Source: an optimization exercise on an open RTL-to-GDS flow (aim: small area and a short achievable clock period). Production flows keep margins and buffers that such runs may drop. Where RTL was checked, it was by simulation tests only, not by an equivalence proof against the original. Not every run is shown, and edits may drop behaviour that the tests do not exercise. The RTL of runs 1, 18 and 19 was laid out without a check of its function. Power and IR drop assume default switching activity.

Fig. 1: run 1, pin map
Pins as bars across the die edge, other pins in gray.
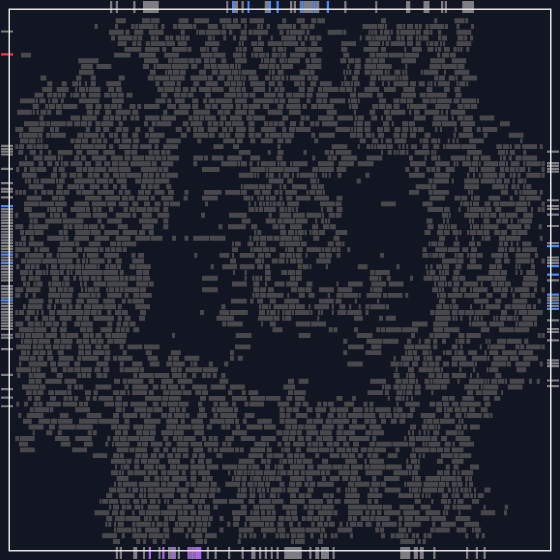
Fig. 2: run 1, placement by cell class
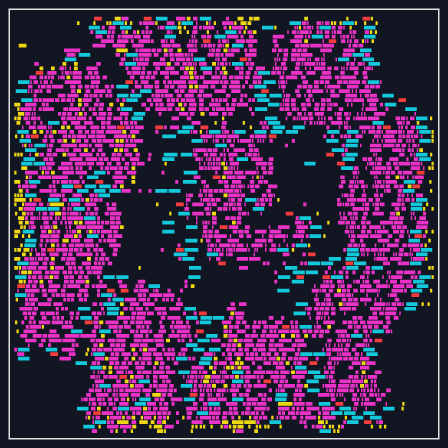
Fig. 3: run 1, M2 wires
Cells faint in the background.
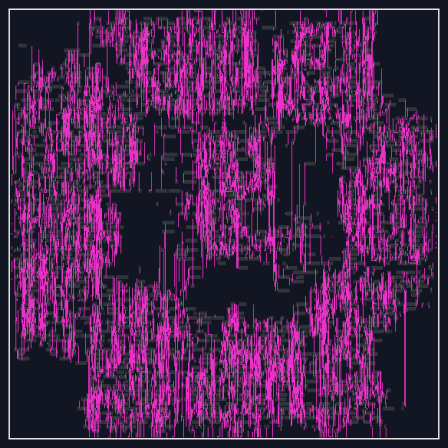
`config.mk`:
```
export PLATFORM = sky130hd
export DESIGN_NAME = top
export DESIGN_NICKNAME = top
export VERILOG_FILES = /design/flow/design.v
export SDC_FILE = /design/flow/constraint.sdc
export NUM_CORES = 4
export LEC_CHECK = 0
export CAP_MARGIN = 20
export CORE_MARGIN = 2
export CORE_UTILIZATION = 40
export SETUP_SLACK_MARGIN = 2.15
export SLEW_MARGIN = 20
export SYNTH_HIERARCHICAL = 1
```
`standard.sh`:
```
#!/bin/bash
# synth_recipe.tcl (not shown) runs the flow's synth.tcl, then flattens the netlist and writes it again
# the make line also repeats each setting of config.mk as NAME=value (left out here)
make -C /OpenROAD-flow-scripts/flow DESIGN_CONFIG=/design/flow/config.mk WORK_HOME=/design/flow/orfs CLKGATE_MAP_FILE= SYNTH_SCRIPT=/design/flow/synth_recipe.tcl "${@:-finish}"
```
`design.v`:
```
module top(clk,reset,a1,a2,a3,b1,b2,b3,c1,c2,c3,c4,c5,c6,c7,c8,c9);
 input wire clk,reset;
 input wire [7:0] a1,a2,a3,b1,b2,b3;
 output wire [16:0] c1,c2,c3,c4,c5,c6,c7,c8,c9;
 reg [7:0] a01n,a02n,a11n,a12n,a21n,a22n,b10n,b11n,b12n,b20n,b21n,b22n;
 reg [16:0] acc1,acc2,acc3,acc4,acc5,acc6,acc7,acc8,acc9;
 wire [16:0] n1,n2,n3,n4,n5,n6,n7,n8,n9;
 mac_pp m1 (.a(a1),    .b(b1),    .acc(acc1), .reset(reset), .nxt(n1));
 mac_np m2 (.an(a01n), .b(b2),    .acc(acc2), .reset(reset), .nxt(n2));
 mac_np m3 (.an(a02n), .b(b3),    .acc(acc3), .reset(reset), .nxt(n3));
 mac_pn m4 (.a(a2),    .bn(b10n), .acc(acc4), .reset(reset), .nxt(n4));
 mac_nn m5 (.an(a11n), .bn(b11n), .acc(acc5), .reset(reset), .nxt(n5));
 mac_nn m6 (.an(a12n), .bn(b12n), .acc(acc6), .reset(reset), .nxt(n6));
 mac_pn m7 (.a(a3),    .bn(b20n), .acc(acc7), .reset(reset), .nxt(n7));
 mac_nn m8 (.an(a21n), .bn(b21n), .acc(acc8), .reset(reset), .nxt(n8));
 mac_nn m9 (.an(a22n), .bn(b22n), .acc(acc9), .reset(reset), .nxt(n9));
 always @(posedge clk) begin
    if (reset) begin
      a01n <= 8'hff; a02n <= 8'hff; a11n <= 8'hff; a12n <= 8'hff; a21n <= 8'hff; a22n <= 8'hff;
      b10n <= 8'hff; b11n <= 8'hff; b12n <= 8'hff; b20n <= 8'hff; b21n <= 8'hff; b22n <= 8'hff;
    end
    else begin
      a01n <= ~a1; a02n <= a01n; a11n <= ~a2; a12n <= a11n; a21n <= ~a3; a22n <= a21n;
      b10n <= ~b1; b20n <= b10n; b11n <= ~b2; b21n <= b11n; b12n <= ~b3; b22n <= b12n;
    end
    acc1 <= n1; acc2 <= n2; acc3 <= n3; acc4 <= n4; acc5 <= n5;
    acc6 <= n6; acc7 <= n7; acc8 <= n8; acc9 <= n9;
 end
 assign c1 = acc1; assign c2 = acc2; assign c3 = acc3;
 assign c4 = acc4; assign c5 = acc5; assign c6 = acc6;
 assign c7 = acc7; assign c8 = acc8; assign c9 = acc9;
endmodule
module mac_pp(input wire [7:0] a, input wire [7:0] b, input wire [16:0] acc, input wire reset, output wire [16:0] nxt);
  wire pp0_0 = a[0] & b[0];
  wire pp0_1 = a[0] & b[1];
  wire pp0_2 = a[0] & b[2];
  wire pp0_3 = a[0] & b[3];
  wire pp0_4 = a[0] & b[4];
  wire pp0_5 = a[0] & b[5];
  wire pp0_6 = a[0] & b[6];
  wire pp0_7 = a[0] & b[7];
  wire pp1_0 = a[1] & b[0];
  wire pp1_1 = a[1] & b[1];
  wire pp1_2 = a[1] & b[2];
  wire pp1_3 = a[1] & b[3];
  wire pp1_4 = a[1] & b[4];
  wire pp1_5 = a[1] & b[5];
  wire pp1_6 = a[1] & b[6];
  wire pp1_7 = a[1] & b[7];
  wire pp2_0 = a[2] & b[0];
  wire pp2_1 = a[2] & b[1];
  wire pp2_2 = a[2] & b[2];
  wire pp2_3 = a[2] & b[3];
  wire pp2_4 = a[2] & b[4];
  wire pp2_5 = a[2] & b[5];
  wire pp2_6 = a[2] & b[6];
  wire pp2_7 = a[2] & b[7];
  wire pp3_0 = a[3] & b[0];
  wire pp3_1 = a[3] & b[1];
  wire pp3_2 = a[3] & b[2];
  wire pp3_3 = a[3] & b[3];
  wire pp3_4 = a[3] & b[4];
  wire pp3_5 = a[3] & b[5];
  wire pp3_6 = a[3] & b[6];
  wire pp3_7 = a[3] & b[7];
  wire pp4_0 = a[4] & b[0];
  wire pp4_1 = a[4] & b[1];
  wire pp4_2 = a[4] & b[2];
  wire pp4_3 = a[4] & b[3];
  wire pp4_4 = a[4] & b[4];
  wire pp4_5 = a[4] & b[5];
  wire pp4_6 = a[4] & b[6];
  wire pp4_7 = a[4] & b[7];
  wire pp5_0 = a[5] & b[0];
  wire pp5_1 = a[5] & b[1];
  wire pp5_2 = a[5] & b[2];
  wire pp5_3 = a[5] & b[3];
  wire pp5_4 = a[5] & b[4];
  wire pp5_5 = a[5] & b[5];
  wire pp5_6 = a[5] & b[6];
  wire pp5_7 = a[5] & b[7];
  wire pp6_0 = a[6] & b[0];
  wire pp6_1 = a[6] & b[1];
  wire pp6_2 = a[6] & b[2];
  wire pp6_3 = a[6] & b[3];
  wire pp6_4 = a[6] & b[4];
  wire pp6_5 = a[6] & b[5];
  wire pp6_6 = a[6] & b[6];
  wire pp6_7 = a[6] & b[7];
  wire pp7_0 = a[7] & b[0];
  wire pp7_1 = a[7] & b[1];
  wire pp7_2 = a[7] & b[2];
  wire pp7_3 = a[7] & b[3];
  wire pp7_4 = a[7] & b[4];
  wire pp7_5 = a[7] & b[5];
  wire pp7_6 = a[7] & b[6];
  wire pp7_7 = a[7] & b[7];
  wire s1, c1;
  ha us1 (acc[5], pp0_5, s1, c1);
  wire s2, c2;
  fax us2 (acc[6], pp0_6, pp1_5, s2, c2);
  wire s3, c3;
  hax us3 (pp2_4, pp3_3, s3, c3);
  wire s4, c4;
  fax us4 (acc[7], pp0_7, pp1_6, s4, c4);
  wire s5, c5;
  fax us5 (pp2_5, pp3_4, pp4_3, s5, c5);
  wire s6, c6;
  ha us6 (pp5_2, pp6_1, s6, c6);
  wire s7, c7;
  fax us7 (acc[8], pp1_7, pp2_6, s7, c7);
  wire s8, c8;
  fa us8 (pp3_5, pp4_4, pp5_3, s8, c8);
  wire s9, c9;
  hax us9 (pp6_2, pp7_1, s9, c9);
  wire s10, c10;
  fax us10 (acc[9], pp2_7, pp3_6, s10, c10);
  wire s11, c11;
  fax us11 (pp4_5, pp5_4, pp6_3, s11, c11);
  wire s12, c12;
  fax us12 (acc[10], pp3_7, pp4_6, s12, c12);
  wire s13, c13;
  ha us13 (acc[3], pp0_3, s13, c13);
  wire s14, c14;
  fa us14 (acc[4], pp0_4, pp1_3, s14, c14);
  wire s15, c15;
  ha us15 (pp2_2, pp3_1, s15, c15);
  wire s16, c16;
  fax us16 (pp1_4, pp2_3, pp3_2, s16, c16);
  wire s17, c17;
  fax us17 (pp4_1, pp5_0, s1, s17, c17);
  wire s18, c18;
  fa us18 (pp4_2, pp5_1, pp6_0, s18, c18);
  wire s19, c19;
  fax us19 (c1, s3, s2, s19, c19);
  wire s20, c20;
  fax us20 (pp7_0, c3, s6, s20, c20);
  wire s21, c21;
  fa us21 (c2, s4, s5, s21, c21);
  wire s22, c22;
  fax us22 (c6, s9, c4, s22, c22);
  wire s23, c23;
  fax us23 (c5, s7, s8, s23, c23);
  wire s24, c24;
  fax us24 (pp7_2, c9, c7, s24, c24);
  wire s25, c25;
  fa us25 (c8, s10, s11, s25, c25);
  wire s26, c26;
  fa us26 (pp5_5, pp6_4, pp7_3, s26, c26);
  wire s27, c27;
  fa us27 (c10, c11, s12, s27, c27);
  wire s28, c28;
  fa us28 (acc[11], pp4_7, pp5_6, s28, c28);
  wire s29, c29;
  fax us29 (pp6_5, pp7_4, c12, s29, c29);
  wire s30, c30;
  fa us30 (acc[12], pp5_7, pp6_6, s30, c30);
  wire s31, c31;
  ha us31 (acc[2], pp0_2, s31, c31);
  wire s32, c32;
  fa us32 (pp1_2, pp2_1, pp3_0, s32, c32);
  wire s33, c33;
  fa us33 (pp4_0, c13, s15, s33, c33);
  wire s34, c34;
  fa us34 (c15, c14, s16, s34, c34);
  wire s35, c35;
  fax us35 (c16, c17, s18, s35, c35);
  wire s36, c36;
  fa us36 (c18, s20, c19, s36, c36);
  wire s37, c37;
  fax us37 (c20, s22, c21, s37, c37);
  wire s38, c38;
  fax us38 (s24, c22, c23, s38, c38);
  wire s39, c39;
  fax us39 (s26, c24, s27, s39, c39);
  wire s40, c40;
  fax us40 (c26, s28, s29, s40, c40);
  wire s41, c41;
  fax us41 (pp7_5, c28, s30, s41, c41);
  wire s42, c42;
  fa us42 (acc[13], pp6_7, pp7_6, s42, c42);
  wire s43, c43;
  ha us43 (acc[1], pp0_1, s43, c43);
  wire s44, c44;
  fa us44 (pp1_1, pp2_0, s31, s44, c44);
  wire s45, c45;
  fa us45 (c31, s13, s32, s45, c45);
  wire s46, c46;
  fa us46 (c32, s14, s33, s46, c46);
  wire s47, c47;
  fa us47 (s17, c33, s34, s47, c47);
  wire s48, c48;
  fa us48 (s19, c34, s35, s48, c48);
  wire s49, c49;
  fax us49 (c35, s21, s36, s49, c49);
  wire s50, c50;
  fax us50 (s23, c36, s37, s50, c50);
  wire s51, c51;
  fax us51 (s25, s38, c37, s51, c51);
  wire s52, c52;
  fax us52 (c25, c38, s39, s52, c52);
  wire s53, c53;
  fax us53 (c27, s40, c39, s53, c53);
  wire s54, c54;
  fa us54 (c29, s41, c40, s54, c54);
  wire s55, c55;
  fa us55 (c30, s42, c41, s55, c55);
  wire s56, c56;
  fa us56 (acc[14], pp7_7, c42, s56, c56);
  wire rs0, rc1;
  ha r0 (acc[0], pp0_0, rs0, rc1);
  assign nxt[0] = rs0 & ~reset;
  wire rs1, rc2;
  fa r1 (pp1_0, s43, rc1, rs1, rc2);
  assign nxt[1] = rs1 & ~reset;
  wire rs2, rc3;
  fa r2 (s44, c43, rc2, rs2, rc3);
  assign nxt[2] = rs2 & ~reset;
  wire rs3, rc4;
  fa r3 (s45, c44, rc3, rs3, rc4);
  assign nxt[3] = rs3 & ~reset;
  wire p4_4, g4_4;
  x2 px4 (s46, c45, p4_4);
  assign g4_4 = s46 & c45;
  wire p5_5, g5_5;
  x2 px5 (s47, c46, p5_5);
  assign g5_5 = s47 & c46;
  wire p6_6, g6_6;
  x2 px6 (s48, c47, p6_6);
  assign g6_6 = s48 & c47;
  wire p7_7, g7_7;
  x2 px7 (s49, c48, p7_7);
  assign g7_7 = s49 & c48;
  wire p8_8, g8_8;
  x2 px8 (s50, c49, p8_8);
  assign g8_8 = s50 & c49;
  wire p9_9, g9_9;
  x2 px9 (s51, c50, p9_9);
  assign g9_9 = s51 & c50;
  wire p10_10, g10_10;
  x2 px10 (s52, c51, p10_10);
  assign g10_10 = s52 & c51;
  wire p11_11, g11_11;
  x2 px11 (s53, c52, p11_11);
  assign g11_11 = s53 & c52;
  wire p12_12, g12_12;
  x2 px12 (s54, c53, p12_12);
  assign g12_12 = s54 & c53;
  wire p13_13, g13_13;
  x2 px13 (s55, c54, p13_13);
  assign g13_13 = s55 & c54;
  wire p14_14, g14_14;
  x2 px14 (s56, c55, p14_14);
  assign g14_14 = s56 & c55;
  wire p15_15, g15_15;
  x2 px15 (acc[15], c56, p15_15);
  assign g15_15 = acc[15] & c56;
  wire g4_3 = g4_4 | (p4_4 & rc4);
  wire g5_4 = g5_5 | (p5_5 & g4_4);
  wire p5_4 = p5_5 & p4_4;
  wire g6_5 = g6_6 | (p6_6 & g5_5);
  wire p6_5 = p6_6 & p5_5;
  wire g7_6 = g7_7 | (p7_7 & g6_6);
  wire p7_6 = p7_7 & p6_6;
  wire g8_7 = g8_8 | (p8_8 & g7_7);
  wire p8_7 = p8_8 & p7_7;
  wire g9_8 = g9_9 | (p9_9 & g8_8);
  wire p9_8 = p9_9 & p8_8;
  wire g10_9 = g10_10 | (p10_10 & g9_9);
  wire p10_9 = p10_10 & p9_9;
  wire g11_10 = g11_11 | (p11_11 & g10_10);
  wire p11_10 = p11_11 & p10_10;
  wire g12_11 = g12_12 | (p12_12 & g11_11);
  wire p12_11 = p12_12 & p11_11;
  wire g13_12 = g13_13 | (p13_13 & g12_12);
  wire p13_12 = p13_13 & p12_12;
  wire g14_13 = g14_14 | (p14_14 & g13_13);
  wire p14_13 = p14_14 & p13_13;
  wire g15_14 = g15_15 | (p15_15 & g14_14);
  wire p15_14 = p15_15 & p14_14;
  wire g5_3 = g5_4 | (p5_4 & rc4);
  wire g6_3 = g6_5 | (p6_5 & g4_3);
  wire g7_4 = g7_6 | (p7_6 & g5_4);
  wire p7_4 = p7_6 & p5_4;
  wire g8_5 = g8_7 | (p8_7 & g6_5);
  wire p8_5 = p8_7 & p6_5;
  wire g9_6 = g9_8 | (p9_8 & g7_6);
  wire p9_6 = p9_8 & p7_6;
  wire g10_7 = g10_9 | (p10_9 & g8_7);
  wire p10_7 = p10_9 & p8_7;
  wire g11_8 = g11_10 | (p11_10 & g9_8);
  wire p11_8 = p11_10 & p9_8;
  wire g12_9 = g12_11 | (p12_11 & g10_9);
  wire p12_9 = p12_11 & p10_9;
  wire g13_10 = g13_12 | (p13_12 & g11_10);
  wire p13_10 = p13_12 & p11_10;
  wire g14_11 = g14_13 | (p14_13 & g12_11);
  wire p14_11 = p14_13 & p12_11;
  wire g15_12 = g15_14 | (p15_14 & g13_12);
  wire p15_12 = p15_14 & p13_12;
  wire g7_3 = g7_4 | (p7_4 & rc4);
  wire g8_3 = g8_5 | (p8_5 & g4_3);
  wire g9_3 = g9_6 | (p9_6 & g5_3);
  wire g10_3 = g10_7 | (p10_7 & g6_3);
  wire g11_4 = g11_8 | (p11_8 & g7_4);
  wire p11_4 = p11_8 & p7_4;
  wire g12_5 = g12_9 | (p12_9 & g8_5);
  wire p12_5 = p12_9 & p8_5;
  wire g13_6 = g13_10 | (p13_10 & g9_6);
  wire p13_6 = p13_10 & p9_6;
  wire g14_7 = g14_11 | (p14_11 & g10_7);
  wire p14_7 = p14_11 & p10_7;
  wire g15_8 = g15_12 | (p15_12 & g11_8);
  wire p15_8 = p15_12 & p11_8;
  wire g11_3 = g11_4 | (p11_4 & rc4);
  wire g12_3 = g12_5 | (p12_5 & g4_3);
  wire g13_3 = g13_6 | (p13_6 & g5_3);
  wire g14_3 = g14_7 | (p14_7 & g6_3);
  wire g15_3 = g15_8 | (p15_8 & g7_3);
  wire sn4;
  xn2 sx4 (p4_4, rc4, sn4);
  assign nxt[4] = ~(sn4 | reset);
  wire sn5;
  xn2 sx5 (p5_5, g4_3, sn5);
  assign nxt[5] = ~(sn5 | reset);
  wire sn6;
  xn2 sx6 (p6_6, g5_3, sn6);
  assign nxt[6] = ~(sn6 | reset);
  wire sn7;
  xn2 sx7 (p7_7, g6_3, sn7);
  assign nxt[7] = ~(sn7 | reset);
  wire sn8;
  xn2 sx8 (p8_8, g7_3, sn8);
  assign nxt[8] = ~(sn8 | reset);
  wire sn9;
  xn2 sx9 (p9_9, g8_3, sn9);
  assign nxt[9] = ~(sn9 | reset);
  wire sn10;
  xn2 sx10 (p10_10, g9_3, sn10);
  assign nxt[10] = ~(sn10 | reset);
  wire sn11;
  xn2 sx11 (p11_11, g10_3, sn11);
  assign nxt[11] = ~(sn11 | reset);
  wire sn12;
  xn2 sx12 (p12_12, g11_3, sn12);
  assign nxt[12] = ~(sn12 | reset);
  wire sn13;
  xn2 sx13 (p13_13, g12_3, sn13);
  assign nxt[13] = ~(sn13 | reset);
  wire sn14;
  xn2 sx14 (p14_14, g13_3, sn14);
  assign nxt[14] = ~(sn14 | reset);
  wire sn15;
  xn2 sx15 (p15_15, g14_3, sn15);
  assign nxt[15] = ~(sn15 | reset);
  wire sn16;
  xn2 sx16 (acc[16], g15_3, sn16);
  assign nxt[16] = ~(sn16 | reset);
endmodule
module mac_np(input wire [7:0] an, input wire [7:0] b, input wire [16:0] acc, input wire reset, output wire [16:0] nxt);
  wire pp0_0 = ~an[0] & b[0];
  wire pp0_1 = ~an[0] & b[1];
  wire pp0_2 = ~an[0] & b[2];
  wire pp0_3 = ~an[0] & b[3];
  wire pp0_4 = ~an[0] & b[4];
  wire pp0_5 = ~an[0] & b[5];
  wire pp0_6 = ~an[0] & b[6];
  wire pp0_7 = ~an[0] & b[7];
  wire pp1_0 = ~an[1] & b[0];
  wire pp1_1 = ~an[1] & b[1];
  wire pp1_2 = ~an[1] & b[2];
  wire pp1_3 = ~an[1] & b[3];
  wire pp1_4 = ~an[1] & b[4];
  wire pp1_5 = ~an[1] & b[5];
  wire pp1_6 = ~an[1] & b[6];
  wire pp1_7 = ~an[1] & b[7];
  wire pp2_0 = ~an[2] & b[0];
  wire pp2_1 = ~an[2] & b[1];
  wire pp2_2 = ~an[2] & b[2];
  wire pp2_3 = ~an[2] & b[3];
  wire pp2_4 = ~an[2] & b[4];
  wire pp2_5 = ~an[2] & b[5];
  wire pp2_6 = ~an[2] & b[6];
  wire pp2_7 = ~an[2] & b[7];
  wire pp3_0 = ~an[3] & b[0];
  wire pp3_1 = ~an[3] & b[1];
  wire pp3_2 = ~an[3] & b[2];
  wire pp3_3 = ~an[3] & b[3];
  wire pp3_4 = ~an[3] & b[4];
  wire pp3_5 = ~an[3] & b[5];
  wire pp3_6 = ~an[3] & b[6];
  wire pp3_7 = ~an[3] & b[7];
  wire pp4_0 = ~an[4] & b[0];
  wire pp4_1 = ~an[4] & b[1];
  wire pp4_2 = ~an[4] & b[2];
  wire pp4_3 = ~an[4] & b[3];
  wire pp4_4 = ~an[4] & b[4];
  wire pp4_5 = ~an[4] & b[5];
  wire pp4_6 = ~an[4] & b[6];
  wire pp4_7 = ~an[4] & b[7];
  wire pp5_0 = ~an[5] & b[0];
  wire pp5_1 = ~an[5] & b[1];
  wire pp5_2 = ~an[5] & b[2];
  wire pp5_3 = ~an[5] & b[3];
  wire pp5_4 = ~an[5] & b[4];
  wire pp5_5 = ~an[5] & b[5];
  wire pp5_6 = ~an[5] & b[6];
  wire pp5_7 = ~an[5] & b[7];
  wire pp6_0 = ~an[6] & b[0];
  wire pp6_1 = ~an[6] & b[1];
  wire pp6_2 = ~an[6] & b[2];
  wire pp6_3 = ~an[6] & b[3];
  wire pp6_4 = ~an[6] & b[4];
  wire pp6_5 = ~an[6] & b[5];
  wire pp6_6 = ~an[6] & b[6];
  wire pp6_7 = ~an[6] & b[7];
  wire pp7_0 = ~an[7] & b[0];
  wire pp7_1 = ~an[7] & b[1];
  wire pp7_2 = ~an[7] & b[2];
  wire pp7_3 = ~an[7] & b[3];
  wire pp7_4 = ~an[7] & b[4];
  wire pp7_5 = ~an[7] & b[5];
  wire pp7_6 = ~an[7] & b[6];
  wire pp7_7 = ~an[7] & b[7];
  wire s1, c1;
  ha us1 (acc[5], pp0_5, s1, c1);
  wire s2, c2;
  fax us2 (acc[6], pp0_6, pp1_5, s2, c2);
  wire s3, c3;
  hax us3 (pp2_4, pp3_3, s3, c3);
  wire s4, c4;
  fax us4 (acc[7], pp0_7, pp1_6, s4, c4);
  wire s5, c5;
  fax us5 (pp2_5, pp3_4, pp4_3, s5, c5);
  wire s6, c6;
  ha us6 (pp5_2, pp6_1, s6, c6);
  wire s7, c7;
  fax us7 (acc[8], pp1_7, pp2_6, s7, c7);
  wire s8, c8;
  fa us8 (pp3_5, pp4_4, pp5_3, s8, c8);
  wire s9, c9;
  hax us9 (pp6_2, pp7_1, s9, c9);
  wire s10, c10;
  fax us10 (acc[9], pp2_7, pp3_6, s10, c10);
  wire s11, c11;
  fax us11 (pp4_5, pp5_4, pp6_3, s11, c11);
  wire s12, c12;
  fax us12 (acc[10], pp3_7, pp4_6, s12, c12);
  wire s13, c13;
  ha us13 (acc[3], pp0_3, s13, c13);
  wire s14, c14;
  fa us14 (acc[4], pp0_4, pp1_3, s14, c14);
  wire s15, c15;
  ha us15 (pp2_2, pp3_1, s15, c15);
  wire s16, c16;
  fax us16 (pp1_4, pp2_3, pp3_2, s16, c16);
  wire s17, c17;
  fax us17 (pp4_1, pp5_0, s1, s17, c17);
  wire s18, c18;
  fa us18 (pp4_2, pp5_1, pp6_0, s18, c18);
  wire s19, c19;
  fax us19 (c1, s3, s2, s19, c19);
  wire s20, c20;
  fax us20 (pp7_0, c3, s6, s20, c20);
  wire s21, c21;
  fa us21 (c2, s4, s5, s21, c21);
  wire s22, c22;
  fax us22 (c6, s9, c4, s22, c22);
  wire s23, c23;
  fax us23 (c5, s7, s8, s23, c23);
  wire s24, c24;
  fax us24 (pp7_2, c9, c7, s24, c24);
  wire s25, c25;
  fa us25 (c8, s10, s11, s25, c25);
  wire s26, c26;
  fa us26 (pp5_5, pp6_4, pp7_3, s26, c26);
  wire s27, c27;
  fa us27 (c10, c11, s12, s27, c27);
  wire s28, c28;
  fa us28 (acc[11], pp4_7, pp5_6, s28, c28);
  wire s29, c29;
  fax us29 (pp6_5, pp7_4, c12, s29, c29);
  wire s30, c30;
  fa us30 (acc[12], pp5_7, pp6_6, s30, c30);
  wire s31, c31;
  ha us31 (acc[2], pp0_2, s31, c31);
  wire s32, c32;
  fa us32 (pp1_2, pp2_1, pp3_0, s32, c32);
  wire s33, c33;
  fa us33 (pp4_0, c13, s15, s33, c33);
  wire s34, c34;
  fa us34 (c15, c14, s16, s34, c34);
  wire s35, c35;
  fax us35 (c16, c17, s18, s35, c35);
  wire s36, c36;
  fa us36 (c18, s20, c19, s36, c36);
  wire s37, c37;
  fax us37 (c20, s22, c21, s37, c37);
  wire s38, c38;
  fax us38 (s24, c22, c23, s38, c38);
  wire s39, c39;
  fax us39 (s26, c24, s27, s39, c39);
  wire s40, c40;
  fax us40 (c26, s28, s29, s40, c40);
  wire s41, c41;
  fax us41 (pp7_5, c28, s30, s41, c41);
  wire s42, c42;
  fa us42 (acc[13], pp6_7, pp7_6, s42, c42);
  wire s43, c43;
  ha us43 (acc[1], pp0_1, s43, c43);
  wire s44, c44;
  fa us44 (pp1_1, pp2_0, s31, s44, c44);
  wire s45, c45;
  fa us45 (c31, s13, s32, s45, c45);
  wire s46, c46;
  fa us46 (c32, s14, s33, s46, c46);
  wire s47, c47;
  fa us47 (s17, c33, s34, s47, c47);
  wire s48, c48;
  fa us48 (s19, c34, s35, s48, c48);
  wire s49, c49;
  fax us49 (c35, s21, s36, s49, c49);
  wire s50, c50;
  fax us50 (s23, c36, s37, s50, c50);
  wire s51, c51;
  fax us51 (s25, s38, c37, s51, c51);
  wire s52, c52;
  fax us52 (c25, c38, s39, s52, c52);
  wire s53, c53;
  fax us53 (c27, s40, c39, s53, c53);
  wire s54, c54;
  fa us54 (c29, s41, c40, s54, c54);
  wire s55, c55;
  fa us55 (c30, s42, c41, s55, c55);
  wire s56, c56;
  fa us56 (acc[14], pp7_7, c42, s56, c56);
  wire rs0, rc1;
  ha r0 (acc[0], pp0_0, rs0, rc1);
  assign nxt[0] = rs0 & ~reset;
  wire rs1, rc2;
  fa r1 (pp1_0, s43, rc1, rs1, rc2);
  assign nxt[1] = rs1 & ~reset;
  wire rs2, rc3;
  fa r2 (s44, c43, rc2, rs2, rc3);
  assign nxt[2] = rs2 & ~reset;
  wire rs3, rc4;
  fa r3 (s45, c44, rc3, rs3, rc4);
  assign nxt[3] = rs3 & ~reset;
  wire p4_4, g4_4;
  x2 px4 (s46, c45, p4_4);
  assign g4_4 = s46 & c45;
  wire p5_5, g5_5;
  x2 px5 (s47, c46, p5_5);
  assign g5_5 = s47 & c46;
  wire p6_6, g6_6;
  x2 px6 (s48, c47, p6_6);
  assign g6_6 = s48 & c47;
  wire p7_7, g7_7;
  x2 px7 (s49, c48, p7_7);
  assign g7_7 = s49 & c48;
  wire p8_8, g8_8;
  x2 px8 (s50, c49, p8_8);
  assign g8_8 = s50 & c49;
  wire p9_9, g9_9;
  x2 px9 (s51, c50, p9_9);
  assign g9_9 = s51 & c50;
  wire p10_10, g10_10;
  x2 px10 (s52, c51, p10_10);
  assign g10_10 = s52 & c51;
  wire p11_11, g11_11;
  x2 px11 (s53, c52, p11_11);
  assign g11_11 = s53 & c52;
  wire p12_12, g12_12;
  x2 px12 (s54, c53, p12_12);
  assign g12_12 = s54 & c53;
  wire p13_13, g13_13;
  x2 px13 (s55, c54, p13_13);
  assign g13_13 = s55 & c54;
  wire p14_14, g14_14;
  x2 px14 (s56, c55, p14_14);
  assign g14_14 = s56 & c55;
  wire p15_15, g15_15;
  x2 px15 (acc[15], c56, p15_15);
  assign g15_15 = acc[15] & c56;
  wire g4_3 = g4_4 | (p4_4 & rc4);
  wire g5_4 = g5_5 | (p5_5 & g4_4);
  wire p5_4 = p5_5 & p4_4;
  wire g6_5 = g6_6 | (p6_6 & g5_5);
  wire p6_5 = p6_6 & p5_5;
  wire g7_6 = g7_7 | (p7_7 & g6_6);
  wire p7_6 = p7_7 & p6_6;
  wire g8_7 = g8_8 | (p8_8 & g7_7);
  wire p8_7 = p8_8 & p7_7;
  wire g9_8 = g9_9 | (p9_9 & g8_8);
  wire p9_8 = p9_9 & p8_8;
  wire g10_9 = g10_10 | (p10_10 & g9_9);
  wire p10_9 = p10_10 & p9_9;
  wire g11_10 = g11_11 | (p11_11 & g10_10);
  wire p11_10 = p11_11 & p10_10;
  wire g12_11 = g12_12 | (p12_12 & g11_11);
  wire p12_11 = p12_12 & p11_11;
  wire g13_12 = g13_13 | (p13_13 & g12_12);
  wire p13_12 = p13_13 & p12_12;
  wire g14_13 = g14_14 | (p14_14 & g13_13);
  wire p14_13 = p14_14 & p13_13;
  wire g15_14 = g15_15 | (p15_15 & g14_14);
  wire p15_14 = p15_15 & p14_14;
  wire g5_3 = g5_4 | (p5_4 & rc4);
  wire g6_3 = g6_5 | (p6_5 & g4_3);
  wire g7_4 = g7_6 | (p7_6 & g5_4);
  wire p7_4 = p7_6 & p5_4;
  wire g8_5 = g8_7 | (p8_7 & g6_5);
  wire p8_5 = p8_7 & p6_5;
  wire g9_6 = g9_8 | (p9_8 & g7_6);
  wire p9_6 = p9_8 & p7_6;
  wire g10_7 = g10_9 | (p10_9 & g8_7);
  wire p10_7 = p10_9 & p8_7;
  wire g11_8 = g11_10 | (p11_10 & g9_8);
  wire p11_8 = p11_10 & p9_8;
  wire g12_9 = g12_11 | (p12_11 & g10_9);
  wire p12_9 = p12_11 & p10_9;
  wire g13_10 = g13_12 | (p13_12 & g11_10);
  wire p13_10 = p13_12 & p11_10;
  wire g14_11 = g14_13 | (p14_13 & g12_11);
  wire p14_11 = p14_13 & p12_11;
  wire g15_12 = g15_14 | (p15_14 & g13_12);
  wire p15_12 = p15_14 & p13_12;
  wire g7_3 = g7_4 | (p7_4 & rc4);
  wire g8_3 = g8_5 | (p8_5 & g4_3);
  wire g9_3 = g9_6 | (p9_6 & g5_3);
  wire g10_3 = g10_7 | (p10_7 & g6_3);
  wire g11_4 = g11_8 | (p11_8 & g7_4);
  wire p11_4 = p11_8 & p7_4;
  wire g12_5 = g12_9 | (p12_9 & g8_5);
  wire p12_5 = p12_9 & p8_5;
  wire g13_6 = g13_10 | (p13_10 & g9_6);
  wire p13_6 = p13_10 & p9_6;
  wire g14_7 = g14_11 | (p14_11 & g10_7);
  wire p14_7 = p14_11 & p10_7;
  wire g15_8 = g15_12 | (p15_12 & g11_8);
  wire p15_8 = p15_12 & p11_8;
  wire g11_3 = g11_4 | (p11_4 & rc4);
  wire g12_3 = g12_5 | (p12_5 & g4_3);
  wire g13_3 = g13_6 | (p13_6 & g5_3);
  wire g14_3 = g14_7 | (p14_7 & g6_3);
  wire g15_3 = g15_8 | (p15_8 & g7_3);
  wire sn4;
  xn2 sx4 (p4_4, rc4, sn4);
  assign nxt[4] = ~(sn4 | reset);
  wire sn5;
  xn2 sx5 (p5_5, g4_3, sn5);
  assign nxt[5] = ~(sn5 | reset);
  wire sn6;
  xn2 sx6 (p6_6, g5_3, sn6);
  assign nxt[6] = ~(sn6 | reset);
  wire sn7;
  xn2 sx7 (p7_7, g6_3, sn7);
  assign nxt[7] = ~(sn7 | reset);
  wire sn8;
  xn2 sx8 (p8_8, g7_3, sn8);
  assign nxt[8] = ~(sn8 | reset);
  wire sn9;
  xn2 sx9 (p9_9, g8_3, sn9);
  assign nxt[9] = ~(sn9 | reset);
  wire sn10;
  xn2 sx10 (p10_10, g9_3, sn10);
  assign nxt[10] = ~(sn10 | reset);
  wire sn11;
  xn2 sx11 (p11_11, g10_3, sn11);
  assign nxt[11] = ~(sn11 | reset);
  wire sn12;
  xn2 sx12 (p12_12, g11_3, sn12);
  assign nxt[12] = ~(sn12 | reset);
  wire sn13;
  xn2 sx13 (p13_13, g12_3, sn13);
  assign nxt[13] = ~(sn13 | reset);
  wire sn14;
  xn2 sx14 (p14_14, g13_3, sn14);
  assign nxt[14] = ~(sn14 | reset);
  wire sn15;
  xn2 sx15 (p15_15, g14_3, sn15);
  assign nxt[15] = ~(sn15 | reset);
  wire sn16;
  xn2 sx16 (acc[16], g15_3, sn16);
  assign nxt[16] = ~(sn16 | reset);
endmodule
module mac_pn(input wire [7:0] a, input wire [7:0] bn, input wire [16:0] acc, input wire reset, output wire [16:0] nxt);
  wire pp0_0 = a[0] & ~bn[0];
  wire pp0_1 = a[0] & ~bn[1];
  wire pp0_2 = a[0] & ~bn[2];
  wire pp0_3 = a[0] & ~bn[3];
  wire pp0_4 = a[0] & ~bn[4];
  wire pp0_5 = a[0] & ~bn[5];
  wire pp0_6 = a[0] & ~bn[6];
  wire pp0_7 = a[0] & ~bn[7];
  wire pp1_0 = a[1] & ~bn[0];
  wire pp1_1 = a[1] & ~bn[1];
  wire pp1_2 = a[1] & ~bn[2];
  wire pp1_3 = a[1] & ~bn[3];
  wire pp1_4 = a[1] & ~bn[4];
  wire pp1_5 = a[1] & ~bn[5];
  wire pp1_6 = a[1] & ~bn[6];
  wire pp1_7 = a[1] & ~bn[7];
  wire pp2_0 = a[2] & ~bn[0];
  wire pp2_1 = a[2] & ~bn[1];
  wire pp2_2 = a[2] & ~bn[2];
  wire pp2_3 = a[2] & ~bn[3];
  wire pp2_4 = a[2] & ~bn[4];
  wire pp2_5 = a[2] & ~bn[5];
  wire pp2_6 = a[2] & ~bn[6];
  wire pp2_7 = a[2] & ~bn[7];
  wire pp3_0 = a[3] & ~bn[0];
  wire pp3_1 = a[3] & ~bn[1];
  wire pp3_2 = a[3] & ~bn[2];
  wire pp3_3 = a[3] & ~bn[3];
  wire pp3_4 = a[3] & ~bn[4];
  wire pp3_5 = a[3] & ~bn[5];
  wire pp3_6 = a[3] & ~bn[6];
  wire pp3_7 = a[3] & ~bn[7];
  wire pp4_0 = a[4] & ~bn[0];
  wire pp4_1 = a[4] & ~bn[1];
  wire pp4_2 = a[4] & ~bn[2];
  wire pp4_3 = a[4] & ~bn[3];
  wire pp4_4 = a[4] & ~bn[4];
  wire pp4_5 = a[4] & ~bn[5];
  wire pp4_6 = a[4] & ~bn[6];
  wire pp4_7 = a[4] & ~bn[7];
  wire pp5_0 = a[5] & ~bn[0];
  wire pp5_1 = a[5] & ~bn[1];
  wire pp5_2 = a[5] & ~bn[2];
  wire pp5_3 = a[5] & ~bn[3];
  wire pp5_4 = a[5] & ~bn[4];
  wire pp5_5 = a[5] & ~bn[5];
  wire pp5_6 = a[5] & ~bn[6];
  wire pp5_7 = a[5] & ~bn[7];
  wire pp6_0 = a[6] & ~bn[0];
  wire pp6_1 = a[6] & ~bn[1];
  wire pp6_2 = a[6] & ~bn[2];
  wire pp6_3 = a[6] & ~bn[3];
  wire pp6_4 = a[6] & ~bn[4];
  wire pp6_5 = a[6] & ~bn[5];
  wire pp6_6 = a[6] & ~bn[6];
  wire pp6_7 = a[6] & ~bn[7];
  wire pp7_0 = a[7] & ~bn[0];
  wire pp7_1 = a[7] & ~bn[1];
  wire pp7_2 = a[7] & ~bn[2];
  wire pp7_3 = a[7] & ~bn[3];
  wire pp7_4 = a[7] & ~bn[4];
  wire pp7_5 = a[7] & ~bn[5];
  wire pp7_6 = a[7] & ~bn[6];
  wire pp7_7 = a[7] & ~bn[7];
  wire s1, c1;
  ha us1 (acc[5], pp0_5, s1, c1);
  wire s2, c2;
  fax us2 (acc[6], pp0_6, pp1_5, s2, c2);
  wire s3, c3;
  hax us3 (pp2_4, pp3_3, s3, c3);
  wire s4, c4;
  fax us4 (acc[7], pp0_7, pp1_6, s4, c4);
  wire s5, c5;
  fax us5 (pp2_5, pp3_4, pp4_3, s5, c5);
  wire s6, c6;
  ha us6 (pp5_2, pp6_1, s6, c6);
  wire s7, c7;
  fax us7 (acc[8], pp1_7, pp2_6, s7, c7);
  wire s8, c8;
  fa us8 (pp3_5, pp4_4, pp5_3, s8, c8);
  wire s9, c9;
  hax us9 (pp6_2, pp7_1, s9, c9);
  wire s10, c10;
  fax us10 (acc[9], pp2_7, pp3_6, s10, c10);
  wire s11, c11;
  fax us11 (pp4_5, pp5_4, pp6_3, s11, c11);
  wire s12, c12;
  fax us12 (acc[10], pp3_7, pp4_6, s12, c12);
  wire s13, c13;
  ha us13 (acc[3], pp0_3, s13, c13);
  wire s14, c14;
  fa us14 (acc[4], pp0_4, pp1_3, s14, c14);
  wire s15, c15;
  ha us15 (pp2_2, pp3_1, s15, c15);
  wire s16, c16;
  fax us16 (pp1_4, pp2_3, pp3_2, s16, c16);
  wire s17, c17;
  fax us17 (pp4_1, pp5_0, s1, s17, c17);
  wire s18, c18;
  fa us18 (pp4_2, pp5_1, pp6_0, s18, c18);
  wire s19, c19;
  fax us19 (c1, s3, s2, s19, c19);
  wire s20, c20;
  fax us20 (pp7_0, c3, s6, s20, c20);
  wire s21, c21;
  fa us21 (c2, s4, s5, s21, c21);
  wire s22, c22;
  fax us22 (c6, s9, c4, s22, c22);
  wire s23, c23;
  fax us23 (c5, s7, s8, s23, c23);
  wire s24, c24;
  fax us24 (pp7_2, c9, c7, s24, c24);
  wire s25, c25;
  fa us25 (c8, s10, s11, s25, c25);
  wire s26, c26;
  fa us26 (pp5_5, pp6_4, pp7_3, s26, c26);
  wire s27, c27;
  fa us27 (c10, c11, s12, s27, c27);
  wire s28, c28;
  fa us28 (acc[11], pp4_7, pp5_6, s28, c28);
  wire s29, c29;
  fax us29 (pp6_5, pp7_4, c12, s29, c29);
  wire s30, c30;
  fa us30 (acc[12], pp5_7, pp6_6, s30, c30);
  wire s31, c31;
  ha us31 (acc[2], pp0_2, s31, c31);
  wire s32, c32;
  fa us32 (pp1_2, pp2_1, pp3_0, s32, c32);
  wire s33, c33;
  fa us33 (pp4_0, c13, s15, s33, c33);
  wire s34, c34;
  fa us34 (c15, c14, s16, s34, c34);
  wire s35, c35;
  fax us35 (c16, c17, s18, s35, c35);
  wire s36, c36;
  fa us36 (c18, s20, c19, s36, c36);
  wire s37, c37;
  fax us37 (c20, s22, c21, s37, c37);
  wire s38, c38;
  fax us38 (s24, c22, c23, s38, c38);
  wire s39, c39;
  fax us39 (s26, c24, s27, s39, c39);
  wire s40, c40;
  fax us40 (c26, s28, s29, s40, c40);
  wire s41, c41;
  fax us41 (pp7_5, c28, s30, s41, c41);
  wire s42, c42;
  fa us42 (acc[13], pp6_7, pp7_6, s42, c42);
  wire s43, c43;
  ha us43 (acc[1], pp0_1, s43, c43);
  wire s44, c44;
  fa us44 (pp1_1, pp2_0, s31, s44, c44);
  wire s45, c45;
  fa us45 (c31, s13, s32, s45, c45);
  wire s46, c46;
  fa us46 (c32, s14, s33, s46, c46);
  wire s47, c47;
  fa us47 (s17, c33, s34, s47, c47);
  wire s48, c48;
  fa us48 (s19, c34, s35, s48, c48);
  wire s49, c49;
  fax us49 (c35, s21, s36, s49, c49);
  wire s50, c50;
  fax us50 (s23, c36, s37, s50, c50);
  wire s51, c51;
  fax us51 (s25, s38, c37, s51, c51);
  wire s52, c52;
  fax us52 (c25, c38, s39, s52, c52);
  wire s53, c53;
  fax us53 (c27, s40, c39, s53, c53);
  wire s54, c54;
  fa us54 (c29, s41, c40, s54, c54);
  wire s55, c55;
  fa us55 (c30, s42, c41, s55, c55);
  wire s56, c56;
  fa us56 (acc[14], pp7_7, c42, s56, c56);
  wire rs0, rc1;
  ha r0 (acc[0], pp0_0, rs0, rc1);
  assign nxt[0] = rs0 & ~reset;
  wire rs1, rc2;
  fa r1 (pp1_0, s43, rc1, rs1, rc2);
  assign nxt[1] = rs1 & ~reset;
  wire rs2, rc3;
  fa r2 (s44, c43, rc2, rs2, rc3);
  assign nxt[2] = rs2 & ~reset;
  wire rs3, rc4;
  fa r3 (s45, c44, rc3, rs3, rc4);
  assign nxt[3] = rs3 & ~reset;
  wire p4_4, g4_4;
  x2 px4 (s46, c45, p4_4);
  assign g4_4 = s46 & c45;
  wire p5_5, g5_5;
  x2 px5 (s47, c46, p5_5);
  assign g5_5 = s47 & c46;
  wire p6_6, g6_6;
  x2 px6 (s48, c47, p6_6);
  assign g6_6 = s48 & c47;
  wire p7_7, g7_7;
  x2 px7 (s49, c48, p7_7);
  assign g7_7 = s49 & c48;
  wire p8_8, g8_8;
  x2 px8 (s50, c49, p8_8);
  assign g8_8 = s50 & c49;
  wire p9_9, g9_9;
  x2 px9 (s51, c50, p9_9);
  assign g9_9 = s51 & c50;
  wire p10_10, g10_10;
  x2 px10 (s52, c51, p10_10);
  assign g10_10 = s52 & c51;
  wire p11_11, g11_11;
  x2 px11 (s53, c52, p11_11);
  assign g11_11 = s53 & c52;
  wire p12_12, g12_12;
  x2 px12 (s54, c53, p12_12);
  assign g12_12 = s54 & c53;
  wire p13_13, g13_13;
  x2 px13 (s55, c54, p13_13);
  assign g13_13 = s55 & c54;
  wire p14_14, g14_14;
  x2 px14 (s56, c55, p14_14);
  assign g14_14 = s56 & c55;
  wire p15_15, g15_15;
  x2 px15 (acc[15], c56, p15_15);
  assign g15_15 = acc[15] & c56;
  wire g4_3 = g4_4 | (p4_4 & rc4);
  wire g5_4 = g5_5 | (p5_5 & g4_4);
  wire p5_4 = p5_5 & p4_4;
  wire g6_5 = g6_6 | (p6_6 & g5_5);
  wire p6_5 = p6_6 & p5_5;
  wire g7_6 = g7_7 | (p7_7 & g6_6);
  wire p7_6 = p7_7 & p6_6;
  wire g8_7 = g8_8 | (p8_8 & g7_7);
  wire p8_7 = p8_8 & p7_7;
  wire g9_8 = g9_9 | (p9_9 & g8_8);
  wire p9_8 = p9_9 & p8_8;
  wire g10_9 = g10_10 | (p10_10 & g9_9);
  wire p10_9 = p10_10 & p9_9;
  wire g11_10 = g11_11 | (p11_11 & g10_10);
  wire p11_10 = p11_11 & p10_10;
  wire g12_11 = g12_12 | (p12_12 & g11_11);
  wire p12_11 = p12_12 & p11_11;
  wire g13_12 = g13_13 | (p13_13 & g12_12);
  wire p13_12 = p13_13 & p12_12;
  wire g14_13 = g14_14 | (p14_14 & g13_13);
  wire p14_13 = p14_14 & p13_13;
  wire g15_14 = g15_15 | (p15_15 & g14_14);
  wire p15_14 = p15_15 & p14_14;
  wire g5_3 = g5_4 | (p5_4 & rc4);
  wire g6_3 = g6_5 | (p6_5 & g4_3);
  wire g7_4 = g7_6 | (p7_6 & g5_4);
  wire p7_4 = p7_6 & p5_4;
  wire g8_5 = g8_7 | (p8_7 & g6_5);
  wire p8_5 = p8_7 & p6_5;
  wire g9_6 = g9_8 | (p9_8 & g7_6);
  wire p9_6 = p9_8 & p7_6;
  wire g10_7 = g10_9 | (p10_9 & g8_7);
  wire p10_7 = p10_9 & p8_7;
  wire g11_8 = g11_10 | (p11_10 & g9_8);
  wire p11_8 = p11_10 & p9_8;
  wire g12_9 = g12_11 | (p12_11 & g10_9);
  wire p12_9 = p12_11 & p10_9;
  wire g13_10 = g13_12 | (p13_12 & g11_10);
  wire p13_10 = p13_12 & p11_10;
  wire g14_11 = g14_13 | (p14_13 & g12_11);
  wire p14_11 = p14_13 & p12_11;
  wire g15_12 = g15_14 | (p15_14 & g13_12);
  wire p15_12 = p15_14 & p13_12;
  wire g7_3 = g7_4 | (p7_4 & rc4);
  wire g8_3 = g8_5 | (p8_5 & g4_3);
  wire g9_3 = g9_6 | (p9_6 & g5_3);
  wire g10_3 = g10_7 | (p10_7 & g6_3);
  wire g11_4 = g11_8 | (p11_8 & g7_4);
  wire p11_4 = p11_8 & p7_4;
  wire g12_5 = g12_9 | (p12_9 & g8_5);
  wire p12_5 = p12_9 & p8_5;
  wire g13_6 = g13_10 | (p13_10 & g9_6);
  wire p13_6 = p13_10 & p9_6;
  wire g14_7 = g14_11 | (p14_11 & g10_7);
  wire p14_7 = p14_11 & p10_7;
  wire g15_8 = g15_12 | (p15_12 & g11_8);
  wire p15_8 = p15_12 & p11_8;
  wire g11_3 = g11_4 | (p11_4 & rc4);
  wire g12_3 = g12_5 | (p12_5 & g4_3);
  wire g13_3 = g13_6 | (p13_6 & g5_3);
  wire g14_3 = g14_7 | (p14_7 & g6_3);
  wire g15_3 = g15_8 | (p15_8 & g7_3);
  wire sn4;
  xn2 sx4 (p4_4, rc4, sn4);
  assign nxt[4] = ~(sn4 | reset);
  wire sn5;
  xn2 sx5 (p5_5, g4_3, sn5);
  assign nxt[5] = ~(sn5 | reset);
  wire sn6;
  xn2 sx6 (p6_6, g5_3, sn6);
  assign nxt[6] = ~(sn6 | reset);
  wire sn7;
  xn2 sx7 (p7_7, g6_3, sn7);
  assign nxt[7] = ~(sn7 | reset);
  wire sn8;
  xn2 sx8 (p8_8, g7_3, sn8);
  assign nxt[8] = ~(sn8 | reset);
  wire sn9;
  xn2 sx9 (p9_9, g8_3, sn9);
  assign nxt[9] = ~(sn9 | reset);
  wire sn10;
  xn2 sx10 (p10_10, g9_3, sn10);
  assign nxt[10] = ~(sn10 | reset);
  wire sn11;
  xn2 sx11 (p11_11, g10_3, sn11);
  assign nxt[11] = ~(sn11 | reset);
  wire sn12;
  xn2 sx12 (p12_12, g11_3, sn12);
  assign nxt[12] = ~(sn12 | reset);
  wire sn13;
  xn2 sx13 (p13_13, g12_3, sn13);
  assign nxt[13] = ~(sn13 | reset);
  wire sn14;
  xn2 sx14 (p14_14, g13_3, sn14);
  assign nxt[14] = ~(sn14 | reset);
  wire sn15;
  xn2 sx15 (p15_15, g14_3, sn15);
  assign nxt[15] = ~(sn15 | reset);
  wire sn16;
  xn2 sx16 (acc[16], g15_3, sn16);
  assign nxt[16] = ~(sn16 | reset);
endmodule
module mac_nn(input wire [7:0] an, input wire [7:0] bn, input wire [16:0] acc, input wire reset, output wire [16:0] nxt);
  wire pp0_0 = ~an[0] & ~bn[0];
  wire pp0_1 = ~an[0] & ~bn[1];
  wire pp0_2 = ~an[0] & ~bn[2];
  wire pp0_3 = ~an[0] & ~bn[3];
  wire pp0_4 = ~an[0] & ~bn[4];
  wire pp0_5 = ~an[0] & ~bn[5];
  wire pp0_6 = ~an[0] & ~bn[6];
  wire pp0_7 = ~an[0] & ~bn[7];
  wire pp1_0 = ~an[1] & ~bn[0];
  wire pp1_1 = ~an[1] & ~bn[1];
  wire pp1_2 = ~an[1] & ~bn[2];
  wire pp1_3 = ~an[1] & ~bn[3];
  wire pp1_4 = ~an[1] & ~bn[4];
  wire pp1_5 = ~an[1] & ~bn[5];
  wire pp1_6 = ~an[1] & ~bn[6];
  wire pp1_7 = ~an[1] & ~bn[7];
  wire pp2_0 = ~an[2] & ~bn[0];
  wire pp2_1 = ~an[2] & ~bn[1];
  wire pp2_2 = ~an[2] & ~bn[2];
  wire pp2_3 = ~an[2] & ~bn[3];
  wire pp2_4 = ~an[2] & ~bn[4];
  wire pp2_5 = ~an[2] & ~bn[5];
  wire pp2_6 = ~an[2] & ~bn[6];
  wire pp2_7 = ~an[2] & ~bn[7];
  wire pp3_0 = ~an[3] & ~bn[0];
  wire pp3_1 = ~an[3] & ~bn[1];
  wire pp3_2 = ~an[3] & ~bn[2];
  wire pp3_3 = ~an[3] & ~bn[3];
  wire pp3_4 = ~an[3] & ~bn[4];
  wire pp3_5 = ~an[3] & ~bn[5];
  wire pp3_6 = ~an[3] & ~bn[6];
  wire pp3_7 = ~an[3] & ~bn[7];
  wire pp4_0 = ~an[4] & ~bn[0];
  wire pp4_1 = ~an[4] & ~bn[1];
  wire pp4_2 = ~an[4] & ~bn[2];
  wire pp4_3 = ~an[4] & ~bn[3];
  wire pp4_4 = ~an[4] & ~bn[4];
  wire pp4_5 = ~an[4] & ~bn[5];
  wire pp4_6 = ~an[4] & ~bn[6];
  wire pp4_7 = ~an[4] & ~bn[7];
  wire pp5_0 = ~an[5] & ~bn[0];
  wire pp5_1 = ~an[5] & ~bn[1];
  wire pp5_2 = ~an[5] & ~bn[2];
  wire pp5_3 = ~an[5] & ~bn[3];
  wire pp5_4 = ~an[5] & ~bn[4];
  wire pp5_5 = ~an[5] & ~bn[5];
  wire pp5_6 = ~an[5] & ~bn[6];
  wire pp5_7 = ~an[5] & ~bn[7];
  wire pp6_0 = ~an[6] & ~bn[0];
  wire pp6_1 = ~an[6] & ~bn[1];
  wire pp6_2 = ~an[6] & ~bn[2];
  wire pp6_3 = ~an[6] & ~bn[3];
  wire pp6_4 = ~an[6] & ~bn[4];
  wire pp6_5 = ~an[6] & ~bn[5];
  wire pp6_6 = ~an[6] & ~bn[6];
  wire pp6_7 = ~an[6] & ~bn[7];
  wire pp7_0 = ~an[7] & ~bn[0];
  wire pp7_1 = ~an[7] & ~bn[1];
  wire pp7_2 = ~an[7] & ~bn[2];
  wire pp7_3 = ~an[7] & ~bn[3];
  wire pp7_4 = ~an[7] & ~bn[4];
  wire pp7_5 = ~an[7] & ~bn[5];
  wire pp7_6 = ~an[7] & ~bn[6];
  wire pp7_7 = ~an[7] & ~bn[7];
  wire s1, c1;
  hax us1 (acc[5], pp0_5, s1, c1);
  wire s2, c2;
  fa us2 (acc[6], pp0_6, pp1_5, s2, c2);
  wire s3, c3;
  hax us3 (pp2_4, pp3_3, s3, c3);
  wire s4, c4;
  fax us4 (acc[7], pp0_7, pp1_6, s4, c4);
  wire s5, c5;
  fax us5 (pp2_5, pp3_4, pp4_3, s5, c5);
  wire s6, c6;
  ha us6 (pp5_2, pp6_1, s6, c6);
  wire s7, c7;
  fax us7 (acc[8], pp1_7, pp2_6, s7, c7);
  wire s8, c8;
  fax us8 (pp3_5, pp4_4, pp5_3, s8, c8);
  wire s9, c9;
  hax us9 (pp6_2, pp7_1, s9, c9);
  wire s10, c10;
  fax us10 (acc[9], pp2_7, pp3_6, s10, c10);
  wire s11, c11;
  fax us11 (pp4_5, pp5_4, pp6_3, s11, c11);
  wire s12, c12;
  fa us12 (acc[10], pp3_7, pp4_6, s12, c12);
  wire s13, c13;
  ha us13 (acc[3], pp0_3, s13, c13);
  wire s14, c14;
  fa us14 (acc[4], pp0_4, pp1_3, s14, c14);
  wire s15, c15;
  ha us15 (pp2_2, pp3_1, s15, c15);
  wire s16, c16;
  fax us16 (pp1_4, pp2_3, pp3_2, s16, c16);
  wire s17, c17;
  fax us17 (pp4_1, pp5_0, s1, s17, c17);
  wire s18, c18;
  fax us18 (pp4_2, pp5_1, pp6_0, s18, c18);
  wire s19, c19;
  fax us19 (c1, s3, s2, s19, c19);
  wire s20, c20;
  fax us20 (pp7_0, c3, s6, s20, c20);
  wire s21, c21;
  fa us21 (c2, s4, s5, s21, c21);
  wire s22, c22;
  fax us22 (c6, s9, c4, s22, c22);
  wire s23, c23;
  fa us23 (c5, s7, s8, s23, c23);
  wire s24, c24;
  fax us24 (pp7_2, c9, c7, s24, c24);
  wire s25, c25;
  fa us25 (c8, s10, s11, s25, c25);
  wire s26, c26;
  fa us26 (pp5_5, pp6_4, pp7_3, s26, c26);
  wire s27, c27;
  fax us27 (c10, c11, s12, s27, c27);
  wire s28, c28;
  fa us28 (acc[11], pp4_7, pp5_6, s28, c28);
  wire s29, c29;
  fax us29 (pp6_5, pp7_4, c12, s29, c29);
  wire s30, c30;
  fax us30 (acc[12], pp5_7, pp6_6, s30, c30);
  wire s31, c31;
  ha us31 (acc[2], pp0_2, s31, c31);
  wire s32, c32;
  fa us32 (pp1_2, pp2_1, pp3_0, s32, c32);
  wire s33, c33;
  fa us33 (pp4_0, c13, s15, s33, c33);
  wire s34, c34;
  fa us34 (c15, c14, s16, s34, c34);
  wire s35, c35;
  fa us35 (c16, c17, s18, s35, c35);
  wire s36, c36;
  fax us36 (c18, s20, c19, s36, c36);
  wire s37, c37;
  fax us37 (c20, s22, c21, s37, c37);
  wire s38, c38;
  fax us38 (s24, c22, c23, s38, c38);
  wire s39, c39;
  fax us39 (s26, c24, s27, s39, c39);
  wire s40, c40;
  fax us40 (c26, s28, s29, s40, c40);
  wire s41, c41;
  fa us41 (pp7_5, c28, s30, s41, c41);
  wire s42, c42;
  fa us42 (acc[13], pp6_7, pp7_6, s42, c42);
  wire s43, c43;
  ha us43 (acc[1], pp0_1, s43, c43);
  wire s44, c44;
  fa us44 (pp1_1, pp2_0, s31, s44, c44);
  wire s45, c45;
  fa us45 (c31, s13, s32, s45, c45);
  wire s46, c46;
  fa us46 (c32, s14, s33, s46, c46);
  wire s47, c47;
  fa us47 (s17, c33, s34, s47, c47);
  wire s48, c48;
  fa us48 (s19, c34, s35, s48, c48);
  wire s49, c49;
  fa us49 (c35, s21, s36, s49, c49);
  wire s50, c50;
  fax us50 (s23, c36, s37, s50, c50);
  wire s51, c51;
  fax us51 (s25, c37, s38, s51, c51);
  wire s52, c52;
  fax us52 (c25, c38, s39, s52, c52);
  wire s53, c53;
  fa us53 (c27, s40, c39, s53, c53);
  wire s54, c54;
  fa us54 (c29, s41, c40, s54, c54);
  wire s55, c55;
  fa us55 (c30, s42, c41, s55, c55);
  wire s56, c56;
  fa us56 (acc[14], pp7_7, c42, s56, c56);
  wire rs0, rc1;
  ha r0 (acc[0], pp0_0, rs0, rc1);
  assign nxt[0] = rs0 & ~reset;
  wire rs1, rc2;
  fa r1 (pp1_0, s43, rc1, rs1, rc2);
  assign nxt[1] = rs1 & ~reset;
  wire rs2, rc3;
  fa r2 (s44, c43, rc2, rs2, rc3);
  assign nxt[2] = rs2 & ~reset;
  wire rs3, rc4;
  fa r3 (s45, c44, rc3, rs3, rc4);
  assign nxt[3] = rs3 & ~reset;
  wire p4_4, g4_4;
  x2 px4 (s46, c45, p4_4);
  assign g4_4 = s46 & c45;
  wire p5_5, g5_5;
  x2 px5 (s47, c46, p5_5);
  assign g5_5 = s47 & c46;
  wire p6_6, g6_6;
  x2 px6 (s48, c47, p6_6);
  assign g6_6 = s48 & c47;
  wire p7_7, g7_7;
  x2 px7 (s49, c48, p7_7);
  assign g7_7 = s49 & c48;
  wire p8_8, g8_8;
  x2 px8 (s50, c49, p8_8);
  assign g8_8 = s50 & c49;
  wire p9_9, g9_9;
  x2 px9 (s51, c50, p9_9);
  assign g9_9 = s51 & c50;
  wire p10_10, g10_10;
  x2 px10 (s52, c51, p10_10);
  assign g10_10 = s52 & c51;
  wire p11_11, g11_11;
  x2 px11 (s53, c52, p11_11);
  assign g11_11 = s53 & c52;
  wire p12_12, g12_12;
  x2 px12 (s54, c53, p12_12);
  assign g12_12 = s54 & c53;
  wire p13_13, g13_13;
  x2 px13 (s55, c54, p13_13);
  assign g13_13 = s55 & c54;
  wire p14_14, g14_14;
  x2 px14 (s56, c55, p14_14);
  assign g14_14 = s56 & c55;
  wire p15_15, g15_15;
  x2 px15 (acc[15], c56, p15_15);
  assign g15_15 = acc[15] & c56;
  wire g4_3 = g4_4 | (p4_4 & rc4);
  wire g5_4 = g5_5 | (p5_5 & g4_4);
  wire p5_4 = p5_5 & p4_4;
  wire g6_5 = g6_6 | (p6_6 & g5_5);
  wire p6_5 = p6_6 & p5_5;
  wire g7_6 = g7_7 | (p7_7 & g6_6);
  wire p7_6 = p7_7 & p6_6;
  wire g8_7 = g8_8 | (p8_8 & g7_7);
  wire p8_7 = p8_8 & p7_7;
  wire g9_8 = g9_9 | (p9_9 & g8_8);
  wire p9_8 = p9_9 & p8_8;
  wire g10_9 = g10_10 | (p10_10 & g9_9);
  wire p10_9 = p10_10 & p9_9;
  wire g11_10 = g11_11 | (p11_11 & g10_10);
  wire p11_10 = p11_11 & p10_10;
  wire g12_11 = g12_12 | (p12_12 & g11_11);
  wire p12_11 = p12_12 & p11_11;
  wire g13_12 = g13_13 | (p13_13 & g12_12);
  wire p13_12 = p13_13 & p12_12;
  wire g14_13 = g14_14 | (p14_14 & g13_13);
  wire p14_13 = p14_14 & p13_13;
  wire g15_14 = g15_15 | (p15_15 & g14_14);
  wire p15_14 = p15_15 & p14_14;
  wire g5_3 = g5_4 | (p5_4 & rc4);
  wire g6_3 = g6_5 | (p6_5 & g4_3);
  wire g7_4 = g7_6 | (p7_6 & g5_4);
  wire p7_4 = p7_6 & p5_4;
  wire g8_5 = g8_7 | (p8_7 & g6_5);
  wire p8_5 = p8_7 & p6_5;
  wire g9_6 = g9_8 | (p9_8 & g7_6);
  wire p9_6 = p9_8 & p7_6;
  wire g10_7 = g10_9 | (p10_9 & g8_7);
  wire p10_7 = p10_9 & p8_7;
  wire g11_8 = g11_10 | (p11_10 & g9_8);
  wire p11_8 = p11_10 & p9_8;
  wire g12_9 = g12_11 | (p12_11 & g10_9);
  wire p12_9 = p12_11 & p10_9;
  wire g13_10 = g13_12 | (p13_12 & g11_10);
  wire p13_10 = p13_12 & p11_10;
  wire g14_11 = g14_13 | (p14_13 & g12_11);
  wire p14_11 = p14_13 & p12_11;
  wire g15_12 = g15_14 | (p15_14 & g13_12);
  wire p15_12 = p15_14 & p13_12;
  wire g7_3 = g7_4 | (p7_4 & rc4);
  wire g8_3 = g8_5 | (p8_5 & g4_3);
  wire g9_3 = g9_6 | (p9_6 & g5_3);
  wire g10_3 = g10_7 | (p10_7 & g6_3);
  wire g11_4 = g11_8 | (p11_8 & g7_4);
  wire p11_4 = p11_8 & p7_4;
  wire g12_5 = g12_9 | (p12_9 & g8_5);
  wire p12_5 = p12_9 & p8_5;
  wire g13_6 = g13_10 | (p13_10 & g9_6);
  wire p13_6 = p13_10 & p9_6;
  wire g14_7 = g14_11 | (p14_11 & g10_7);
  wire p14_7 = p14_11 & p10_7;
  wire g15_8 = g15_12 | (p15_12 & g11_8);
  wire p15_8 = p15_12 & p11_8;
  wire g11_3 = g11_4 | (p11_4 & rc4);
  wire g12_3 = g12_5 | (p12_5 & g4_3);
  wire g13_3 = g13_6 | (p13_6 & g5_3);
  wire g14_3 = g14_7 | (p14_7 & g6_3);
  wire g15_3 = g15_8 | (p15_8 & g7_3);
  wire sn4;
  xn2 sx4 (p4_4, rc4, sn4);
  assign nxt[4] = ~(sn4 | reset);
  wire sn5;
  xn2 sx5 (p5_5, g4_3, sn5);
  assign nxt[5] = ~(sn5 | reset);
  wire sn6;
  xn2 sx6 (p6_6, g5_3, sn6);
  assign nxt[6] = ~(sn6 | reset);
  wire sn7;
  xn2 sx7 (p7_7, g6_3, sn7);
  assign nxt[7] = ~(sn7 | reset);
  wire sn8;
  xn2 sx8 (p8_8, g7_3, sn8);
  assign nxt[8] = ~(sn8 | reset);
  wire sn9;
  xn2 sx9 (p9_9, g8_3, sn9);
  assign nxt[9] = ~(sn9 | reset);
  wire sn10;
  xn2 sx10 (p10_10, g9_3, sn10);
  assign nxt[10] = ~(sn10 | reset);
  wire sn11;
  xn2 sx11 (p11_11, g10_3, sn11);
  assign nxt[11] = ~(sn11 | reset);
  wire sn12;
  xn2 sx12 (p12_12, g11_3, sn12);
  assign nxt[12] = ~(sn12 | reset);
  wire sn13;
  xn2 sx13 (p13_13, g12_3, sn13);
  assign nxt[13] = ~(sn13 | reset);
  wire sn14;
  xn2 sx14 (p14_14, g13_3, sn14);
  assign nxt[14] = ~(sn14 | reset);
  wire sn15;
  xn2 sx15 (p15_15, g14_3, sn15);
  assign nxt[15] = ~(sn15 | reset);
  wire sn16;
  xn2 sx16 (acc[16], g15_3, sn16);
  assign nxt[16] = ~(sn16 | reset);
endmodule
module fa(input wire x, input wire y, input wire z, output wire s, output wire c);
  assign s = x ^ y ^ z;
  assign c = (x & y) | (z & (x ^ y));
endmodule
module fax(input wire x, input wire y, input wire z, output wire s, output wire c);
  wire t;
  x2 u0 (x, y, t);
  x2 u1 (t, z, s);
  assign c = (x & y) | (z & t);
endmodule
module ha(input wire x, input wire y, output wire s, output wire c);
  assign s = x ^ y;
  assign c = x & y;
endmodule
module hax(input wire x, input wire y, output wire s, output wire c);
  x2 u0 (x, y, s);
  assign c = x & y;
endmodule
module x2(input wire x, input wire y, output wire s);
  assign s = x ^ y;
endmodule
module xn2(input wire x, input wire y, output wire s);
  assign s = ~(x ^ y);
endmodule
```
`constraint.sdc`:
```
create_clock -name core_clock -period 6.0 [get_ports {clk}]
set_input_delay 1.2000 -clock core_clock [delete_from_list [all_inputs] [get_ports {clk}]]
set_output_delay 1.2000 -clock core_clock [all_outputs]
set_load 0.01 [all_outputs]
```
`flow/run.sh`:
```
#!/bin/bash
# Standard ORFS layout with small port buffers and no CTS dummy loads.
set -euo pipefail
export BUFFER_PORTS_ARGS="-buffer_cell sky130_fd_sc_hd__buf_2"
export CTS_ARGS="-sink_clustering_enable -repair_clock_nets -dont_use_dummy_load -buf_list sky130_fd_sc_hd__clkbuf_8"
bash standard.sh > standard_flow.log 2>&1
```
==> flow_summary.json, run 1 <==
{
  "run_status": "no timing/DRC/antenna violations",
  "multi_input_combinational_cell_count": 2424,
  "finalSetupViolations": 0,
  "min-delay-start": "acc6[16]",
  "clkCellAreaFrac_pct": 2.23,
  "post-route-min-period_ns": 3.87,
  "holdBufCountCts": 0,
  "p_comb_share_pct": 66.5,
  "nNonClkInverters": 18,
  "antenna_found_initial": 1,
  "number_of_buffers_created_by_cts": 52,
  "route.antenna.remaining_nets": 0,
  "placed_cells_incl_taps": 3741,
  "path_class": "in2reg",
  "data_required_time_of_the_critical_path_ns": 6.51,
  "hold_path.class": "reg2reg",
  "clkPwrFrac_pct": 12.9,
  "hold_viol_final": 0,
  "globalRouteOverflowTotal": 0,
  "number_of_h_tree_levels": 2,
  "drt-vias-per-instance": 5.34,
  "p_seq_share_pct": 20.5,
  "synth_area_per_cell_um2": 9.21,
  "finalClockSkew_ns": 0.0529,
  "final.period_utilization_pct": 64.6,
  "r2r_start": "b10n[7]"
}
About Fig. 1:
Purple is `b2`, pins 8, direction input, edge south. Blue is `c5`, pins 17, direction output, edge 7 north, 6 east, 4 west. Red is `reset`, pins 1, direction input, edge west.
All pins by edge: 61 west, 60 south, 49 north, 33 east.
overall die height: 257 um
buffers added on ports: 202
width of the die: 257 um

About Fig. 2:
Yellow is other buffers and delay cells, cells 341, share of their area 7.6%. Red is cells driving clock nets, cells 52, share of their area 2.3%. Magenta is all other logic, cells 2442, share of their area 74%. Cyan is flip-flops, cells 249, share of their area 16%.
CORE AREA: 63100 um2
final core utilization: 51.0%
sequential cell area share: 15.8%
row count: 92

About Fig. 3:
The layer holds 49% of the routed length. The wires run mostly vertical. The longest straight run is 75.1 um. 3137 nets have wire on it.
vias after detailed routing: 21009
met2 Resource Use GR: 35.8%
drt total wl: 72.4 mm

==> run 1: Yosys stat by module (local to each module, per instance) <==
module | flops+latches | copies in the design
top | 249 | 1
mac_np | 0 | 2
mac_pn | 0 | 2
mac_pp | 0 | 1
mac_nn | 0 | 4
fa | 0 | 233
ha | 0 | 59
fax | 0 | 226
x2 | 0 | 582
xn2 | 0 | 117
hax | 0 | 22
==> run 1: synthesized netlist by cell type, drive strengths merged <==
master  number
a22o       253
inv         18
o22ai        9
nand3       18
xnor2      117
o21a         9
clkbuf      78
xor2       582
dfxtp      249
a32o        18
nor3        18
fa         233
a31o         9
nand2       72
o21ai       45
a32oi       36
buf          5
o31ai        9
and4         9
and2        86
or2         48
ha          59
a211oi       9
nand2b      57
nor2       391
a41o         9
a21oi       18
nor2b      310
==> run 1: cell families after synthesis <==
kind of cell	count (synthesis)	synth area share (%)
AO/OA/AOI/OAI	424	13.7
XOR/XNOR	699	24.0
adder cells (fa/ha/maj)	292	21.1
buffers and inverters	101	1.63
flip-flops	249	19.5
AND/OR/NAND/NOR	1009	20.1
==> run 1: stage by stage <==
stage | setup slack (ns) | hold slack (ns) | total power, mW | area [um2]
after global placement | 1.34 | 0.485 | 7.83 | 27700
after detailed placement | 1.28 | 0.498 | 7.93 | 27700
after floorplan | 2.00 | 0.406 | 6.69 | 25900
after global routing | 1.96 | 0.530 | 12.2 | 32200
after CTS | 2.14 | 0.514 | 9.79 | 28800
final | 2.13 | 0.505 | 11.4 | 32200
==> run 1: path summary, 6_finish.rpt <==
check                   to  slack (ns)  depth (start not counted)
setup / recovery  acc1[14]        2.13                         17
setup reg to reg  acc4[16]        2.22                         15
hold reg to reg   acc6[16]        0.50                          2
hold / removal    acc6[16]        0.50                          2
==> run 1: sequential cells by signal, summed over array words and instances, names as in the netlist, 17 cells and up <==
register / cells
acc6: 17
acc7: 17
acc8: 17
acc9: 17
acc2: 17
acc5: 17
acc4: 17
acc3: 17
acc1: 17
==> run 1: what timing repair did <==
item	4_1_cts	5_1_grt
resized for setup	63	535
buffers inserted	23	112
endpoints found under the hold margin	0	0
pin swaps	41	279
cloned	0	2
endpoints found under the setup margin	41	72
==> run 1: metal layers <==
metal | vias to the layer above | GRT usage, % | share of wire (%)
li1 | 9696 | - | -
met1 | 10590 | 26.1 | 42
met2 | 563 | 35.8 | 49
met3 | 160 | 3.30 | 5.3
met4 | 0 | 7.43 | 3.4
met5 | - | 0 | 0
==> run 2, diff against run 1 <==
--- a/design.v
+++ b/design.v
@@ -1078,5 +1078,5 @@
   wire pp7_7 = ~an[7] & ~bn[7];
   wire s1, c1;
-  hax us1 (acc[5], pp0_5, s1, c1);
+  ha us1 (acc[5], pp0_5, s1, c1);
   wire s2, c2;
   fa us2 (acc[6], pp0_6, pp1_5, s2, c2);
@@ -1084,19 +1084,19 @@
   hax us3 (pp2_4, pp3_3, s3, c3);
   wire s4, c4;
-  fax us4 (acc[7], pp0_7, pp1_6, s4, c4);
+  fa us4 (acc[7], pp0_7, pp1_6, s4, c4);
   wire s5, c5;
-  fax us5 (pp2_5, pp3_4, pp4_3, s5, c5);
+  fa us5 (pp2_5, pp3_4, pp4_3, s5, c5);
   wire s6, c6;
-  ha us6 (pp5_2, pp6_1, s6, c6);
+  hax us6 (pp5_2, pp6_1, s6, c6);
   wire s7, c7;
-  fax us7 (acc[8], pp1_7, pp2_6, s7, c7);
+  fa us7 (acc[8], pp1_7, pp2_6, s7, c7);
   wire s8, c8;
-  fax us8 (pp3_5, pp4_4, pp5_3, s8, c8);
+  fa us8 (pp3_5, pp4_4, pp5_3, s8, c8);
   wire s9, c9;
-  hax us9 (pp6_2, pp7_1, s9, c9);
+  ha us9 (pp6_2, pp7_1, s9, c9);
   wire s10, c10;
-  fax us10 (acc[9], pp2_7, pp3_6, s10, c10);
+  fa us10 (acc[9], pp2_7, pp3_6, s10, c10);
   wire s11, c11;
-  fax us11 (pp4_5, pp5_4, pp6_3, s11, c11);
+  fa us11 (pp4_5, pp5_4, pp6_3, s11, c11);
   wire s12, c12;
   fa us12 (acc[10], pp3_7, pp4_6, s12, c12);
@@ -1108,13 +1108,13 @@
   ha us15 (pp2_2, pp3_1, s15, c15);
   wire s16, c16;
-  fax us16 (pp1_4, pp2_3, pp3_2, s16, c16);
+  fa us16 (pp1_4, pp2_3, pp3_2, s16, c16);
   wire s17, c17;
-  fax us17 (pp4_1, pp5_0, s1, s17, c17);
+  fa us17 (pp4_1, pp5_0, s1, s17, c17);
   wire s18, c18;
-  fax us18 (pp4_2, pp5_1, pp6_0, s18, c18);
+  fa us18 (pp4_2, pp5_1, pp6_0, s18, c18);
   wire s19, c19;
   fax us19 (c1, s3, s2, s19, c19);
   wire s20, c20;
-  fax us20 (pp7_0, c3, s6, s20, c20);
+  fa us20 (pp7_0, c3, s6, s20, c20);
   wire s21, c21;
   fa us21 (c2, s4, s5, s21, c21);
@@ -1130,5 +1130,5 @@
   fa us26 (pp5_5, pp6_4, pp7_3, s26, c26);
   wire s27, c27;
-  fax us27 (c10, c11, s12, s27, c27);
+  fa us27 (c10, c11, s12, s27, c27);
   wire s28, c28;
   fa us28 (acc[11], pp4_7, pp5_6, s28, c28);
@@ -1136,5 +1136,5 @@
   fax us29 (pp6_5, pp7_4, c12, s29, c29);
   wire s30, c30;
-  fax us30 (acc[12], pp5_7, pp6_6, s30, c30);
+  fa us30 (acc[12], pp5_7, pp6_6, s30, c30);
   wire s31, c31;
   ha us31 (acc[2], pp0_2, s31, c31);
@@ -1148,5 +1148,5 @@
   fa us35 (c16, c17, s18, s35, c35);
   wire s36, c36;
-  fax us36 (c18, s20, c19, s36, c36);
+  fa us36 (c18, s20, c19, s36, c36);
   wire s37, c37;
   fax us37 (c20, s22, c21, s37, c37);
@@ -1156,5 +1156,5 @@
   fax us39 (s26, c24, s27, s39, c39);
   wire s40, c40;
-  fax us40 (c26, s28, s29, s40, c40);
+  fa us40 (c26, s28, s29, s40, c40);
   wire s41, c41;
   fa us41 (pp7_5, c28, s30, s41, c41);
@@ -1176,9 +1176,9 @@
   fa us49 (c35, s21, s36, s49, c49);
   wire s50, c50;
-  fax us50 (s23, c36, s37, s50, c50);
+  fa us50 (s23, c36, s37, s50, c50);
   wire s51, c51;
-  fax us51 (s25, c37, s38, s51, c51);
+  fa us51 (s25, s38, c37, s51, c51);
   wire s52, c52;
-  fax us52 (c25, c38, s39, s52, c52);
+  fa us52 (c25, c38, s39, s52, c52);
   wire s53, c53;
   fa us53 (c27, s40, c39, s53, c53);
@@ -1201,7 +1201,7 @@
   fa r3 (s45, c44, rc3, rs3, rc4);
   assign nxt[3] = rs3 & ~reset;
-  wire p4_4, g4_4;
-  x2 px4 (s46, c45, p4_4);
-  assign g4_4 = s46 & c45;
+  wire rs4, rc5;
+  fa r4 (s46, c45, rc4, rs4, rc5);
+  assign nxt[4] = rs4 & ~reset;
   wire p5_5, g5_5;
   x2 px5 (s47, c46, p5_5);
@@ -1237,7 +1237,5 @@
   x2 px15 (acc[15], c56, p15_15);
   assign g15_15 = acc[15] & c56;
-  wire g4_3 = g4_4 | (p4_4 & rc4);
-  wire g5_4 = g5_5 | (p5_5 & g4_4);
-  wire p5_4 = p5_5 & p4_4;
+  wire g5_4 = g5_5 | (p5_5 & rc5);
   wire g6_5 = g6_6 | (p6_6 & g5_5);
   wire p6_5 = p6_6 & p5_5;
@@ -1260,8 +1258,6 @@
   wire g15_14 = g15_15 | (p15_15 & g14_14);
   wire p15_14 = p15_15 & p14_14;
-  wire g5_3 = g5_4 | (p5_4 & rc4);
-  wire g6_3 = g6_5 | (p6_5 & g4_3);
+  wire g6_4 = g6_5 | (p6_5 & rc5);
   wire g7_4 = g7_6 | (p7_6 & g5_4);
-  wire p7_4 = p7_6 & p5_4;
   wire g8_5 = g8_7 | (p8_7 & g6_5);
   wire p8_5 = p8_7 & p6_5;
@@ -1280,10 +1276,8 @@
   wire g15_12 = g15_14 | (p15_14 & g13_12);
   wire p15_12 = p15_14 & p13_12;
-  wire g7_3 = g7_4 | (p7_4 & rc4);
-  wire g8_3 = g8_5 | (p8_5 & g4_3);
-  wire g9_3 = g9_6 | (p9_6 & g5_3);
-  wire g10_3 = g10_7 | (p10_7 & g6_3);
+  wire g8_4 = g8_5 | (p8_5 & rc5);
+  wire g9_4 = g9_6 | (p9_6 & g5_4);
+  wire g10_4 = g10_7 | (p10_7 & g6_4);
   wire g11_4 = g11_8 | (p11_8 & g7_4);
-  wire p11_4 = p11_8 & p7_4;
   wire g12_5 = g12_9 | (p12_9 & g8_5);
   wire p12_5 = p12_9 & p8_5;
@@ -1294,47 +1288,43 @@
   wire g15_8 = g15_12 | (p15_12 & g11_8);
   wire p15_8 = p15_12 & p11_8;
-  wire g11_3 = g11_4 | (p11_4 & rc4);
-  wire g12_3 = g12_5 | (p12_5 & g4_3);
-  wire g13_3 = g13_6 | (p13_6 & g5_3);
-  wire g14_3 = g14_7 | (p14_7 & g6_3);
-  wire g15_3 = g15_8 | (p15_8 & g7_3);
-  wire sn4;
-  xn2 sx4 (p4_4, rc4, sn4);
-  assign nxt[4] = ~(sn4 | reset);
+  wire g12_4 = g12_5 | (p12_5 & rc5);
+  wire g13_4 = g13_6 | (p13_6 & g5_4);
+  wire g14_4 = g14_7 | (p14_7 & g6_4);
+  wire g15_4 = g15_8 | (p15_8 & g7_4);
   wire sn5;
-  xn2 sx5 (p5_5, g4_3, sn5);
+  xn2 sx5 (p5_5, rc5, sn5);
   assign nxt[5] = ~(sn5 | reset);
   wire sn6;
-  xn2 sx6 (p6_6, g5_3, sn6);
+  xn2 sx6 (p6_6, g5_4, sn6);
   assign nxt[6] = ~(sn6 | reset);
   wire sn7;
-  xn2 sx7 (p7_7, g6_3, sn7);
+  xn2 sx7 (p7_7, g6_4, sn7);
   assign nxt[7] = ~(sn7 | reset);
   wire sn8;
-  xn2 sx8 (p8_8, g7_3, sn8);
+  xn2 sx8 (p8_8, g7_4, sn8);
   assign nxt[8] = ~(sn8 | reset);
   wire sn9;
-  xn2 sx9 (p9_9, g8_3, sn9);
+  xn2 sx9 (p9_9, g8_4, sn9);
   assign nxt[9] = ~(sn9 | reset);
   wire sn10;
-  xn2 sx10 (p10_10, g9_3, sn10);
+  xn2 sx10 (p10_10, g9_4, sn10);
   assign nxt[10] = ~(sn10 | reset);
   wire sn11;
-  xn2 sx11 (p11_11, g10_3, sn11);
+  xn2 sx11 (p11_11, g10_4, sn11);
   assign nxt[11] = ~(sn11 | reset);
   wire sn12;
-  xn2 sx12 (p12_12, g11_3, sn12);
+  xn2 sx12 (p12_12, g11_4, sn12);
   assign nxt[12] = ~(sn12 | reset);
   wire sn13;
-  xn2 sx13 (p13_13, g12_3, sn13);
+  xn2 sx13 (p13_13, g12_4, sn13);
   assign nxt[13] = ~(sn13 | reset);
   wire sn14;
-  xn2 sx14 (p14_14, g13_3, sn14);
+  xn2 sx14 (p14_14, g13_4, sn14);
   assign nxt[14] = ~(sn14 | reset);
   wire sn15;
-  xn2 sx15 (p15_15, g14_3, sn15);
+  xn2 sx15 (p15_15, g14_4, sn15);
   assign nxt[15] = ~(sn15 | reset);
   wire sn16;
-  xn2 sx16 (acc[16], g15_3, sn16);
+  xn2 sx16 (acc[16], g15_4, sn16);
   assign nxt[16] = ~(sn16 | reset);
 endmodule
--- a/config.mk
+++ b/config.mk
@@ -9,5 +9,5 @@
 export CORE_MARGIN = 2
 export CORE_UTILIZATION = 40
-export SETUP_SLACK_MARGIN = 2.15
+export SETUP_SLACK_MARGIN = 1.9
 export SLEW_MARGIN = 20
 export SYNTH_HIERARCHICAL = 1
Fig. 4: run 2, placement by cell class
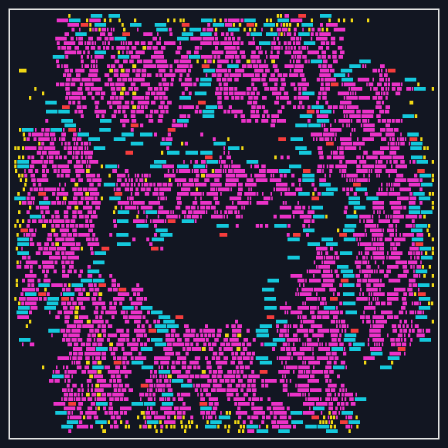
Magenta is all other logic, cells 2302, share of their area 75%. Yellow is other buffers and delay cells, cells 243, share of their area 4.8%. Cyan is flip-flops, cells 249, share of their area 18%. Red is cells driving clock nets, cells 52, share of their area 2.6%.

Fig. 5: run 2, placed standard cells
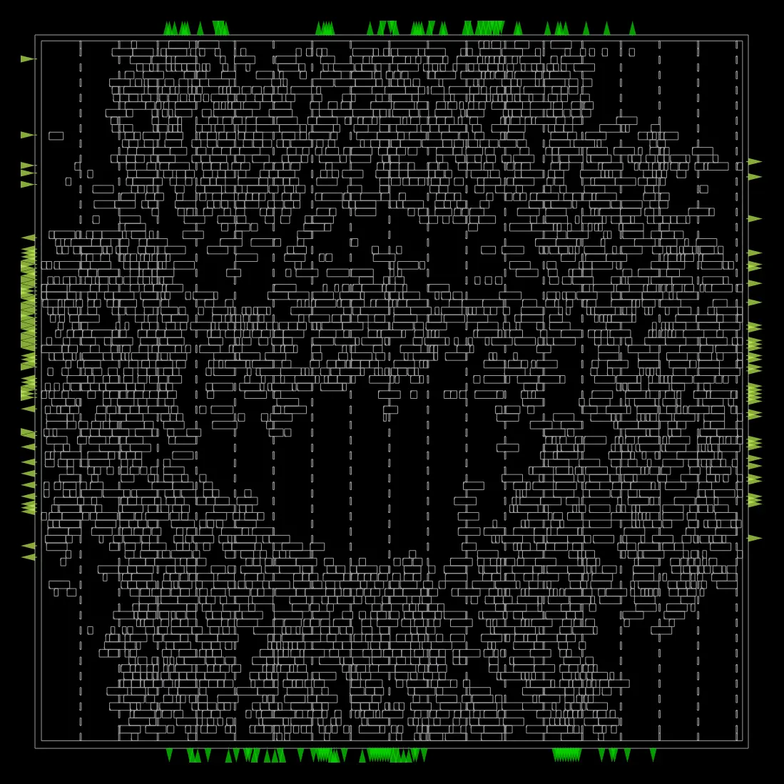
CORE AREA: 62700 um2
Filler cells: 5978
count of sequential standard cells: 249
sequential cell area share: 17.3%

==> flow_summary.json, run 2 <==
{
  "globalRouteOverflowTotal": 0,
  "whs_path_depth": 2,
  "run_status": "no timing/DRC/antenna violations",
  "wl_met1_mm": 28.7,
  "post_synth_mux_area_share_pct": 0,
  "synth_simple_gate_area_share_pct": 20.0,
  "buffer_ports.inserted": 202,
  "hold_viol_final": 0,
  "vias": 19338,
  "synth_xor_xnor_area_share_pct": 19.1,
  "worst_hold_slack_ns": 0.500,
  "globalRouteMet1Util_pct": 25.5,
  "worst_r2r_endpoint": "acc9[13]",
  "share_of_the_synthesized_area_in_compound_gates_ao_oa_aoi_oai_pct": 12.0,
  "holdBufCountCts": 0,
  "number_of_buffers_created_by_cts": 52,
  "antenna_found_initial": 2,
  "data_required_time_of_the_critical_path_ns": 6.50,
  "finalSetupViolations": 0,
  "met3RoutedLength_mm": 3.50,
  "wirelength_mm": 65.8,
  "layout_setup_ws_ns": 1.95,
  "placed_cells_incl_taps": 3601,
  "dr_wl_met2_mm": 32.0,
  "final.period_utilization_pct": 67.5,
  "final_cell_area_um2": 29100,
  "path_class": "in2reg"
}
Fig. 6: run 2, pin map
Pins as bars across the die edge, other pins in gray.
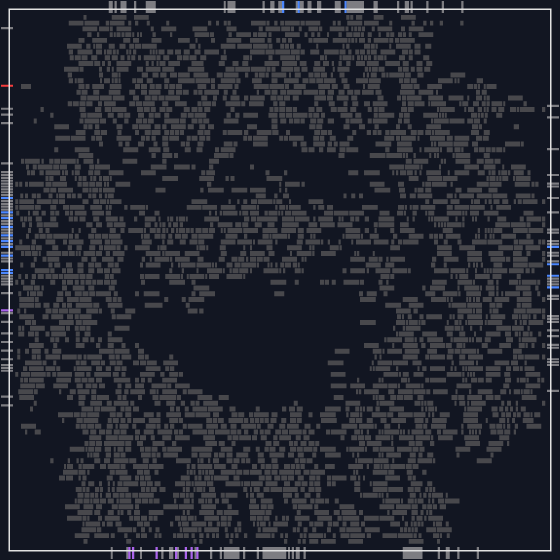
Blue is `c5`, pins 17, direction output, edge 10 west, 4 east, 3 north. Purple is `b2`, pins 8, direction input, edge 7 south, 1 west. Red is `reset`, pins 1, direction input, edge west.
All pins by edge: 59 south, 56 west, 53 north, 35 east.
overall die height: 255 um
width of the die: 255 um

## run 2: cell count changes in the layout (fill, tap and decap cells not counted), moves of 17 or more
cell	previous run	this run
sky130_fd_sc_hd__nor2b_4	46	6
sky130_fd_sc_hd__fa_1	194	296
sky130_fd_sc_hd__buf_4	142	41
sky130_fd_sc_hd__a22o_1	246	174
sky130_fd_sc_hd__nor2b_1	241	280
sky130_fd_sc_hd__xor2_1	390	340
sky130_fd_sc_hd__and2_4	22	1
sky130_fd_sc_hd__dfxtp_1	184	204
sky130_fd_sc_hd__buf_6	21	0
sky130_fd_sc_hd__and2_1	64	81
sky130_fd_sc_hd__buf_2	155	198
sky130_fd_sc_hd__fa_2	39	9
sky130_fd_sc_hd__xor2_2	181	95
## run 2: worst max path at each step
stage,depth (start not counted),endpoint,slack (ns)
floorplan,11,acc1[14],1.91
global placement,14,acc2[16],1.18
detailed placement,14,acc2[16],1.15
CTS,14,acc2[16],1.91
global route,16,acc2[16],1.75
finish,18,acc3[14],1.95
## run 2: what timing repair did
item	4_1_cts	5_1_grt
resized for setup	9	202
pin swaps	1	83
setup endpoints to repair	8	60
setup buffers	1	38
## run 2: critical path: stages
cell                      delay (ns)
sky130_fd_sc_hd__buf_2          0.18
sky130_fd_sc_hd__nor2b_2        0.20
sky130_fd_sc_hd__xor2_1         0.24
sky130_fd_sc_hd__xor2_1         0.26
sky130_fd_sc_hd__a22o_1         0.23
sky130_fd_sc_hd__xor2_1         0.22
sky130_fd_sc_hd__buf_4          0.16
sky130_fd_sc_hd__xor2_2         0.21
sky130_fd_sc_hd__xor2_2         0.22
sky130_fd_sc_hd__xor2_2         0.21
sky130_fd_sc_hd__xor2_1         0.24
sky130_fd_sc_hd__buf_4          0.16
sky130_fd_sc_hd__nand2_1        0.05
sky130_fd_sc_hd__nand2_1        0.16
sky130_fd_sc_hd__o21ai_4        0.12
sky130_fd_sc_hd__o31ai_2        0.30
sky130_fd_sc_hd__xnor2_1        0.15
sky130_fd_sc_hd__nor2_1         0.05
## run 2: layout make-up
cell class,instances,area share [%]
diodes,1,0.00860
clock buffers,52,2.46
inverters,22,0.284
multi-input cells,2280,71.7
flip-flops and latches,249,17.3
well taps,846,3.64
repair buffers,243,4.59
## run 2: report_power, final
group	switching, mW	leakage, nW	internal, mW
combinational	3.55	11.6	2.72
clock	0.716	0.374	0.753
sequential	0.335	2.04	1.96
==> run 3, diff against run 2 <==
--- a/config.mk
+++ b/config.mk
@@ -9,5 +9,4 @@
 export CORE_MARGIN = 2
 export CORE_UTILIZATION = 40
-export SETUP_SLACK_MARGIN = 1.9
 export SLEW_MARGIN = 20
 export SYNTH_HIERARCHICAL = 1
Fig. 7: run 3, wiring heat map
The bar under the picture is 100 um long. The die is cut into 26 by 26 equal tiles; black is low, pale yellow is high, scaled to the fullest tile. Values are wire area over tile area, all layers added.
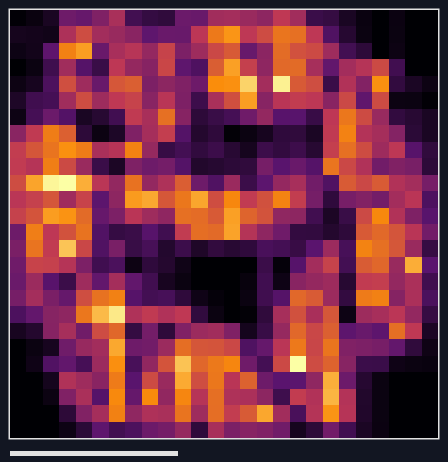
28% of the tiles are over half the peak. 7.5% of the tiles are nearly empty. The fullest tile reaches 0.45. The mean over all tiles is 0.16. The densest ninth of the die: west.

Fig. 8: run 3, placement by cell class
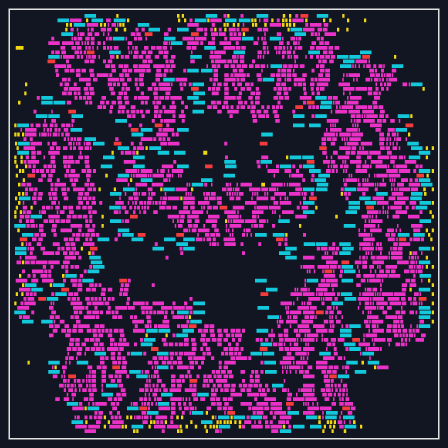
Yellow is other buffers and delay cells, cells 204, share of their area 3.9%. Magenta is all other logic, cells 2302, share of their area 75%. Cyan is flip-flops, cells 249, share of their area 19%. Red is cells driving clock nets, cells 51, share of their area 2.6%.
Final Instance Area: 27700 um2
final core utilization: 44.1%
sequential cell area share: 18.0%

==> flow_summary.json, run 3 <==
{
  "cts.repair.resized": 0,
  "yosys-top-cells-count": "sky130_fd_sc_hd__xor2_1, sky130_fd_sc_hd__nor2_1, sky130_fd_sc_hd__nor2b_1, sky130_fd_sc_hd__fa_1, sky130_fd_sc_hd__dfxtp_1",
  "post-route-min-period_ns": 4.26,
  "data_required_time_of_the_critical_path_ns": 6.46,
  "die_height_um": 255,
  "number_of_h_tree_levels": 2,
  "finalClockSkew_ns": 0.0254,
  "globalRoute.busiestLayer": "met2",
  "finalSetupViolations": 0,
  "run_status": "no timing/DRC/antenna violations",
  "async_flop_share_pct": 0,
  "core.rowCount": 92,
  "final.period_utilization_pct": 70.9,
  "postCtsSetupRepairBufs": 0,
  "number_of_buffers_created_by_cts": 51,
  "wirelength_mm": 64.4,
  "holdBufCountCts": 0,
  "path_class": "in2reg",
  "yosysMostFrequentCell": "sky130_fd_sc_hd__xor2_1",
  "route.antenna.remaining_nets": 0,
  "synth_seq_cells": 249,
  "postSynth.topFlopCell": "sky130_fd_sc_hd__dfxtp_1",
  "num-fill-cells": 6100,
  "crit_chain": "buf_2 -> nor2b_1 -> xor2_1 -> xor2_1 -> fa_1 -> xor2_1 -> xor2_1 -> xor2_1 -> and4_1 -> a41o_1 -> o21ai_2 -> o31ai_1 -> xnor2_1 -> nor2_1",
  "postPlaceCellArea_um2": 27000,
  "antenna_found_initial": 3,
  "most_frequent_cell_on_critical_path": "sky130_fd_sc_hd__xor2_1",
  "hold_viol_final": 0,
  "timing.critical_path.slowest_stage_cell": "sky130_fd_sc_hd__fa_1",
  "grt_use_met2_pct": 34.2,
  "drt-vias-per-instance": 5.25,
  "grt_use_met3_pct": 4.51,
  "vias": 19172,
  "buffer_ports.inserted": 202,
  "globalRouteOverflowTotal": 0,
  "synth_area_per_cell_um2": 9.57,
  "width_of_the_die_um": 255,
  "die-area_um2": 65100,
  "timing.critical_path.slowest_cell_delay_ns": 0.61,
  "globalRouteMet1Util_pct": 25.5
}
Fig. 9: run 3, M2 wires
Cells faint in the background.
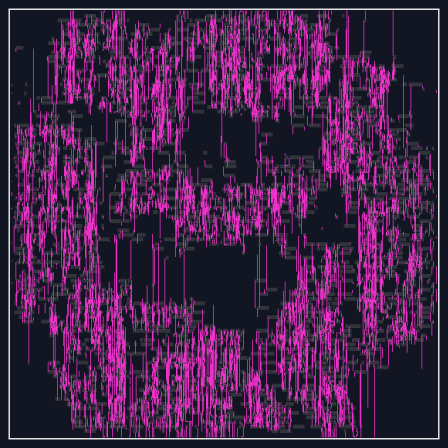
The layer holds 48% of the routed length. The layer carries 30.8 mm of wire.

-- run 3: cell counts after synthesis --
Identical to the previous run, type by type.
-- run 3: layout make-up --
type / count / area share (%)
Clock buffer: 51 / 2.54
Inverter: 22 / 0.298
Sequential cell: 249 / 18.0
Multi-Input combinational cell: 2280 / 71.6
Tap cell: 846 / 3.83
Timing Repair Buffer: 204 / 3.74
Antenna cell: 2 / 0.0181
-- run 3: Yosys stat by module (local to each module, per instance) --
module | flip-flops and latches | cells inside | area, um2 | times used
mac_nn | 0 | 141 | 662 | 4
top | 249 | 355 | 5660 | 1
mac_pp | 0 | 124 | 738 | 1
hax | 0 | 1 | 6.26 | 18
fa | 0 | 1 | 20.0 | 305
xn2 | 0 | 1 | 8.76 | 113
ha | 0 | 1 | 12.5 | 63
fax | 0 | 1 | 8.76 | 158
mac_np | 0 | 124 | 738 | 2
mac_pn | 0 | 124 | 738 | 2
x2 | 0 | 1 | 8.76 | 438
-- run 3: logic make-up after synthesis --
logic type                 share of synthesized area (%)
and+or+nand+nor                                     20.0
AOI/OAI and AO/OA                                   12.0
adders and majority gates                           27.3
buffers and inverters                               1.71
xor gates and xnor gates                            19.1
DFF                                                 19.8
-- run 3: through the flow --
step	cells	power, mW	worst slack (ns)
2_1_floorplan	2634	6.40	1.86
3_3_place_gp	3601	7.53	1.29
3_5_place_dp	3601	7.62	1.21
4_1_cts	3652	9.20	1.83
5_1_grt	3654	9.93	1.39
6_report	3654	9.10	1.74
-- run 3: where the power goes --
part	leakage [nW]	internal [mW]	switching, mW
clock	0.367	0.739	0.719
sequential	2.06	1.96	0.322
combinational	11.2	2.20	3.16
-- run 3: worst paths after layout --
path / startpoint / end / slack (ns) / cells after the start
hold / removal: acc8[16] / acc8[16] / 0.51 / 2
setup reg to reg: b11n[6] / acc5[13] / 1.78 / 12
setup / recovery: a3[0] / acc7[14] / 1.74 / 14
hold reg to reg: acc8[16] / acc8[16] / 0.51 / 2
-- run 3: worst max-delay path, delay by kind of cell --
family,cells,cell delay [ns]
xor+xnor,6,1.56
simple gates,3,0.56
fa+ha+maj,1,0.61
compound gates,3,0.59
buf+inv,1,0.18
-- run 3: per-layer routing --
layer  vias to the layer above  routed length (um)
li1                       9075                   -
met1                      9570               28200
met2                       432               30800
met3                        93                3910
met4                         2                1480
met5                         -                   7
==> run 4, diff against run 3 <==
==> flow/run.sh (replaced) <==
#!/bin/bash
# Standard ORFS layout, with buf_2 input buffers, buf_1 output buffers and no
# CTS dummy loads.
set -euo pipefail
export BUFFER_PORTS_ARGS="-inputs -buffer_cell sky130_fd_sc_hd__buf_2"
export PRE_GLOBAL_PLACE_TCL="$(pwd)/flow/pre_gpl.tcl"
export CTS_ARGS="-sink_clustering_enable -repair_clock_nets -dont_use_dummy_load -buf_list sky130_fd_sc_hd__clkbuf_8"
bash standard.sh > standard_flow.log 2>&1
==> flow/pre_gpl.tcl (new file) <==
# Output ports get the smallest buffer: they drive only the fixed output load
# and have most of the cycle to spare.
buffer_ports -outputs -buffer_cell sky130_fd_sc_hd__buf_1
Fig. 10: run 4, M2 wires
Cells faint in the background.
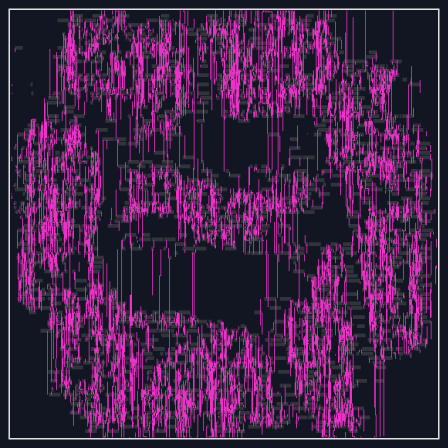
2778 nets have wire on it. The wires run mostly vertical. The layer carries 30.9 mm of wire. The layer holds 48% of the routed length. The longest straight run is 97.2 um.

Fig. 11: run 4, placed standard cells
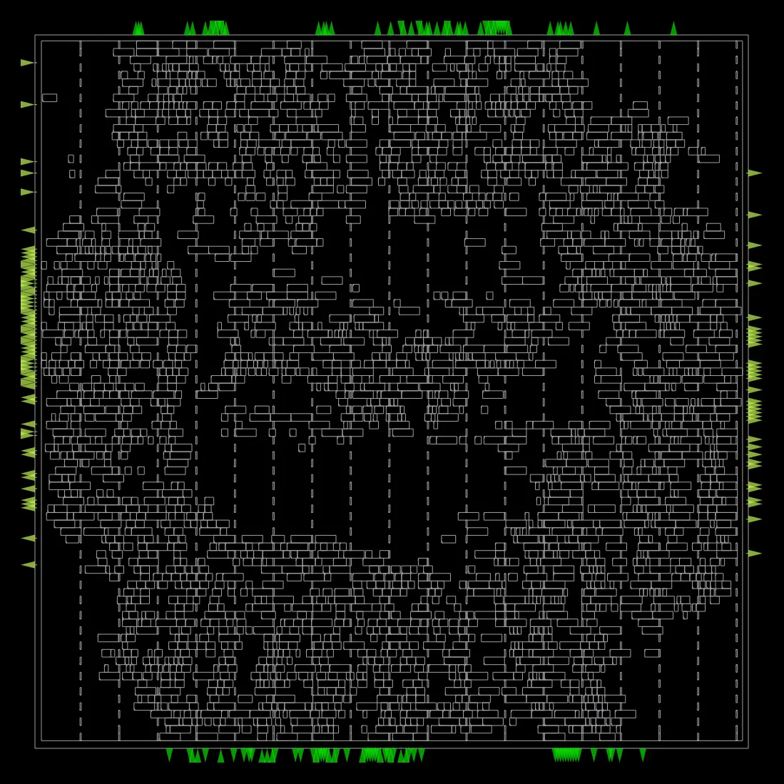
number of tap cells inserted: 846
final cell count without fillers: 3500
final core utilization: 42.9%
sequential cell area share: 18.5%
Filler cells: 6063

==> flow_summary.json, run 4 <==
{
  "finalSetupViolations": 0,
  "width_of_the_die_um": 255,
  "path_class": "reg2reg",
  "globalRouteMet1Util_pct": 24.2,
  "first_global_vias": 19729,
  "globalRouteOverflowTotal": 0,
  "yosysMostFrequentCell": "sky130_fd_sc_hd__xor2_1",
  "drv_cap": 0,
  "finalClockSkew_ns": 0.0455,
  "final.period_utilization_pct": 72.2,
  "wirelength_mm": 64.3,
  "most_frequent_cell_on_critical_path": "sky130_fd_sc_hd__fa_1",
  "power.ir.vdd_worst_v": 0.000336,
  "antenna_found_initial": 2,
  "synth_seq_cells": 249,
  "cts.repair.resized": 0,
  "synth_enable_flop_cells": 0,
  "dr_wl_met2_mm": 30.9,
  "whs_path_depth": 2,
  "async_flop_share_pct": 0,
  "postCtsSetupRepairBufs": 0,
  "placeableCoreArea_um2": 62700,
  "synth_area_per_cell_um2": 9.57,
  "crit_buf_inv": 0,
  "number_of_buffers_created_by_cts": 52,
  "hold_path.class": "reg2reg",
  "min-delay-start": "acc4[16]",
  "setup.reg_to_reg.worst_slack_ns": 1.67,
  "die_height_um": 255,
  "max_freq_ghz": 0.231,
  "hold_end": "acc4[16]",
  "timing.critical_path.slowest_stage_cell": "sky130_fd_sc_hd__dfxtp_1",
  "worst_r2r_endpoint": "acc5[13]",
  "holdBufCountCts": 0,
  "post-route-min-period_ns": 4.33,
  "grt_use_met2_pct": 33.9,
  "yosys-top-cells-count": "sky130_fd_sc_hd__xor2_1, sky130_fd_sc_hd__nor2_1, sky130_fd_sc_hd__nor2b_1, sky130_fd_sc_hd__fa_1, sky130_fd_sc_hd__dfxtp_1",
  "wl_met1_mm": 27.1,
  "grt_use_met3_pct": 5.90,
  "core.rowCount": 92,
  "timing.critical_path.slowest_cell_delay_ns": 0.65,
  "die-area_um2": 65100,
  "hold_viol_final": 0,
  "data_required_time_of_the_critical_path_ns": 6.44,
  "highest-signal-layer": "met5",
  "buffer_ports.inserted": 202,
  "vias": 18639,
  "yosys.area.top_type_share_pct": 24.2,
  "globalRoute.busiestLayer": "met2",
  "timing.reg2reg.worst_path_depth": 12,
  "layout.cells.most_common_list": "sky130_fd_sc_hd__xor2_1, sky130_fd_sc_hd__nor2_1, sky130_fd_sc_hd__nor2b_1",
  "critPathTopFamily": "adder cells",
  "met3RoutedLength_mm": 4.56,
  "run_status": "no timing/DRC/antenna violations",
  "final_estimated_routing_congestion_in_global_placement": 0.870,
  "layout_commonest_cell": "sky130_fd_sc_hd__xor2_1"
}
Fig. 12: run 4, placement by cell class
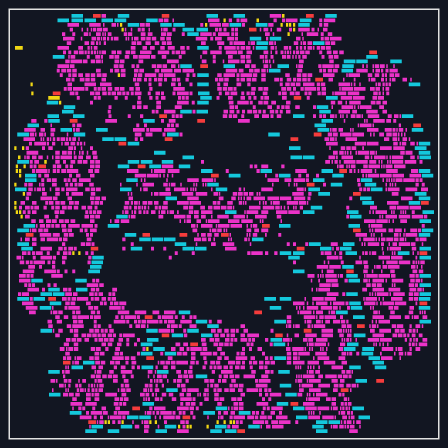
Yellow is other buffers and delay cells, cells 50, share of their area 1.1%. Cyan is flip-flops, cells 249, share of their area 19%. Magenta is all other logic, cells 2302, share of their area 77%. Red is cells driving clock nets, cells 52, share of their area 2.8%.
Final Instance Area: 26900 um2

==> run 4: how the worst max path moves through the flow <==
stage	slack (ns)	end	startpoint	depth (start not counted)
4_1_cts	1.73	acc5[13]	b11n[6]	12
6_report	1.67	acc5[13]	b11n[5]	12
5_1_grt	1.41	acc5[13]	b11n[6]	12
3_3_place_gp	1.24	acc2[14]	b2[5]	14
3_5_place_dp	1.19	acc3[16]	b3[7]	16
2_1_floorplan	1.86	acc1[14]	b1[4]	11
==> run 4: cell families after synthesis <==
logic type / Yosys count / share of synthesized area (%)
AOI/OAI and AO/OA: 368 / 12.0
xor gates and xnor gates: 551 / 19.1
adders and majority gates: 368 / 27.3
buffers and inverters: 105 / 1.71
DFF: 249 / 19.8
and+or+nand+nor: 993 / 20.0
==> run 4: final cells by class <==
cell class,count,area [um2]
multi-input combinational,2280,19800
timing repair buffer,50,274
inverter,22,82.6
clock buffer,52,716
sequential,249,4980
tap,846,1060
antenna,1,2.50
fill,6063,35800
==> run 4: worst min-delay path, cell delays in order, from the launching register on <==
cell and delay, ns:
sky130_fd_sc_hd__dfxtp_1 0.35, sky130_fd_sc_hd__xnor2_1 0.14, sky130_fd_sc_hd__nor2_1 0.04
==> run 4: through the flow <==
step	worst slack [ns]	instance area [um2]	power (mW)	hold WS (ns)	instances
after detailed placement	1.19	26200	7.43	0.556	3447
after global routing	1.41	26900	9.72	0.602	3500
after CTS	1.73	26900	9.03	0.565	3499
after floorplan	1.86	25200	6.40	0.406	2634
final	1.67	26900	8.94	0.566	3500
after global placement	1.24	26200	7.35	0.554	3447
==> run 4: report_power, final <==
part / leakage, nW / total, mW / internal [mW] / switching (mW)
sequential: 2.06 / 2.48 / 1.96 / 0.524
clock: 0.374 / 1.46 / 0.752 / 0.712
combinational: 10.5 / 4.99 / 2.05 / 2.94
total: 12.9 / 8.94 / 4.76 / 4.18
==> run 4: Yosys stat by module (local to each module, per instance) <==
module  flip-flops and latches  copies in the design  area [um2]
mac_np                       0                     2         738
top                        249                     1        5660
mac_pn                       0                     2         738
fax                          0                   158        8.76
xn2                          0                   113        8.76
x2                           0                   438        8.76
mac_pp                       0                     1         738
hax                          0                    18        6.26
ha                           0                    63        12.5
mac_nn                       0                     4         662
fa                           0                   305        20.0
==> run 5, diff against run 4 <==
==> flow/run.sh (replaced) <==
#!/bin/bash
# Standard ORFS layout with buf_1 port buffers (input ones then upsized) and
# no CTS dummy loads.
set -euo pipefail
export BUFFER_PORTS_ARGS="-buffer_cell sky130_fd_sc_hd__buf_1"
export POST_GLOBAL_PLACE_TCL="$(pwd)/flow/post_gpl.tcl"
export CTS_ARGS="-sink_clustering_enable -repair_clock_nets -dont_use_dummy_load -buf_list sky130_fd_sc_hd__clkbuf_8"
bash standard.sh > standard_flow.log 2>&1
==> flow/post_gpl.tcl (new file) <==
# Port buffers are inserted as buf_1; the input ones each drive a PE's partial
# products, so they get a stronger buffer.
foreach inst [get_cells input*] {
  replace_cell $inst sky130_fd_sc_hd__buf_2
}
removed: flow/pre_gpl.tcl
Fig. 13: run 5, pin map
Pins as bars across the die edge, other pins in gray.
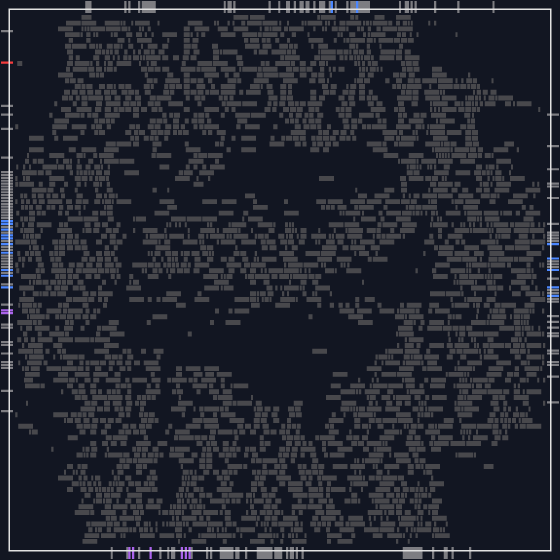
Blue is `c5`, pins 17, direction output, edge 10 west, 5 east, 2 north. Red is `reset`, pins 1, direction input, edge west. Purple is `b2`, pins 8, direction input, edge 6 south, 2 west.
All pins by edge: 58 west, 58 south, 52 north, 35 east.

Fig. 14: run 5, placed standard cells
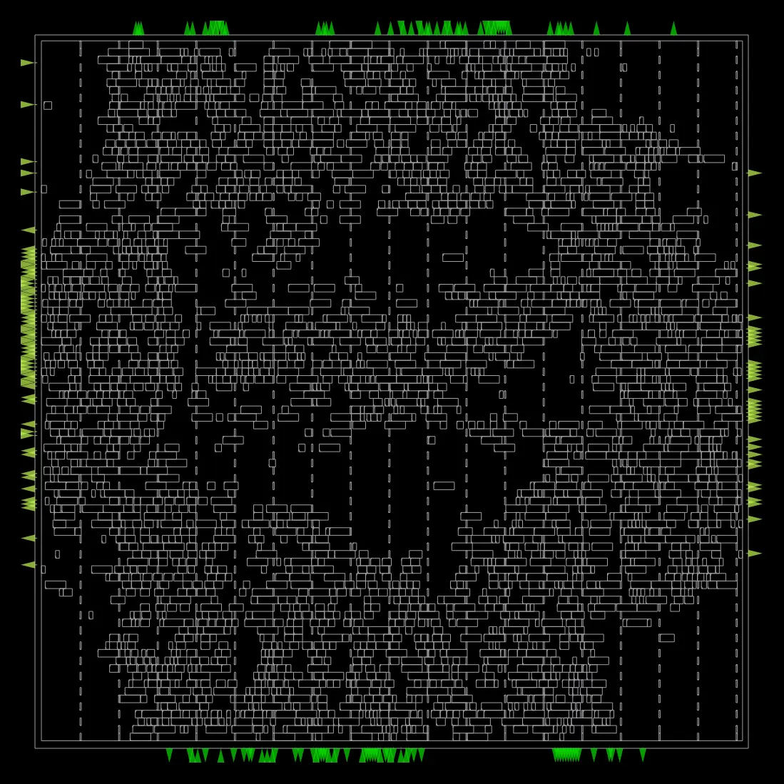
final core utilization: 43.8%
Filler cells: 6095
final cell count without fillers: 3656

==> flow_summary.json, run 5 <==
{
  "run_status": "no timing/DRC/antenna violations",
  "clock_buffers": 53,
  "synth_enable_flop_cells": 0,
  "core.rowCount": 92,
  "finalSetupViolations": 0,
  "number_of_buffers_created_by_cts": 53,
  "width_of_the_die_um": 255,
  "yosysMostFrequentCell": "sky130_fd_sc_hd__xor2_1",
  "internal_pwr_total_mw": 4.87,
  "post-route-min-period_ns": 4.32,
  "nNonClkBuffers": 205,
  "max_freq_ghz": 0.232,
  "synth_seq_cells": 249,
  "hold_viol_final": 0,
  "holdBufCountCts": 0,
  "sequential_cell_area_share_pct": 18.1,
  "largestClassByArea": "multi-input gates",
  "first_global_vias": 20173,
  "globalRouteOverflowTotal": 0,
  "route.antenna.remaining_nets": 0,
  "multi_input_combinational_cell_count": 2280,
  "nFlopsAndLatches": 249,
  "cts.repair.resized": 0,
  "yosys-top-cells-count": "sky130_fd_sc_hd__xor2_1, sky130_fd_sc_hd__nor2_1, sky130_fd_sc_hd__nor2b_1, sky130_fd_sc_hd__fa_1, sky130_fd_sc_hd__dfxtp_1",
  "drt-vias-per-instance": 5.24,
  "crit_buf_inv": 1,
  "critPathTopFamily": "XOR/XNOR gates",
  "drv_cap": 0,
  "timing.critical_path.slowest_cell_delay_ns": 0.49,
  "tapCellCount": 846,
  "switching_share_pct": 46.3,
  "buffer_area_share_pct": 3.07,
  "number_of_h_tree_levels": 2,
  "power.net_switching_mw": 4.20,
  "p_comb_share_pct": 58.4,
  "placed_cells_incl_taps": 3602,
  "data_required_time_of_the_critical_path_ns": 6.47,
  "placeableCoreArea_um2": 62700
}
Fig. 15: run 5, M2 wires
Cells faint in the background.
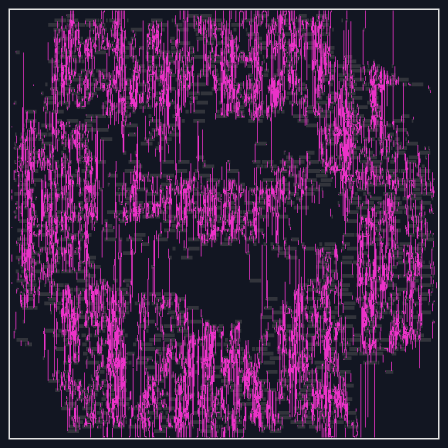
The wires run mostly vertical. The layer carries 31.1 mm of wire.
drt total wl: 64.3 mm
vias after detailed routing: 19167

==> run 5: cell types whose count changed in the layout (fill, tap and decap cells not counted) <==
cell | before | now
sky130_fd_sc_hd__buf_1 | 0 | 153
sky130_fd_sc_hd__buf_4 | 0 | 4
sky130_fd_sc_hd__buf_12 | 1 | 0
==> run 5: per-module statistics from Yosys, one instance, submodules excluded <==
module / flip-flops and latches / cells / times used / cell area, um2
xn2: 0 / 1 / 113 / 8.76
mac_nn: 0 / 141 / 4 / 662
fax: 0 / 1 / 158 / 8.76
hax: 0 / 1 / 18 / 6.26
mac_np: 0 / 124 / 2 / 738
x2: 0 / 1 / 438 / 8.76
fa: 0 / 1 / 305 / 20.0
ha: 0 / 1 / 63 / 12.5
mac_pp: 0 / 124 / 1 / 738
top: 249 / 355 / 1 / 5660
mac_pn: 0 / 124 / 2 / 738
==> run 5: routing by layer <==
metal / vias up / GRT usage [%] / wire length [um]
li1: 9077 / - / -
met1: 9563 / 25.0 / 27700
met2: 420 / 34.4 / 31100
met3: 105 / 4.80 / 4060
met4: 2 / 5.91 / 1530
met5: - / 0 / 13
==> run 5: logic make-up after synthesis <==
family,after synthesis,synth area share [%]
xor+xnor,551,19.1
compound gates,368,12.0
flops,249,19.8
simple gates,993,20.0
buf+inv,105,1.71
fa+ha+maj,368,27.3
==> run 5: final timing paths <==
kind,start,endpoint,slack [ns],cells past startpoint
worst max-delay path,b2[5],acc2[16],1.68,14
worst min-delay path,acc6[16],acc6[16],0.51,2
worst max register to register,b11n[5],acc5[16],1.81,12
worst min register to register,acc6[16],acc6[16],0.51,2
==> run 5: power by group through the flow <==
stage / sequential [mW] / clock [mW] / combinational [mW]
6_report: 2.29 / 1.48 / 5.30
5_1_grt: 2.32 / 1.64 / 5.94
4_1_cts: 2.29 / 1.58 / 5.30
3_5_place_dp: 2.32 / 0 / 5.26
3_3_place_gp: 2.32 / 0 / 5.15
2_1_floorplan: 2.29 / 0 / 4.11
==> run 5: stage by stage <==
step	util, %	hold WS, ns	setup WS [ns]	power (mW)	area, um2
4_1_cts	43.8	0.513	1.77	9.17	27500
5_1_grt	43.8	0.538	1.43	9.90	27500
3_5_place_dp	42.7	0.499	1.11	7.58	26800
3_3_place_gp	42.6	0.491	0.901	7.46	26700
6_report	43.8	0.507	1.68	9.07	27500
2_1_floorplan	-	0.406	1.86	6.40	25200
==> run 6, diff against run 5 <==
--- a/config.mk
+++ b/config.mk
@@ -8,5 +8,6 @@
 export CAP_MARGIN = 20
 export CORE_MARGIN = 2
-export CORE_UTILIZATION = 40
+export CORE_UTILIZATION = 60
+export PLACE_DENSITY = 0.8
 export SLEW_MARGIN = 20
 export SYNTH_HIERARCHICAL = 1
Fig. 16: run 6, pin map
Pins as bars across the die edge, other pins in gray.
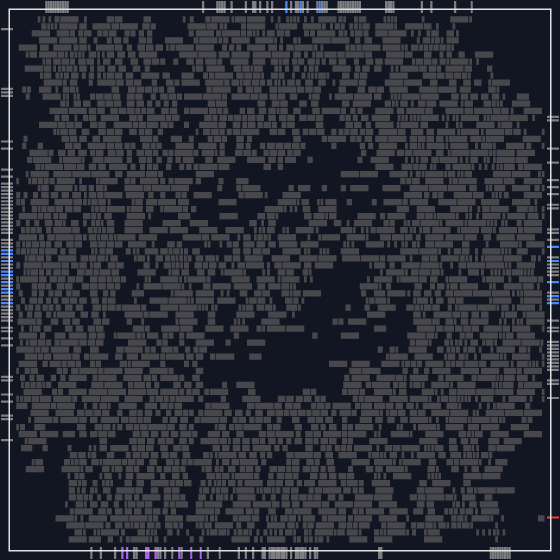
Red is `reset`, pins 1, direction input, edge east. Blue is `c5`, pins 17, direction output, edge 9 west, 5 east, 3 north. Purple is `b2`, pins 8, direction input, edge south.
width of the die: 209 um
overall die height: 209 um

Fig. 17: run 6, wiring heat map
The bar under the picture is 50 um long. The die is cut into 21 by 21 equal tiles; black is low, pale yellow is high, scaled to the fullest tile. Values are wire area over tile area, all layers added.
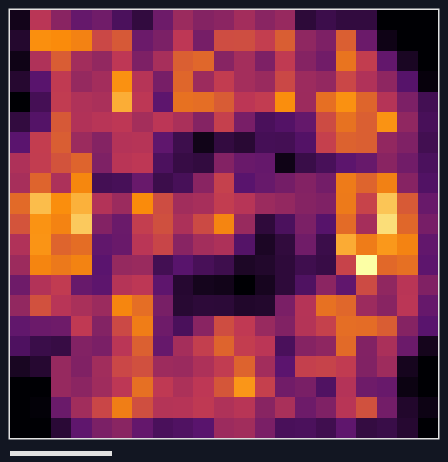
30% of the tiles are over half the peak. The densest ninth of the die: west. The emptiest ninth of the die: center. The mean over all tiles is 0.23. 4.1% of the tiles are nearly empty.
vias after detailed routing: 19749
DR WL/cell: 18.9 um
global routing usage summed across all routing layers: 29.1%
drt total wl: 63.0 mm

==> flow_summary.json, run 6 <==
{
  "run_status": "no timing/DRC/antenna violations",
  "met3RoutedLength_mm": 4.19,
  "post_synth_mux_area_share_pct": 0,
  "synth_xor_xnor_area_share_pct": 19.1,
  "most_frequent_cell_on_critical_path": "sky130_fd_sc_hd__xor2_1",
  "number_of_buffers_created_by_cts": 45,
  "drv_cap": 0,
  "share_of_the_synthesized_area_in_compound_gates_ao_oa_aoi_oai_pct": 12.0,
  "buffer_ports.inserted": 202,
  "r2r_start": "a22n[6]",
  "finalClockSkew_ns": 0.0174,
  "timing.critical_path.slowest_cell_delay_ns": 0.50,
  "route.antenna.remaining_nets": 0,
  "finalSetupViolations": 0,
  "hold_viol_final": 0,
  "max_freq_ghz": 0.223,
  "cts.repair.resized": 0,
  "yosys.area.top_type_share_pct": 24.2,
  "core.rowCount": 75,
  "pre_cts_ws_ns": 1.14,
  "hold_path.class": "reg2reg",
  "die-area_um2": 43700,
  "async_flop_share_pct": 0,
  "timing.reg2reg.worst_path_depth": 12,
  "yosys-top-cells-count": "sky130_fd_sc_hd__xor2_1, sky130_fd_sc_hd__nor2_1, sky130_fd_sc_hd__nor2b_1, sky130_fd_sc_hd__fa_1, sky130_fd_sc_hd__dfxtp_1",
  "layout_setup_ws_ns": 1.52,
  "timing.critical_path.slowest_stage_cell": "sky130_fd_sc_hd__fa_1",
  "wl_met1_mm": 26.0,
  "antenna-diode-count": 0,
  "setup.reg_to_reg.worst_slack_ns": 1.80,
  "postCtsSetupRepairBufs": 0,
  "final.period_utilization_pct": 74.7,
  "dominant_combinational_cell_family_by_area_after_synthesis": "adder cells",
  "highest-signal-layer": "met4",
  "antenna_found_initial": 0,
  "crit_chain": "buf_2 -> nor2b_1 -> xor2_1 -> xor2_1 -> fa_1 -> xor2_1 -> xor2_1 -> xor2_1 -> and4_1 -> a41o_1 -> o21ai_2 -> o31ai_1 -> xnor2_1 -> nor2_1",
  "number_of_h_tree_levels": 2,
  "post-route-min-period_ns": 4.48,
  "layout.cells.most_common_list": "sky130_fd_sc_hd__xor2_1, sky130_fd_sc_hd__nor2_1, sky130_fd_sc_hd__nor2b_1",
  "start_point_of_the_critical_path": "a2[3]",
  "drt-vias-per-instance": 5.91,
  "path_class": "in2reg",
  "synth_enable_flop_cells": 0,
  "yosysMostFrequentCell": "sky130_fd_sc_hd__xor2_1",
  "dr_wl_met2_mm": 31.1,
  "placed_cells_incl_taps": 3295
}
Fig. 18: run 6, placed standard cells
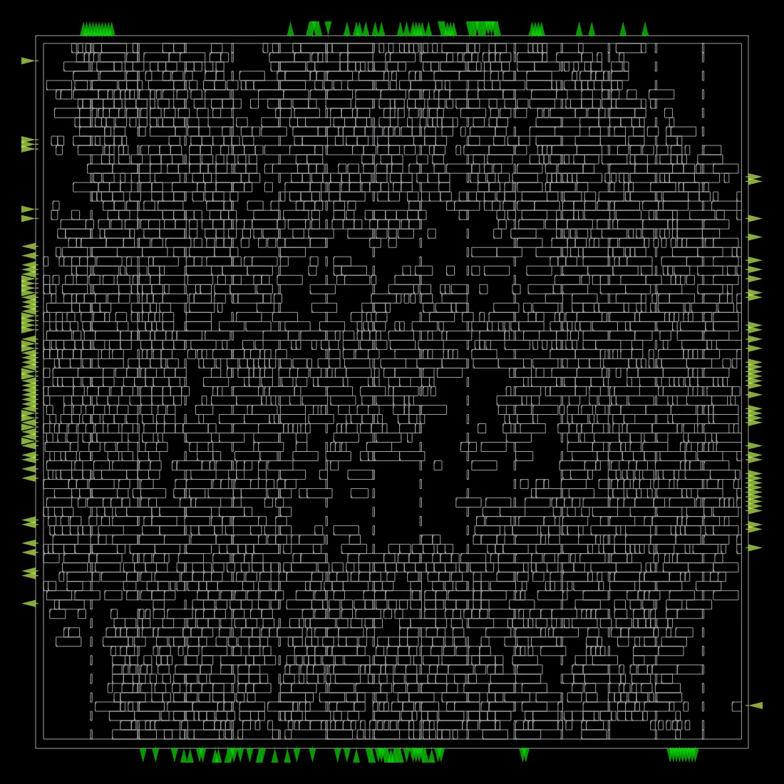
final cell count without fillers: 3340
CORE AREA: 41800 um2
final core utilization: 64.7%

## run 6: Yosys stat by module, one instance, submodules excluded, excerpt
module | copies in the design | cells
fa | 305 | 1
fax | 158 | 1
hax | 18 | 1
mac_nn | 4 | 141
mac_pp | 1 | 124
top | 1 | 355
xn2 | 113 | 1
## run 6: logic make-up after synthesis
logic type | count (synthesis)
DFF | 249
xor gates and xnor gates | 551
buffers and inverters | 105
adders and majority gates | 368
and+or+nand+nor | 993
AOI/OAI and AO/OA | 368
## run 6: per-stage QoR
stage	area (um2)	total power, mW
2_1_floorplan	25200	6.40
3_3_place_gp	26300	7.40
5_1_grt	27000	9.74
6_report	27000	9.04
3_5_place_dp	26400	7.61
4_1_cts	27000	9.03
## run 6: how the worst min path moves through the flow
stage                  start       end  slack (ns)  cells after the start
global route        acc3[16]  acc3[16]        0.55                      2
CTS                 acc5[16]  acc5[16]        0.52                      2
floorplan            a11n[0]   a12n[0]        0.41                      1
detailed placement  acc5[16]  acc5[16]        0.51                      2
finish              acc4[16]  acc4[16]        0.52                      2
global placement    acc5[16]  acc5[16]        0.49                      2
## run 6: report_power, final
group | leakage (nW) | switching (mW) | internal, mW
clock network | 0.324 | 0.675 | 0.658
registers | 2.06 | 0.330 | 1.96
logic | 10.6 | 3.28 | 2.14
## run 6: worst max-delay path, delay by kind of cell
kind | cells | cell delay [ns]
xor gates and xnor gates | 6 | 1.71
buffers and inverters | 1 | 0.20
AOI/OAI and AO/OA | 3 | 0.72
adders and majority gates | 1 | 0.50
and+or+nand+nor | 3 | 0.59
## run 6: metal layers
layer | vias up | global-route usage (%)
met1 | 9908 | 36.5
met4 | 0 | 10.6
li1 | 9046 | -
met5 | - | 0
met2 | 643 | 49.7
met3 | 152 | 6.24
## run 6: final cells by class
| type | instances | area [um2] |
|---|---|---|
| Multi-Input combinational cell | 2280 | 19800 |
| Fill cell | 3372 | 14700 |
| Sequential cell | 249 | 4980 |
| Timing Repair Buffer | 205 | 857 |
| Tap cell | 539 | 674 |
| Clock buffer | 45 | 619 |
| Inverter | 22 | 82.6 |
==> run 7, diff against run 6 <==
==> flow/post_gpl.tcl (replaced) <==
# Port buffers are inserted as buf_1; the input ones each drive a PE's partial
# products, so they get a stronger buffer.
foreach inst [get_cells input*] {
  replace_cell $inst sky130_fd_sc_hd__buf_4
}
--- a/config.mk
+++ b/config.mk
@@ -8,6 +8,5 @@
 export CAP_MARGIN = 20
 export CORE_MARGIN = 2
-export CORE_UTILIZATION = 60
-export PLACE_DENSITY = 0.8
+export CORE_UTILIZATION = 40
 export SLEW_MARGIN = 20
 export SYNTH_HIERARCHICAL = 1
Fig. 19: run 7, pin map
Pins as bars across the die edge, other pins in gray.
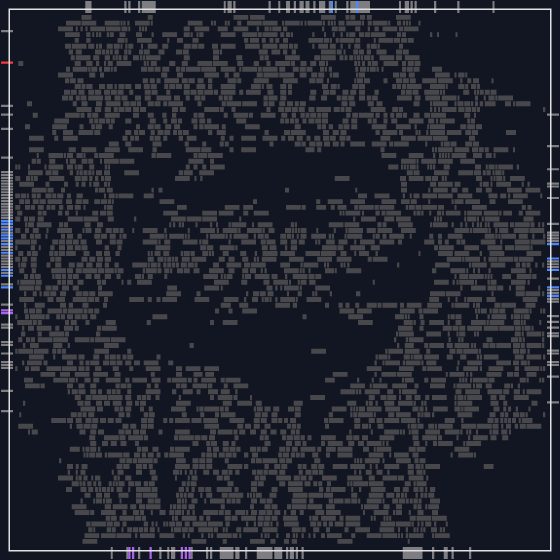
Purple is `b2`, pins 8, direction input, edge 6 south, 2 west. Red is `reset`, pins 1, direction input, edge west. Blue is `c5`, pins 17, direction output, edge 10 west, 5 east, 2 north.
All pins by edge: 58 west, 58 south, 52 north, 35 east.
overall die height: 255 um
width of the die: 255 um

Fig. 20: run 7, placed standard cells
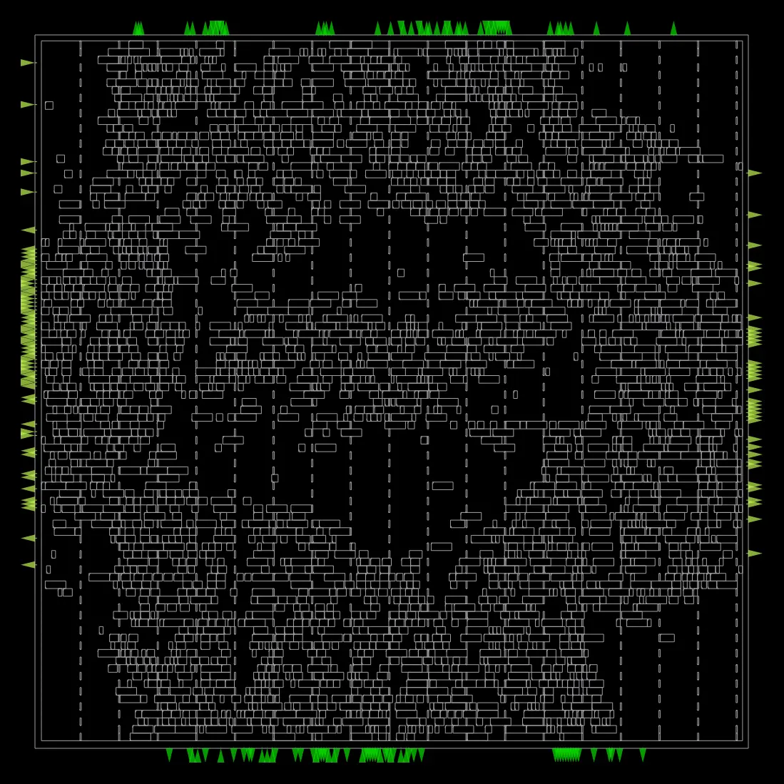
final cell count without fillers: 3654
CORE AREA: 62700 um2
sequential cell area share: 18.1%

==> flow_summary.json, run 7 <==
{
  "grt_use_met2_pct": 34.4,
  "layout_commonest_cell": "sky130_fd_sc_hd__xor2_1",
  "crit_chain": "buf_4 -> nor2b_1 -> xor2_1 -> xor2_1 -> fa_1 -> xor2_1 -> xor2_1 -> xor2_1 -> and4_1 -> a41o_1 -> o21ai_2 -> a211oi_1 -> xnor2_1 -> nor2_1",
  "share_of_the_synthesized_area_in_compound_gates_ao_oa_aoi_oai_pct": 12.0,
  "wirelength_mm": 64.5,
  "postSynth.topFlopCell": "sky130_fd_sc_hd__dfxtp_1",
  "pre_cts_ws_ns": 1.20,
  "run_status": "no timing/DRC/antenna violations",
  "globalRouteMet1Util_pct": 25.4,
  "post-route-min-period_ns": 4.20,
  "synth_area_per_cell_um2": 9.57,
  "drt-vias-per-instance": 5.22,
  "min-delay-start": "acc6[16]",
  "finalClockSkew_ns": 0.0344,
  "avgRoutedWirePerCell_um": 17.7,
  "layout.cells.most_common_list": "sky130_fd_sc_hd__xor2_1, sky130_fd_sc_hd__nor2_1, sky130_fd_sc_hd__nor2b_1",
  "most_frequent_cell_on_critical_path": "sky130_fd_sc_hd__xor2_1",
  "antenna_found_initial": 1,
  "postCtsSetupRepairBufs": 0,
  "drv_cap": 0,
  "core.rowCount": 92,
  "path_class": "in2reg",
  "holdBufCountCts": 0,
  "globalRoute.busiestLayer": "met2",
  "number_of_h_tree_levels": 2,
  "first_global_vias": 20026
}
Fig. 21: run 7, wiring heat map
The bar under the picture is 100 um long. The die is cut into 26 by 26 equal tiles; black is low, pale yellow is high, scaled to the fullest tile. Values are wire area over tile area, all layers added.
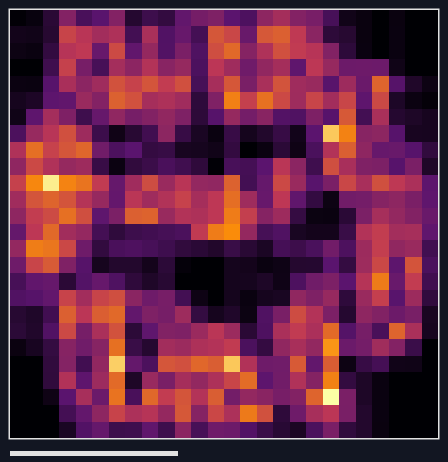
18% of the tiles are over half the peak. The fullest tile reaches 0.52. 7.4% of the tiles are nearly empty. The mean over all tiles is 0.16.

==> run 7: routing by layer <==
metal / wire (um) / vias to the layer above / share of wire, %
li1: - / 9069 / -
met1: 28400 / 9508 / 44
met2: 31200 / 391 / 48
met3: 3390 / 98 / 5.3
met4: 1420 / 0 / 2.2
met5: 0 / - / 0
==> run 7: cells by family after synthesis <==
kind of cell,count (synthesis)
buffers and inverters,105
adder cells (fa/ha/maj),368
XOR/XNOR,551
AND/OR/NAND/NOR,993
AO/OA/AOI/OAI,368
flip-flops,249
==> run 7: area by class of cell <==
cell class,instances,area [um2],share of cell area (%)
timing repair buffer,205,965,3.50
clock buffer,51,702,2.54
multi-input combinational,2280,19800,71.8
sequential,249,4980,18.1
inverter,22,82.6,0.299
antenna,1,2.50,0.00907
tap,846,1060,3.84
==> run 7: how the worst max path moves through the flow <==
stage | from | endpoint | slack [ns] | cells past startpoint
2_1_floorplan | b1[4] | acc1[14] | 1.86 | 11
3_3_place_gp | b2[5] | acc2[16] | 0.90 | 14
3_5_place_dp | b2[5] | acc2[16] | 1.20 | 14
5_1_grt | b2[1] | acc2[16] | 1.52 | 16
4_1_cts | b11n[5] | acc5[13] | 1.85 | 12
6_report | b2[5] | acc2[16] | 1.80 | 14
==> run 7: per-stage QoR <==
stage	cells	cell area [um2]	power, mW
6_report	3654	27600	9.06
5_1_grt	3654	27600	9.85
2_1_floorplan	2634	25200	6.40
3_3_place_gp	3602	26700	7.46
3_5_place_dp	3602	26900	7.58
4_1_cts	3653	27600	9.14
==> run 7: Yosys stat by module (local to each module, per instance), a selection <==
module  copies in the design  cell area (um2)
fax                      158             8.76
ha                        63             12.5
mac_nn                     4              662
mac_np                     2              738
mac_pn                     2              738
mac_pp                     1              738
top                        1             5660
xn2                      113             8.76
==> run 7: report_power, final <==
group	switching [mW]	internal (mW)
Clock	0.719	0.740
Sequential	0.328	1.96
Combinational	3.16	2.15
==> run 8, diff against run 7 <==
--- a/flow/run.sh
+++ b/flow/run.sh
@@ -6,3 +6,4 @@
 export POST_GLOBAL_PLACE_TCL="$(pwd)/flow/post_gpl.tcl"
 export CTS_ARGS="-sink_clustering_enable -repair_clock_nets -dont_use_dummy_load -buf_list sky130_fd_sc_hd__clkbuf_8"
+export SETUP_MOVE_SEQUENCE="sizeup,swap"
 bash standard.sh > standard_flow.log 2>&1
--- a/config.mk
+++ b/config.mk
@@ -9,4 +9,5 @@
 export CORE_MARGIN = 2
 export CORE_UTILIZATION = 40
+export SETUP_SLACK_MARGIN = 1.95
 export SLEW_MARGIN = 20
 export SYNTH_HIERARCHICAL = 1
Fig. 22: run 8, placed standard cells
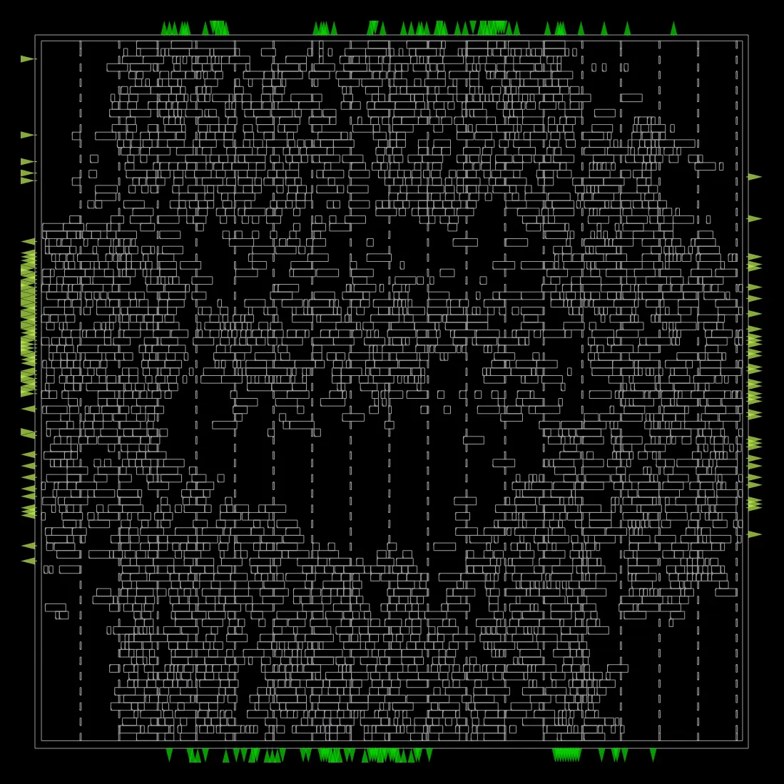
Filler cells: 6020
sequential cell area share: 17.6%

Fig. 23: run 8, wiring heat map
The bar under the picture is 100 um long. The die is cut into 26 by 26 equal tiles; black is low, pale yellow is high, scaled to the fullest tile. Values are wire area over tile area, all layers added.
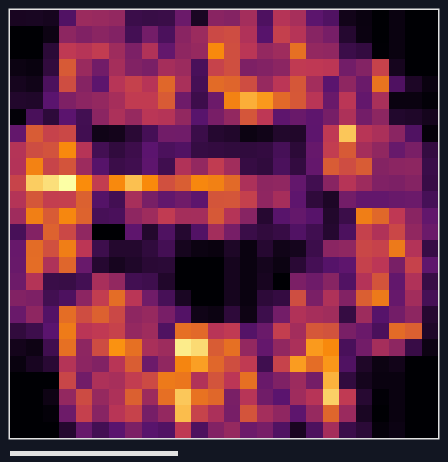
The mean over all tiles is 0.16. 23% of the tiles are over half the peak. 7.8% of the tiles are nearly empty. The fullest tile reaches 0.49.
vias after detailed routing: 19280
drt total wl: 66.5 mm
DR WL/cell: 18.2 um
global routing usage summed across all routing layers: 20.3%

==> flow_summary.json, run 8 <==
{
  "run_status": "no timing/DRC/antenna violations",
  "hold_path.class": "reg2reg",
  "most_frequent_cell_on_critical_path": "sky130_fd_sc_hd__xor2_1",
  "max_freq_ghz": 0.253,
  "antenna_found_initial": 1,
  "core.rowCount": 92,
  "path_class": "in2reg",
  "buffer_ports.inserted": 202,
  "synth_seq_cells": 249,
  "drv_cap": 0,
  "placed_cells_incl_taps": 3601,
  "worst_r2r_endpoint": "acc5[16]",
  "crit_buf_inv": 1,
  "finalClockSkew_ns": 0.0284,
  "min-delay-start": "acc8[16]",
  "async_flop_share_pct": 0,
  "r2r_start": "b11n[7]",
  "first_global_vias": 20708,
  "worst_hold_slack_ns": 0.509,
  "post-route-min-period_ns": 3.95,
  "number_of_h_tree_levels": 2,
  "postSynth.topFlopCell": "sky130_fd_sc_hd__dfxtp_1",
  "critPathTopFamily": "XOR/XNOR gates",
  "layout.cells.most_common_list": "sky130_fd_sc_hd__nor2_1, sky130_fd_sc_hd__xor2_1, sky130_fd_sc_hd__fa_1",
  "whs_path_depth": 2,
  "width_of_the_die_um": 255,
  "synth_enable_flop_cells": 0,
  "data_required_time_of_the_critical_path_ns": 6.49,
  "holdBufCountCts": 0,
  "crit_chain": "buf_4 -> nor2b_1 -> xor2_1 -> xor2_1 -> fa_1 -> xor2_1 -> xor2_1 -> xor2_2 -> and4_1 -> a41o_1 -> o21ai_4 -> o21ai_1 -> xnor2_1 -> nor2_1",
  "power.ir.vdd_worst_v": 0.000289,
  "route.antenna.remaining_nets": 0,
  "die_height_um": 255,
  "placeableCoreArea_um2": 62700,
  "yosys-top-cells-count": "sky130_fd_sc_hd__xor2_1, sky130_fd_sc_hd__nor2_1, sky130_fd_sc_hd__nor2b_1, sky130_fd_sc_hd__fa_1, sky130_fd_sc_hd__dfxtp_1",
  "timing.critical_path.slowest_cell_delay_ns": 0.48,
  "final.period_utilization_pct": 65.8,
  "layout_commonest_cell": "sky130_fd_sc_hd__nor2_1",
  "die-area_um2": 65100,
  "finalSetupViolations": 0,
  "number_of_buffers_created_by_cts": 52,
  "timing.reg2reg.worst_path_depth": 11,
  "layout_setup_ws_ns": 2.05,
  "final_util_pct": 46.2
}
Fig. 24: run 8, pin map
Pins as bars across the die edge, other pins in gray.
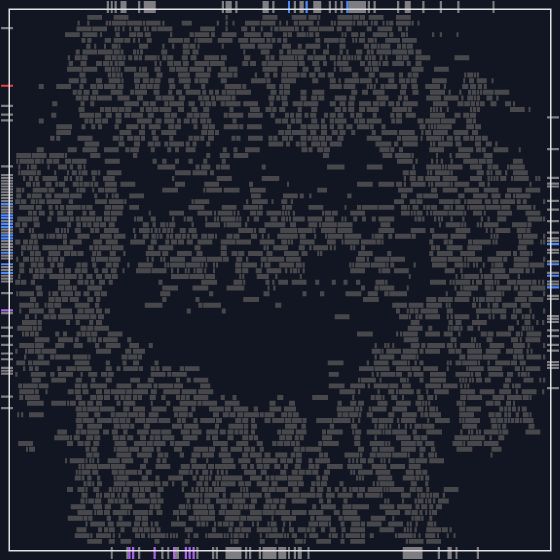
Red is `reset`, pins 1, direction input, edge west. Blue is `c5`, pins 17, direction output, edge 10 west, 4 east, 3 north. Purple is `b2`, pins 8, direction input, edge 7 south, 1 west.
All pins by edge: 59 south, 56 west, 54 north, 34 east.

[run 8: cell counts after synthesis]
No cell type changed its count.
[run 8: worst min-delay path: cells and delay by family (launching register included)]
family / cells / cell delay [ns]
flip-flops: 1 / 0.34
XOR/XNOR: 1 / 0.07
AND/OR/NAND/NOR: 1 / 0.07
[run 8: where the power goes]
group	switching, mW	internal [mW]
logic	3.50	2.41
registers	0.349	1.96
clock network	0.729	0.752
total	4.57	5.12
[run 8: final cells by class]
class | count | area, um2 | area share (%)
inverter | 22 | 82.6 | 0.285
tap | 846 | 1060 | 3.65
clock buffer | 52 | 716 | 2.47
timing repair buffer | 204 | 992 | 3.42
multi-input combinational | 2280 | 21000 | 72.6
antenna | 1 | 2.50 | 0.00864
sequential | 249 | 5090 | 17.6
[run 8: kinds of logic after synthesis]
kind of cell    Yosys count  synth area share (%)
buf+inv                 105                  1.71
flops                   249                  19.8
compound gates          368                  12.0
simple gates            993                  20.0
fa+ha+maj               368                  27.3
xor+xnor                551                  19.1
[run 8: Yosys stat by module, one instance, submodules excluded]
module  flip-flops and latches  cells inside
fax                          0             1
fa                           0             1
top                        249           355
x2                           0             1
mac_nn                       0           141
ha                           0             1
mac_pn                       0           124
hax                          0             1
mac_np                       0           124
xn2                          0             1
mac_pp                       0           124
[run 8: timing repair]
action / CTS / global route
cloned: 0 / 0
endpoints found under the setup margin: 10 / 60
gates resized for setup: 18 / 244
endpoints found under the hold margin: 0 / 0
pin swaps: 3 / 128
[run 8: worst max path at each step]
stage                     startpoint       end  depth (start not counted)
after floorplan                b1[7]  acc1[14]                         13
after global placement         b2[5]  acc2[16]                         14
after detailed placement       b2[7]  acc2[16]                         14
after CTS                    a11n[3]  acc5[16]                         12
after global routing           a2[2]  acc4[11]                         14
final                          a2[2]  acc4[11]                         14
[run 8: per-stage QoR]
step | instance area (um2) | total power [mW]
final | 29000 | 9.70
after global routing | 29000 | 10.5
after CTS | 27800 | 9.29
after detailed placement | 27000 | 7.67
after global placement | 26800 | 7.57
after floorplan | 25300 | 6.50
[run 8: routing by layer]
metal	GRT usage [%]	vias up	part of all wire (%)	routed length [um]
met5	0	-	0	0
met4	6.53	0	2.9	1900
met3	4.15	136	5.0	3330
met2	35.0	415	49	32700
met1	25.4	9772	43	28500
li1	-	8957	-	-
==> run 9, diff against run 8 <==
==> flow/run.sh (replaced) <==
#!/bin/bash
# Standard ORFS layout with buf_1 port buffers (input ones then upsized) and
# no CTS dummy loads.
set -euo pipefail
export BUFFER_PORTS_ARGS="-buffer_cell sky130_fd_sc_hd__buf_1"
export POST_GLOBAL_PLACE_TCL="$(pwd)/flow/post_gpl.tcl"
export CTS_ARGS="-sink_clustering_enable -repair_clock_nets -dont_use_dummy_load -buf_list {sky130_fd_sc_hd__clkbuf_4 sky130_fd_sc_hd__clkbuf_8}"
bash standard.sh > standard_flow.log 2>&1
--- a/config.mk
+++ b/config.mk
@@ -9,5 +9,4 @@
 export CORE_MARGIN = 2
 export CORE_UTILIZATION = 40
-export SETUP_SLACK_MARGIN = 1.95
 export SLEW_MARGIN = 20
 export SYNTH_HIERARCHICAL = 1
Fig. 25: run 9, placement by cell class
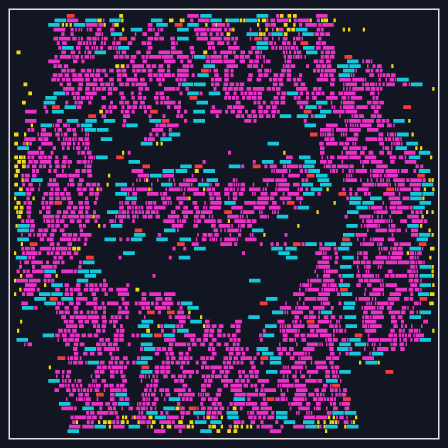
Cyan is flip-flops, cells 249, share of their area 19%. Red is cells driving clock nets, cells 51, share of their area 2.6%. Magenta is all other logic, cells 2302, share of their area 75%. Yellow is other buffers and delay cells, cells 205, share of their area 3.6%.
sequential cell area share: 18.1%
Final Instance Area: 27600 um2

==> flow_summary.json, run 9 <==
{
  "wirelength_mm": 64.5,
  "route.antenna.remaining_nets": 0,
  "holdBufCountCts": 0,
  "postPlaceCellArea_um2": 26900,
  "synth_seq_cells": 249,
  "drv_cap": 0,
  "synth_enable_flop_cells": 0,
  "total_power_mw": 9.06,
  "async_flop_share_pct": 0,
  "layout_commonest_cell": "sky130_fd_sc_hd__xor2_1",
  "post-route-min-period_ns": 4.20,
  "power.ir.vdd_worst_v": 0.000250,
  "multi_input_comb_area_um2": 19800,
  "hold_path.class": "reg2reg",
  "placeableCoreArea_um2": 62700,
  "finalSetupViolations": 0,
  "layout.cells.most_common_list": "sky130_fd_sc_hd__xor2_1, sky130_fd_sc_hd__nor2_1, sky130_fd_sc_hd__nor2b_1",
  "yosys-top-cells-count": "sky130_fd_sc_hd__xor2_1, sky130_fd_sc_hd__nor2_1, sky130_fd_sc_hd__nor2b_1, sky130_fd_sc_hd__fa_1, sky130_fd_sc_hd__dfxtp_1",
  "yosys.area.top_type_share_pct": 24.2,
  "internal_pwr_total_mw": 4.85,
  "antenna_found_initial": 1,
  "postCtsSetupRepairBufs": 0,
  "width_of_the_die_um": 255,
  "final.period_utilization_pct": 70.0,
  "buffer_ports.inserted": 202,
  "max_freq_ghz": 0.238,
  "layout_setup_ws_ns": 1.80,
  "p_comb_share_pct": 58.6,
  "clkPwrFrac_pct": 16.1,
  "hold_viol_final": 0,
  "avgRoutedWirePerCell_um": 17.7,
  "number_of_h_tree_levels": 2,
  "die-area_um2": 65100,
  "num-fill-cells": 6200,
  "run_status": "no timing/DRC/antenna violations",
  "p_seq_share_pct": 25.3,
  "yosysMostFrequentCell": "sky130_fd_sc_hd__xor2_1",
  "die_height_um": 255,
  "vias": 19066,
  "core.rowCount": 92,
  "postSynth.topFlopCell": "sky130_fd_sc_hd__dfxtp_1",
  "worst_hold_slack_ns": 0.510,
  "cts.repair.resized": 0,
  "switching_share_pct": 46.5,
  "synth_area_per_cell_um2": 9.57,
  "finalClockSkew_ns": 0.0344,
  "first_global_vias": 20026
}
Fig. 26: run 9, M2 wires
Cells faint in the background.
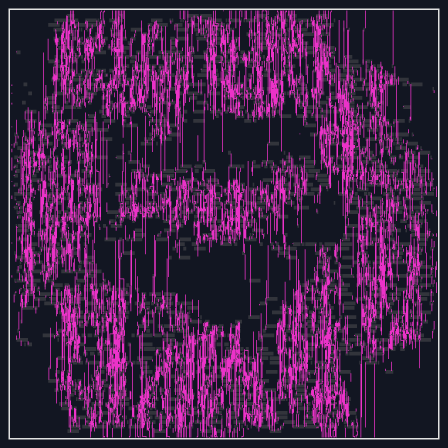
The longest straight run is 89.1 um. 2884 nets have wire on it. The layer carries 31.2 mm of wire. The wires run mostly vertical. The layer holds 48% of the routed length.

-- run 9: cell counts after synthesis --
Identical to the previous run, type by type.
-- run 9: critical path, stage by stage --
cell	delay, ns
sky130_fd_sc_hd__buf_4	0.17
sky130_fd_sc_hd__nor2b_1	0.22
sky130_fd_sc_hd__xor2_1	0.25
sky130_fd_sc_hd__xor2_1	0.26
sky130_fd_sc_hd__fa_1	0.49
sky130_fd_sc_hd__xor2_1	0.24
sky130_fd_sc_hd__xor2_1	0.31
sky130_fd_sc_hd__xor2_1	0.40
sky130_fd_sc_hd__and4_1	0.24
sky130_fd_sc_hd__a41o_1	0.16
sky130_fd_sc_hd__o21ai_2	0.13
sky130_fd_sc_hd__a211oi_1	0.37
sky130_fd_sc_hd__xnor2_1	0.17
sky130_fd_sc_hd__nor2_1	0.05
-- run 9: stage by stage --
step	util [%]	std cells
detailed placement	42.9	3602
floorplan	-	2634
global placement	42.6	3602
CTS	44.0	3653
finish	44.0	3654
global route	44.0	3654
-- run 9: path summary, 6_finish.rpt --
check / start / to / slack [ns] / cells past startpoint
worst max-delay path: b2[5] / acc2[16] / 1.80 / 14
worst min-delay path: acc6[16] / acc6[16] / 0.51 / 2
worst max register to register: b11n[5] / acc5[13] / 1.85 / 12
worst min register to register: acc6[16] / acc6[16] / 0.51 / 2
-- run 9: area by class of cell --
type,count,area share [%]
repair buffers,205,3.50
diodes,1,0.00907
flip-flops and latches,249,18.1
inverters,22,0.299
well taps,846,3.84
clock buffers,51,2.54
multi-input cells,2280,71.8
-- run 9: logic make-up after synthesis --
family | share of synthesized area (%)
AOI/OAI and AO/OA | 12.0
xor gates and xnor gates | 19.1
adders and majority gates | 27.3
buffers and inverters | 1.71
DFF | 19.8
and+or+nand+nor | 20.0
-- run 9: power by group through the flow --
stage	combinational (mW)	clock [mW]	sequential, mW
after detailed placement	5.26	0	2.32
after global placement	5.15	0	2.32
after global routing	5.93	1.60	2.32
after floorplan	4.11	0	2.29
after CTS	5.30	1.55	2.29
final	5.31	1.46	2.29
-- run 9: routing by layer --
layer  vias to the layer above  track usage (%)  share of wire (%)
li1                       9069                -                  -
met1                      9508             25.4                 44
met2                       391             34.4                 48
met3                        98             4.47                5.3
met4                         0             5.38                2.2
met5                         -                0                  0
==> run 10: a larger rewrite; changed files in full <==
==> design.v <==
module top(clk,reset,a1,a2,a3,b1,b2,b3,c1,c2,c3,c4,c5,c6,c7,c8,c9);
 input wire clk,reset;
 input wire [7:0] a1,a2,a3,b1,b2,b3;
 output wire [16:0] c1,c2,c3,c4,c5,c6,c7,c8,c9;
 reg [7:0] a01n,a02n,a11n,a12n,a21n,a22n,b10n,b11n,b12n,b20n,b21n,b22n;
 reg [16:0] acc1,acc2,acc3,acc4,acc5,acc6,acc7,acc8,acc9;
 wire [16:0] n1,n2,n3,n4,n5,n6,n7,n8,n9;
 wire [7:0] a1n = ~a1, a2n = ~a2, a3n = ~a3, b1n = ~b1, b2n = ~b2, b3n = ~b3;
 mac_in  m1 (.an(a1n),  .bn(b1n),  .acc(acc1), .reset(reset), .nxt(n1));
 mac_in  m2 (.an(a01n), .bn(b2n),  .acc(acc2), .reset(reset), .nxt(n2));
 mac_in  m3 (.an(a02n), .bn(b3n),  .acc(acc3), .reset(reset), .nxt(n3));
 mac_in  m4 (.an(a2n),  .bn(b10n), .acc(acc4), .reset(reset), .nxt(n4));
 mac_reg m5 (.an(a11n), .bn(b11n), .acc(acc5), .reset(reset), .nxt(n5));
 mac_reg m6 (.an(a12n), .bn(b12n), .acc(acc6), .reset(reset), .nxt(n6));
 mac_in  m7 (.an(a3n),  .bn(b20n), .acc(acc7), .reset(reset), .nxt(n7));
 mac_reg m8 (.an(a21n), .bn(b21n), .acc(acc8), .reset(reset), .nxt(n8));
 mac_reg m9 (.an(a22n), .bn(b22n), .acc(acc9), .reset(reset), .nxt(n9));
 always @(posedge clk) begin
    if (reset) begin
      a01n <= 8'hff; a02n <= 8'hff; a11n <= 8'hff; a12n <= 8'hff; a21n <= 8'hff; a22n <= 8'hff;
      b10n <= 8'hff; b11n <= 8'hff; b12n <= 8'hff; b20n <= 8'hff; b21n <= 8'hff; b22n <= 8'hff;
    end
    else begin
      a01n <= ~a1; a02n <= a01n; a11n <= ~a2; a12n <= a11n; a21n <= ~a3; a22n <= a21n;
      b10n <= ~b1; b20n <= b10n; b11n <= ~b2; b21n <= b11n; b12n <= ~b3; b22n <= b12n;
    end
    acc1 <= n1; acc2 <= n2; acc3 <= n3; acc4 <= n4; acc5 <= n5;
    acc6 <= n6; acc7 <= n7; acc8 <= n8; acc9 <= n9;
 end
 assign c1 = acc1; assign c2 = acc2; assign c3 = acc3;
 assign c4 = acc4; assign c5 = acc5; assign c6 = acc6;
 assign c7 = acc7; assign c8 = acc8; assign c9 = acc9;
endmodule
module mac_in(input wire [7:0] an, input wire [7:0] bn, input wire [16:0] acc, input wire reset, output wire [16:0] nxt);
  wire pp0_0 = ~an[0] & ~bn[0];
  wire pp0_1 = ~an[0] & ~bn[1];
  wire pp0_2 = ~an[0] & ~bn[2];
  wire pp0_3 = ~an[0] & ~bn[3];
  wire pp0_4 = ~an[0] & ~bn[4];
  wire pp0_5 = ~an[0] & ~bn[5];
  wire pp0_6 = ~an[0] & ~bn[6];
  wire pp0_7 = ~an[0] & ~bn[7];
  wire pp1_0 = ~an[1] & ~bn[0];
  wire pp1_1 = ~an[1] & ~bn[1];
  wire pp1_2 = ~an[1] & ~bn[2];
  wire pp1_3 = ~an[1] & ~bn[3];
  wire pp1_4 = ~an[1] & ~bn[4];
  wire pp1_5 = ~an[1] & ~bn[5];
  wire pp1_6 = ~an[1] & ~bn[6];
  wire pp1_7 = ~an[1] & ~bn[7];
  wire pp2_0 = ~an[2] & ~bn[0];
  wire pp2_1 = ~an[2] & ~bn[1];
  wire pp2_2 = ~an[2] & ~bn[2];
  wire pp2_3 = ~an[2] & ~bn[3];
  wire pp2_4 = ~an[2] & ~bn[4];
  wire pp2_5 = ~an[2] & ~bn[5];
  wire pp2_6 = ~an[2] & ~bn[6];
  wire pp2_7 = ~an[2] & ~bn[7];
  wire pp3_0 = ~an[3] & ~bn[0];
  wire pp3_1 = ~an[3] & ~bn[1];
  wire pp3_2 = ~an[3] & ~bn[2];
  wire pp3_3 = ~an[3] & ~bn[3];
  wire pp3_4 = ~an[3] & ~bn[4];
  wire pp3_5 = ~an[3] & ~bn[5];
  wire pp3_6 = ~an[3] & ~bn[6];
  wire pp3_7 = ~an[3] & ~bn[7];
  wire pp4_0 = ~an[4] & ~bn[0];
  wire pp4_1 = ~an[4] & ~bn[1];
  wire pp4_2 = ~an[4] & ~bn[2];
  wire pp4_3 = ~an[4] & ~bn[3];
  wire pp4_4 = ~an[4] & ~bn[4];
  wire pp4_5 = ~an[4] & ~bn[5];
  wire pp4_6 = ~an[4] & ~bn[6];
  wire pp4_7 = ~an[4] & ~bn[7];
  wire pp5_0 = ~an[5] & ~bn[0];
  wire pp5_1 = ~an[5] & ~bn[1];
  wire pp5_2 = ~an[5] & ~bn[2];
  wire pp5_3 = ~an[5] & ~bn[3];
  wire pp5_4 = ~an[5] & ~bn[4];
  wire pp5_5 = ~an[5] & ~bn[5];
  wire pp5_6 = ~an[5] & ~bn[6];
  wire pp5_7 = ~an[5] & ~bn[7];
  wire pp6_0 = ~an[6] & ~bn[0];
  wire pp6_1 = ~an[6] & ~bn[1];
  wire pp6_2 = ~an[6] & ~bn[2];
  wire pp6_3 = ~an[6] & ~bn[3];
  wire pp6_4 = ~an[6] & ~bn[4];
  wire pp6_5 = ~an[6] & ~bn[5];
  wire pp6_6 = ~an[6] & ~bn[6];
  wire pp6_7 = ~an[6] & ~bn[7];
  wire pp7_0 = ~an[7] & ~bn[0];
  wire pp7_1 = ~an[7] & ~bn[1];
  wire pp7_2 = ~an[7] & ~bn[2];
  wire pp7_3 = ~an[7] & ~bn[3];
  wire pp7_4 = ~an[7] & ~bn[4];
  wire pp7_5 = ~an[7] & ~bn[5];
  wire pp7_6 = ~an[7] & ~bn[6];
  wire pp7_7 = ~an[7] & ~bn[7];
  wire s1, c1;
  ha us1 (acc[5], pp0_5, s1, c1);
  wire s2, c2;
  fax us2 (acc[6], pp0_6, pp1_5, s2, c2);
  wire s3, c3;
  hax us3 (pp2_4, pp3_3, s3, c3);
  wire s4, c4;
  fax us4 (acc[7], pp0_7, pp1_6, s4, c4);
  wire s5, c5;
  fax us5 (pp2_5, pp3_4, pp4_3, s5, c5);
  wire s6, c6;
  ha us6 (pp5_2, pp6_1, s6, c6);
  wire s7, c7;
  fax us7 (acc[8], pp1_7, pp2_6, s7, c7);
  wire s8, c8;
  fa us8 (pp3_5, pp4_4, pp5_3, s8, c8);
  wire s9, c9;
  hax us9 (pp6_2, pp7_1, s9, c9);
  wire s10, c10;
  fax us10 (acc[9], pp2_7, pp3_6, s10, c10);
  wire s11, c11;
  fax us11 (pp4_5, pp5_4, pp6_3, s11, c11);
  wire s12, c12;
  fax us12 (acc[10], pp3_7, pp4_6, s12, c12);
  wire s13, c13;
  ha us13 (acc[3], pp0_3, s13, c13);
  wire s14, c14;
  fa us14 (acc[4], pp0_4, pp1_3, s14, c14);
  wire s15, c15;
  ha us15 (pp2_2, pp3_1, s15, c15);
  wire s16, c16;
  fax us16 (pp1_4, pp2_3, pp3_2, s16, c16);
  wire s17, c17;
  fax us17 (pp4_1, pp5_0, s1, s17, c17);
  wire s18, c18;
  fa us18 (pp4_2, pp5_1, pp6_0, s18, c18);
  wire s19, c19;
  fax us19 (c1, s3, s2, s19, c19);
  wire s20, c20;
  fax us20 (pp7_0, c3, s6, s20, c20);
  wire s21, c21;
  fa us21 (c2, s4, s5, s21, c21);
  wire s22, c22;
  fax us22 (c6, s9, c4, s22, c22);
  wire s23, c23;
  fax us23 (c5, s7, s8, s23, c23);
  wire s24, c24;
  fax us24 (pp7_2, c9, c7, s24, c24);
  wire s25, c25;
  fa us25 (c8, s10, s11, s25, c25);
  wire s26, c26;
  fa us26 (pp5_5, pp6_4, pp7_3, s26, c26);
  wire s27, c27;
  fa us27 (c10, c11, s12, s27, c27);
  wire s28, c28;
  fa us28 (acc[11], pp4_7, pp5_6, s28, c28);
  wire s29, c29;
  fax us29 (pp6_5, pp7_4, c12, s29, c29);
  wire s30, c30;
  fa us30 (acc[12], pp5_7, pp6_6, s30, c30);
  wire s31, c31;
  ha us31 (acc[2], pp0_2, s31, c31);
  wire s32, c32;
  fa us32 (pp1_2, pp2_1, pp3_0, s32, c32);
  wire s33, c33;
  fa us33 (pp4_0, c13, s15, s33, c33);
  wire s34, c34;
  fa us34 (c15, c14, s16, s34, c34);
  wire s35, c35;
  fax us35 (c16, c17, s18, s35, c35);
  wire s36, c36;
  fa us36 (c18, s20, c19, s36, c36);
  wire s37, c37;
  fax us37 (c20, s22, c21, s37, c37);
  wire s38, c38;
  fax us38 (s24, c22, c23, s38, c38);
  wire s39, c39;
  fax us39 (s26, c24, s27, s39, c39);
  wire s40, c40;
  fax us40 (c26, s28, s29, s40, c40);
  wire s41, c41;
  fax us41 (pp7_5, c28, s30, s41, c41);
  wire s42, c42;
  fa us42 (acc[13], pp6_7, pp7_6, s42, c42);
  wire s43, c43;
  ha us43 (acc[1], pp0_1, s43, c43);
  wire s44, c44;
  fa us44 (pp1_1, pp2_0, s31, s44, c44);
  wire s45, c45;
  fa us45 (c31, s13, s32, s45, c45);
  wire s46, c46;
  fa us46 (c32, s14, s33, s46, c46);
  wire s47, c47;
  fa us47 (s17, c33, s34, s47, c47);
  wire s48, c48;
  fa us48 (s19, c34, s35, s48, c48);
  wire s49, c49;
  fax us49 (c35, s21, s36, s49, c49);
  wire s50, c50;
  fax us50 (s23, c36, s37, s50, c50);
  wire s51, c51;
  fax us51 (s25, s38, c37, s51, c51);
  wire s52, c52;
  fax us52 (c25, c38, s39, s52, c52);
  wire s53, c53;
  fax us53 (c27, s40, c39, s53, c53);
  wire s54, c54;
  fa us54 (c29, s41, c40, s54, c54);
  wire s55, c55;
  fa us55 (c30, s42, c41, s55, c55);
  wire s56, c56;
  fa us56 (acc[14], pp7_7, c42, s56, c56);
  wire rs0, rc1;
  ha r0 (acc[0], pp0_0, rs0, rc1);
  assign nxt[0] = rs0 & ~reset;
  wire rs1, rc2;
  fa r1 (pp1_0, s43, rc1, rs1, rc2);
  assign nxt[1] = rs1 & ~reset;
  wire rs2, rc3;
  fa r2 (s44, c43, rc2, rs2, rc3);
  assign nxt[2] = rs2 & ~reset;
  wire rs3, rc4;
  fa r3 (s45, c44, rc3, rs3, rc4);
  assign nxt[3] = rs3 & ~reset;
  wire p4_4, g4_4;
  x2 px4 (s46, c45, p4_4);
  assign g4_4 = s46 & c45;
  wire p5_5, g5_5;
  x2 px5 (s47, c46, p5_5);
  assign g5_5 = s47 & c46;
  wire p6_6, g6_6;
  x2 px6 (s48, c47, p6_6);
  assign g6_6 = s48 & c47;
  wire p7_7, g7_7;
  x2 px7 (s49, c48, p7_7);
  assign g7_7 = s49 & c48;
  wire p8_8, g8_8;
  x2 px8 (s50, c49, p8_8);
  assign g8_8 = s50 & c49;
  wire p9_9, g9_9;
  x2 px9 (s51, c50, p9_9);
  assign g9_9 = s51 & c50;
  wire p10_10, g10_10;
  x2 px10 (s52, c51, p10_10);
  assign g10_10 = s52 & c51;
  wire p11_11, g11_11;
  x2 px11 (s53, c52, p11_11);
  assign g11_11 = s53 & c52;
  wire p12_12, g12_12;
  x2 px12 (s54, c53, p12_12);
  assign g12_12 = s54 & c53;
  wire p13_13, g13_13;
  x2 px13 (s55, c54, p13_13);
  assign g13_13 = s55 & c54;
  wire p14_14, g14_14;
  x2 px14 (s56, c55, p14_14);
  assign g14_14 = s56 & c55;
  wire p15_15, g15_15;
  x2 px15 (acc[15], c56, p15_15);
  assign g15_15 = acc[15] & c56;
  wire g4_3 = g4_4 | (p4_4 & rc4);
  wire g5_4 = g5_5 | (p5_5 & g4_4);
  wire p5_4 = p5_5 & p4_4;
  wire g6_5 = g6_6 | (p6_6 & g5_5);
  wire p6_5 = p6_6 & p5_5;
  wire g7_6 = g7_7 | (p7_7 & g6_6);
  wire p7_6 = p7_7 & p6_6;
  wire g8_7 = g8_8 | (p8_8 & g7_7);
  wire p8_7 = p8_8 & p7_7;
  wire g9_8 = g9_9 | (p9_9 & g8_8);
  wire p9_8 = p9_9 & p8_8;
  wire g10_9 = g10_10 | (p10_10 & g9_9);
  wire p10_9 = p10_10 & p9_9;
  wire g11_10 = g11_11 | (p11_11 & g10_10);
  wire p11_10 = p11_11 & p10_10;
  wire g12_11 = g12_12 | (p12_12 & g11_11);
  wire p12_11 = p12_12 & p11_11;
  wire g13_12 = g13_13 | (p13_13 & g12_12);
  wire p13_12 = p13_13 & p12_12;
  wire g14_13 = g14_14 | (p14_14 & g13_13);
  wire p14_13 = p14_14 & p13_13;
  wire g15_14 = g15_15 | (p15_15 & g14_14);
  wire p15_14 = p15_15 & p14_14;
  wire g5_3 = g5_4 | (p5_4 & rc4);
  wire g6_3 = g6_5 | (p6_5 & g4_3);
  wire g7_4 = g7_6 | (p7_6 & g5_4);
  wire p7_4 = p7_6 & p5_4;
  wire g8_5 = g8_7 | (p8_7 & g6_5);
  wire p8_5 = p8_7 & p6_5;
  wire g9_6 = g9_8 | (p9_8 & g7_6);
  wire p9_6 = p9_8 & p7_6;
  wire g10_7 = g10_9 | (p10_9 & g8_7);
  wire p10_7 = p10_9 & p8_7;
  wire g11_8 = g11_10 | (p11_10 & g9_8);
  wire p11_8 = p11_10 & p9_8;
  wire g12_9 = g12_11 | (p12_11 & g10_9);
  wire p12_9 = p12_11 & p10_9;
  wire g13_10 = g13_12 | (p13_12 & g11_10);
  wire p13_10 = p13_12 & p11_10;
  wire g14_11 = g14_13 | (p14_13 & g12_11);
  wire p14_11 = p14_13 & p12_11;
  wire g15_12 = g15_14 | (p15_14 & g13_12);
  wire p15_12 = p15_14 & p13_12;
  wire g7_3 = g7_4 | (p7_4 & rc4);
  wire g8_3 = g8_5 | (p8_5 & g4_3);
  wire g9_3 = g9_6 | (p9_6 & g5_3);
  wire g10_3 = g10_7 | (p10_7 & g6_3);
  wire g11_4 = g11_8 | (p11_8 & g7_4);
  wire p11_4 = p11_8 & p7_4;
  wire g12_5 = g12_9 | (p12_9 & g8_5);
  wire p12_5 = p12_9 & p8_5;
  wire g13_6 = g13_10 | (p13_10 & g9_6);
  wire p13_6 = p13_10 & p9_6;
  wire g14_7 = g14_11 | (p14_11 & g10_7);
  wire p14_7 = p14_11 & p10_7;
  wire g15_8 = g15_12 | (p15_12 & g11_8);
  wire p15_8 = p15_12 & p11_8;
  wire g11_3 = g11_4 | (p11_4 & rc4);
  wire g12_3 = g12_5 | (p12_5 & g4_3);
  wire g13_3 = g13_6 | (p13_6 & g5_3);
  wire g14_3 = g14_7 | (p14_7 & g6_3);
  wire g15_3 = g15_8 | (p15_8 & g7_3);
  wire sn4;
  xn2 sx4 (p4_4, rc4, sn4);
  assign nxt[4] = ~(sn4 | reset);
  wire sn5;
  xn2 sx5 (p5_5, g4_3, sn5);
  assign nxt[5] = ~(sn5 | reset);
  wire sn6;
  xn2 sx6 (p6_6, g5_3, sn6);
  assign nxt[6] = ~(sn6 | reset);
  wire sn7;
  xn2 sx7 (p7_7, g6_3, sn7);
  assign nxt[7] = ~(sn7 | reset);
  wire sn8;
  xn2 sx8 (p8_8, g7_3, sn8);
  assign nxt[8] = ~(sn8 | reset);
  wire sn9;
  xn2 sx9 (p9_9, g8_3, sn9);
  assign nxt[9] = ~(sn9 | reset);
  wire sn10;
  xn2 sx10 (p10_10, g9_3, sn10);
  assign nxt[10] = ~(sn10 | reset);
  wire sn11;
  xn2 sx11 (p11_11, g10_3, sn11);
  assign nxt[11] = ~(sn11 | reset);
  wire sn12;
  xn2 sx12 (p12_12, g11_3, sn12);
  assign nxt[12] = ~(sn12 | reset);
  wire sn13;
  xn2 sx13 (p13_13, g12_3, sn13);
  assign nxt[13] = ~(sn13 | reset);
  wire sn14;
  xn2 sx14 (p14_14, g13_3, sn14);
  assign nxt[14] = ~(sn14 | reset);
  wire sn15;
  xn2 sx15 (p15_15, g14_3, sn15);
  assign nxt[15] = ~(sn15 | reset);
  wire sn16;
  xn2 sx16 (acc[16], g15_3, sn16);
  assign nxt[16] = ~(sn16 | reset);
endmodule
module mac_reg(input wire [7:0] an, input wire [7:0] bn, input wire [16:0] acc, input wire reset, output wire [16:0] nxt);
  wire pp0_0 = ~an[0] & ~bn[0];
  wire pp0_1 = ~an[0] & ~bn[1];
  wire pp0_2 = ~an[0] & ~bn[2];
  wire pp0_3 = ~an[0] & ~bn[3];
  wire pp0_4 = ~an[0] & ~bn[4];
  wire pp0_5 = ~an[0] & ~bn[5];
  wire pp0_6 = ~an[0] & ~bn[6];
  wire pp0_7 = ~an[0] & ~bn[7];
  wire pp1_0 = ~an[1] & ~bn[0];
  wire pp1_1 = ~an[1] & ~bn[1];
  wire pp1_2 = ~an[1] & ~bn[2];
  wire pp1_3 = ~an[1] & ~bn[3];
  wire pp1_4 = ~an[1] & ~bn[4];
  wire pp1_5 = ~an[1] & ~bn[5];
  wire pp1_6 = ~an[1] & ~bn[6];
  wire pp1_7 = ~an[1] & ~bn[7];
  wire pp2_0 = ~an[2] & ~bn[0];
  wire pp2_1 = ~an[2] & ~bn[1];
  wire pp2_2 = ~an[2] & ~bn[2];
  wire pp2_3 = ~an[2] & ~bn[3];
  wire pp2_4 = ~an[2] & ~bn[4];
  wire pp2_5 = ~an[2] & ~bn[5];
  wire pp2_6 = ~an[2] & ~bn[6];
  wire pp2_7 = ~an[2] & ~bn[7];
  wire pp3_0 = ~an[3] & ~bn[0];
  wire pp3_1 = ~an[3] & ~bn[1];
  wire pp3_2 = ~an[3] & ~bn[2];
  wire pp3_3 = ~an[3] & ~bn[3];
  wire pp3_4 = ~an[3] & ~bn[4];
  wire pp3_5 = ~an[3] & ~bn[5];
  wire pp3_6 = ~an[3] & ~bn[6];
  wire pp3_7 = ~an[3] & ~bn[7];
  wire pp4_0 = ~an[4] & ~bn[0];
  wire pp4_1 = ~an[4] & ~bn[1];
  wire pp4_2 = ~an[4] & ~bn[2];
  wire pp4_3 = ~an[4] & ~bn[3];
  wire pp4_4 = ~an[4] & ~bn[4];
  wire pp4_5 = ~an[4] & ~bn[5];
  wire pp4_6 = ~an[4] & ~bn[6];
  wire pp4_7 = ~an[4] & ~bn[7];
  wire pp5_0 = ~an[5] & ~bn[0];
  wire pp5_1 = ~an[5] & ~bn[1];
  wire pp5_2 = ~an[5] & ~bn[2];
  wire pp5_3 = ~an[5] & ~bn[3];
  wire pp5_4 = ~an[5] & ~bn[4];
  wire pp5_5 = ~an[5] & ~bn[5];
  wire pp5_6 = ~an[5] & ~bn[6];
  wire pp5_7 = ~an[5] & ~bn[7];
  wire pp6_0 = ~an[6] & ~bn[0];
  wire pp6_1 = ~an[6] & ~bn[1];
  wire pp6_2 = ~an[6] & ~bn[2];
  wire pp6_3 = ~an[6] & ~bn[3];
  wire pp6_4 = ~an[6] & ~bn[4];
  wire pp6_5 = ~an[6] & ~bn[5];
  wire pp6_6 = ~an[6] & ~bn[6];
  wire pp6_7 = ~an[6] & ~bn[7];
  wire pp7_0 = ~an[7] & ~bn[0];
  wire pp7_1 = ~an[7] & ~bn[1];
  wire pp7_2 = ~an[7] & ~bn[2];
  wire pp7_3 = ~an[7] & ~bn[3];
  wire pp7_4 = ~an[7] & ~bn[4];
  wire pp7_5 = ~an[7] & ~bn[5];
  wire pp7_6 = ~an[7] & ~bn[6];
  wire pp7_7 = ~an[7] & ~bn[7];
  wire s1, c1;
  ha us1 (acc[5], pp0_5, s1, c1);
  wire s2, c2;
  fa us2 (acc[6], pp0_6, pp1_5, s2, c2);
  wire s3, c3;
  hax us3 (pp2_4, pp3_3, s3, c3);
  wire s4, c4;
  fa us4 (acc[7], pp0_7, pp1_6, s4, c4);
  wire s5, c5;
  fa us5 (pp2_5, pp3_4, pp4_3, s5, c5);
  wire s6, c6;
  hax us6 (pp5_2, pp6_1, s6, c6);
  wire s7, c7;
  fa us7 (acc[8], pp1_7, pp2_6, s7, c7);
  wire s8, c8;
  fa us8 (pp3_5, pp4_4, pp5_3, s8, c8);
  wire s9, c9;
  ha us9 (pp6_2, pp7_1, s9, c9);
  wire s10, c10;
  fa us10 (acc[9], pp2_7, pp3_6, s10, c10);
  wire s11, c11;
  fa us11 (pp4_5, pp5_4, pp6_3, s11, c11);
  wire s12, c12;
  fa us12 (acc[10], pp3_7, pp4_6, s12, c12);
  wire s13, c13;
  ha us13 (acc[3], pp0_3, s13, c13);
  wire s14, c14;
  fa us14 (acc[4], pp0_4, pp1_3, s14, c14);
  wire s15, c15;
  ha us15 (pp2_2, pp3_1, s15, c15);
  wire s16, c16;
  fa us16 (pp1_4, pp2_3, pp3_2, s16, c16);
  wire s17, c17;
  fa us17 (pp4_1, pp5_0, s1, s17, c17);
  wire s18, c18;
  fa us18 (pp4_2, pp5_1, pp6_0, s18, c18);
  wire s19, c19;
  fax us19 (c1, s3, s2, s19, c19);
  wire s20, c20;
  fa us20 (pp7_0, c3, s6, s20, c20);
  wire s21, c21;
  fa us21 (c2, s4, s5, s21, c21);
  wire s22, c22;
  fax us22 (c6, s9, c4, s22, c22);
  wire s23, c23;
  fa us23 (c5, s7, s8, s23, c23);
  wire s24, c24;
  fax us24 (pp7_2, c9, c7, s24, c24);
  wire s25, c25;
  fa us25 (c8, s10, s11, s25, c25);
  wire s26, c26;
  fa us26 (pp5_5, pp6_4, pp7_3, s26, c26);
  wire s27, c27;
  fa us27 (c10, c11, s12, s27, c27);
  wire s28, c28;
  fa us28 (acc[11], pp4_7, pp5_6, s28, c28);
  wire s29, c29;
  fax us29 (pp6_5, pp7_4, c12, s29, c29);
  wire s30, c30;
  fa us30 (acc[12], pp5_7, pp6_6, s30, c30);
  wire s31, c31;
  ha us31 (acc[2], pp0_2, s31, c31);
  wire s32, c32;
  fa us32 (pp1_2, pp2_1, pp3_0, s32, c32);
  wire s33, c33;
  fa us33 (pp4_0, c13, s15, s33, c33);
  wire s34, c34;
  fa us34 (c15, c14, s16, s34, c34);
  wire s35, c35;
  fa us35 (c16, c17, s18, s35, c35);
  wire s36, c36;
  fa us36 (c18, s20, c19, s36, c36);
  wire s37, c37;
  fax us37 (c20, s22, c21, s37, c37);
  wire s38, c38;
  fax us38 (s24, c22, c23, s38, c38);
  wire s39, c39;
  fax us39 (s26, c24, s27, s39, c39);
  wire s40, c40;
  fa us40 (c26, s28, s29, s40, c40);
  wire s41, c41;
  fa us41 (pp7_5, c28, s30, s41, c41);
  wire s42, c42;
  fa us42 (acc[13], pp6_7, pp7_6, s42, c42);
  wire s43, c43;
  ha us43 (acc[1], pp0_1, s43, c43);
  wire s44, c44;
  fa us44 (pp1_1, pp2_0, s31, s44, c44);
  wire s45, c45;
  fa us45 (c31, s13, s32, s45, c45);
  wire s46, c46;
  fa us46 (c32, s14, s33, s46, c46);
  wire s47, c47;
  fa us47 (s17, c33, s34, s47, c47);
  wire s48, c48;
  fa us48 (s19, c34, s35, s48, c48);
  wire s49, c49;
  fa us49 (c35, s21, s36, s49, c49);
  wire s50, c50;
  fa us50 (s23, c36, s37, s50, c50);
  wire s51, c51;
  fa us51 (s25, s38, c37, s51, c51);
  wire s52, c52;
  fa us52 (c25, c38, s39, s52, c52);
  wire s53, c53;
  fa us53 (c27, s40, c39, s53, c53);
  wire s54, c54;
  fa us54 (c29, s41, c40, s54, c54);
  wire s55, c55;
  fa us55 (c30, s42, c41, s55, c55);
  wire s56, c56;
  fa us56 (acc[14], pp7_7, c42, s56, c56);
  wire rs0, rc1;
  ha r0 (acc[0], pp0_0, rs0, rc1);
  assign nxt[0] = rs0 & ~reset;
  wire rs1, rc2;
  fa r1 (pp1_0, s43, rc1, rs1, rc2);
  assign nxt[1] = rs1 & ~reset;
  wire rs2, rc3;
  fa r2 (s44, c43, rc2, rs2, rc3);
  assign nxt[2] = rs2 & ~reset;
  wire rs3, rc4;
  fa r3 (s45, c44, rc3, rs3, rc4);
  assign nxt[3] = rs3 & ~reset;
  wire rs4, rc5;
  fa r4 (s46, c45, rc4, rs4, rc5);
  assign nxt[4] = rs4 & ~reset;
  wire p5_5, g5_5;
  x2 px5 (s47, c46, p5_5);
  assign g5_5 = s47 & c46;
  wire p6_6, g6_6;
  x2 px6 (s48, c47, p6_6);
  assign g6_6 = s48 & c47;
  wire p7_7, g7_7;
  x2 px7 (s49, c48, p7_7);
  assign g7_7 = s49 & c48;
  wire p8_8, g8_8;
  x2 px8 (s50, c49, p8_8);
  assign g8_8 = s50 & c49;
  wire p9_9, g9_9;
  x2 px9 (s51, c50, p9_9);
  assign g9_9 = s51 & c50;
  wire p10_10, g10_10;
  x2 px10 (s52, c51, p10_10);
  assign g10_10 = s52 & c51;
  wire p11_11, g11_11;
  x2 px11 (s53, c52, p11_11);
  assign g11_11 = s53 & c52;
  wire p12_12, g12_12;
  x2 px12 (s54, c53, p12_12);
  assign g12_12 = s54 & c53;
  wire p13_13, g13_13;
  x2 px13 (s55, c54, p13_13);
  assign g13_13 = s55 & c54;
  wire p14_14, g14_14;
  x2 px14 (s56, c55, p14_14);
  assign g14_14 = s56 & c55;
  wire p15_15, g15_15;
  x2 px15 (acc[15], c56, p15_15);
  assign g15_15 = acc[15] & c56;
  wire g5_4 = g5_5 | (p5_5 & rc5);
  wire g6_5 = g6_6 | (p6_6 & g5_5);
  wire p6_5 = p6_6 & p5_5;
  wire g7_6 = g7_7 | (p7_7 & g6_6);
  wire p7_6 = p7_7 & p6_6;
  wire g8_7 = g8_8 | (p8_8 & g7_7);
  wire p8_7 = p8_8 & p7_7;
  wire g9_8 = g9_9 | (p9_9 & g8_8);
  wire p9_8 = p9_9 & p8_8;
  wire g10_9 = g10_10 | (p10_10 & g9_9);
  wire p10_9 = p10_10 & p9_9;
  wire g11_10 = g11_11 | (p11_11 & g10_10);
  wire p11_10 = p11_11 & p10_10;
  wire g12_11 = g12_12 | (p12_12 & g11_11);
  wire p12_11 = p12_12 & p11_11;
  wire g13_12 = g13_13 | (p13_13 & g12_12);
  wire p13_12 = p13_13 & p12_12;
  wire g14_13 = g14_14 | (p14_14 & g13_13);
  wire p14_13 = p14_14 & p13_13;
  wire g15_14 = g15_15 | (p15_15 & g14_14);
  wire p15_14 = p15_15 & p14_14;
  wire g6_4 = g6_5 | (p6_5 & rc5);
  wire g7_4 = g7_6 | (p7_6 & g5_4);
  wire g8_5 = g8_7 | (p8_7 & g6_5);
  wire p8_5 = p8_7 & p6_5;
  wire g9_6 = g9_8 | (p9_8 & g7_6);
  wire p9_6 = p9_8 & p7_6;
  wire g10_7 = g10_9 | (p10_9 & g8_7);
  wire p10_7 = p10_9 & p8_7;
  wire g11_8 = g11_10 | (p11_10 & g9_8);
  wire p11_8 = p11_10 & p9_8;
  wire g12_9 = g12_11 | (p12_11 & g10_9);
  wire p12_9 = p12_11 & p10_9;
  wire g13_10 = g13_12 | (p13_12 & g11_10);
  wire p13_10 = p13_12 & p11_10;
  wire g14_11 = g14_13 | (p14_13 & g12_11);
  wire p14_11 = p14_13 & p12_11;
  wire g15_12 = g15_14 | (p15_14 & g13_12);
  wire p15_12 = p15_14 & p13_12;
  wire g8_4 = g8_5 | (p8_5 & rc5);
  wire g9_4 = g9_6 | (p9_6 & g5_4);
  wire g10_4 = g10_7 | (p10_7 & g6_4);
  wire g11_4 = g11_8 | (p11_8 & g7_4);
  wire g12_5 = g12_9 | (p12_9 & g8_5);
  wire p12_5 = p12_9 & p8_5;
  wire g13_6 = g13_10 | (p13_10 & g9_6);
  wire p13_6 = p13_10 & p9_6;
  wire g14_7 = g14_11 | (p14_11 & g10_7);
  wire p14_7 = p14_11 & p10_7;
  wire g15_8 = g15_12 | (p15_12 & g11_8);
  wire p15_8 = p15_12 & p11_8;
  wire g12_4 = g12_5 | (p12_5 & rc5);
  wire g13_4 = g13_6 | (p13_6 & g5_4);
  wire g14_4 = g14_7 | (p14_7 & g6_4);
  wire g15_4 = g15_8 | (p15_8 & g7_4);
  wire sn5;
  xn2 sx5 (p5_5, rc5, sn5);
  assign nxt[5] = ~(sn5 | reset);
  wire sn6;
  xn2 sx6 (p6_6, g5_4, sn6);
  assign nxt[6] = ~(sn6 | reset);
  wire sn7;
  xn2 sx7 (p7_7, g6_4, sn7);
  assign nxt[7] = ~(sn7 | reset);
  wire sn8;
  xn2 sx8 (p8_8, g7_4, sn8);
  assign nxt[8] = ~(sn8 | reset);
  wire sn9;
  xn2 sx9 (p9_9, g8_4, sn9);
  assign nxt[9] = ~(sn9 | reset);
  wire sn10;
  xn2 sx10 (p10_10, g9_4, sn10);
  assign nxt[10] = ~(sn10 | reset);
  wire sn11;
  xn2 sx11 (p11_11, g10_4, sn11);
  assign nxt[11] = ~(sn11 | reset);
  wire sn12;
  xn2 sx12 (p12_12, g11_4, sn12);
  assign nxt[12] = ~(sn12 | reset);
  wire sn13;
  xn2 sx13 (p13_13, g12_4, sn13);
  assign nxt[13] = ~(sn13 | reset);
  wire sn14;
  xn2 sx14 (p14_14, g13_4, sn14);
  assign nxt[14] = ~(sn14 | reset);
  wire sn15;
  xn2 sx15 (p15_15, g14_4, sn15);
  assign nxt[15] = ~(sn15 | reset);
  wire sn16;
  xn2 sx16 (acc[16], g15_4, sn16);
  assign nxt[16] = ~(sn16 | reset);
endmodule
module fa(input wire x, input wire y, input wire z, output wire s, output wire c);
  assign s = x ^ y ^ z;
  assign c = (x & y) | (z & (x ^ y));
endmodule
module fax(input wire x, input wire y, input wire z, output wire s, output wire c);
  wire t;
  x2 u0 (x, y, t);
  x2 u1 (t, z, s);
  assign c = (x & y) | (z & t);
endmodule
module ha(input wire x, input wire y, output wire s, output wire c);
  assign s = x ^ y;
  assign c = x & y;
endmodule
module hax(input wire x, input wire y, output wire s, output wire c);
  x2 u0 (x, y, s);
  assign c = x & y;
endmodule
module x2(input wire x, input wire y, output wire s);
  assign s = x ^ y;
endmodule
module xn2(input wire x, input wire y, output wire s);
  assign s = ~(x ^ y);
endmodule
==> flow/run.sh <==
#!/bin/bash
# Standard ORFS layout with buf_1 port buffers (input ones then upsized) and
# no CTS dummy loads.
set -euo pipefail
export BUFFER_PORTS_ARGS="-buffer_cell sky130_fd_sc_hd__buf_1"
export POST_GLOBAL_PLACE_TCL="$(pwd)/flow/post_gpl.tcl"
export CTS_ARGS="-sink_clustering_enable -repair_clock_nets -dont_use_dummy_load -buf_list sky130_fd_sc_hd__clkbuf_8"
bash standard.sh > standard_flow.log 2>&1
Fig. 27: run 10, placed standard cells
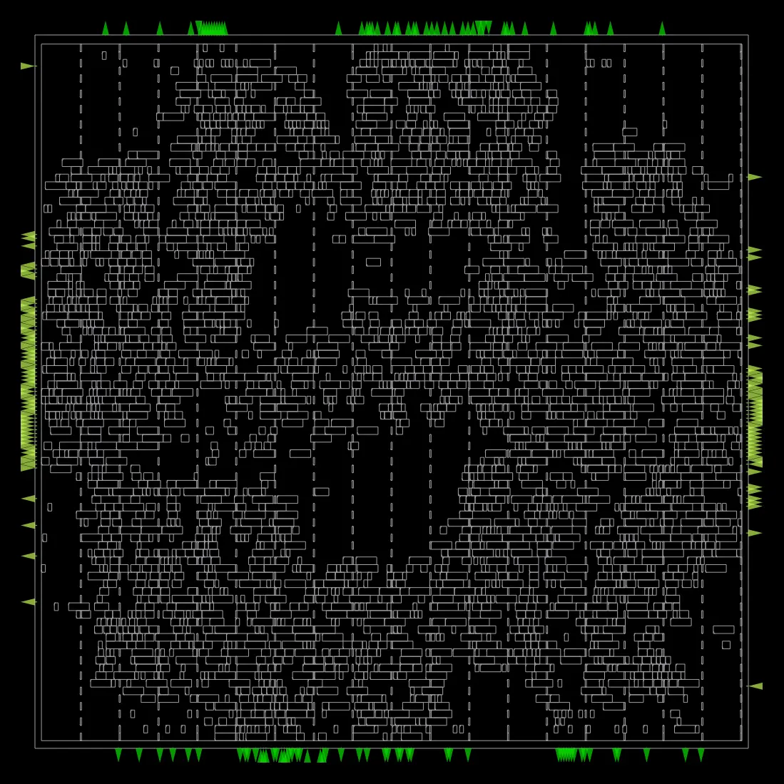
number of tap cells inserted: 837
Filler cells: 5977

Fig. 28: run 10, wiring heat map
The bar under the picture is 100 um long. The die is cut into 25 by 25 equal tiles; black is low, pale yellow is high, scaled to the fullest tile. Values are wire area over tile area, all layers added.
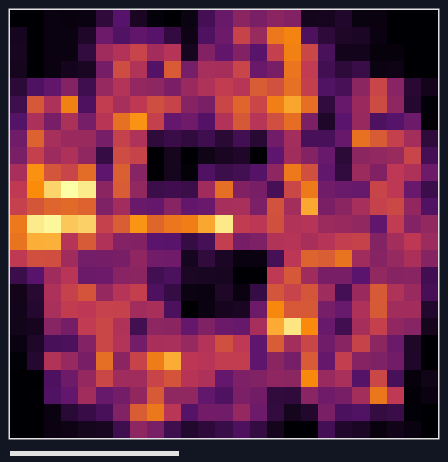
24% of the tiles are over half the peak. The mean over all tiles is 0.17. The emptiest ninth of the die: north-east. The densest ninth of the die: west. The fullest tile reaches 0.51.

==> flow_summary.json, run 10 <==
{
  "run_status": "no timing/DRC/antenna violations",
  "final_util_pct": 43.9,
  "wl_met1_mm": 27.8,
  "layout.cells.most_common_list": "sky130_fd_sc_hd__nor2_1, sky130_fd_sc_hd__xor2_1, sky130_fd_sc_hd__fa_1",
  "stdcell_count": 3698,
  "hold_path.class": "reg2reg",
  "buffer_ports.inserted": 202,
  "width_of_the_die_um": 253,
  "avgRoutedWirePerCell_um": 17.9,
  "power.ir.vdd_worst_v": 0.000222,
  "yosys.area.top_type_share_pct": 24.5,
  "finalSetupViolations": 0,
  "crit_buf_inv": 2,
  "p_seq_share_pct": 25.2,
  "placeableCoreArea_um2": 61600,
  "critPathTopFamily": "XOR/XNOR gates",
  "final_cell_area_um2": 27000,
  "first_global_vias": 20701,
  "data_required_time_of_the_critical_path_ns": 6.48,
  "highest-signal-layer": "met5",
  "post-route-min-period_ns": 4.31,
  "timing.critical_path.slowest_stage_cell": "sky130_fd_sc_hd__fa_1",
  "met3RoutedLength_mm": 4.30,
  "antenna_found_initial": 3,
  "route.antenna.remaining_nets": 0,
  "drt-vias-per-instance": 5.31,
  "number_of_buffers_created_by_cts": 54,
  "layout_commonest_cell": "sky130_fd_sc_hd__nor2_1",
  "dr_wl_met2_mm": 31.6,
  "die_height_um": 253,
  "timing.critical_path.slowest_cell_delay_ns": 0.60,
  "synth_enable_flop_cells": 0,
  "die-area_um2": 64200,
  "postSynth.topFlopCell": "sky130_fd_sc_hd__dfxtp_1",
  "placed_cells_incl_taps": 3640,
  "synth_area_per_cell_um2": 9.01,
  "globalRouteOverflowTotal": 0,
  "most_frequent_cell_on_critical_path": "sky130_fd_sc_hd__xor2_1",
  "cts.repair.resized": 0,
  "worst_hold_slack_ns": 0.502
}
Fig. 29: run 10, pin map
Pins as bars across the die edge, other pins in gray.
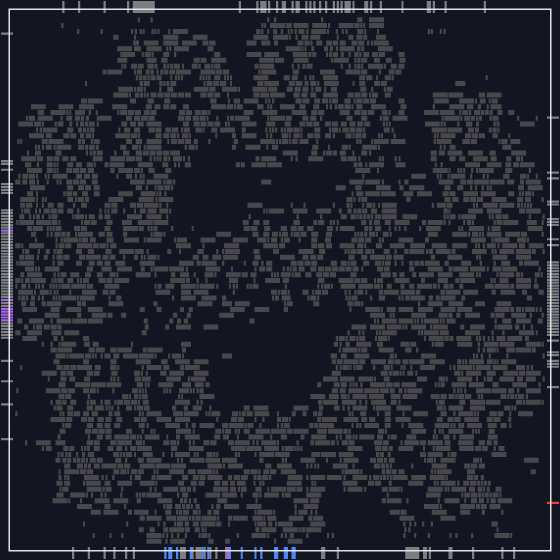
Purple is `b2`, pins 8, direction input, edge 7 west, 1 south. Red is `reset`, pins 1, direction input, edge east. Blue is `c5`, pins 17, direction output, edge south.
All pins by edge: 57 west, 53 south, 49 north, 44 east.

==> run 10: cell types whose count changed after synthesis <==
cell | previous run | this run
sky130_fd_sc_hd__and2_1 | 82 | 18
sky130_fd_sc_hd__buf_1 | 0 | 35
sky130_fd_sc_hd__clkbuf_1 | 78 | 123
sky130_fd_sc_hd__inv_1 | 17 | 65
sky130_fd_sc_hd__nor2_1 | 383 | 703
sky130_fd_sc_hd__nor2b_1 | 306 | 50
==> run 10: cells by family after synthesis <==
| logic type | Yosys count | synth area share (%) |
|---|---|---|
| AOI/OAI and AO/OA | 368 | 12.2 |
| DFF | 249 | 20.0 |
| adders and majority gates | 368 | 27.7 |
| buffers and inverters | 233 | 3.66 |
| and+or+nand+nor | 993 | 17.1 |
| xor gates and xnor gates | 551 | 19.4 |
==> run 10: layout make-up <==
type,instances,area [um2],area share [%]
antenna,4,10.0,0.0371
sequential,249,4980,18.5
timing repair buffer,204,970,3.59
tap,837,1050,3.88
inverter,70,263,0.973
clock buffer,54,743,2.75
multi-input combinational,2280,19000,70.3
==> run 10: modules after synthesis (local to each module, per instance) <==
module,copies in the design,cell area (um2),flops+latches,cells
mac_in,5,638,0,140
ha,63,12.5,0,1
fax,158,8.76,0,1
x2,438,8.76,0,1
hax,18,6.26,0,1
mac_reg,4,662,0,141
top,1,5840,249,403
fa,305,20.0,0,1
xn2,113,8.76,0,1
==> run 10: power by group through the flow <==
stage,clock [mW],sequential (mW),combinational (mW)
finish,1.52,2.30,5.33
global route,1.67,2.34,5.94
CTS,1.60,2.31,5.32
detailed placement,0,2.34,5.27
global placement,0,2.34,5.15
floorplan,0,2.27,4.14
==> run 10: worst paths after layout <==
path | startpoint | endpoint | slack [ns] | depth (start not counted)
max | a3[4] | acc7[16] | 1.69 | 15
min | acc8[16] | acc8[16] | 0.50 | 2
max reg2reg | b12n[6] | acc6[13] | 1.79 | 12
min reg2reg | acc8[16] | acc8[16] | 0.50 | 2
==> run 10: layer usage <==
metal  vias up  GRT usage (%)
met2       536           35.3
met5         -              0
li1       9186              -
met1      9778           25.5
met3       122           5.16
met4         4           7.46
==> run 11, diff against run 10 <==
==> flow/post_gpl.tcl (replaced) <==
# Port buffers are inserted as buf_1; the input ones each drive a PE's partial
# products, so they get a stronger buffer, and so do the inverters they drive.
foreach inst [get_cells input*] {
  replace_cell $inst sky130_fd_sc_hd__buf_4
  foreach pin [get_pins -of_objects [get_nets -of_objects [get_pins $inst/X]] -filter "direction == input"] {
    set c [get_cells -of_objects $pin]
    if {[get_property $c ref_name] == "sky130_fd_sc_hd__inv_1"} {
      replace_cell $c sky130_fd_sc_hd__inv_4
    }
  }
}
Fig. 30: run 11, M2 wires
Cells faint in the background.
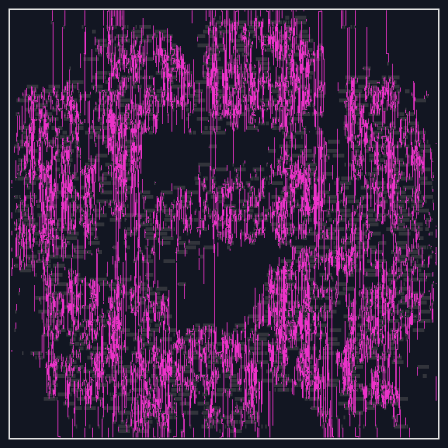
2998 nets have wire on it. The layer carries 31.6 mm of wire.

==> flow_summary.json, run 11 <==
{
  "run_status": "no timing/DRC/antenna violations",
  "final.period_utilization_pct": 71.9,
  "nNonClkInverters": 70,
  "core.rowCount": 91,
  "hold_viol_final": 0,
  "final_util_pct": 43.9,
  "data_required_time_of_the_critical_path_ns": 6.48,
  "die-area_um2": 64200,
  "layout.cells.most_common_list": "sky130_fd_sc_hd__nor2_1, sky130_fd_sc_hd__xor2_1, sky130_fd_sc_hd__fa_1",
  "tapCellCount": 837,
  "total_power_mw": 9.14,
  "yosysMostFrequentCell": "sky130_fd_sc_hd__nor2_1",
  "track_usage_pct": 20.8,
  "max_freq_ghz": 0.232,
  "drt-vias-per-instance": 5.31,
  "yosys-top-cells-count": "sky130_fd_sc_hd__nor2_1, sky130_fd_sc_hd__xor2_1, sky130_fd_sc_hd__fa_1, sky130_fd_sc_hd__dfxtp_1, sky130_fd_sc_hd__a22o_1",
  "die_height_um": 253,
  "number_of_buffers_created_by_cts": 54,
  "sequential_cell_area_share_pct": 18.5,
  "nNonClkBuffers": 204,
  "postCtsSetupRepairBufs": 0,
  "synth_seq_cells": 249,
  "seqCellArea_um2": 4980,
  "setup.reg_to_reg.worst_slack_ns": 1.79,
  "drv_cap": 0
}
Fig. 31: run 11, placement by cell class
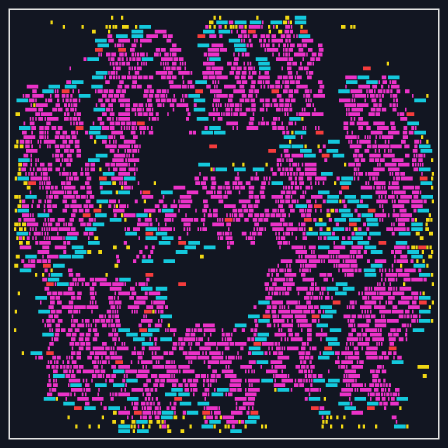
Red is cells driving clock nets, cells 54, share of their area 2.9%. Magenta is all other logic, cells 2350, share of their area 74%. Cyan is flip-flops, cells 249, share of their area 19%. Yellow is other buffers and delay cells, cells 204, share of their area 3.7%.

[run 11: logic make-up (layout without fill, tap and decap cells)]
group                      count (synthesis)  in the layout  synth area share [%]
and+or+nand+nor                          993            993                  17.1
adders and majority gates                368            368                  27.7
xor gates and xnor gates                 551            551                  19.4
AOI/OAI and AO/OA                        368            368                  12.2
buffers and inverters                    233            328                  3.66
other                                      0              4                     0
DFF                                      249            249                  20.0
[run 11: path summary, 6_finish.rpt]
| check | startpoint | to | cells past startpoint |
|---|---|---|---|
| worst min register to register | acc8[16] | acc8[16] | 2 |
| worst max-delay path | a3[4] | acc7[16] | 15 |
| worst max register to register | b12n[6] | acc6[13] | 12 |
| worst min-delay path | acc8[16] | acc8[16] | 2 |
[run 11: per-layer routing]
layer	global-route usage (%)	wire length [um]	vias to the layer above	part of all wire (%)
met5	0	139	-	0.21
met4	7.46	2150	4	3.3
met3	5.16	4300	122	6.5
met2	35.3	31600	536	48
met1	25.5	27800	9778	42
li1	-	-	9186	-
[run 11: critical path, cell delays in order]
cell and delay, ns:
sky130_fd_sc_hd__buf_4 0.13, sky130_fd_sc_hd__inv_1 0.27, sky130_fd_sc_hd__nor2_1 0.12, sky130_fd_sc_hd__fa_1 0.60, sky130_fd_sc_hd__xor2_1 0.23, sky130_fd_sc_hd__xor2_1 0.27, sky130_fd_sc_hd__xor2_1 0.25, sky130_fd_sc_hd__xor2_1 0.24
sky130_fd_sc_hd__xor2_1 0.37, sky130_fd_sc_hd__a32oi_1 0.25, sky130_fd_sc_hd__a21oi_1 0.22, sky130_fd_sc_hd__nor3_1 0.08, sky130_fd_sc_hd__a211oi_1 0.36, sky130_fd_sc_hd__xnor2_1 0.16, sky130_fd_sc_hd__nor2_1 0.05
[run 11: where the power goes]
part	internal (mW)	switching, mW	leakage [nW]	total, mW
clock	0.779	0.737	0.388	1.52
combinational	2.13	3.20	10.9	5.33
sequential	1.96	0.339	2.06	2.30
total	4.87	4.28	13.4	9.14
[run 11: metrics by stage]
step	instance area [um2]	hold WS [ns]
3_3_place_gp	26100	0.489
5_1_grt	27000	0.552
4_1_cts	27000	0.515
2_1_floorplan	24900	0.406
3_5_place_dp	26300	0.503
6_report	27000	0.502
[run 11: per-module statistics from Yosys (local to each module, per instance), excerpt]
module,area (um2),cells
mac_reg,662,141
mac_in,638,140
xn2,8.76,1
top,5840,403
ha,12.5,1
x2,8.76,1
fax,8.76,1
hax,6.26,1
==> run 12, diff against run 11 <==
--- a/flow/post_gpl.tcl
+++ b/flow/post_gpl.tcl
@@ -3,5 +3,5 @@
 foreach inst [get_cells input*] {
   replace_cell $inst sky130_fd_sc_hd__buf_4
-  foreach pin [get_pins -of_objects [get_nets -of_objects [get_pins $inst/X]] -filter "direction == input"] {
+  foreach pin [get_pins -of_objects [get_nets -of_objects [get_pins [get_full_name $inst]/X]] -filter "direction == input"] {
     set c [get_cells -of_objects $pin]
     if {[get_property $c ref_name] == "sky130_fd_sc_hd__inv_1"} {
Fig. 32: run 12, placement by cell class
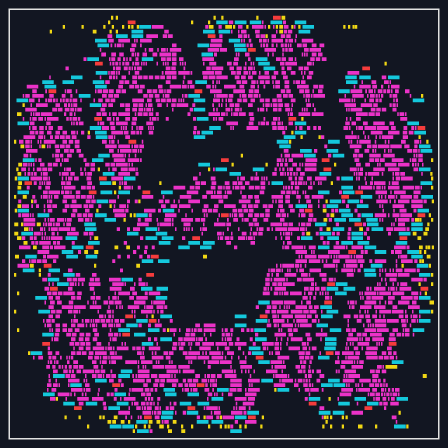
Red is cells driving clock nets, cells 52, share of their area 2.7%. Magenta is all other logic, cells 2350, share of their area 74%. Yellow is other buffers and delay cells, cells 204, share of their area 3.7%. Cyan is flip-flops, cells 249, share of their area 19%.
row count: 91
sequential cell area share: 18.4%
CORE AREA: 61600 um2

Fig. 33: run 12, M2 wires
Cells faint in the background.
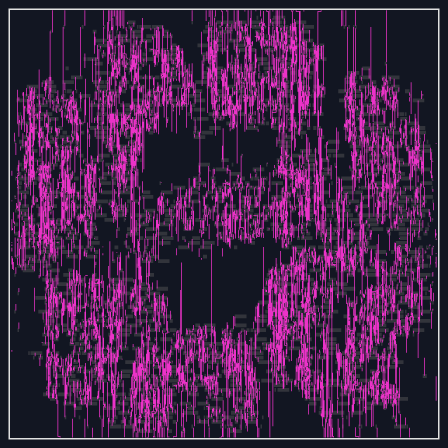
The layer carries 31.3 mm of wire. The layer holds 48% of the routed length. The wires run mostly vertical. The longest straight run is 90.6 um. 2986 nets have wire on it.

==> flow_summary.json, run 12 <==
{
  "globalRouteMet1Util_pct": 25.6,
  "layout.cells.most_common_list": "sky130_fd_sc_hd__nor2_1, sky130_fd_sc_hd__xor2_1, sky130_fd_sc_hd__fa_1",
  "vias": 19562,
  "number_of_h_tree_levels": 2,
  "data_required_time_of_the_critical_path_ns": 6.49,
  "timing.critical_path.slowest_stage_cell": "sky130_fd_sc_hd__dfxtp_1",
  "finalSetupViolations": 0,
  "clkPwrFrac_pct": 16.2,
  "power-top-group": "combinational cells",
  "yosys-top-cells-count": "sky130_fd_sc_hd__nor2_1, sky130_fd_sc_hd__xor2_1, sky130_fd_sc_hd__fa_1, sky130_fd_sc_hd__dfxtp_1, sky130_fd_sc_hd__a22o_1",
  "power.net_switching_mw": 4.27,
  "post-route-min-period_ns": 4.22,
  "timing.reg2reg.worst_path_depth": 12,
  "hold_viol_final": 0,
  "stdcell_count": 3697,
  "wirelength_mm": 65.8,
  "worst_hold_slack_ns": 0.502,
  "holdBufCountCts": 0,
  "power.ir.vdd_worst_v": 0.000202,
  "seqCellArea_um2": 4980,
  "placed_cells_incl_taps": 3640,
  "globalRouteOverflowTotal": 0,
  "route.antenna.remaining_nets": 0,
  "yosys.area.top_type_share_pct": 24.5,
  "pwr.group.clock_mw": 1.47,
  "critPathTopFamily": "adder cells",
  "worst-path-stages": 12,
  "timing.critical_path.slowest_cell_delay_ns": 0.66,
  "postSynth.topFlopCell": "sky130_fd_sc_hd__dfxtp_1",
  "antenna_found_initial": 5,
  "num-fill-cells": 6003,
  "multi_input_comb_area_um2": 19000,
  "globalRoute.busiestLayer": "met2",
  "yosysMostFrequentCell": "sky130_fd_sc_hd__nor2_1",
  "path_class": "reg2reg",
  "finalClockSkew_ns": 0.0402,
  "p_seq_share_pct": 25.3,
  "layout_commonest_cell": "sky130_fd_sc_hd__nor2_1",
  "width_of_the_die_um": 253,
  "avgRoutedWirePerCell_um": 17.8,
  "hold_path.class": "reg2reg",
  "run_status": "no timing/DRC/antenna violations",
  "powerComb_mw": 5.34,
  "grt_use_met2_pct": 35.2,
  "cts.repair.resized": 0,
  "drt-vias-per-instance": 5.29,
  "crit_buf_inv": 0,
  "p_comb_share_pct": 58.6,
  "async_flop_share_pct": 0,
  "die-area_um2": 64200,
  "synth_seq_cells": 249,
  "switching_share_pct": 46.8,
  "most_frequent_cell_on_critical_path": "sky130_fd_sc_hd__fa_1"
}
Fig. 34: run 12, wiring heat map
The bar under the picture is 100 um long. The die is cut into 25 by 25 equal tiles; black is low, pale yellow is high, scaled to the fullest tile. Values are wire area over tile area, all layers added.
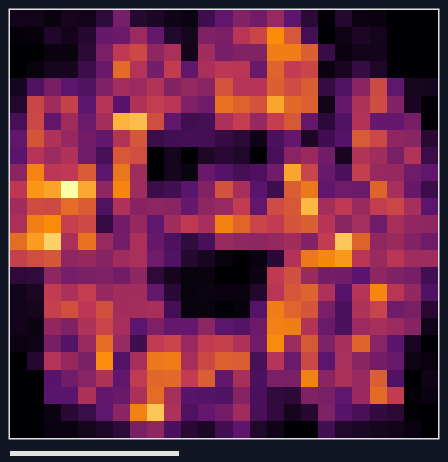
22% of the tiles are over half the peak. The emptiest ninth of the die: north-east. The fullest tile reaches 0.51. The densest ninth of the die: west. The mean over all tiles is 0.17.

run 12: cell types whose count changed in the layout (fill, tap and decap cells not counted), sizes merged:
| cell | before | now |
|---|---|---|
| clkbuf | 54 | 52 |
| diode | 4 | 5 |
run 12: final cells by class:
| type | instances | area share (%) |
|---|---|---|
| sequential | 249 | 18.4 |
| multi-input combinational | 2280 | 70.1 |
| timing repair buffer | 204 | 3.58 |
| clock buffer | 52 | 2.64 |
| inverter | 70 | 1.41 |
| tap | 837 | 3.86 |
| antenna | 5 | 0.0462 |
run 12: worst paths after layout:
path | end | slack (ns) | start
max | acc6[13] | 1.78 | b12n[6]
min reg2reg | acc8[16] | 0.50 | acc8[16]
min | acc8[16] | 0.50 | acc8[16]
max reg2reg | acc6[13] | 1.78 | b12n[6]
run 12: stage by stage:
step | instance area, um2 | worst slack, ns | power, mW | util [%]
global placement | 26100 | 1.04 | 7.49 | 42.3
detailed placement | 26400 | 1.23 | 7.63 | 42.8
floorplan | 24900 | 1.66 | 6.41 | -
finish | 27100 | 1.78 | 9.11 | 44.0
CTS | 27100 | 1.80 | 9.20 | 44.0
global route | 27100 | 1.51 | 9.92 | 44.0
run 12: per-module statistics from Yosys (local to each module, per instance), a selection:
module / flip-flops and latches / area, um2 / cells / copies in the design
ha: 0 / 12.5 / 1 / 63
hax: 0 / 6.26 / 1 / 18
mac_reg: 0 / 662 / 141 / 4
x2: 0 / 8.76 / 1 / 438
mac_in: 0 / 638 / 140 / 5
fax: 0 / 8.76 / 1 / 158
fa: 0 / 20.0 / 1 / 305
run 12: worst register-to-register path: cells and delay by family (launching register included):
kind | cells | cell delay (ns)
adders and majority gates | 3 | 1.61
AOI/OAI and AO/OA | 4 | 0.97
DFF | 1 | 0.66
xor gates and xnor gates | 2 | 0.53
and+or+nand+nor | 3 | 0.33
run 12: metal layers:
layer  share of wire [%]  up-vias
met5               0.035        -
met1                  43     9725
met2                  48      523
li1                    -     9179
met4                 3.8        4
met3                 6.1      131
run 12: kinds of logic (layout without fill, tap and decap cells):
logic type | count (synthesis) | after routing | synth area share [%]
adders and majority gates | 368 | 368 | 27.7
AOI/OAI and AO/OA | 368 | 368 | 12.2
xor gates and xnor gates | 551 | 551 | 19.4
and+or+nand+nor | 993 | 993 | 17.1
DFF | 249 | 249 | 20.0
buffers and inverters | 233 | 326 | 3.66
other | 0 | 5 | 0
==> run 13, diff against run 12 <==
--- a/flow/run.sh
+++ b/flow/run.sh
@@ -6,3 +6,4 @@
 export POST_GLOBAL_PLACE_TCL="$(pwd)/flow/post_gpl.tcl"
 export CTS_ARGS="-sink_clustering_enable -repair_clock_nets -dont_use_dummy_load -buf_list sky130_fd_sc_hd__clkbuf_8"
+export SETUP_MOVE_SEQUENCE="sizeup,swap"
 bash standard.sh > standard_flow.log 2>&1
--- a/config.mk
+++ b/config.mk
@@ -9,4 +9,5 @@
 export CORE_MARGIN = 2
 export CORE_UTILIZATION = 40
+export SETUP_SLACK_MARGIN = 2.1
 export SLEW_MARGIN = 20
 export SYNTH_HIERARCHICAL = 1
Fig. 35: run 13, pin map
Pins as bars across the die edge, other pins in gray.
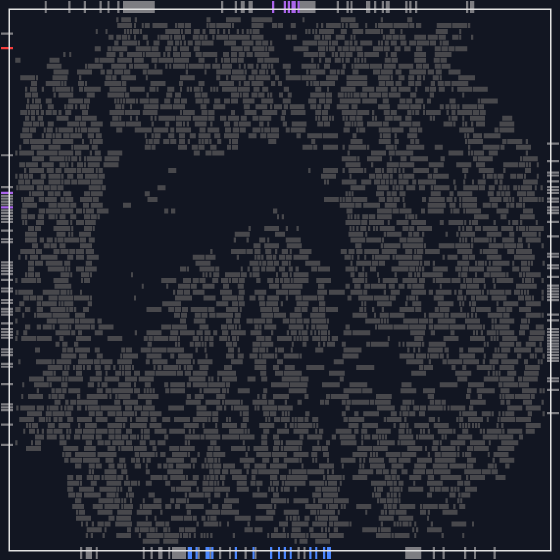
Blue is `c5`, pins 17, direction output, edge south. Red is `reset`, pins 1, direction input, edge west. Purple is `b2`, pins 8, direction input, edge 6 north, 2 west.
All pins by edge: 57 north, 55 south, 47 west, 44 east.

Fig. 36: run 13, placed standard cells
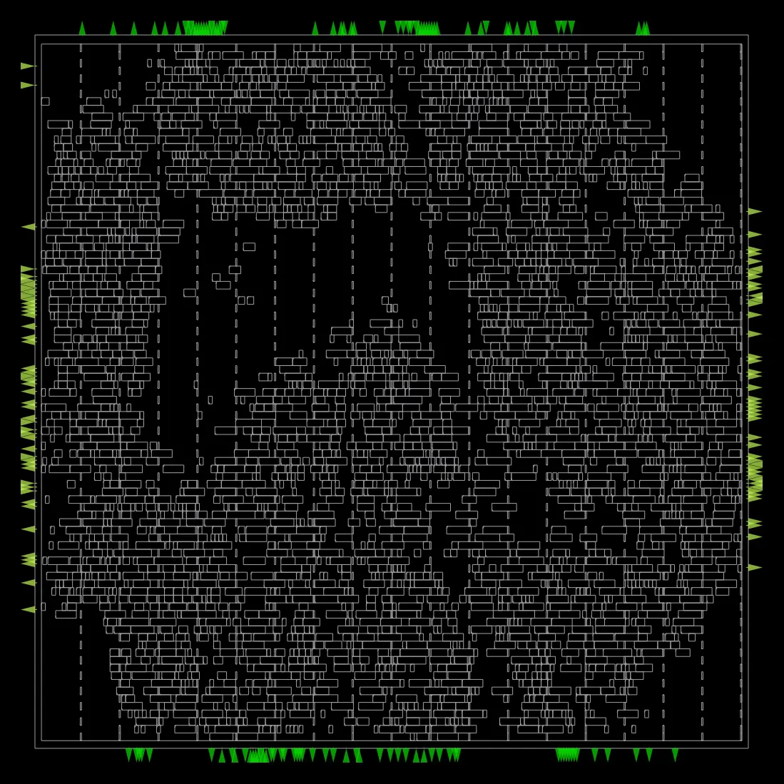
sequential cell area share: 17.0%
final cell count without fillers: 3693

==> flow_summary.json, run 13 <==
{
  "first_global_vias": 20585,
  "width_of_the_die_um": 253,
  "postSynth.topFlopCell": "sky130_fd_sc_hd__dfxtp_1",
  "timing.reg2reg.worst_path_depth": 15,
  "synthAdderAreaFrac_pct": 27.7,
  "placed_cells_incl_taps": 3640,
  "yosys-top-cells-count": "sky130_fd_sc_hd__nor2_1, sky130_fd_sc_hd__xor2_1, sky130_fd_sc_hd__fa_1, sky130_fd_sc_hd__dfxtp_1, sky130_fd_sc_hd__a22o_1",
  "drt-vias-per-instance": 5.24,
  "synth_simple_gate_area_share_pct": 17.1,
  "placeableCoreArea_um2": 61600,
  "r2r_start": "b10n[1]",
  "yosys.area.top_type_share_pct": 24.5,
  "globalRouteOverflowTotal": 0,
  "start_point_of_the_critical_path": "a2[7]",
  "finalSetupViolations": 0,
  "hold_path.class": "reg2reg",
  "die_height_um": 253,
  "hold_viol_final": 0,
  "async_flop_share_pct": 0,
  "finalClockSkew_ns": 0.0741,
  "number_of_buffers_created_by_cts": 52,
  "synth_enable_flop_cells": 0,
  "track_usage_pct": 21.1,
  "post_synth_mux_area_share_pct": 0,
  "share_of_the_synthesized_area_in_compound_gates_ao_oa_aoi_oai_pct": 12.2,
  "drv_cap": 0,
  "crit_end": "acc4[14]",
  "holdBufCountCts": 0,
  "vias": 19336,
  "max_freq_ghz": 0.251,
  "run_status": "no timing/DRC/antenna violations",
  "total_power_mw": 10.3,
  "die-area_um2": 64200,
  "worst_r2r_endpoint": "acc4[14]",
  "synth_area_per_cell_um2": 9.01,
  "synth_xor_xnor_area_share_pct": 19.4,
  "layout_commonest_cell": "sky130_fd_sc_hd__nor2_1",
  "post-route-min-period_ns": 3.99,
  "antenna_found_initial": 2,
  "wirelength_mm": 67.9,
  "path_class": "in2reg",
  "core.rowCount": 91,
  "postCtsSetupRepairBufs": 0,
  "setup.reg_to_reg.worst_slack_ns": 2.11,
  "postPlaceCellArea_um2": 27500
}
Fig. 37: run 13, placement by cell class
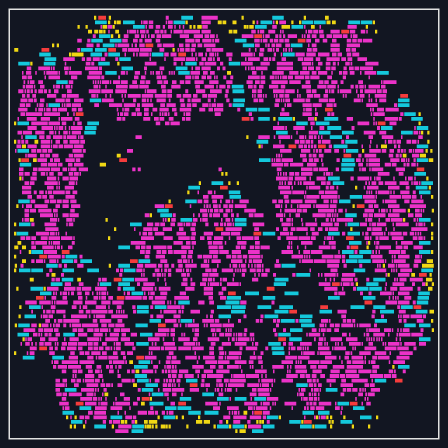
Red is cells driving clock nets, cells 52, share of their area 2.4%. Yellow is other buffers and delay cells, cells 204, share of their area 3.5%. Magenta is all other logic, cells 2350, share of their area 76%. Cyan is flip-flops, cells 249, share of their area 18%.
Final Instance Area: 30300 um2
final core utilization: 49.2%

==> run 13: cell counts after synthesis <==
Identical to the previous run, type by type.
==> run 13: worst min path at each step <==
| stage | cells after the start | to | start |
|---|---|---|---|
| floorplan | 1 | a02n[0] | a01n[0] |
| global placement | 2 | acc8[16] | acc8[16] |
| detailed placement | 2 | acc8[16] | acc8[16] |
| CTS | 2 | acc8[16] | acc8[16] |
| global route | 1 | a12n[0] | a11n[0] |
| finish | 1 | a12n[6] | a11n[6] |
==> run 13: final cells by class <==
class | count | area, um2
inverters | 70 | 546
diodes | 1 | 2.50
flip-flops and latches | 249 | 5140
repair buffers | 204 | 1030
fillers | 5648 | 31300
clock buffers | 52 | 716
multi-input cells | 2280 | 21800
well taps | 837 | 1050
==> run 13: critical path, cell delays in order <==
cell and delay (ns):
sky130_fd_sc_hd__buf_4 0.12, sky130_fd_sc_hd__inv_8 0.05, sky130_fd_sc_hd__nor2_4 0.14, sky130_fd_sc_hd__xor2_4 0.23, sky130_fd_sc_hd__xor2_2 0.27, sky130_fd_sc_hd__a22o_1 0.29
sky130_fd_sc_hd__xor2_2 0.26, sky130_fd_sc_hd__xor2_2 0.24, sky130_fd_sc_hd__xor2_2 0.22, sky130_fd_sc_hd__xor2_2 0.23, sky130_fd_sc_hd__xor2_2 0.25, sky130_fd_sc_hd__a32oi_2 0.16
sky130_fd_sc_hd__nand2_1 0.17, sky130_fd_sc_hd__o21ai_4 0.12, sky130_fd_sc_hd__o31ai_2 0.26, sky130_fd_sc_hd__xnor2_1 0.17, sky130_fd_sc_hd__nor2_1 0.07
==> run 13: metrics by stage <==
stage	hold WS, ns	setup WS (ns)
finish	0.514	2.01
global route	0.539	1.81
CTS	0.511	2.08
detailed placement	0.492	1.42
global placement	0.493	1.35
floorplan	0.406	1.94
==> run 13: report_power, final <==
part / switching, mW / total [mW] / leakage (nW) / internal [mW]
sequential: 0.363 / 2.32 / 2.05 / 1.96
clock: 0.717 / 1.47 / 0.374 / 0.754
combinational: 3.85 / 6.51 / 11.1 / 2.66
total: 4.93 / 10.3 / 13.5 / 5.37
==> run 13: per-layer routing <==
| metal | track usage (%) | wire length (um) | vias up |
|---|---|---|---|
| met4 | 8.32 | 2520 | 2 |
| met3 | 4.12 | 3430 | 125 |
| met5 | 0 | 16 | - |
| met1 | 26.4 | 28600 | 9753 |
| met2 | 35.7 | 33300 | 433 |
| li1 | - | - | 9023 |
==> run 14, diff against run 13 <==
--- a/config.mk
+++ b/config.mk
@@ -9,5 +9,5 @@
 export CORE_MARGIN = 2
 export CORE_UTILIZATION = 40
-export SETUP_SLACK_MARGIN = 2.1
+export SETUP_SLACK_MARGIN = 1.8
 export SLEW_MARGIN = 20
 export SYNTH_HIERARCHICAL = 1
Fig. 38: run 14, M2 wires
Cells faint in the background.
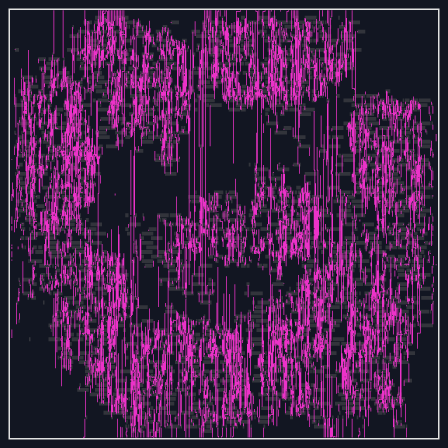
2931 nets have wire on it. The layer holds 49% of the routed length. The layer carries 32.2 mm of wire.
vias after detailed routing: 19419
met2 Resource Use GR: 35.3%
drt total wl: 65.9 mm

Fig. 39: run 14, placement by cell class
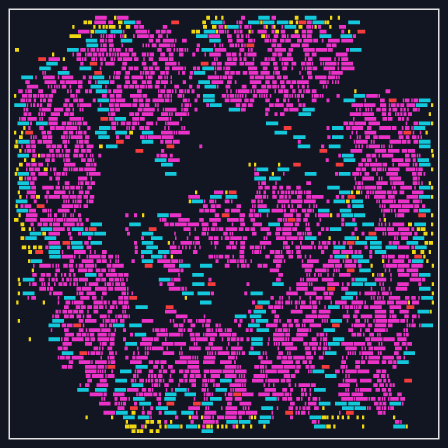
Cyan is flip-flops, cells 249, share of their area 19%. Magenta is all other logic, cells 2350, share of their area 75%. Yellow is other buffers and delay cells, cells 203, share of their area 3.6%. Red is cells driving clock nets, cells 52, share of their area 2.7%.

==> flow_summary.json, run 14 <==
{
  "synth_simple_gate_area_share_pct": 17.1,
  "drv_cap": 0,
  "die_height_um": 253,
  "drt-vias-per-instance": 5.26,
  "post_synth_mux_area_share_pct": 0,
  "core.rowCount": 91,
  "hold_viol_final": 0,
  "start_point_of_the_critical_path": "b1[1]",
  "track_usage_pct": 20.5,
  "worst_r2r_endpoint": "acc9[13]",
  "worst-path-stages": 17,
  "synthAdderAreaFrac_pct": 27.7,
  "max_freq_ghz": 0.249,
  "data_required_time_of_the_critical_path_ns": 6.45,
  "placeableCoreArea_um2": 61600,
  "path_class": "in2reg",
  "finalSetupViolations": 0,
  "worst_hold_slack_ns": 0.506,
  "final_cell_area_um2": 27600,
  "avgRoutedWirePerCell_um": 17.9,
  "crit_end": "acc1[16]",
  "final.period_utilization_pct": 67.1,
  "yosysMostFrequentCell": "sky130_fd_sc_hd__nor2_1",
  "synth_seq_cells": 249,
  "yosys-top-cells-count": "sky130_fd_sc_hd__nor2_1, sky130_fd_sc_hd__xor2_1, sky130_fd_sc_hd__fa_1, sky130_fd_sc_hd__dfxtp_1, sky130_fd_sc_hd__a22o_1",
  "r2r_start": "b22n[3]",
  "synth_enable_flop_cells": 0,
  "globalRouteOverflowTotal": 0,
  "setup.reg_to_reg.worst_slack_ns": 2.01,
  "finalClockSkew_ns": 0.0518,
  "postSynth.topFlopCell": "sky130_fd_sc_hd__dfxtp_1",
  "timing.reg2reg.worst_path_depth": 12,
  "layout.cells.most_common_list": "sky130_fd_sc_hd__nor2_1, sky130_fd_sc_hd__xor2_1, sky130_fd_sc_hd__fa_1",
  "route.antenna.remaining_nets": 0,
  "die-area_um2": 64200,
  "run_status": "no timing/DRC/antenna violations",
  "timing.critical_path.slowest_cell_delay_ns": 0.28,
  "crit_buf_inv": 2,
  "power.ir.vdd_worst_v": 0.000428,
  "crit_chain": "buf_4 -> inv_4 -> nor2_1 -> xor2_1 -> xor2_1 -> a22o_1 -> xor2_1 -> a22o_1 -> xor2_2 -> a22o_1 -> xor2_2 -> a32oi_2 -> a21oi_1 -> nor3_1 -> a211oi_1 -> xnor2_1 -> nor2_1",
  "post-route-min-period_ns": 4.02,
  "first_global_vias": 20251,
  "dominant_combinational_cell_family_by_area_after_synthesis": "adder cells",
  "number_of_buffers_created_by_cts": 52,
  "buffer_ports.inserted": 202,
  "yosys.area.top_type_share_pct": 24.5
}
Fig. 40: run 14, wiring heat map
The bar under the picture is 100 um long. The die is cut into 25 by 25 equal tiles; black is low, pale yellow is high, scaled to the fullest tile. Values are wire area over tile area, all layers added.
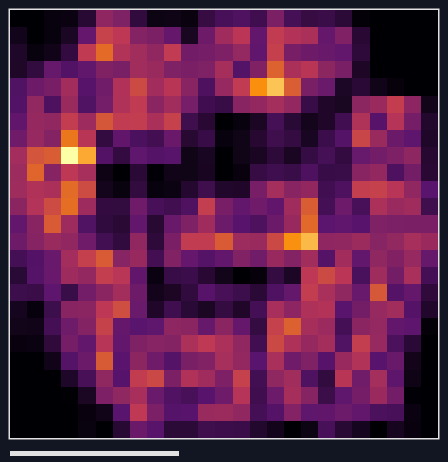
9.4% of the tiles are nearly empty. The mean over all tiles is 0.16. 10% of the tiles are over half the peak. The fullest tile reaches 0.61.

-- run 14: cell counts after synthesis --
Identical to the previous run, type by type.
-- run 14: cell type report --
cell class	count	area (um2)
timing repair buffer	203	962
antenna	3	7.51
tap	837	1050
clock buffer	52	716
multi-input combinational	2280	19500
inverter	70	383
sequential	249	5010
fill	5939	34000
-- run 14: logic make-up after synthesis --
group	Yosys count
compound gates	368
xor+xnor	551
fa+ha+maj	368
buf+inv	233
flops	249
simple gates	993
-- run 14: per-stage QoR --
step | setup slack, ns | std cells | total power [mW]
2_1_floorplan | 1.78 | 2762 | 6.45
3_3_place_gp | 1.17 | 3639 | 7.47
3_5_place_dp | 1.36 | 3639 | 7.59
4_1_cts | 1.81 | 3691 | 9.19
5_1_grt | 1.75 | 3694 | 10.2
6_report | 1.98 | 3694 | 9.38
-- run 14: metal layers --
metal | up-vias | routed length, um | GRT usage (%)
met5 | - | 14 | 0
met4 | 2 | 1560 | 5.90
met3 | 99 | 3640 | 3.50
met2 | 484 | 32200 | 35.3
met1 | 9701 | 28500 | 26.2
li1 | 9133 | - | -
-- run 14: modules after synthesis, one instance, submodules excluded, a selection --
module | flip-flops and latches | area [um2]
fa | 0 | 20.0
mac_in | 0 | 638
ha | 0 | 12.5
xn2 | 0 | 8.76
top | 249 | 5840
mac_reg | 0 | 662
x2 | 0 | 8.76
-- run 14: repair_timing --
item	4_1_cts	5_1_grt
cloned	0	0
endpoints found under the setup margin	1	42
resized for setup	1	87
pin swaps	0	30
hold buffers	0	0
buffers inserted	0	0
-- run 14: how the worst min path moves through the flow --
stage / start / to / slack [ns] / depth (start not counted)
2_1_floorplan: a01n[0] / a02n[0] / 0.41 / 1
3_3_place_gp: acc3[16] / acc3[16] / 0.49 / 2
3_5_place_dp: acc1[16] / acc1[16] / 0.50 / 2
4_1_cts: acc8[16] / acc8[16] / 0.51 / 2
5_1_grt: acc3[16] / acc3[16] / 0.54 / 2
6_report: acc6[16] / acc6[16] / 0.51 / 2
-- run 14: power breakdown --
| group | internal [mW] | switching [mW] |
|---|---|---|
| clock network | 0.754 | 0.724 |
| logic | 2.26 | 3.33 |
| registers | 1.96 | 0.351 |
| total | 4.98 | 4.40 |
==> run 15, diff against run 14 <==
--- a/config.mk
+++ b/config.mk
@@ -9,5 +9,5 @@
 export CORE_MARGIN = 2
 export CORE_UTILIZATION = 40
-export SETUP_SLACK_MARGIN = 1.8
+export SETUP_SLACK_MARGIN = 1.95
 export SLEW_MARGIN = 20
 export SYNTH_HIERARCHICAL = 1
Fig. 41: run 15, pin map
Pins as bars across the die edge, other pins in gray.
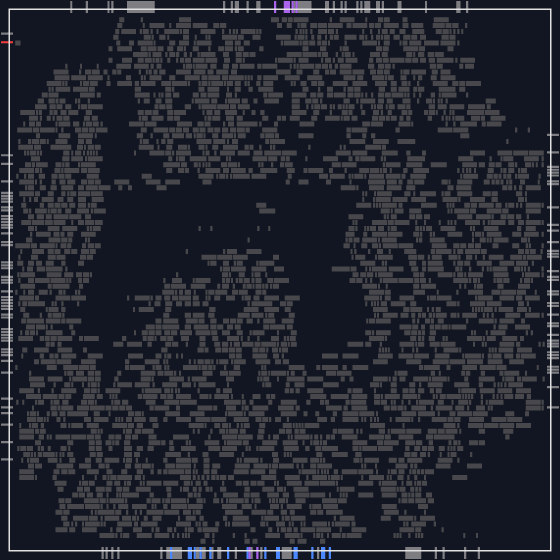
Purple is `b2`, pins 8, direction input, edge 6 north, 2 south. Red is `reset`, pins 1, direction input, edge west. Blue is `c5`, pins 17, direction output, edge south.
All pins by edge: 59 south, 58 north, 49 west, 37 east.

Fig. 42: run 15, M2 wires
Cells faint in the background.
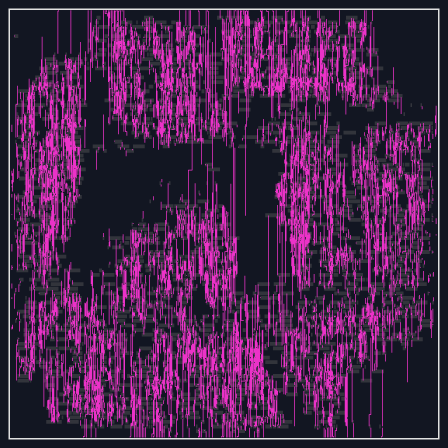
The layer holds 50% of the routed length. 2959 nets have wire on it. The layer carries 33.2 mm of wire. The longest straight run is 91.5 um.

==> flow_summary.json, run 15 <==
{
  "run_status": "no timing/DRC/antenna violations",
  "number_of_buffers_created_by_cts": 54,
  "hold_viol_final": 0,
  "power.sequential.total_mw": 2.31,
  "wirelength_mm": 66.4,
  "finalSetupViolations": 0,
  "async_flop_share_pct": 0,
  "switching_share_pct": 47.6,
  "maxSlewHeadroom_pct": 52.8,
  "cts.repair.resized": 10,
  "pre_cts_ws_ns": 1.39,
  "post-route-min-period_ns": 3.95,
  "first_global_vias": 20378,
  "holdBufCountCts": 0,
  "hold_path.class": "reg2reg",
  "postSynth.topFlopCell": "sky130_fd_sc_hd__dfxtp_1",
  "cts_max_path_buffers": 3,
  "dominant_combinational_cell_family_by_area_after_synthesis": "adder cells",
  "timing.reg2reg.worst_path_depth": 12,
  "power.ir.vdd_worst_v": 0.000445,
  "die_height_um": 253,
  "yosysMostFrequentCell": "sky130_fd_sc_hd__nor2_1",
  "synth_area_per_cell_um2": 9.01,
  "synth_simple_gate_area_share_pct": 17.1,
  "globalRouteOverflowTotal": 0,
  "path_class": "in2reg",
  "total_power_mw": 9.79,
  "final_util_pct": 46.6,
  "path_clk_slew_ns": 0.06,
  "worst_hold_slack_ns": 0.514,
  "synth_seq_cells": 249,
  "pwr.group.clock_mw": 1.53,
  "internal_pwr_total_mw": 5.13,
  "synth_enable_flop_cells": 0,
  "synthAdderAreaFrac_pct": 27.7,
  "width_of_the_die_um": 253,
  "power-top-group": "combinational cells",
  "number_of_h_tree_levels": 2,
  "core.rowCount": 91,
  "postCtsSetupRepairBufs": 0,
  "power.net_switching_mw": 4.66,
  "antenna_found_initial": 1,
  "die-area_um2": 64200,
  "synth_xor_xnor_area_share_pct": 19.4,
  "yosys.area.top_type_share_pct": 24.5,
  "route.antenna.remaining_nets": 0,
  "powerComb_mw": 5.95,
  "layout_commonest_cell": "sky130_fd_sc_hd__nor2_1",
  "p_seq_share_pct": 23.6,
  "finalClockSkew_ns": 0.0580,
  "max_freq_ghz": 0.253,
  "placeableCoreArea_um2": 61600,
  "post_synth_mux_area_share_pct": 0
}
Fig. 43: run 15, wiring heat map
The bar under the picture is 100 um long. The die is cut into 25 by 25 equal tiles; black is low, pale yellow is high, scaled to the fullest tile. Values are wire area over tile area, all layers added.
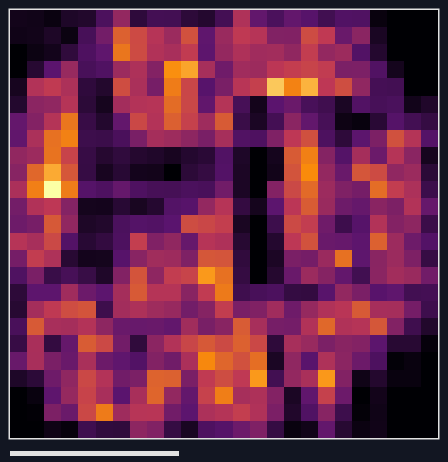
The mean over all tiles is 0.17. The fullest tile reaches 0.53. 7.0% of the tiles are nearly empty. 18% of the tiles are over half the peak.
global routing usage summed across all routing layers: 20.6%
DR WL/cell: 18.0 um
vias after detailed routing: 19393

==> run 15: cell counts after synthesis <==
Identical to the previous run, type by type.
==> run 15: path summary, 6_finish.rpt <==
path	from	slack [ns]	endpoint
worst min-delay path	acc9[16]	0.51	acc9[16]
worst max register to register	a11n[1]	2.13	acc5[16]
worst min register to register	acc9[16]	0.51	acc9[16]
worst max-delay path	a1[6]	2.05	acc1[16]
==> run 15: modules after synthesis, one instance, submodules excluded <==
module   cells  flops+latches
fa           1              0
xn2          1              0
x2           1              0
fax          1              0
mac_reg    141              0
top        403            249
hax          1              0
mac_in     140              0
ha           1              0
==> run 15: cell families after synthesis <==
group                    after synthesis
AND/OR/NAND/NOR                      993
XOR/XNOR                             551
AO/OA/AOI/OAI                        368
adder cells (fa/ha/maj)              368
flip-flops                           249
buffers and inverters                233
==> run 15: metal layers <==
layer	wire length, um	track usage (%)	vias to the layer above
met5	0	0	-
met4	2480	8.52	0
met3	3250	3.60	138
met2	33200	35.7	446
met1	27500	25.2	9727
li1	-	-	9082
==> run 15: cell type report <==
| type | count | area (um2) |
|---|---|---|
| fill | 5904 | 32900 |
| multi-input combinational | 2280 | 20400 |
| sequential | 249 | 5080 |
| tap | 837 | 1050 |
| timing repair buffer | 204 | 981 |
| clock buffer | 54 | 743 |
| inverter | 70 | 402 |
| antenna | 1 | 2.50 |
==> run 15: worst max-delay path, cell delays in order <==
cell,delay [ns]
sky130_fd_sc_hd__buf_4,0.13
sky130_fd_sc_hd__inv_4,0.12
sky130_fd_sc_hd__nor2_1,0.07
sky130_fd_sc_hd__ha_1,0.24
sky130_fd_sc_hd__xor2_2,0.20
sky130_fd_sc_hd__a22o_1,0.26
sky130_fd_sc_hd__xor2_2,0.23
sky130_fd_sc_hd__a22o_1,0.23
sky130_fd_sc_hd__xor2_1,0.31
sky130_fd_sc_hd__a22o_2,0.26
sky130_fd_sc_hd__xor2_2,0.30
sky130_fd_sc_hd__a32oi_4,0.21
sky130_fd_sc_hd__nand2_1,0.17
sky130_fd_sc_hd__nor2_1,0.07
sky130_fd_sc_hd__a211oi_2,0.23
sky130_fd_sc_hd__xnor2_1,0.14
sky130_fd_sc_hd__nor2_1,0.06
==> run 15: per-stage QoR <==
stage / cell area, um2 / cells
detailed placement: 27200 / 3640
finish: 28700 / 3695
global placement: 27000 / 3640
global route: 28700 / 3695
CTS: 28000 / 3694
floorplan: 26100 / 2762
==> run 16, diff against run 15 <==
--- a/config.mk
+++ b/config.mk
@@ -9,5 +9,5 @@
 export CORE_MARGIN = 2
 export CORE_UTILIZATION = 40
-export SETUP_SLACK_MARGIN = 1.95
+export SETUP_SLACK_MARGIN = 1.85
 export SLEW_MARGIN = 20
 export SYNTH_HIERARCHICAL = 1
Fig. 44: run 16, wiring heat map
The bar under the picture is 100 um long. The die is cut into 25 by 25 equal tiles; black is low, pale yellow is high, scaled to the fullest tile. Values are wire area over tile area, all layers added.
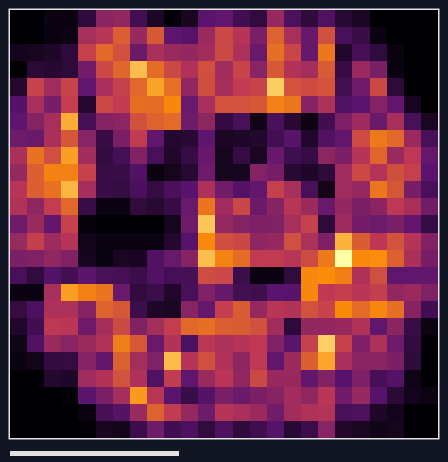
24% of the tiles are over half the peak. The mean over all tiles is 0.17. 7.5% of the tiles are nearly empty. The densest ninth of the die: east. The fullest tile reaches 0.50.

Fig. 45: run 16, placed standard cells
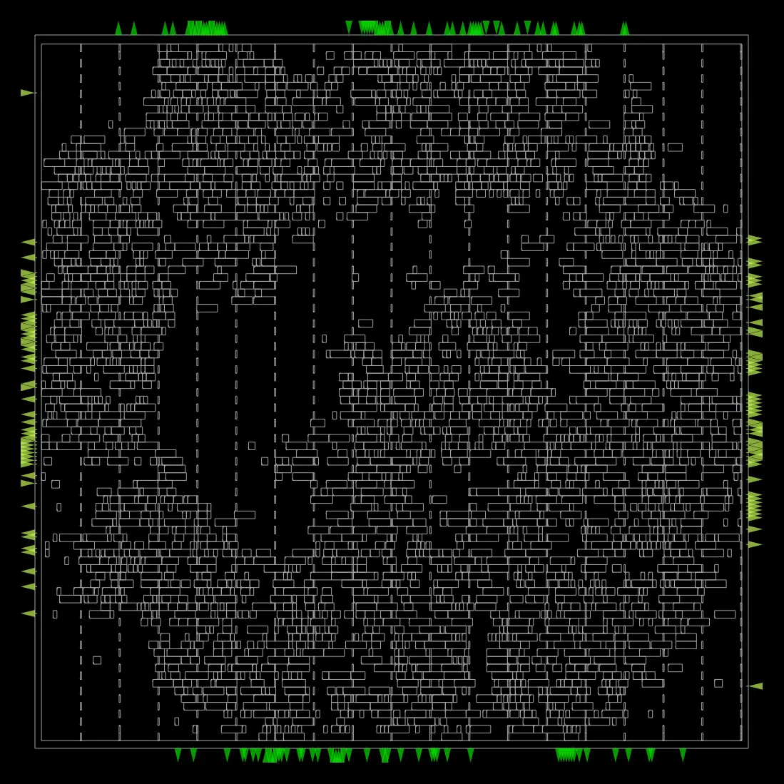
Filler cells: 6003
final cell count without fillers: 3691
final core utilization: 45.0%
sequential cell area share: 18.1%

==> flow_summary.json, run 16 <==
{
  "layout.cells.most_common_list": "sky130_fd_sc_hd__nor2_1, sky130_fd_sc_hd__xor2_1, sky130_fd_sc_hd__fa_1",
  "yosys.area.top_type_share_pct": 24.5,
  "min-delay-start": "acc7[16]",
  "hold_path.class": "reg2reg",
  "async_flop_share_pct": 0,
  "hold_end": "acc7[16]",
  "pwr.group.clock_mw": 1.47,
  "die_height_um": 253,
  "placeableCoreArea_um2": 61600,
  "finalClockSkew_ns": 0.0355,
  "max_freq_ghz": 0.250,
  "globalRoute.busiestLayer": "met2",
  "synth_seq_cells": 249,
  "antenna_found_initial": 0,
  "power.sequential.total_mw": 2.32,
  "grt_use_met3_pct": 3.58,
  "wirelength_mm": 67.1,
  "layout_setup_ws_ns": 2.00,
  "path_class": "in2reg",
  "maxSlewHeadroom_pct": 52.2,
  "synth_area_per_cell_um2": 9.01,
  "yosysMostFrequentCell": "sky130_fd_sc_hd__nor2_1",
  "die-area_um2": 64200,
  "total_power_mw": 9.46,
  "postSynth.topFlopCell": "sky130_fd_sc_hd__dfxtp_1",
  "first_global_vias": 20311,
  "path_clk_slew_ns": 0.05,
  "setup.reg_to_reg.worst_slack_ns": 2.05,
  "nNonClkBuffers": 204,
  "power-top-group": "combinational cells",
  "run_status": "no timing/DRC/antenna violations",
  "antenna-diode-count": 0,
  "avgRoutedWirePerCell_um": 18.2,
  "hold_viol_final": 0,
  "data_required_time_of_the_critical_path_ns": 6.47,
  "multi_input_comb_area_um2": 19600,
  "worst_hold_slack_ns": 0.519,
  "layout_commonest_cell": "sky130_fd_sc_hd__nor2_1",
  "internal_pwr_total_mw": 4.99,
  "route.antenna.remaining_nets": 0,
  "number_of_h_tree_levels": 2,
  "nNonClkInverters": 70,
  "track_usage_pct": 20.8,
  "postPlaceCellArea_um2": 26500,
  "clock_buffers": 51,
  "switching_share_pct": 47.3,
  "nFlopsAndLatches": 249,
  "tapCellCount": 837,
  "clkPwrFrac_pct": 15.5,
  "core.rowCount": 91,
  "yosys-top-cells-count": "sky130_fd_sc_hd__nor2_1, sky130_fd_sc_hd__xor2_1, sky130_fd_sc_hd__fa_1, sky130_fd_sc_hd__dfxtp_1, sky130_fd_sc_hd__a22o_1",
  "p_comb_share_pct": 60.0
}
Fig. 46: run 16, pin map
Pins as bars across the die edge, other pins in gray.
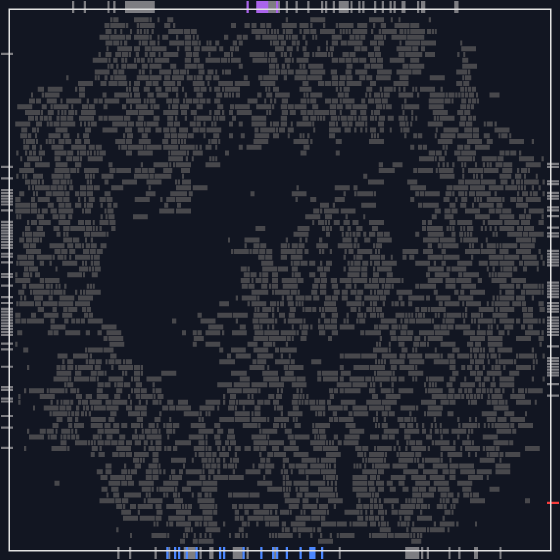
Purple is `b2`, pins 8, direction input, edge north. Red is `reset`, pins 1, direction input, edge east. Blue is `c5`, pins 17, direction output, edge south.
All pins by edge: 57 north, 51 south, 48 west, 47 east.

## run 16: changes by cell type in the layout (fill, tap and decap cells not counted), moves of 15 or more
cell / previous run / this run
sky130_fd_sc_hd__xor2_2: 96 / 58
sky130_fd_sc_hd__o21ai_1: 13 / 28
sky130_fd_sc_hd__nor2_2: 28 / 3
sky130_fd_sc_hd__fa_2: 30 / 12
sky130_fd_sc_hd__nor2_1: 644 / 700
sky130_fd_sc_hd__fa_1: 275 / 293
sky130_fd_sc_hd__dfxtp_1: 189 / 210
sky130_fd_sc_hd__o21ai_2: 19 / 4
sky130_fd_sc_hd__nor2_4: 31 / 0
sky130_fd_sc_hd__xor2_1: 340 / 380
## run 16: how the worst max path moves through the flow
stage                       start        to  cells after the start
after global routing      b21n[1]  acc8[13]                     14
after CTS                 a11n[0]  acc5[16]                     12
final                       a1[0]  acc1[14]                     15
after global placement      a3[0]  acc7[14]                     15
after detailed placement    b1[1]  acc1[16]                     17
after floorplan             a2[0]  acc4[14]                     15
## run 16: layer usage
| metal | vias to the layer above | part of all wire, % |
|---|---|---|
| met5 | - | 0 |
| met4 | 0 | 2.9 |
| met3 | 108 | 5.3 |
| met2 | 485 | 49 |
| met1 | 9772 | 43 |
| li1 | 9122 | - |
## run 16: critical path: stages
cell	delay [ns]
sky130_fd_sc_hd__buf_4	0.12
sky130_fd_sc_hd__inv_4	0.06
sky130_fd_sc_hd__nor2_1	0.18
sky130_fd_sc_hd__xor2_1	0.27
sky130_fd_sc_hd__xor2_1	0.14
sky130_fd_sc_hd__fa_1	0.60
sky130_fd_sc_hd__xor2_1	0.32
sky130_fd_sc_hd__xor2_2	0.27
sky130_fd_sc_hd__xor2_2	0.28
sky130_fd_sc_hd__and4_1	0.24
sky130_fd_sc_hd__a41o_1	0.20
sky130_fd_sc_hd__o21ai_4	0.12
sky130_fd_sc_hd__o31ai_1	0.26
sky130_fd_sc_hd__xnor2_1	0.15
sky130_fd_sc_hd__nor2_1	0.06
## run 16: cell families (layout without fill, tap and decap cells)
kind of cell    after synthesis  after routing  synth area share (%)
xor+xnor                    551            551                  19.4
fa+ha+maj                   368            368                  27.7
compound gates              368            368                  12.2
simple gates                993            993                  17.1
flops                       249            249                  20.0
buf+inv                     233            325                  3.66
## run 16: timing repair
action / 4_1_cts / 5_1_grt
setup buffers: 0 / 0
resized for setup: 0 / 103
endpoints found under the setup margin: 0 / 50
==> run 17, diff against run 16 <==
==> flow/run.sh (replaced) <==
#!/bin/bash
# Standard ORFS layout with buf_1 port buffers (input ones then upsized) and
# no CTS dummy loads.
set -euo pipefail
export BUFFER_PORTS_ARGS="-buffer_cell sky130_fd_sc_hd__buf_1"
export POST_GLOBAL_PLACE_TCL="$(pwd)/flow/post_gpl.tcl"
export CTS_ARGS="-sink_clustering_enable -repair_clock_nets -dont_use_dummy_load -buf_list sky130_fd_sc_hd__clkbuf_4"
export SETUP_MOVE_SEQUENCE="sizeup,swap"
bash standard.sh > standard_flow.log 2>&1
Fig. 47: run 17, wiring heat map
The bar under the picture is 100 um long. The die is cut into 25 by 25 equal tiles; black is low, pale yellow is high, scaled to the fullest tile. Values are wire area over tile area, all layers added.
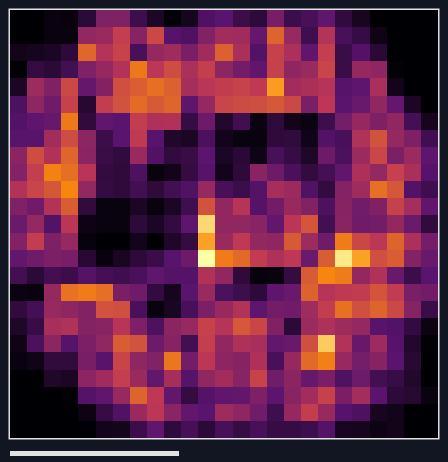
The mean over all tiles is 0.17. The densest ninth of the die: east. The fullest tile reaches 0.55. 17% of the tiles are over half the peak.
global routing usage summed across all routing layers: 20.9%
DR WL/cell: 17.9 um
drt total wl: 66.5 mm

Fig. 48: run 17, pin map
Pins as bars across the die edge, other pins in gray.
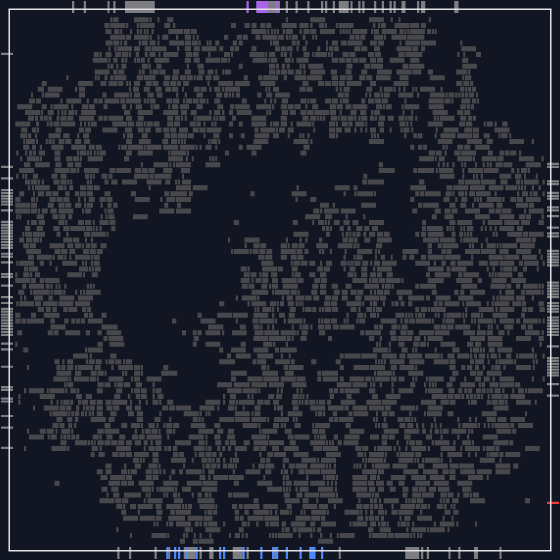
Red is `reset`, pins 1, direction input, edge east. Blue is `c5`, pins 17, direction output, edge south. Purple is `b2`, pins 8, direction input, edge north.
width of the die: 253 um
overall die height: 253 um

==> flow_summary.json, run 17 <==
{
  "max_freq_ghz": 0.254,
  "vias": 19574,
  "path_clk_slew_ns": 0.05,
  "synth_seq_cells": 249,
  "start_point_of_the_critical_path": "a21n[0]",
  "number_of_buffers_created_by_cts": 78,
  "r2r_start": "a21n[0]",
  "finalClockSkew_ns": 0.0777,
  "postPlaceCellArea_um2": 26500,
  "run_status": "no timing/DRC/antenna violations",
  "synth_enable_flop_cells": 0,
  "num-fill-cells": 6023,
  "route.antenna.remaining_nets": 0,
  "wl_met1_mm": 28.6,
  "final.period_utilization_pct": 65.7,
  "final_util_pct": 44.3,
  "number_of_h_tree_levels": 3,
  "yosysMostFrequentCell": "sky130_fd_sc_hd__nor2_1",
  "antenna_found_initial": 2,
  "layout_setup_ws_ns": 2.06,
  "hold_viol_final": 0,
  "final_cell_area_um2": 27300,
  "stdcell_count": 3720,
  "dr_wl_met2_mm": 32.3,
  "first_global_vias": 20544,
  "pre_cts_ws_ns": 1.39
}
Fig. 49: run 17, placement by cell class
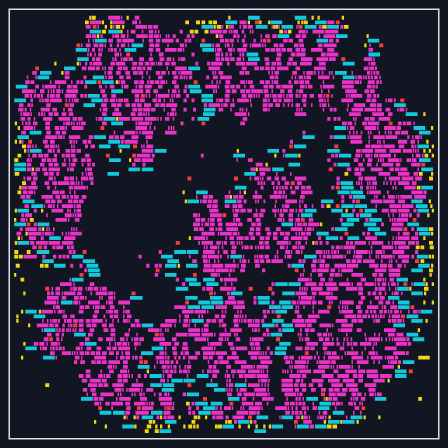
Yellow is other buffers and delay cells, cells 204, share of their area 3.7%. Red is cells driving clock nets, cells 78, share of their area 2.2%. Cyan is flip-flops, cells 249, share of their area 19%. Magenta is all other logic, cells 2350, share of their area 75%.

-- run 17: cell count changes in the layout (fill, tap and decap cells not counted), sizes merged --
| cell | previous run | this run |
|---|---|---|
| clkbuf | 51 | 78 |
| diode | 0 | 2 |
-- run 17: critical path, cell delays in order, from the launching register on --
cell and delay (ns):
sky130_fd_sc_hd__dfxtp_2 0.47, sky130_fd_sc_hd__nor2_1 0.09, sky130_fd_sc_hd__ha_1 0.32, sky130_fd_sc_hd__fa_1 0.42
sky130_fd_sc_hd__fa_1 0.53, sky130_fd_sc_hd__fa_1 0.59, sky130_fd_sc_hd__xor2_1 0.33, sky130_fd_sc_hd__nand2_1 0.11
sky130_fd_sc_hd__o21ai_2 0.19, sky130_fd_sc_hd__a31oi_2 0.16, sky130_fd_sc_hd__o31ai_1 0.34, sky130_fd_sc_hd__xnor2_1 0.15
sky130_fd_sc_hd__nor2_1 0.05
-- run 17: modules after synthesis, one instance, submodules excluded --
module	flip-flops and latches	cell area [um2]
fax	0	8.76
mac_in	0	638
fa	0	20.0
top	249	5840
hax	0	6.26
mac_reg	0	662
xn2	0	8.76
ha	0	12.5
x2	0	8.76
-- run 17: kinds of logic after synthesis --
kind of cell,after synthesis,synth area share [%]
AO/OA/AOI/OAI,368,12.2
XOR/XNOR,551,19.4
adder cells (fa/ha/maj),368,27.7
buffers and inverters,233,3.66
flip-flops,249,20.0
AND/OR/NAND/NOR,993,17.1
-- run 17: cell type report --
type	instances	area (um2)	share of cell area, %
Tap cell	837	1050	3.84
Sequential cell	249	5050	18.5
Multi-Input combinational cell	2280	19300	70.6
Antenna cell	2	5.00	0.0183
Inverter	70	383	1.40
Timing Repair Buffer	204	970	3.55
Clock buffer	78	586	2.15
-- run 17: what timing repair did --
action / 4_1_cts / 5_1_grt
endpoints found under the setup margin: 0 / 33
hold buffers: 0 / 0
resized for setup: 0 / 65
-- run 17: power by group through the flow --
| stage | Combinational [mW] | Clock, mW | Sequential (mW) |
|---|---|---|---|
| after detailed placement | 5.35 | 0 | 2.35 |
| final | 5.47 | 1.29 | 2.31 |
| after global routing | 6.09 | 1.44 | 2.35 |
| after CTS | 5.41 | 1.39 | 2.31 |
| after floorplan | 4.27 | 0 | 2.27 |
| after global placement | 5.24 | 0 | 2.34 |
==> run 18, diff against run 17 <==
--- a/design.v
+++ b/design.v
@@ -427,23 +427,23 @@
   ha us1 (acc[5], pp0_5, s1, c1);
   wire s2, c2;
-  fa us2 (acc[6], pp0_6, pp1_5, s2, c2);
+  fax us2 (acc[6], pp0_6, pp1_5, s2, c2);
   wire s3, c3;
   hax us3 (pp2_4, pp3_3, s3, c3);
   wire s4, c4;
-  fa us4 (acc[7], pp0_7, pp1_6, s4, c4);
+  fax us4 (acc[7], pp0_7, pp1_6, s4, c4);
   wire s5, c5;
-  fa us5 (pp2_5, pp3_4, pp4_3, s5, c5);
+  fax us5 (pp2_5, pp3_4, pp4_3, s5, c5);
   wire s6, c6;
-  hax us6 (pp5_2, pp6_1, s6, c6);
+  ha us6 (pp5_2, pp6_1, s6, c6);
   wire s7, c7;
-  fa us7 (acc[8], pp1_7, pp2_6, s7, c7);
+  fax us7 (acc[8], pp1_7, pp2_6, s7, c7);
   wire s8, c8;
-  fa us8 (pp3_5, pp4_4, pp5_3, s8, c8);
+  fax us8 (pp3_5, pp4_4, pp5_3, s8, c8);
   wire s9, c9;
-  ha us9 (pp6_2, pp7_1, s9, c9);
+  hax us9 (pp6_2, pp7_1, s9, c9);
   wire s10, c10;
-  fa us10 (acc[9], pp2_7, pp3_6, s10, c10);
+  fax us10 (acc[9], pp2_7, pp3_6, s10, c10);
   wire s11, c11;
-  fa us11 (pp4_5, pp5_4, pp6_3, s11, c11);
+  fax us11 (pp4_5, pp5_4, pp6_3, s11, c11);
   wire s12, c12;
   fa us12 (acc[10], pp3_7, pp4_6, s12, c12);
@@ -457,5 +457,5 @@
   fa us16 (pp1_4, pp2_3, pp3_2, s16, c16);
   wire s17, c17;
-  fa us17 (pp4_1, pp5_0, s1, s17, c17);
+  fax us17 (pp4_1, pp5_0, s1, s17, c17);
   wire s18, c18;
   fa us18 (pp4_2, pp5_1, pp6_0, s18, c18);
@@ -463,5 +463,5 @@
   fax us19 (c1, s3, s2, s19, c19);
   wire s20, c20;
-  fa us20 (pp7_0, c3, s6, s20, c20);
+  fax us20 (pp7_0, c3, s6, s20, c20);
   wire s21, c21;
   fa us21 (c2, s4, s5, s21, c21);
@@ -477,5 +477,5 @@
   fa us26 (pp5_5, pp6_4, pp7_3, s26, c26);
   wire s27, c27;
-  fa us27 (c10, c11, s12, s27, c27);
+  fax us27 (c10, c11, s12, s27, c27);
   wire s28, c28;
   fa us28 (acc[11], pp4_7, pp5_6, s28, c28);
@@ -503,5 +503,5 @@
   fax us39 (s26, c24, s27, s39, c39);
   wire s40, c40;
-  fa us40 (c26, s28, s29, s40, c40);
+  fax us40 (c26, s28, s29, s40, c40);
   wire s41, c41;
   fa us41 (pp7_5, c28, s30, s41, c41);
==> flow/run.sh (replaced) <==
#!/bin/bash
# Standard ORFS layout with buf_1 port buffers (input ones then upsized) and
# no CTS dummy loads.
set -euo pipefail
export BUFFER_PORTS_ARGS="-buffer_cell sky130_fd_sc_hd__buf_1"
export POST_GLOBAL_PLACE_TCL="$(pwd)/flow/post_gpl.tcl"
export CTS_ARGS="-sink_clustering_enable -repair_clock_nets -dont_use_dummy_load -buf_list sky130_fd_sc_hd__clkbuf_8"
export SETUP_MOVE_SEQUENCE="sizeup,swap"
bash standard.sh > standard_flow.log 2>&1
Fig. 50: run 18, placed standard cells
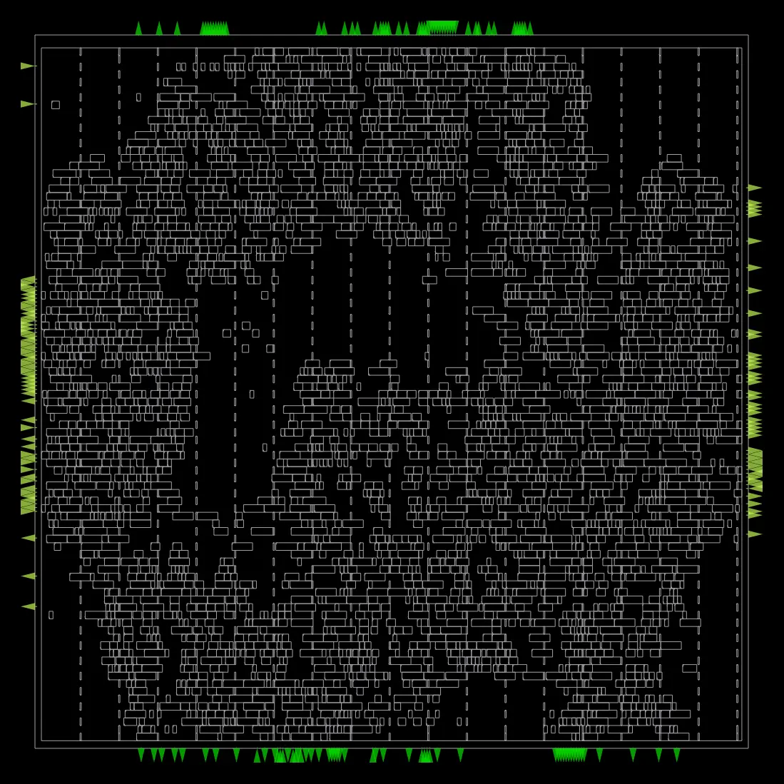
final core utilization: 45.2%
CORE AREA: 61900 um2
Filler cells: 6070
sequential cell area share: 18.0%

Fig. 51: run 18, wiring heat map
The bar under the picture is 100 um long. The die is cut into 25 by 25 equal tiles; black is low, pale yellow is high, scaled to the fullest tile. Values are wire area over tile area, all layers added.
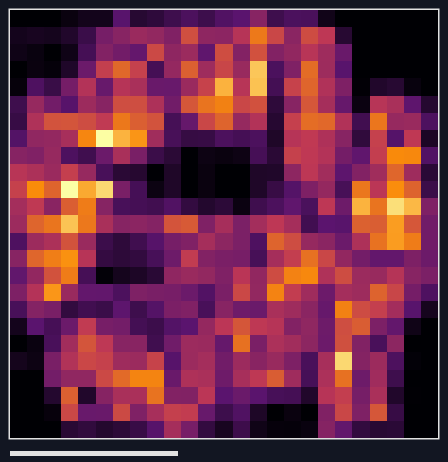
22% of the tiles are over half the peak. The mean over all tiles is 0.17. 11% of the tiles are nearly empty. The fullest tile reaches 0.51. The densest ninth of the die: east.
DR WL/cell: 17.8 um
vias after detailed routing: 20140
drt total wl: 67.3 mm
global routing usage summed across all routing layers: 20.6%

==> flow_summary.json, run 18 <==
{
  "numClockSinks": 249,
  "width_of_the_die_um": 255,
  "number_of_h_tree_levels": 2,
  "first_global_vias": 21160,
  "run_status": "no timing/DRC/antenna violations",
  "cts_max_path_buffers": 3,
  "worst_hold_slack_ns": 0.507,
  "power.density_cell_area_nw_per_um2": 338,
  "antenna_found_initial": 4,
  "pre_cts_ws_ns": 1.35,
  "layout_setup_ws_ns": 1.89,
  "drt-vias-per-instance": 5.33,
  "route.antenna.remaining_nets": 0,
  "die-area_um2": 64900,
  "finalClockSkew_ns": 0.0513,
  "buffer_ports.inserted": 202,
  "finalSetupViolations": 0,
  "critPathTopFamily": "XOR/XNOR gates",
  "die_height_um": 255,
  "pin_count_of_the_biggest_net_entering_global_routing": 128,
  "crit_buf_inv": 2,
  "path_class": "in2reg",
  "data_required_time_of_the_critical_path_ns": 6.48,
  "hold_path.class": "reg2reg",
  "drv_cap": 0,
  "drc": 0,
  "globalRouteOverflowTotal": 0,
  "synth_enable_flop_cells": 0,
  "ys_warns": 7,
  "yosys-top-cells-count": "sky130_fd_sc_hd__nor2_1, sky130_fd_sc_hd__xor2_1, sky130_fd_sc_hd__fa_1, sky130_fd_sc_hd__dfxtp_1, sky130_fd_sc_hd__a22o_1",
  "async_flop_share_pct": 0,
  "most_frequent_cell_on_critical_path": "sky130_fd_sc_hd__xor2_1",
  "power.ir.vdd_worst_v": 0.000520,
  "yosysMostFrequentCell": "sky130_fd_sc_hd__nor2_1",
  "maxSlewHeadroom_pct": 45.0,
  "synth_seq_cells": 249,
  "crit_chain": "buf_4 -> inv_4 -> nor2_1 -> xor2_1 -> xor2_1 -> fa_1 -> xor2_1 -> xor2_1 -> xor2_2 -> and4_1 -> a41o_1 -> o21ai_4 -> o31ai_1 -> xnor2_1 -> nor2_1",
  "core.rowCount": 91,
  "post-route-min-period_ns": 4.11,
  "number_of_buffers_created_by_cts": 51,
  "yosys.area.top_type_share_pct": 20.8,
  "cts_root_buf": "sky130_fd_sc_hd__clkbuf_8",
  "path_clk_slew_ns": 0.06,
  "timing.critical_path.slowest_stage_cell": "sky130_fd_sc_hd__fa_1",
  "max_freq_ghz": 0.243,
  "hold_viol_final": 0,
  "postSynth.topFlopCell": "sky130_fd_sc_hd__dfxtp_1",
  "final.period_utilization_pct": 68.5,
  "initial_core_util_pct": 40.6,
  "layout.cells.most_common_list": "sky130_fd_sc_hd__nor2_1, sky130_fd_sc_hd__xor2_1, sky130_fd_sc_hd__fa_1",
  "holdBufCountCts": 0,
  "layout_commonest_cell": "sky130_fd_sc_hd__nor2_1",
  "synth_area_per_cell_um2": 8.83,
  "timing.critical_path.slowest_cell_delay_ns": 0.49,
  "data_arrival_time_of_the_worst_path_ns": 4.59
}
Fig. 52: run 18, M2 wires
Cells faint in the background.
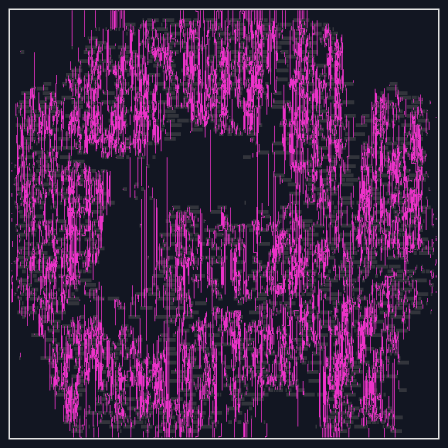
3013 nets have wire on it. The layer holds 48% of the routed length. The longest straight run is 144 um.
met2 Resource Use GR: 35.4%

[run 18: cell count changes after synthesis, sizes merged]
cell	previous run	this run
xor2	438	526
a22o	177	221
fa	305	261
[run 18: area by class of cell]
cell class / count / area [um2] / area share, %
clock buffers: 51 / 702 / 2.51
diodes: 2 / 5.00 / 0.0179
multi-input cells: 2368 / 19800 / 70.9
inverters: 70 / 383 / 1.37
repair buffers: 204 / 970 / 3.47
well taps: 837 / 1050 / 3.74
flip-flops and latches: 249 / 5020 / 18.0
[run 18: report_power, final]
group | internal (mW) | switching, mW | total [mW]
clock network | 0.738 | 0.704 | 1.44
logic | 2.27 | 3.41 | 5.69
registers | 1.96 | 0.353 | 2.31
[run 18: kinds of logic (layout without fill, tap and decap cells)]
logic type	after synthesis	in the layout	synth area share, %
flops	249	249	19.8
other cells	0	2	0
compound gates	412	412	13.6
buf+inv	233	325	3.62
simple gates	993	993	16.9
fa+ha+maj	324	324	23.9
xor+xnor	639	639	22.2
[run 18: per-stage QoR]
stage | power, mW | instance area (um2) | cells
2_1_floorplan | 6.58 | 25400 | 2850
3_3_place_gp | 7.62 | 26500 | 3728
3_5_place_dp | 7.74 | 26800 | 3728
4_1_cts | 9.31 | 27500 | 3779
5_1_grt | 10.3 | 28000 | 3781
6_report | 9.45 | 28000 | 3781
[run 18: path summary, 6_finish.rpt]
path / from / slack, ns / depth (start not counted) / end
setup / recovery: b3[4] / 1.89 / 15 / acc3[14]
hold reg to reg: b12n[1] / 0.51 / 1 / b22n[1]
setup reg to reg: b12n[2] / 2.05 / 12 / acc6[13]
hold / removal: b12n[1] / 0.51 / 1 / b22n[1]
[run 18: metal layers]
layer  vias to the layer above  part of all wire [%]  GRT usage (%)
li1                       9476                     -              -
met1                     10036                    42           25.5
met2                       488                    48           35.4
met3                       136                   6.0           4.20
met4                         4                   3.2           7.49
met5                         -                 0.039              0
[run 18: what timing repair did]
item                                    CTS  global route
hold endpoints to repair                  0             0
endpoints found under the setup margin    0            56
resized for setup                         0            92
[run 18: modules after synthesis (local to each module, per instance)]
module / flip-flops and latches / cells inside
mac_reg: 0 / 141
hax: 0 / 1
mac_in: 0 / 140
ha: 0 / 1
fa: 0 / 1
top: 249 / 403
xn2: 0 / 1
x2: 0 / 1
fax: 0 / 1
==> run 19, diff against run 18 <==
--- a/design.v
+++ b/design.v
@@ -6,4 +6,12 @@
  reg [16:0] acc1,acc2,acc3,acc4,acc5,acc6,acc7,acc8,acc9;
  wire [16:0] n1,n2,n3,n4,n5,n6,n7,n8,n9;
+ wire rst_n = ~reset;
+ wire [7:0] a1g, a2g, a3g, b1g, b2g, b3g;
+ nand8 g1 (a1, rst_n, a1g);
+ nand8 g2 (a2, rst_n, a2g);
+ nand8 g3 (a3, rst_n, a3g);
+ nand8 g4 (b1, rst_n, b1g);
+ nand8 g5 (b2, rst_n, b2g);
+ nand8 g6 (b3, rst_n, b3g);
  wire [7:0] a1n = ~a1, a2n = ~a2, a3n = ~a3, b1n = ~b1, b2n = ~b2, b3n = ~b3;
  mac_in  m1 (.an(a1n),  .bn(b1n),  .acc(acc1), .reset(reset), .nxt(n1));
@@ -18,11 +26,12 @@
  always @(posedge clk) begin
     if (reset) begin
-      a01n <= 8'hff; a02n <= 8'hff; a11n <= 8'hff; a12n <= 8'hff; a21n <= 8'hff; a22n <= 8'hff;
-      b10n <= 8'hff; b11n <= 8'hff; b12n <= 8'hff; b20n <= 8'hff; b21n <= 8'hff; b22n <= 8'hff;
+      a02n <= 8'hff; a12n <= 8'hff; a22n <= 8'hff;
+      b20n <= 8'hff; b21n <= 8'hff; b22n <= 8'hff;
     end
     else begin
-      a01n <= ~a1; a02n <= a01n; a11n <= ~a2; a12n <= a11n; a21n <= ~a3; a22n <= a21n;
-      b10n <= ~b1; b20n <= b10n; b11n <= ~b2; b21n <= b11n; b12n <= ~b3; b22n <= b12n;
+      a02n <= a01n; a12n <= a11n; a22n <= a21n;
+      b20n <= b10n; b21n <= b11n; b22n <= b12n;
     end
+    a01n <= a1g; a11n <= a2g; a21n <= a3g; b10n <= b1g; b11n <= b2g; b12n <= b3g;
     acc1 <= n1; acc2 <= n2; acc3 <= n3; acc4 <= n4; acc5 <= n5;
     acc6 <= n6; acc7 <= n7; acc8 <= n8; acc9 <= n9;
@@ -427,23 +436,23 @@
   ha us1 (acc[5], pp0_5, s1, c1);
   wire s2, c2;
-  fax us2 (acc[6], pp0_6, pp1_5, s2, c2);
+  fa us2 (acc[6], pp0_6, pp1_5, s2, c2);
   wire s3, c3;
   hax us3 (pp2_4, pp3_3, s3, c3);
   wire s4, c4;
-  fax us4 (acc[7], pp0_7, pp1_6, s4, c4);
+  fa us4 (acc[7], pp0_7, pp1_6, s4, c4);
   wire s5, c5;
-  fax us5 (pp2_5, pp3_4, pp4_3, s5, c5);
+  fa us5 (pp2_5, pp3_4, pp4_3, s5, c5);
   wire s6, c6;
-  ha us6 (pp5_2, pp6_1, s6, c6);
+  hax us6 (pp5_2, pp6_1, s6, c6);
   wire s7, c7;
-  fax us7 (acc[8], pp1_7, pp2_6, s7, c7);
+  fa us7 (acc[8], pp1_7, pp2_6, s7, c7);
   wire s8, c8;
-  fax us8 (pp3_5, pp4_4, pp5_3, s8, c8);
+  fa us8 (pp3_5, pp4_4, pp5_3, s8, c8);
   wire s9, c9;
-  hax us9 (pp6_2, pp7_1, s9, c9);
+  ha us9 (pp6_2, pp7_1, s9, c9);
   wire s10, c10;
-  fax us10 (acc[9], pp2_7, pp3_6, s10, c10);
+  fa us10 (acc[9], pp2_7, pp3_6, s10, c10);
   wire s11, c11;
-  fax us11 (pp4_5, pp5_4, pp6_3, s11, c11);
+  fa us11 (pp4_5, pp5_4, pp6_3, s11, c11);
   wire s12, c12;
   fa us12 (acc[10], pp3_7, pp4_6, s12, c12);
@@ -457,5 +466,5 @@
   fa us16 (pp1_4, pp2_3, pp3_2, s16, c16);
   wire s17, c17;
-  fax us17 (pp4_1, pp5_0, s1, s17, c17);
+  fa us17 (pp4_1, pp5_0, s1, s17, c17);
   wire s18, c18;
   fa us18 (pp4_2, pp5_1, pp6_0, s18, c18);
@@ -463,5 +472,5 @@
   fax us19 (c1, s3, s2, s19, c19);
   wire s20, c20;
-  fax us20 (pp7_0, c3, s6, s20, c20);
+  fa us20 (pp7_0, c3, s6, s20, c20);
   wire s21, c21;
   fa us21 (c2, s4, s5, s21, c21);
@@ -477,5 +486,5 @@
   fa us26 (pp5_5, pp6_4, pp7_3, s26, c26);
   wire s27, c27;
-  fax us27 (c10, c11, s12, s27, c27);
+  fa us27 (c10, c11, s12, s27, c27);
   wire s28, c28;
   fa us28 (acc[11], pp4_7, pp5_6, s28, c28);
@@ -503,5 +512,5 @@
   fax us39 (s26, c24, s27, s39, c39);
   wire s40, c40;
-  fax us40 (c26, s28, s29, s40, c40);
+  fa us40 (c26, s28, s29, s40, c40);
   wire s41, c41;
   fa us41 (pp7_5, c28, s30, s41, c41);
@@ -676,4 +685,7 @@
   assign nxt[16] = ~(sn16 | reset);
 endmodule
+module nand8(input wire [7:0] x, input wire e, output wire [7:0] y);
+  assign y = ~(x & {8{e}});
+endmodule
 module fa(input wire x, input wire y, input wire z, output wire s, output wire c);
   assign s = x ^ y ^ z;
Fig. 53: run 19, wiring heat map
The bar under the picture is 100 um long. The die is cut into 25 by 25 equal tiles; black is low, pale yellow is high, scaled to the fullest tile. Values are wire area over tile area, all layers added.
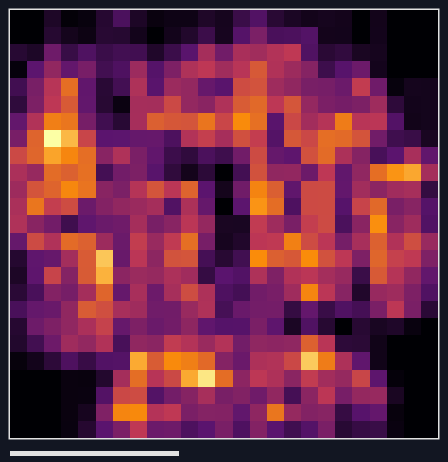
The mean over all tiles is 0.17. 8.5% of the tiles are nearly empty. The fullest tile reaches 0.52. 21% of the tiles are over half the peak.
global routing usage summed across all routing layers: 21.1%
vias after detailed routing: 19573

Fig. 54: run 19, placement by cell class
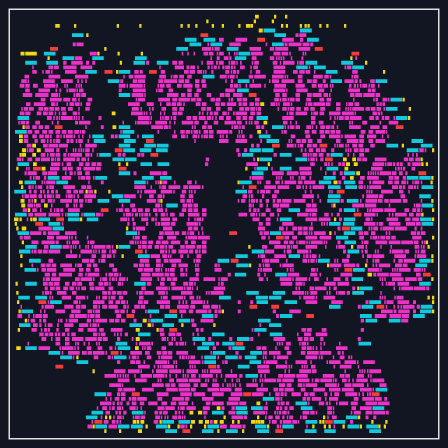
Cyan is flip-flops, cells 249, share of their area 19%. Red is cells driving clock nets, cells 51, share of their area 2.6%. Yellow is other buffers and delay cells, cells 203, share of their area 3.6%. Magenta is all other logic, cells 2351, share of their area 75%.
final core utilization: 45.0%
CORE AREA: 61500 um2
sequential cell area share: 18.2%

==> flow_summary.json, run 19 <==
{
  "cts_max_path_buffers": 3,
  "postCtsSetupRepairBufs": 0,
  "layout_commonest_cell": "sky130_fd_sc_hd__nor2_1",
  "core.rowCount": 91,
  "drt-vias-per-instance": 5.37,
  "antenna-diode-count": 3,
  "synth_area_per_cell_um2": 8.96,
  "route.antenna.remaining_nets": 0,
  "synth_enable_flop_cells": 0,
  "switching_share_pct": 47.1,
  "drc": 0,
  "internal_pwr_total_mw": 5.01,
  "p_comb_share_pct": 60.3,
  "maxSlewHeadroom_pct": 30.1,
  "clkCellAreaFrac_pct": 2.54,
  "buffer_area_share_pct": 3.48,
  "data_required_time_of_the_critical_path_ns": 6.46,
  "globalRouteOverflowTotal": 0,
  "pin_count_of_the_biggest_net_entering_global_routing": 202,
  "async_flop_share_pct": 0,
  "wirelength_mm": 68.0,
  "buffer_ports.inserted": 202,
  "multi_input_combinational_cell_count": 2280,
  "numClockSinks": 249,
  "cts_root_buf": "sky130_fd_sc_hd__clkbuf_8",
  "postPlaceCellArea_um2": 26300,
  "initial_core_util_pct": 40.3,
  "antenna_found_initial": 3,
  "placed_cells_incl_taps": 3593,
  "run_status": "no timing/DRC/antenna violations",
  "yosys-top-cells-count": "sky130_fd_sc_hd__nor2_1, sky130_fd_sc_hd__xor2_1, sky130_fd_sc_hd__fa_1, sky130_fd_sc_hd__dfxtp_1, sky130_fd_sc_hd__a22o_1",
  "yosys.area.top_type_share_pct": 24.7,
  "p_seq_share_pct": 24.4,
  "first_global_vias": 20344,
  "number_of_buffers_created_by_cts": 51,
  "final_cell_area_um2": 27700,
  "finalSetupViolations": 0,
  "synth_seq_cells": 249,
  "die-area_um2": 63900,
  "multi_input_area_share_pct": 70.8,
  "multi_input_comb_area_um2": 19600,
  "power.density_cell_area_nw_per_um2": 342
}
Fig. 55: run 19, placed standard cells
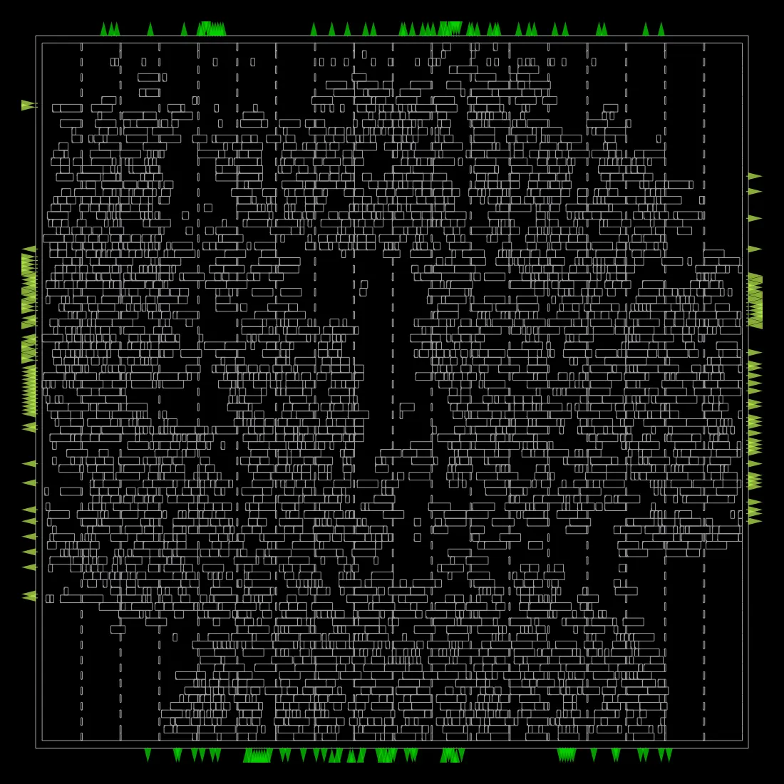
final cell count without fillers: 3647
number of tap cells inserted: 790
Filler cells: 6045

[run 19: per-module statistics from Yosys, one instance, submodules excluded]
module	times used	cells
nand8	6	9
fax	158	1
top	1	351
mac_reg	4	141
ha	63	1
mac_in	5	140
fa	305	1
xn2	113	1
x2	438	1
hax	18	1
[run 19: kinds of logic after synthesis]
logic type	after synthesis	synth area share, %
AO/OA/AOI/OAI	368	12.2
XOR/XNOR	551	19.5
adder cells (fa/ha/maj)	368	27.8
buffers and inverters	235	3.66
flip-flops	249	20.1
AND/OR/NAND/NOR	993	16.7
[run 19: layer usage]
metal	vias up	GRT usage [%]	part of all wire [%]
li1	9116	-	-
met1	9826	26.1	42
met2	514	36.5	49
met3	117	3.82	5.4
met4	0	8.25	3.4
met5	-	0	0
[run 19: critical path, stage by stage]
cell and delay (ns):
sky130_fd_sc_hd__buf_4 0.10, sky130_fd_sc_hd__inv_4 0.06, sky130_fd_sc_hd__nor2_1 0.21, sky130_fd_sc_hd__xor2_1 0.32
sky130_fd_sc_hd__xor2_1 0.27, sky130_fd_sc_hd__xor2_1 0.24, sky130_fd_sc_hd__a22o_1 0.23, sky130_fd_sc_hd__a22o_1 0.23
sky130_fd_sc_hd__xor2_2 0.22, sky130_fd_sc_hd__a22o_1 0.25, sky130_fd_sc_hd__xor2_2 0.14, sky130_fd_sc_hd__a32oi_2 0.37
sky130_fd_sc_hd__nand2_1 0.15, sky130_fd_sc_hd__nor3_1 0.19, sky130_fd_sc_hd__o21ai_1 0.12, sky130_fd_sc_hd__xnor2_1 0.17
sky130_fd_sc_hd__nor2_1 0.06
[run 19: power by group through the flow]
stage | combinational (mW) | sequential (mW) | clock [mW]
6_report | 5.71 | 2.31 | 1.45
5_1_grt | 6.34 | 2.34 | 1.59
3_5_place_dp | 5.33 | 2.34 | 0
4_1_cts | 5.39 | 2.31 | 1.54
3_3_place_gp | 5.20 | 2.33 | 0
2_1_floorplan | 4.23 | 2.27 | 0
[run 19: final timing paths]
kind / startpoint / to / slack [ns] / depth (start not counted)
setup reg to reg: b22n[3] / acc9[16] / 2.06 / 12
hold / removal: acc9[16] / acc9[16] / 0.50 / 2
hold reg to reg: acc9[16] / acc9[16] / 0.50 / 2
setup / recovery: b1[7] / acc1[15] / 1.92 / 17
[run 19: repair_timing]
action,CTS,global route
endpoints found under the setup margin,2,54
hold endpoints to repair,0,0
pin swaps,0,53
resized for setup,2,120
--- run 20: outline of the changes from run 19 ---
design.v: 713 -> 713 lines; modules unchanged: 9
  mac_reg: edited, 317 -> 317 lines
--- a/config.mk
+++ b/config.mk
@@ -9,5 +9,5 @@
 export CORE_MARGIN = 2
 export CORE_UTILIZATION = 40
-export SETUP_SLACK_MARGIN = 1.85
+export SETUP_SLACK_MARGIN = 1.8
 export SLEW_MARGIN = 20
 export SYNTH_HIERARCHICAL = 1
Fig. 56: run 20, pin map
Pins as bars across the die edge, other pins in gray.
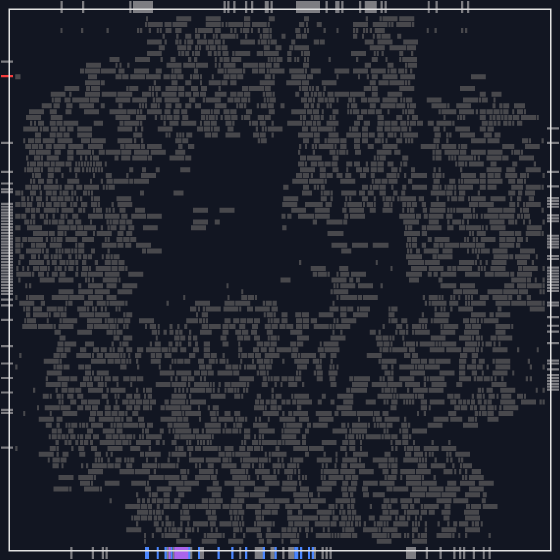
Red is `reset`, pins 1, direction input, edge west. Blue is `c5`, pins 17, direction output, edge south. Purple is `b2`, pins 8, direction input, edge south.
All pins by edge: 62 south, 50 north, 49 west, 42 east.
width of the die: 253 um
overall die height: 253 um

Fig. 57: run 20, placement by cell class
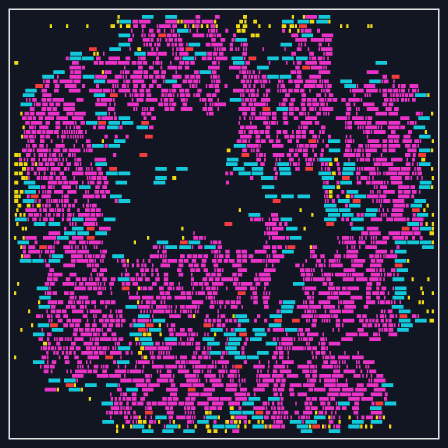
Red is cells driving clock nets, cells 51, share of their area 2.7%. Magenta is all other logic, cells 2359, share of their area 75%. Yellow is other buffers and delay cells, cells 206, share of their area 3.7%. Cyan is flip-flops, cells 249, share of their area 19%.

==> flow_summary.json, run 20 <==
{
  "internal_pwr_total_mw": 4.93,
  "drt-vias-per-instance": 5.38,
  "first_global_vias": 20341,
  "holdBufCountCts": 0,
  "grt_use_met3_pct": 4.08,
  "layout.cells.most_common_list": "sky130_fd_sc_hd__nor2_1, sky130_fd_sc_hd__xor2_1, sky130_fd_sc_hd__fa_1",
  "power.ir.vdd_worst_v": 0.000446,
  "finalSetupViolations": 0,
  "globalRouteOverflowTotal": 0,
  "power.density_cell_area_nw_per_um2": 341,
  "postSynth.topFlopCell": "sky130_fd_sc_hd__dfxtp_1",
  "data_required_time_of_the_critical_path_ns": 6.48,
  "run_status": "no timing/DRC/antenna violations",
  "hold_viol_final": 0,
  "route.antenna.remaining_nets": 0,
  "max_freq_ghz": 0.245,
  "dr_wl_met2_mm": 33.3,
  "number_of_buffers_created_by_cts": 51,
  "layout_setup_ws_ns": 1.92,
  "p_seq_share_pct": 24.8,
  "path_class": "in2reg",
  "core.rowCount": 91,
  "multi_input_comb_area_um2": 19300,
  "post-route-min-period_ns": 4.08,
  "pwr.group.clock_mw": 1.46,
  "power.net_switching_mw": 4.42,
  "num-fill-cells": 5894,
  "highest-signal-layer": "met4",
  "stdcell_count": 3655,
  "drv_cap": 0,
  "power-top-group": "combinational cells",
  "seqCellArea_um2": 5040,
  "number_of_h_tree_levels": 2,
  "grt_use_met2_pct": 36.3,
  "wl_met1_mm": 28.7,
  "ys_warns": 7,
  "antenna-diode-count": 0,
  "placed_cells_incl_taps": 3604,
  "clkPwrFrac_pct": 15.6,
  "power.sequential.total_mw": 2.32,
  "die-area_um2": 64000,
  "postCtsSetupRepairBufs": 0,
  "powerComb_mw": 5.57,
  "buffer_ports.inserted": 202,
  "cts.repair.resized": 4
}
Fig. 58: run 20, wiring heat map
The bar under the picture is 100 um long. The die is cut into 25 by 25 equal tiles; black is low, pale yellow is high, scaled to the fullest tile. Values are wire area over tile area, all layers added.
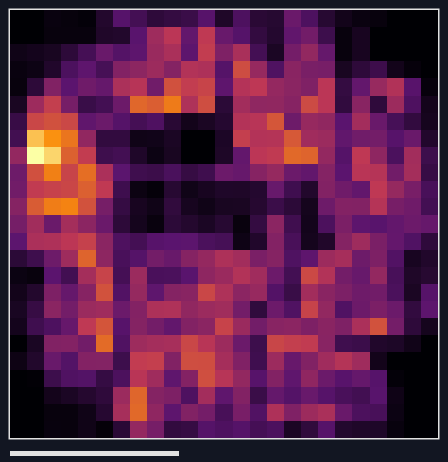
The fullest tile reaches 0.63. The mean over all tiles is 0.17. 11% of the tiles are over half the peak.
drt total wl: 67.7 mm
DR WL/cell: 18.5 um
global routing usage summed across all routing layers: 21.1%
vias after detailed routing: 19674

## run 20: final timing paths
| kind | start | to | slack (ns) |
|---|---|---|---|
| min | acc9[16] | acc9[16] | 0.50 |
| max | a1[7] | acc1[14] | 1.92 |
| min reg2reg | acc9[16] | acc9[16] | 0.50 |
| max reg2reg | a22n[4] | acc9[13] | 2.01 |
## run 20: kinds of logic (layout without fill, tap and decap cells)
family                     after synthesis  after routing  share of synthesized area, %
DFF                                    249            249                          20.1
adders and majority gates              368            368                          27.6
and+or+nand+nor                        985            985                          16.4
xor gates and xnor gates               559            559                          19.7
buffers and inverters                  235            328                          3.65
AOI/OAI and AO/OA                      376            376                          12.5
## run 20: modules after synthesis (local to each module, per instance)
module | copies in the design | cells
ha | 71 | 1
mac_in | 5 | 140
fax | 166 | 1
x2 | 446 | 1
fa | 297 | 1
mac_reg | 4 | 141
xn2 | 113 | 1
top | 1 | 351
nand8 | 6 | 9
hax | 10 | 1
## run 20: through the flow
step | hold slack, ns | utilization [%] | power [mW] | instance area, um2
5_1_grt | 0.553 | 44.6 | 10.1 | 27400
6_report | 0.504 | 44.6 | 9.35 | 27400
2_1_floorplan | 0.406 | - | 6.42 | 24900
3_3_place_gp | 0.489 | 42.3 | 7.49 | 26000
3_5_place_dp | 0.496 | 42.8 | 7.59 | 26300
4_1_cts | 0.511 | 43.9 | 9.15 | 27000
## run 20: final cells by class
type	count	area share, %
Multi-Input combinational cell	2288	70.5
Sequential cell	249	18.4
Tap cell	790	3.61
Timing Repair Buffer	206	3.55
Clock buffer	51	2.56
Inverter	71	1.41
## run 20: critical path: stages
cell and delay, ns:
sky130_fd_sc_hd__buf_4 0.11, sky130_fd_sc_hd__inv_4 0.06, sky130_fd_sc_hd__nor2_1 0.21, sky130_fd_sc_hd__xor2_2 0.24, sky130_fd_sc_hd__xor2_2 0.22, sky130_fd_sc_hd__xor2_1 0.27, sky130_fd_sc_hd__xor2_1 0.27, sky130_fd_sc_hd__xor2_1 0.29
sky130_fd_sc_hd__xor2_1 0.48, sky130_fd_sc_hd__xor2_2 0.33, sky130_fd_sc_hd__nand2_1 0.10, sky130_fd_sc_hd__nand2_1 0.14, sky130_fd_sc_hd__o21ai_4 0.10, sky130_fd_sc_hd__o31ai_1 0.31, sky130_fd_sc_hd__xnor2_1 0.15, sky130_fd_sc_hd__nor2_1 0.05

[separate check: timing with driven ports]
No port has a modelled driver above. Below, the same layouts with a new extraction and two added sets of constraints.
Step 1, drivers: a clkbuf_16 drives clk and a buf_2 each remaining input, both assumed.
Step 2 adds t to the input delays and takes it off the output delays; t is the mean of the earliest and latest rising clock arrival at the registers after step 1. Input paths then give back, and output paths get back, about the clock's delay inside the block.
Three values: ideal, step 1, step 2; two values: the first two.
run	t (ns)	setup WS [ns]	clock arrival spread, ns	worst slew at a driven data input, ns	cell pins on the clock port's net
run 1	0.684	2.126 / 2.096 / 1.412	0.062 / 0.061	0.13	1
run 2	0.674	1.948 / 1.980 / 1.306	0.054 / 0.054	0.06	1
run 3	0.677	1.743 / 1.778 / 1.101	0.033 / 0.033	0.07	1
run 4	0.664	1.667 / 1.667 / 1.096	0.055 / 0.055	0.06	1
run 5	0.679	1.681 / 1.720 / 1.041	0.034 / 0.034	0.06	1
run 6	0.655	1.519 / 1.544 / 0.889	0.023 / 0.023	0.04	1
run 7	0.672	1.797 / 1.831 / 1.159	0.036 / 0.036	0.07	1
run 8	0.689	2.050 / 2.075 / 1.386	0.040 / 0.040	0.06	1
run 9	0.672	1.797 / 1.831 / 1.159	0.036 / 0.036	0.07	1
run 10	0.689	1.688 / 1.716 / 1.027	0.056 / 0.056	0.10	1
run 11	0.689	1.688 / 1.716 / 1.027	0.056 / 0.056	0.10	1
run 12	0.686	1.779 / 1.779 / 1.139	0.050 / 0.050	0.12	1
run 13	0.660	2.012 / 2.016 / 1.356	0.089 / 0.089	0.07	1
run 14	0.664	1.976 / 1.963 / 1.299	0.060 / 0.060	0.08	1
run 15	0.671	2.047 / 2.077 / 1.406	0.065 / 0.064	0.08	1
run 16	0.682	2.004 / 2.034 / 1.352	0.046 / 0.046	0.08	1
run 17	0.806	2.060 / 2.060 / 1.297	0.089 / 0.089	0.08	1
run 18	0.673	1.891 / 1.910 / 1.236	0.057 / 0.057	0.09	1
run 19	0.681	1.921 / 1.951 / 1.270	0.050 / 0.049	0.09	1
run 20	0.674	1.923 / 1.943 / 1.269	0.060 / 0.060	0.09	1
After both steps every run listed still meets setup and hold. For run 17, which loses most, drivers alone change the setup slack by 0.000 ns; drivers and shift together by -0.763 ns.
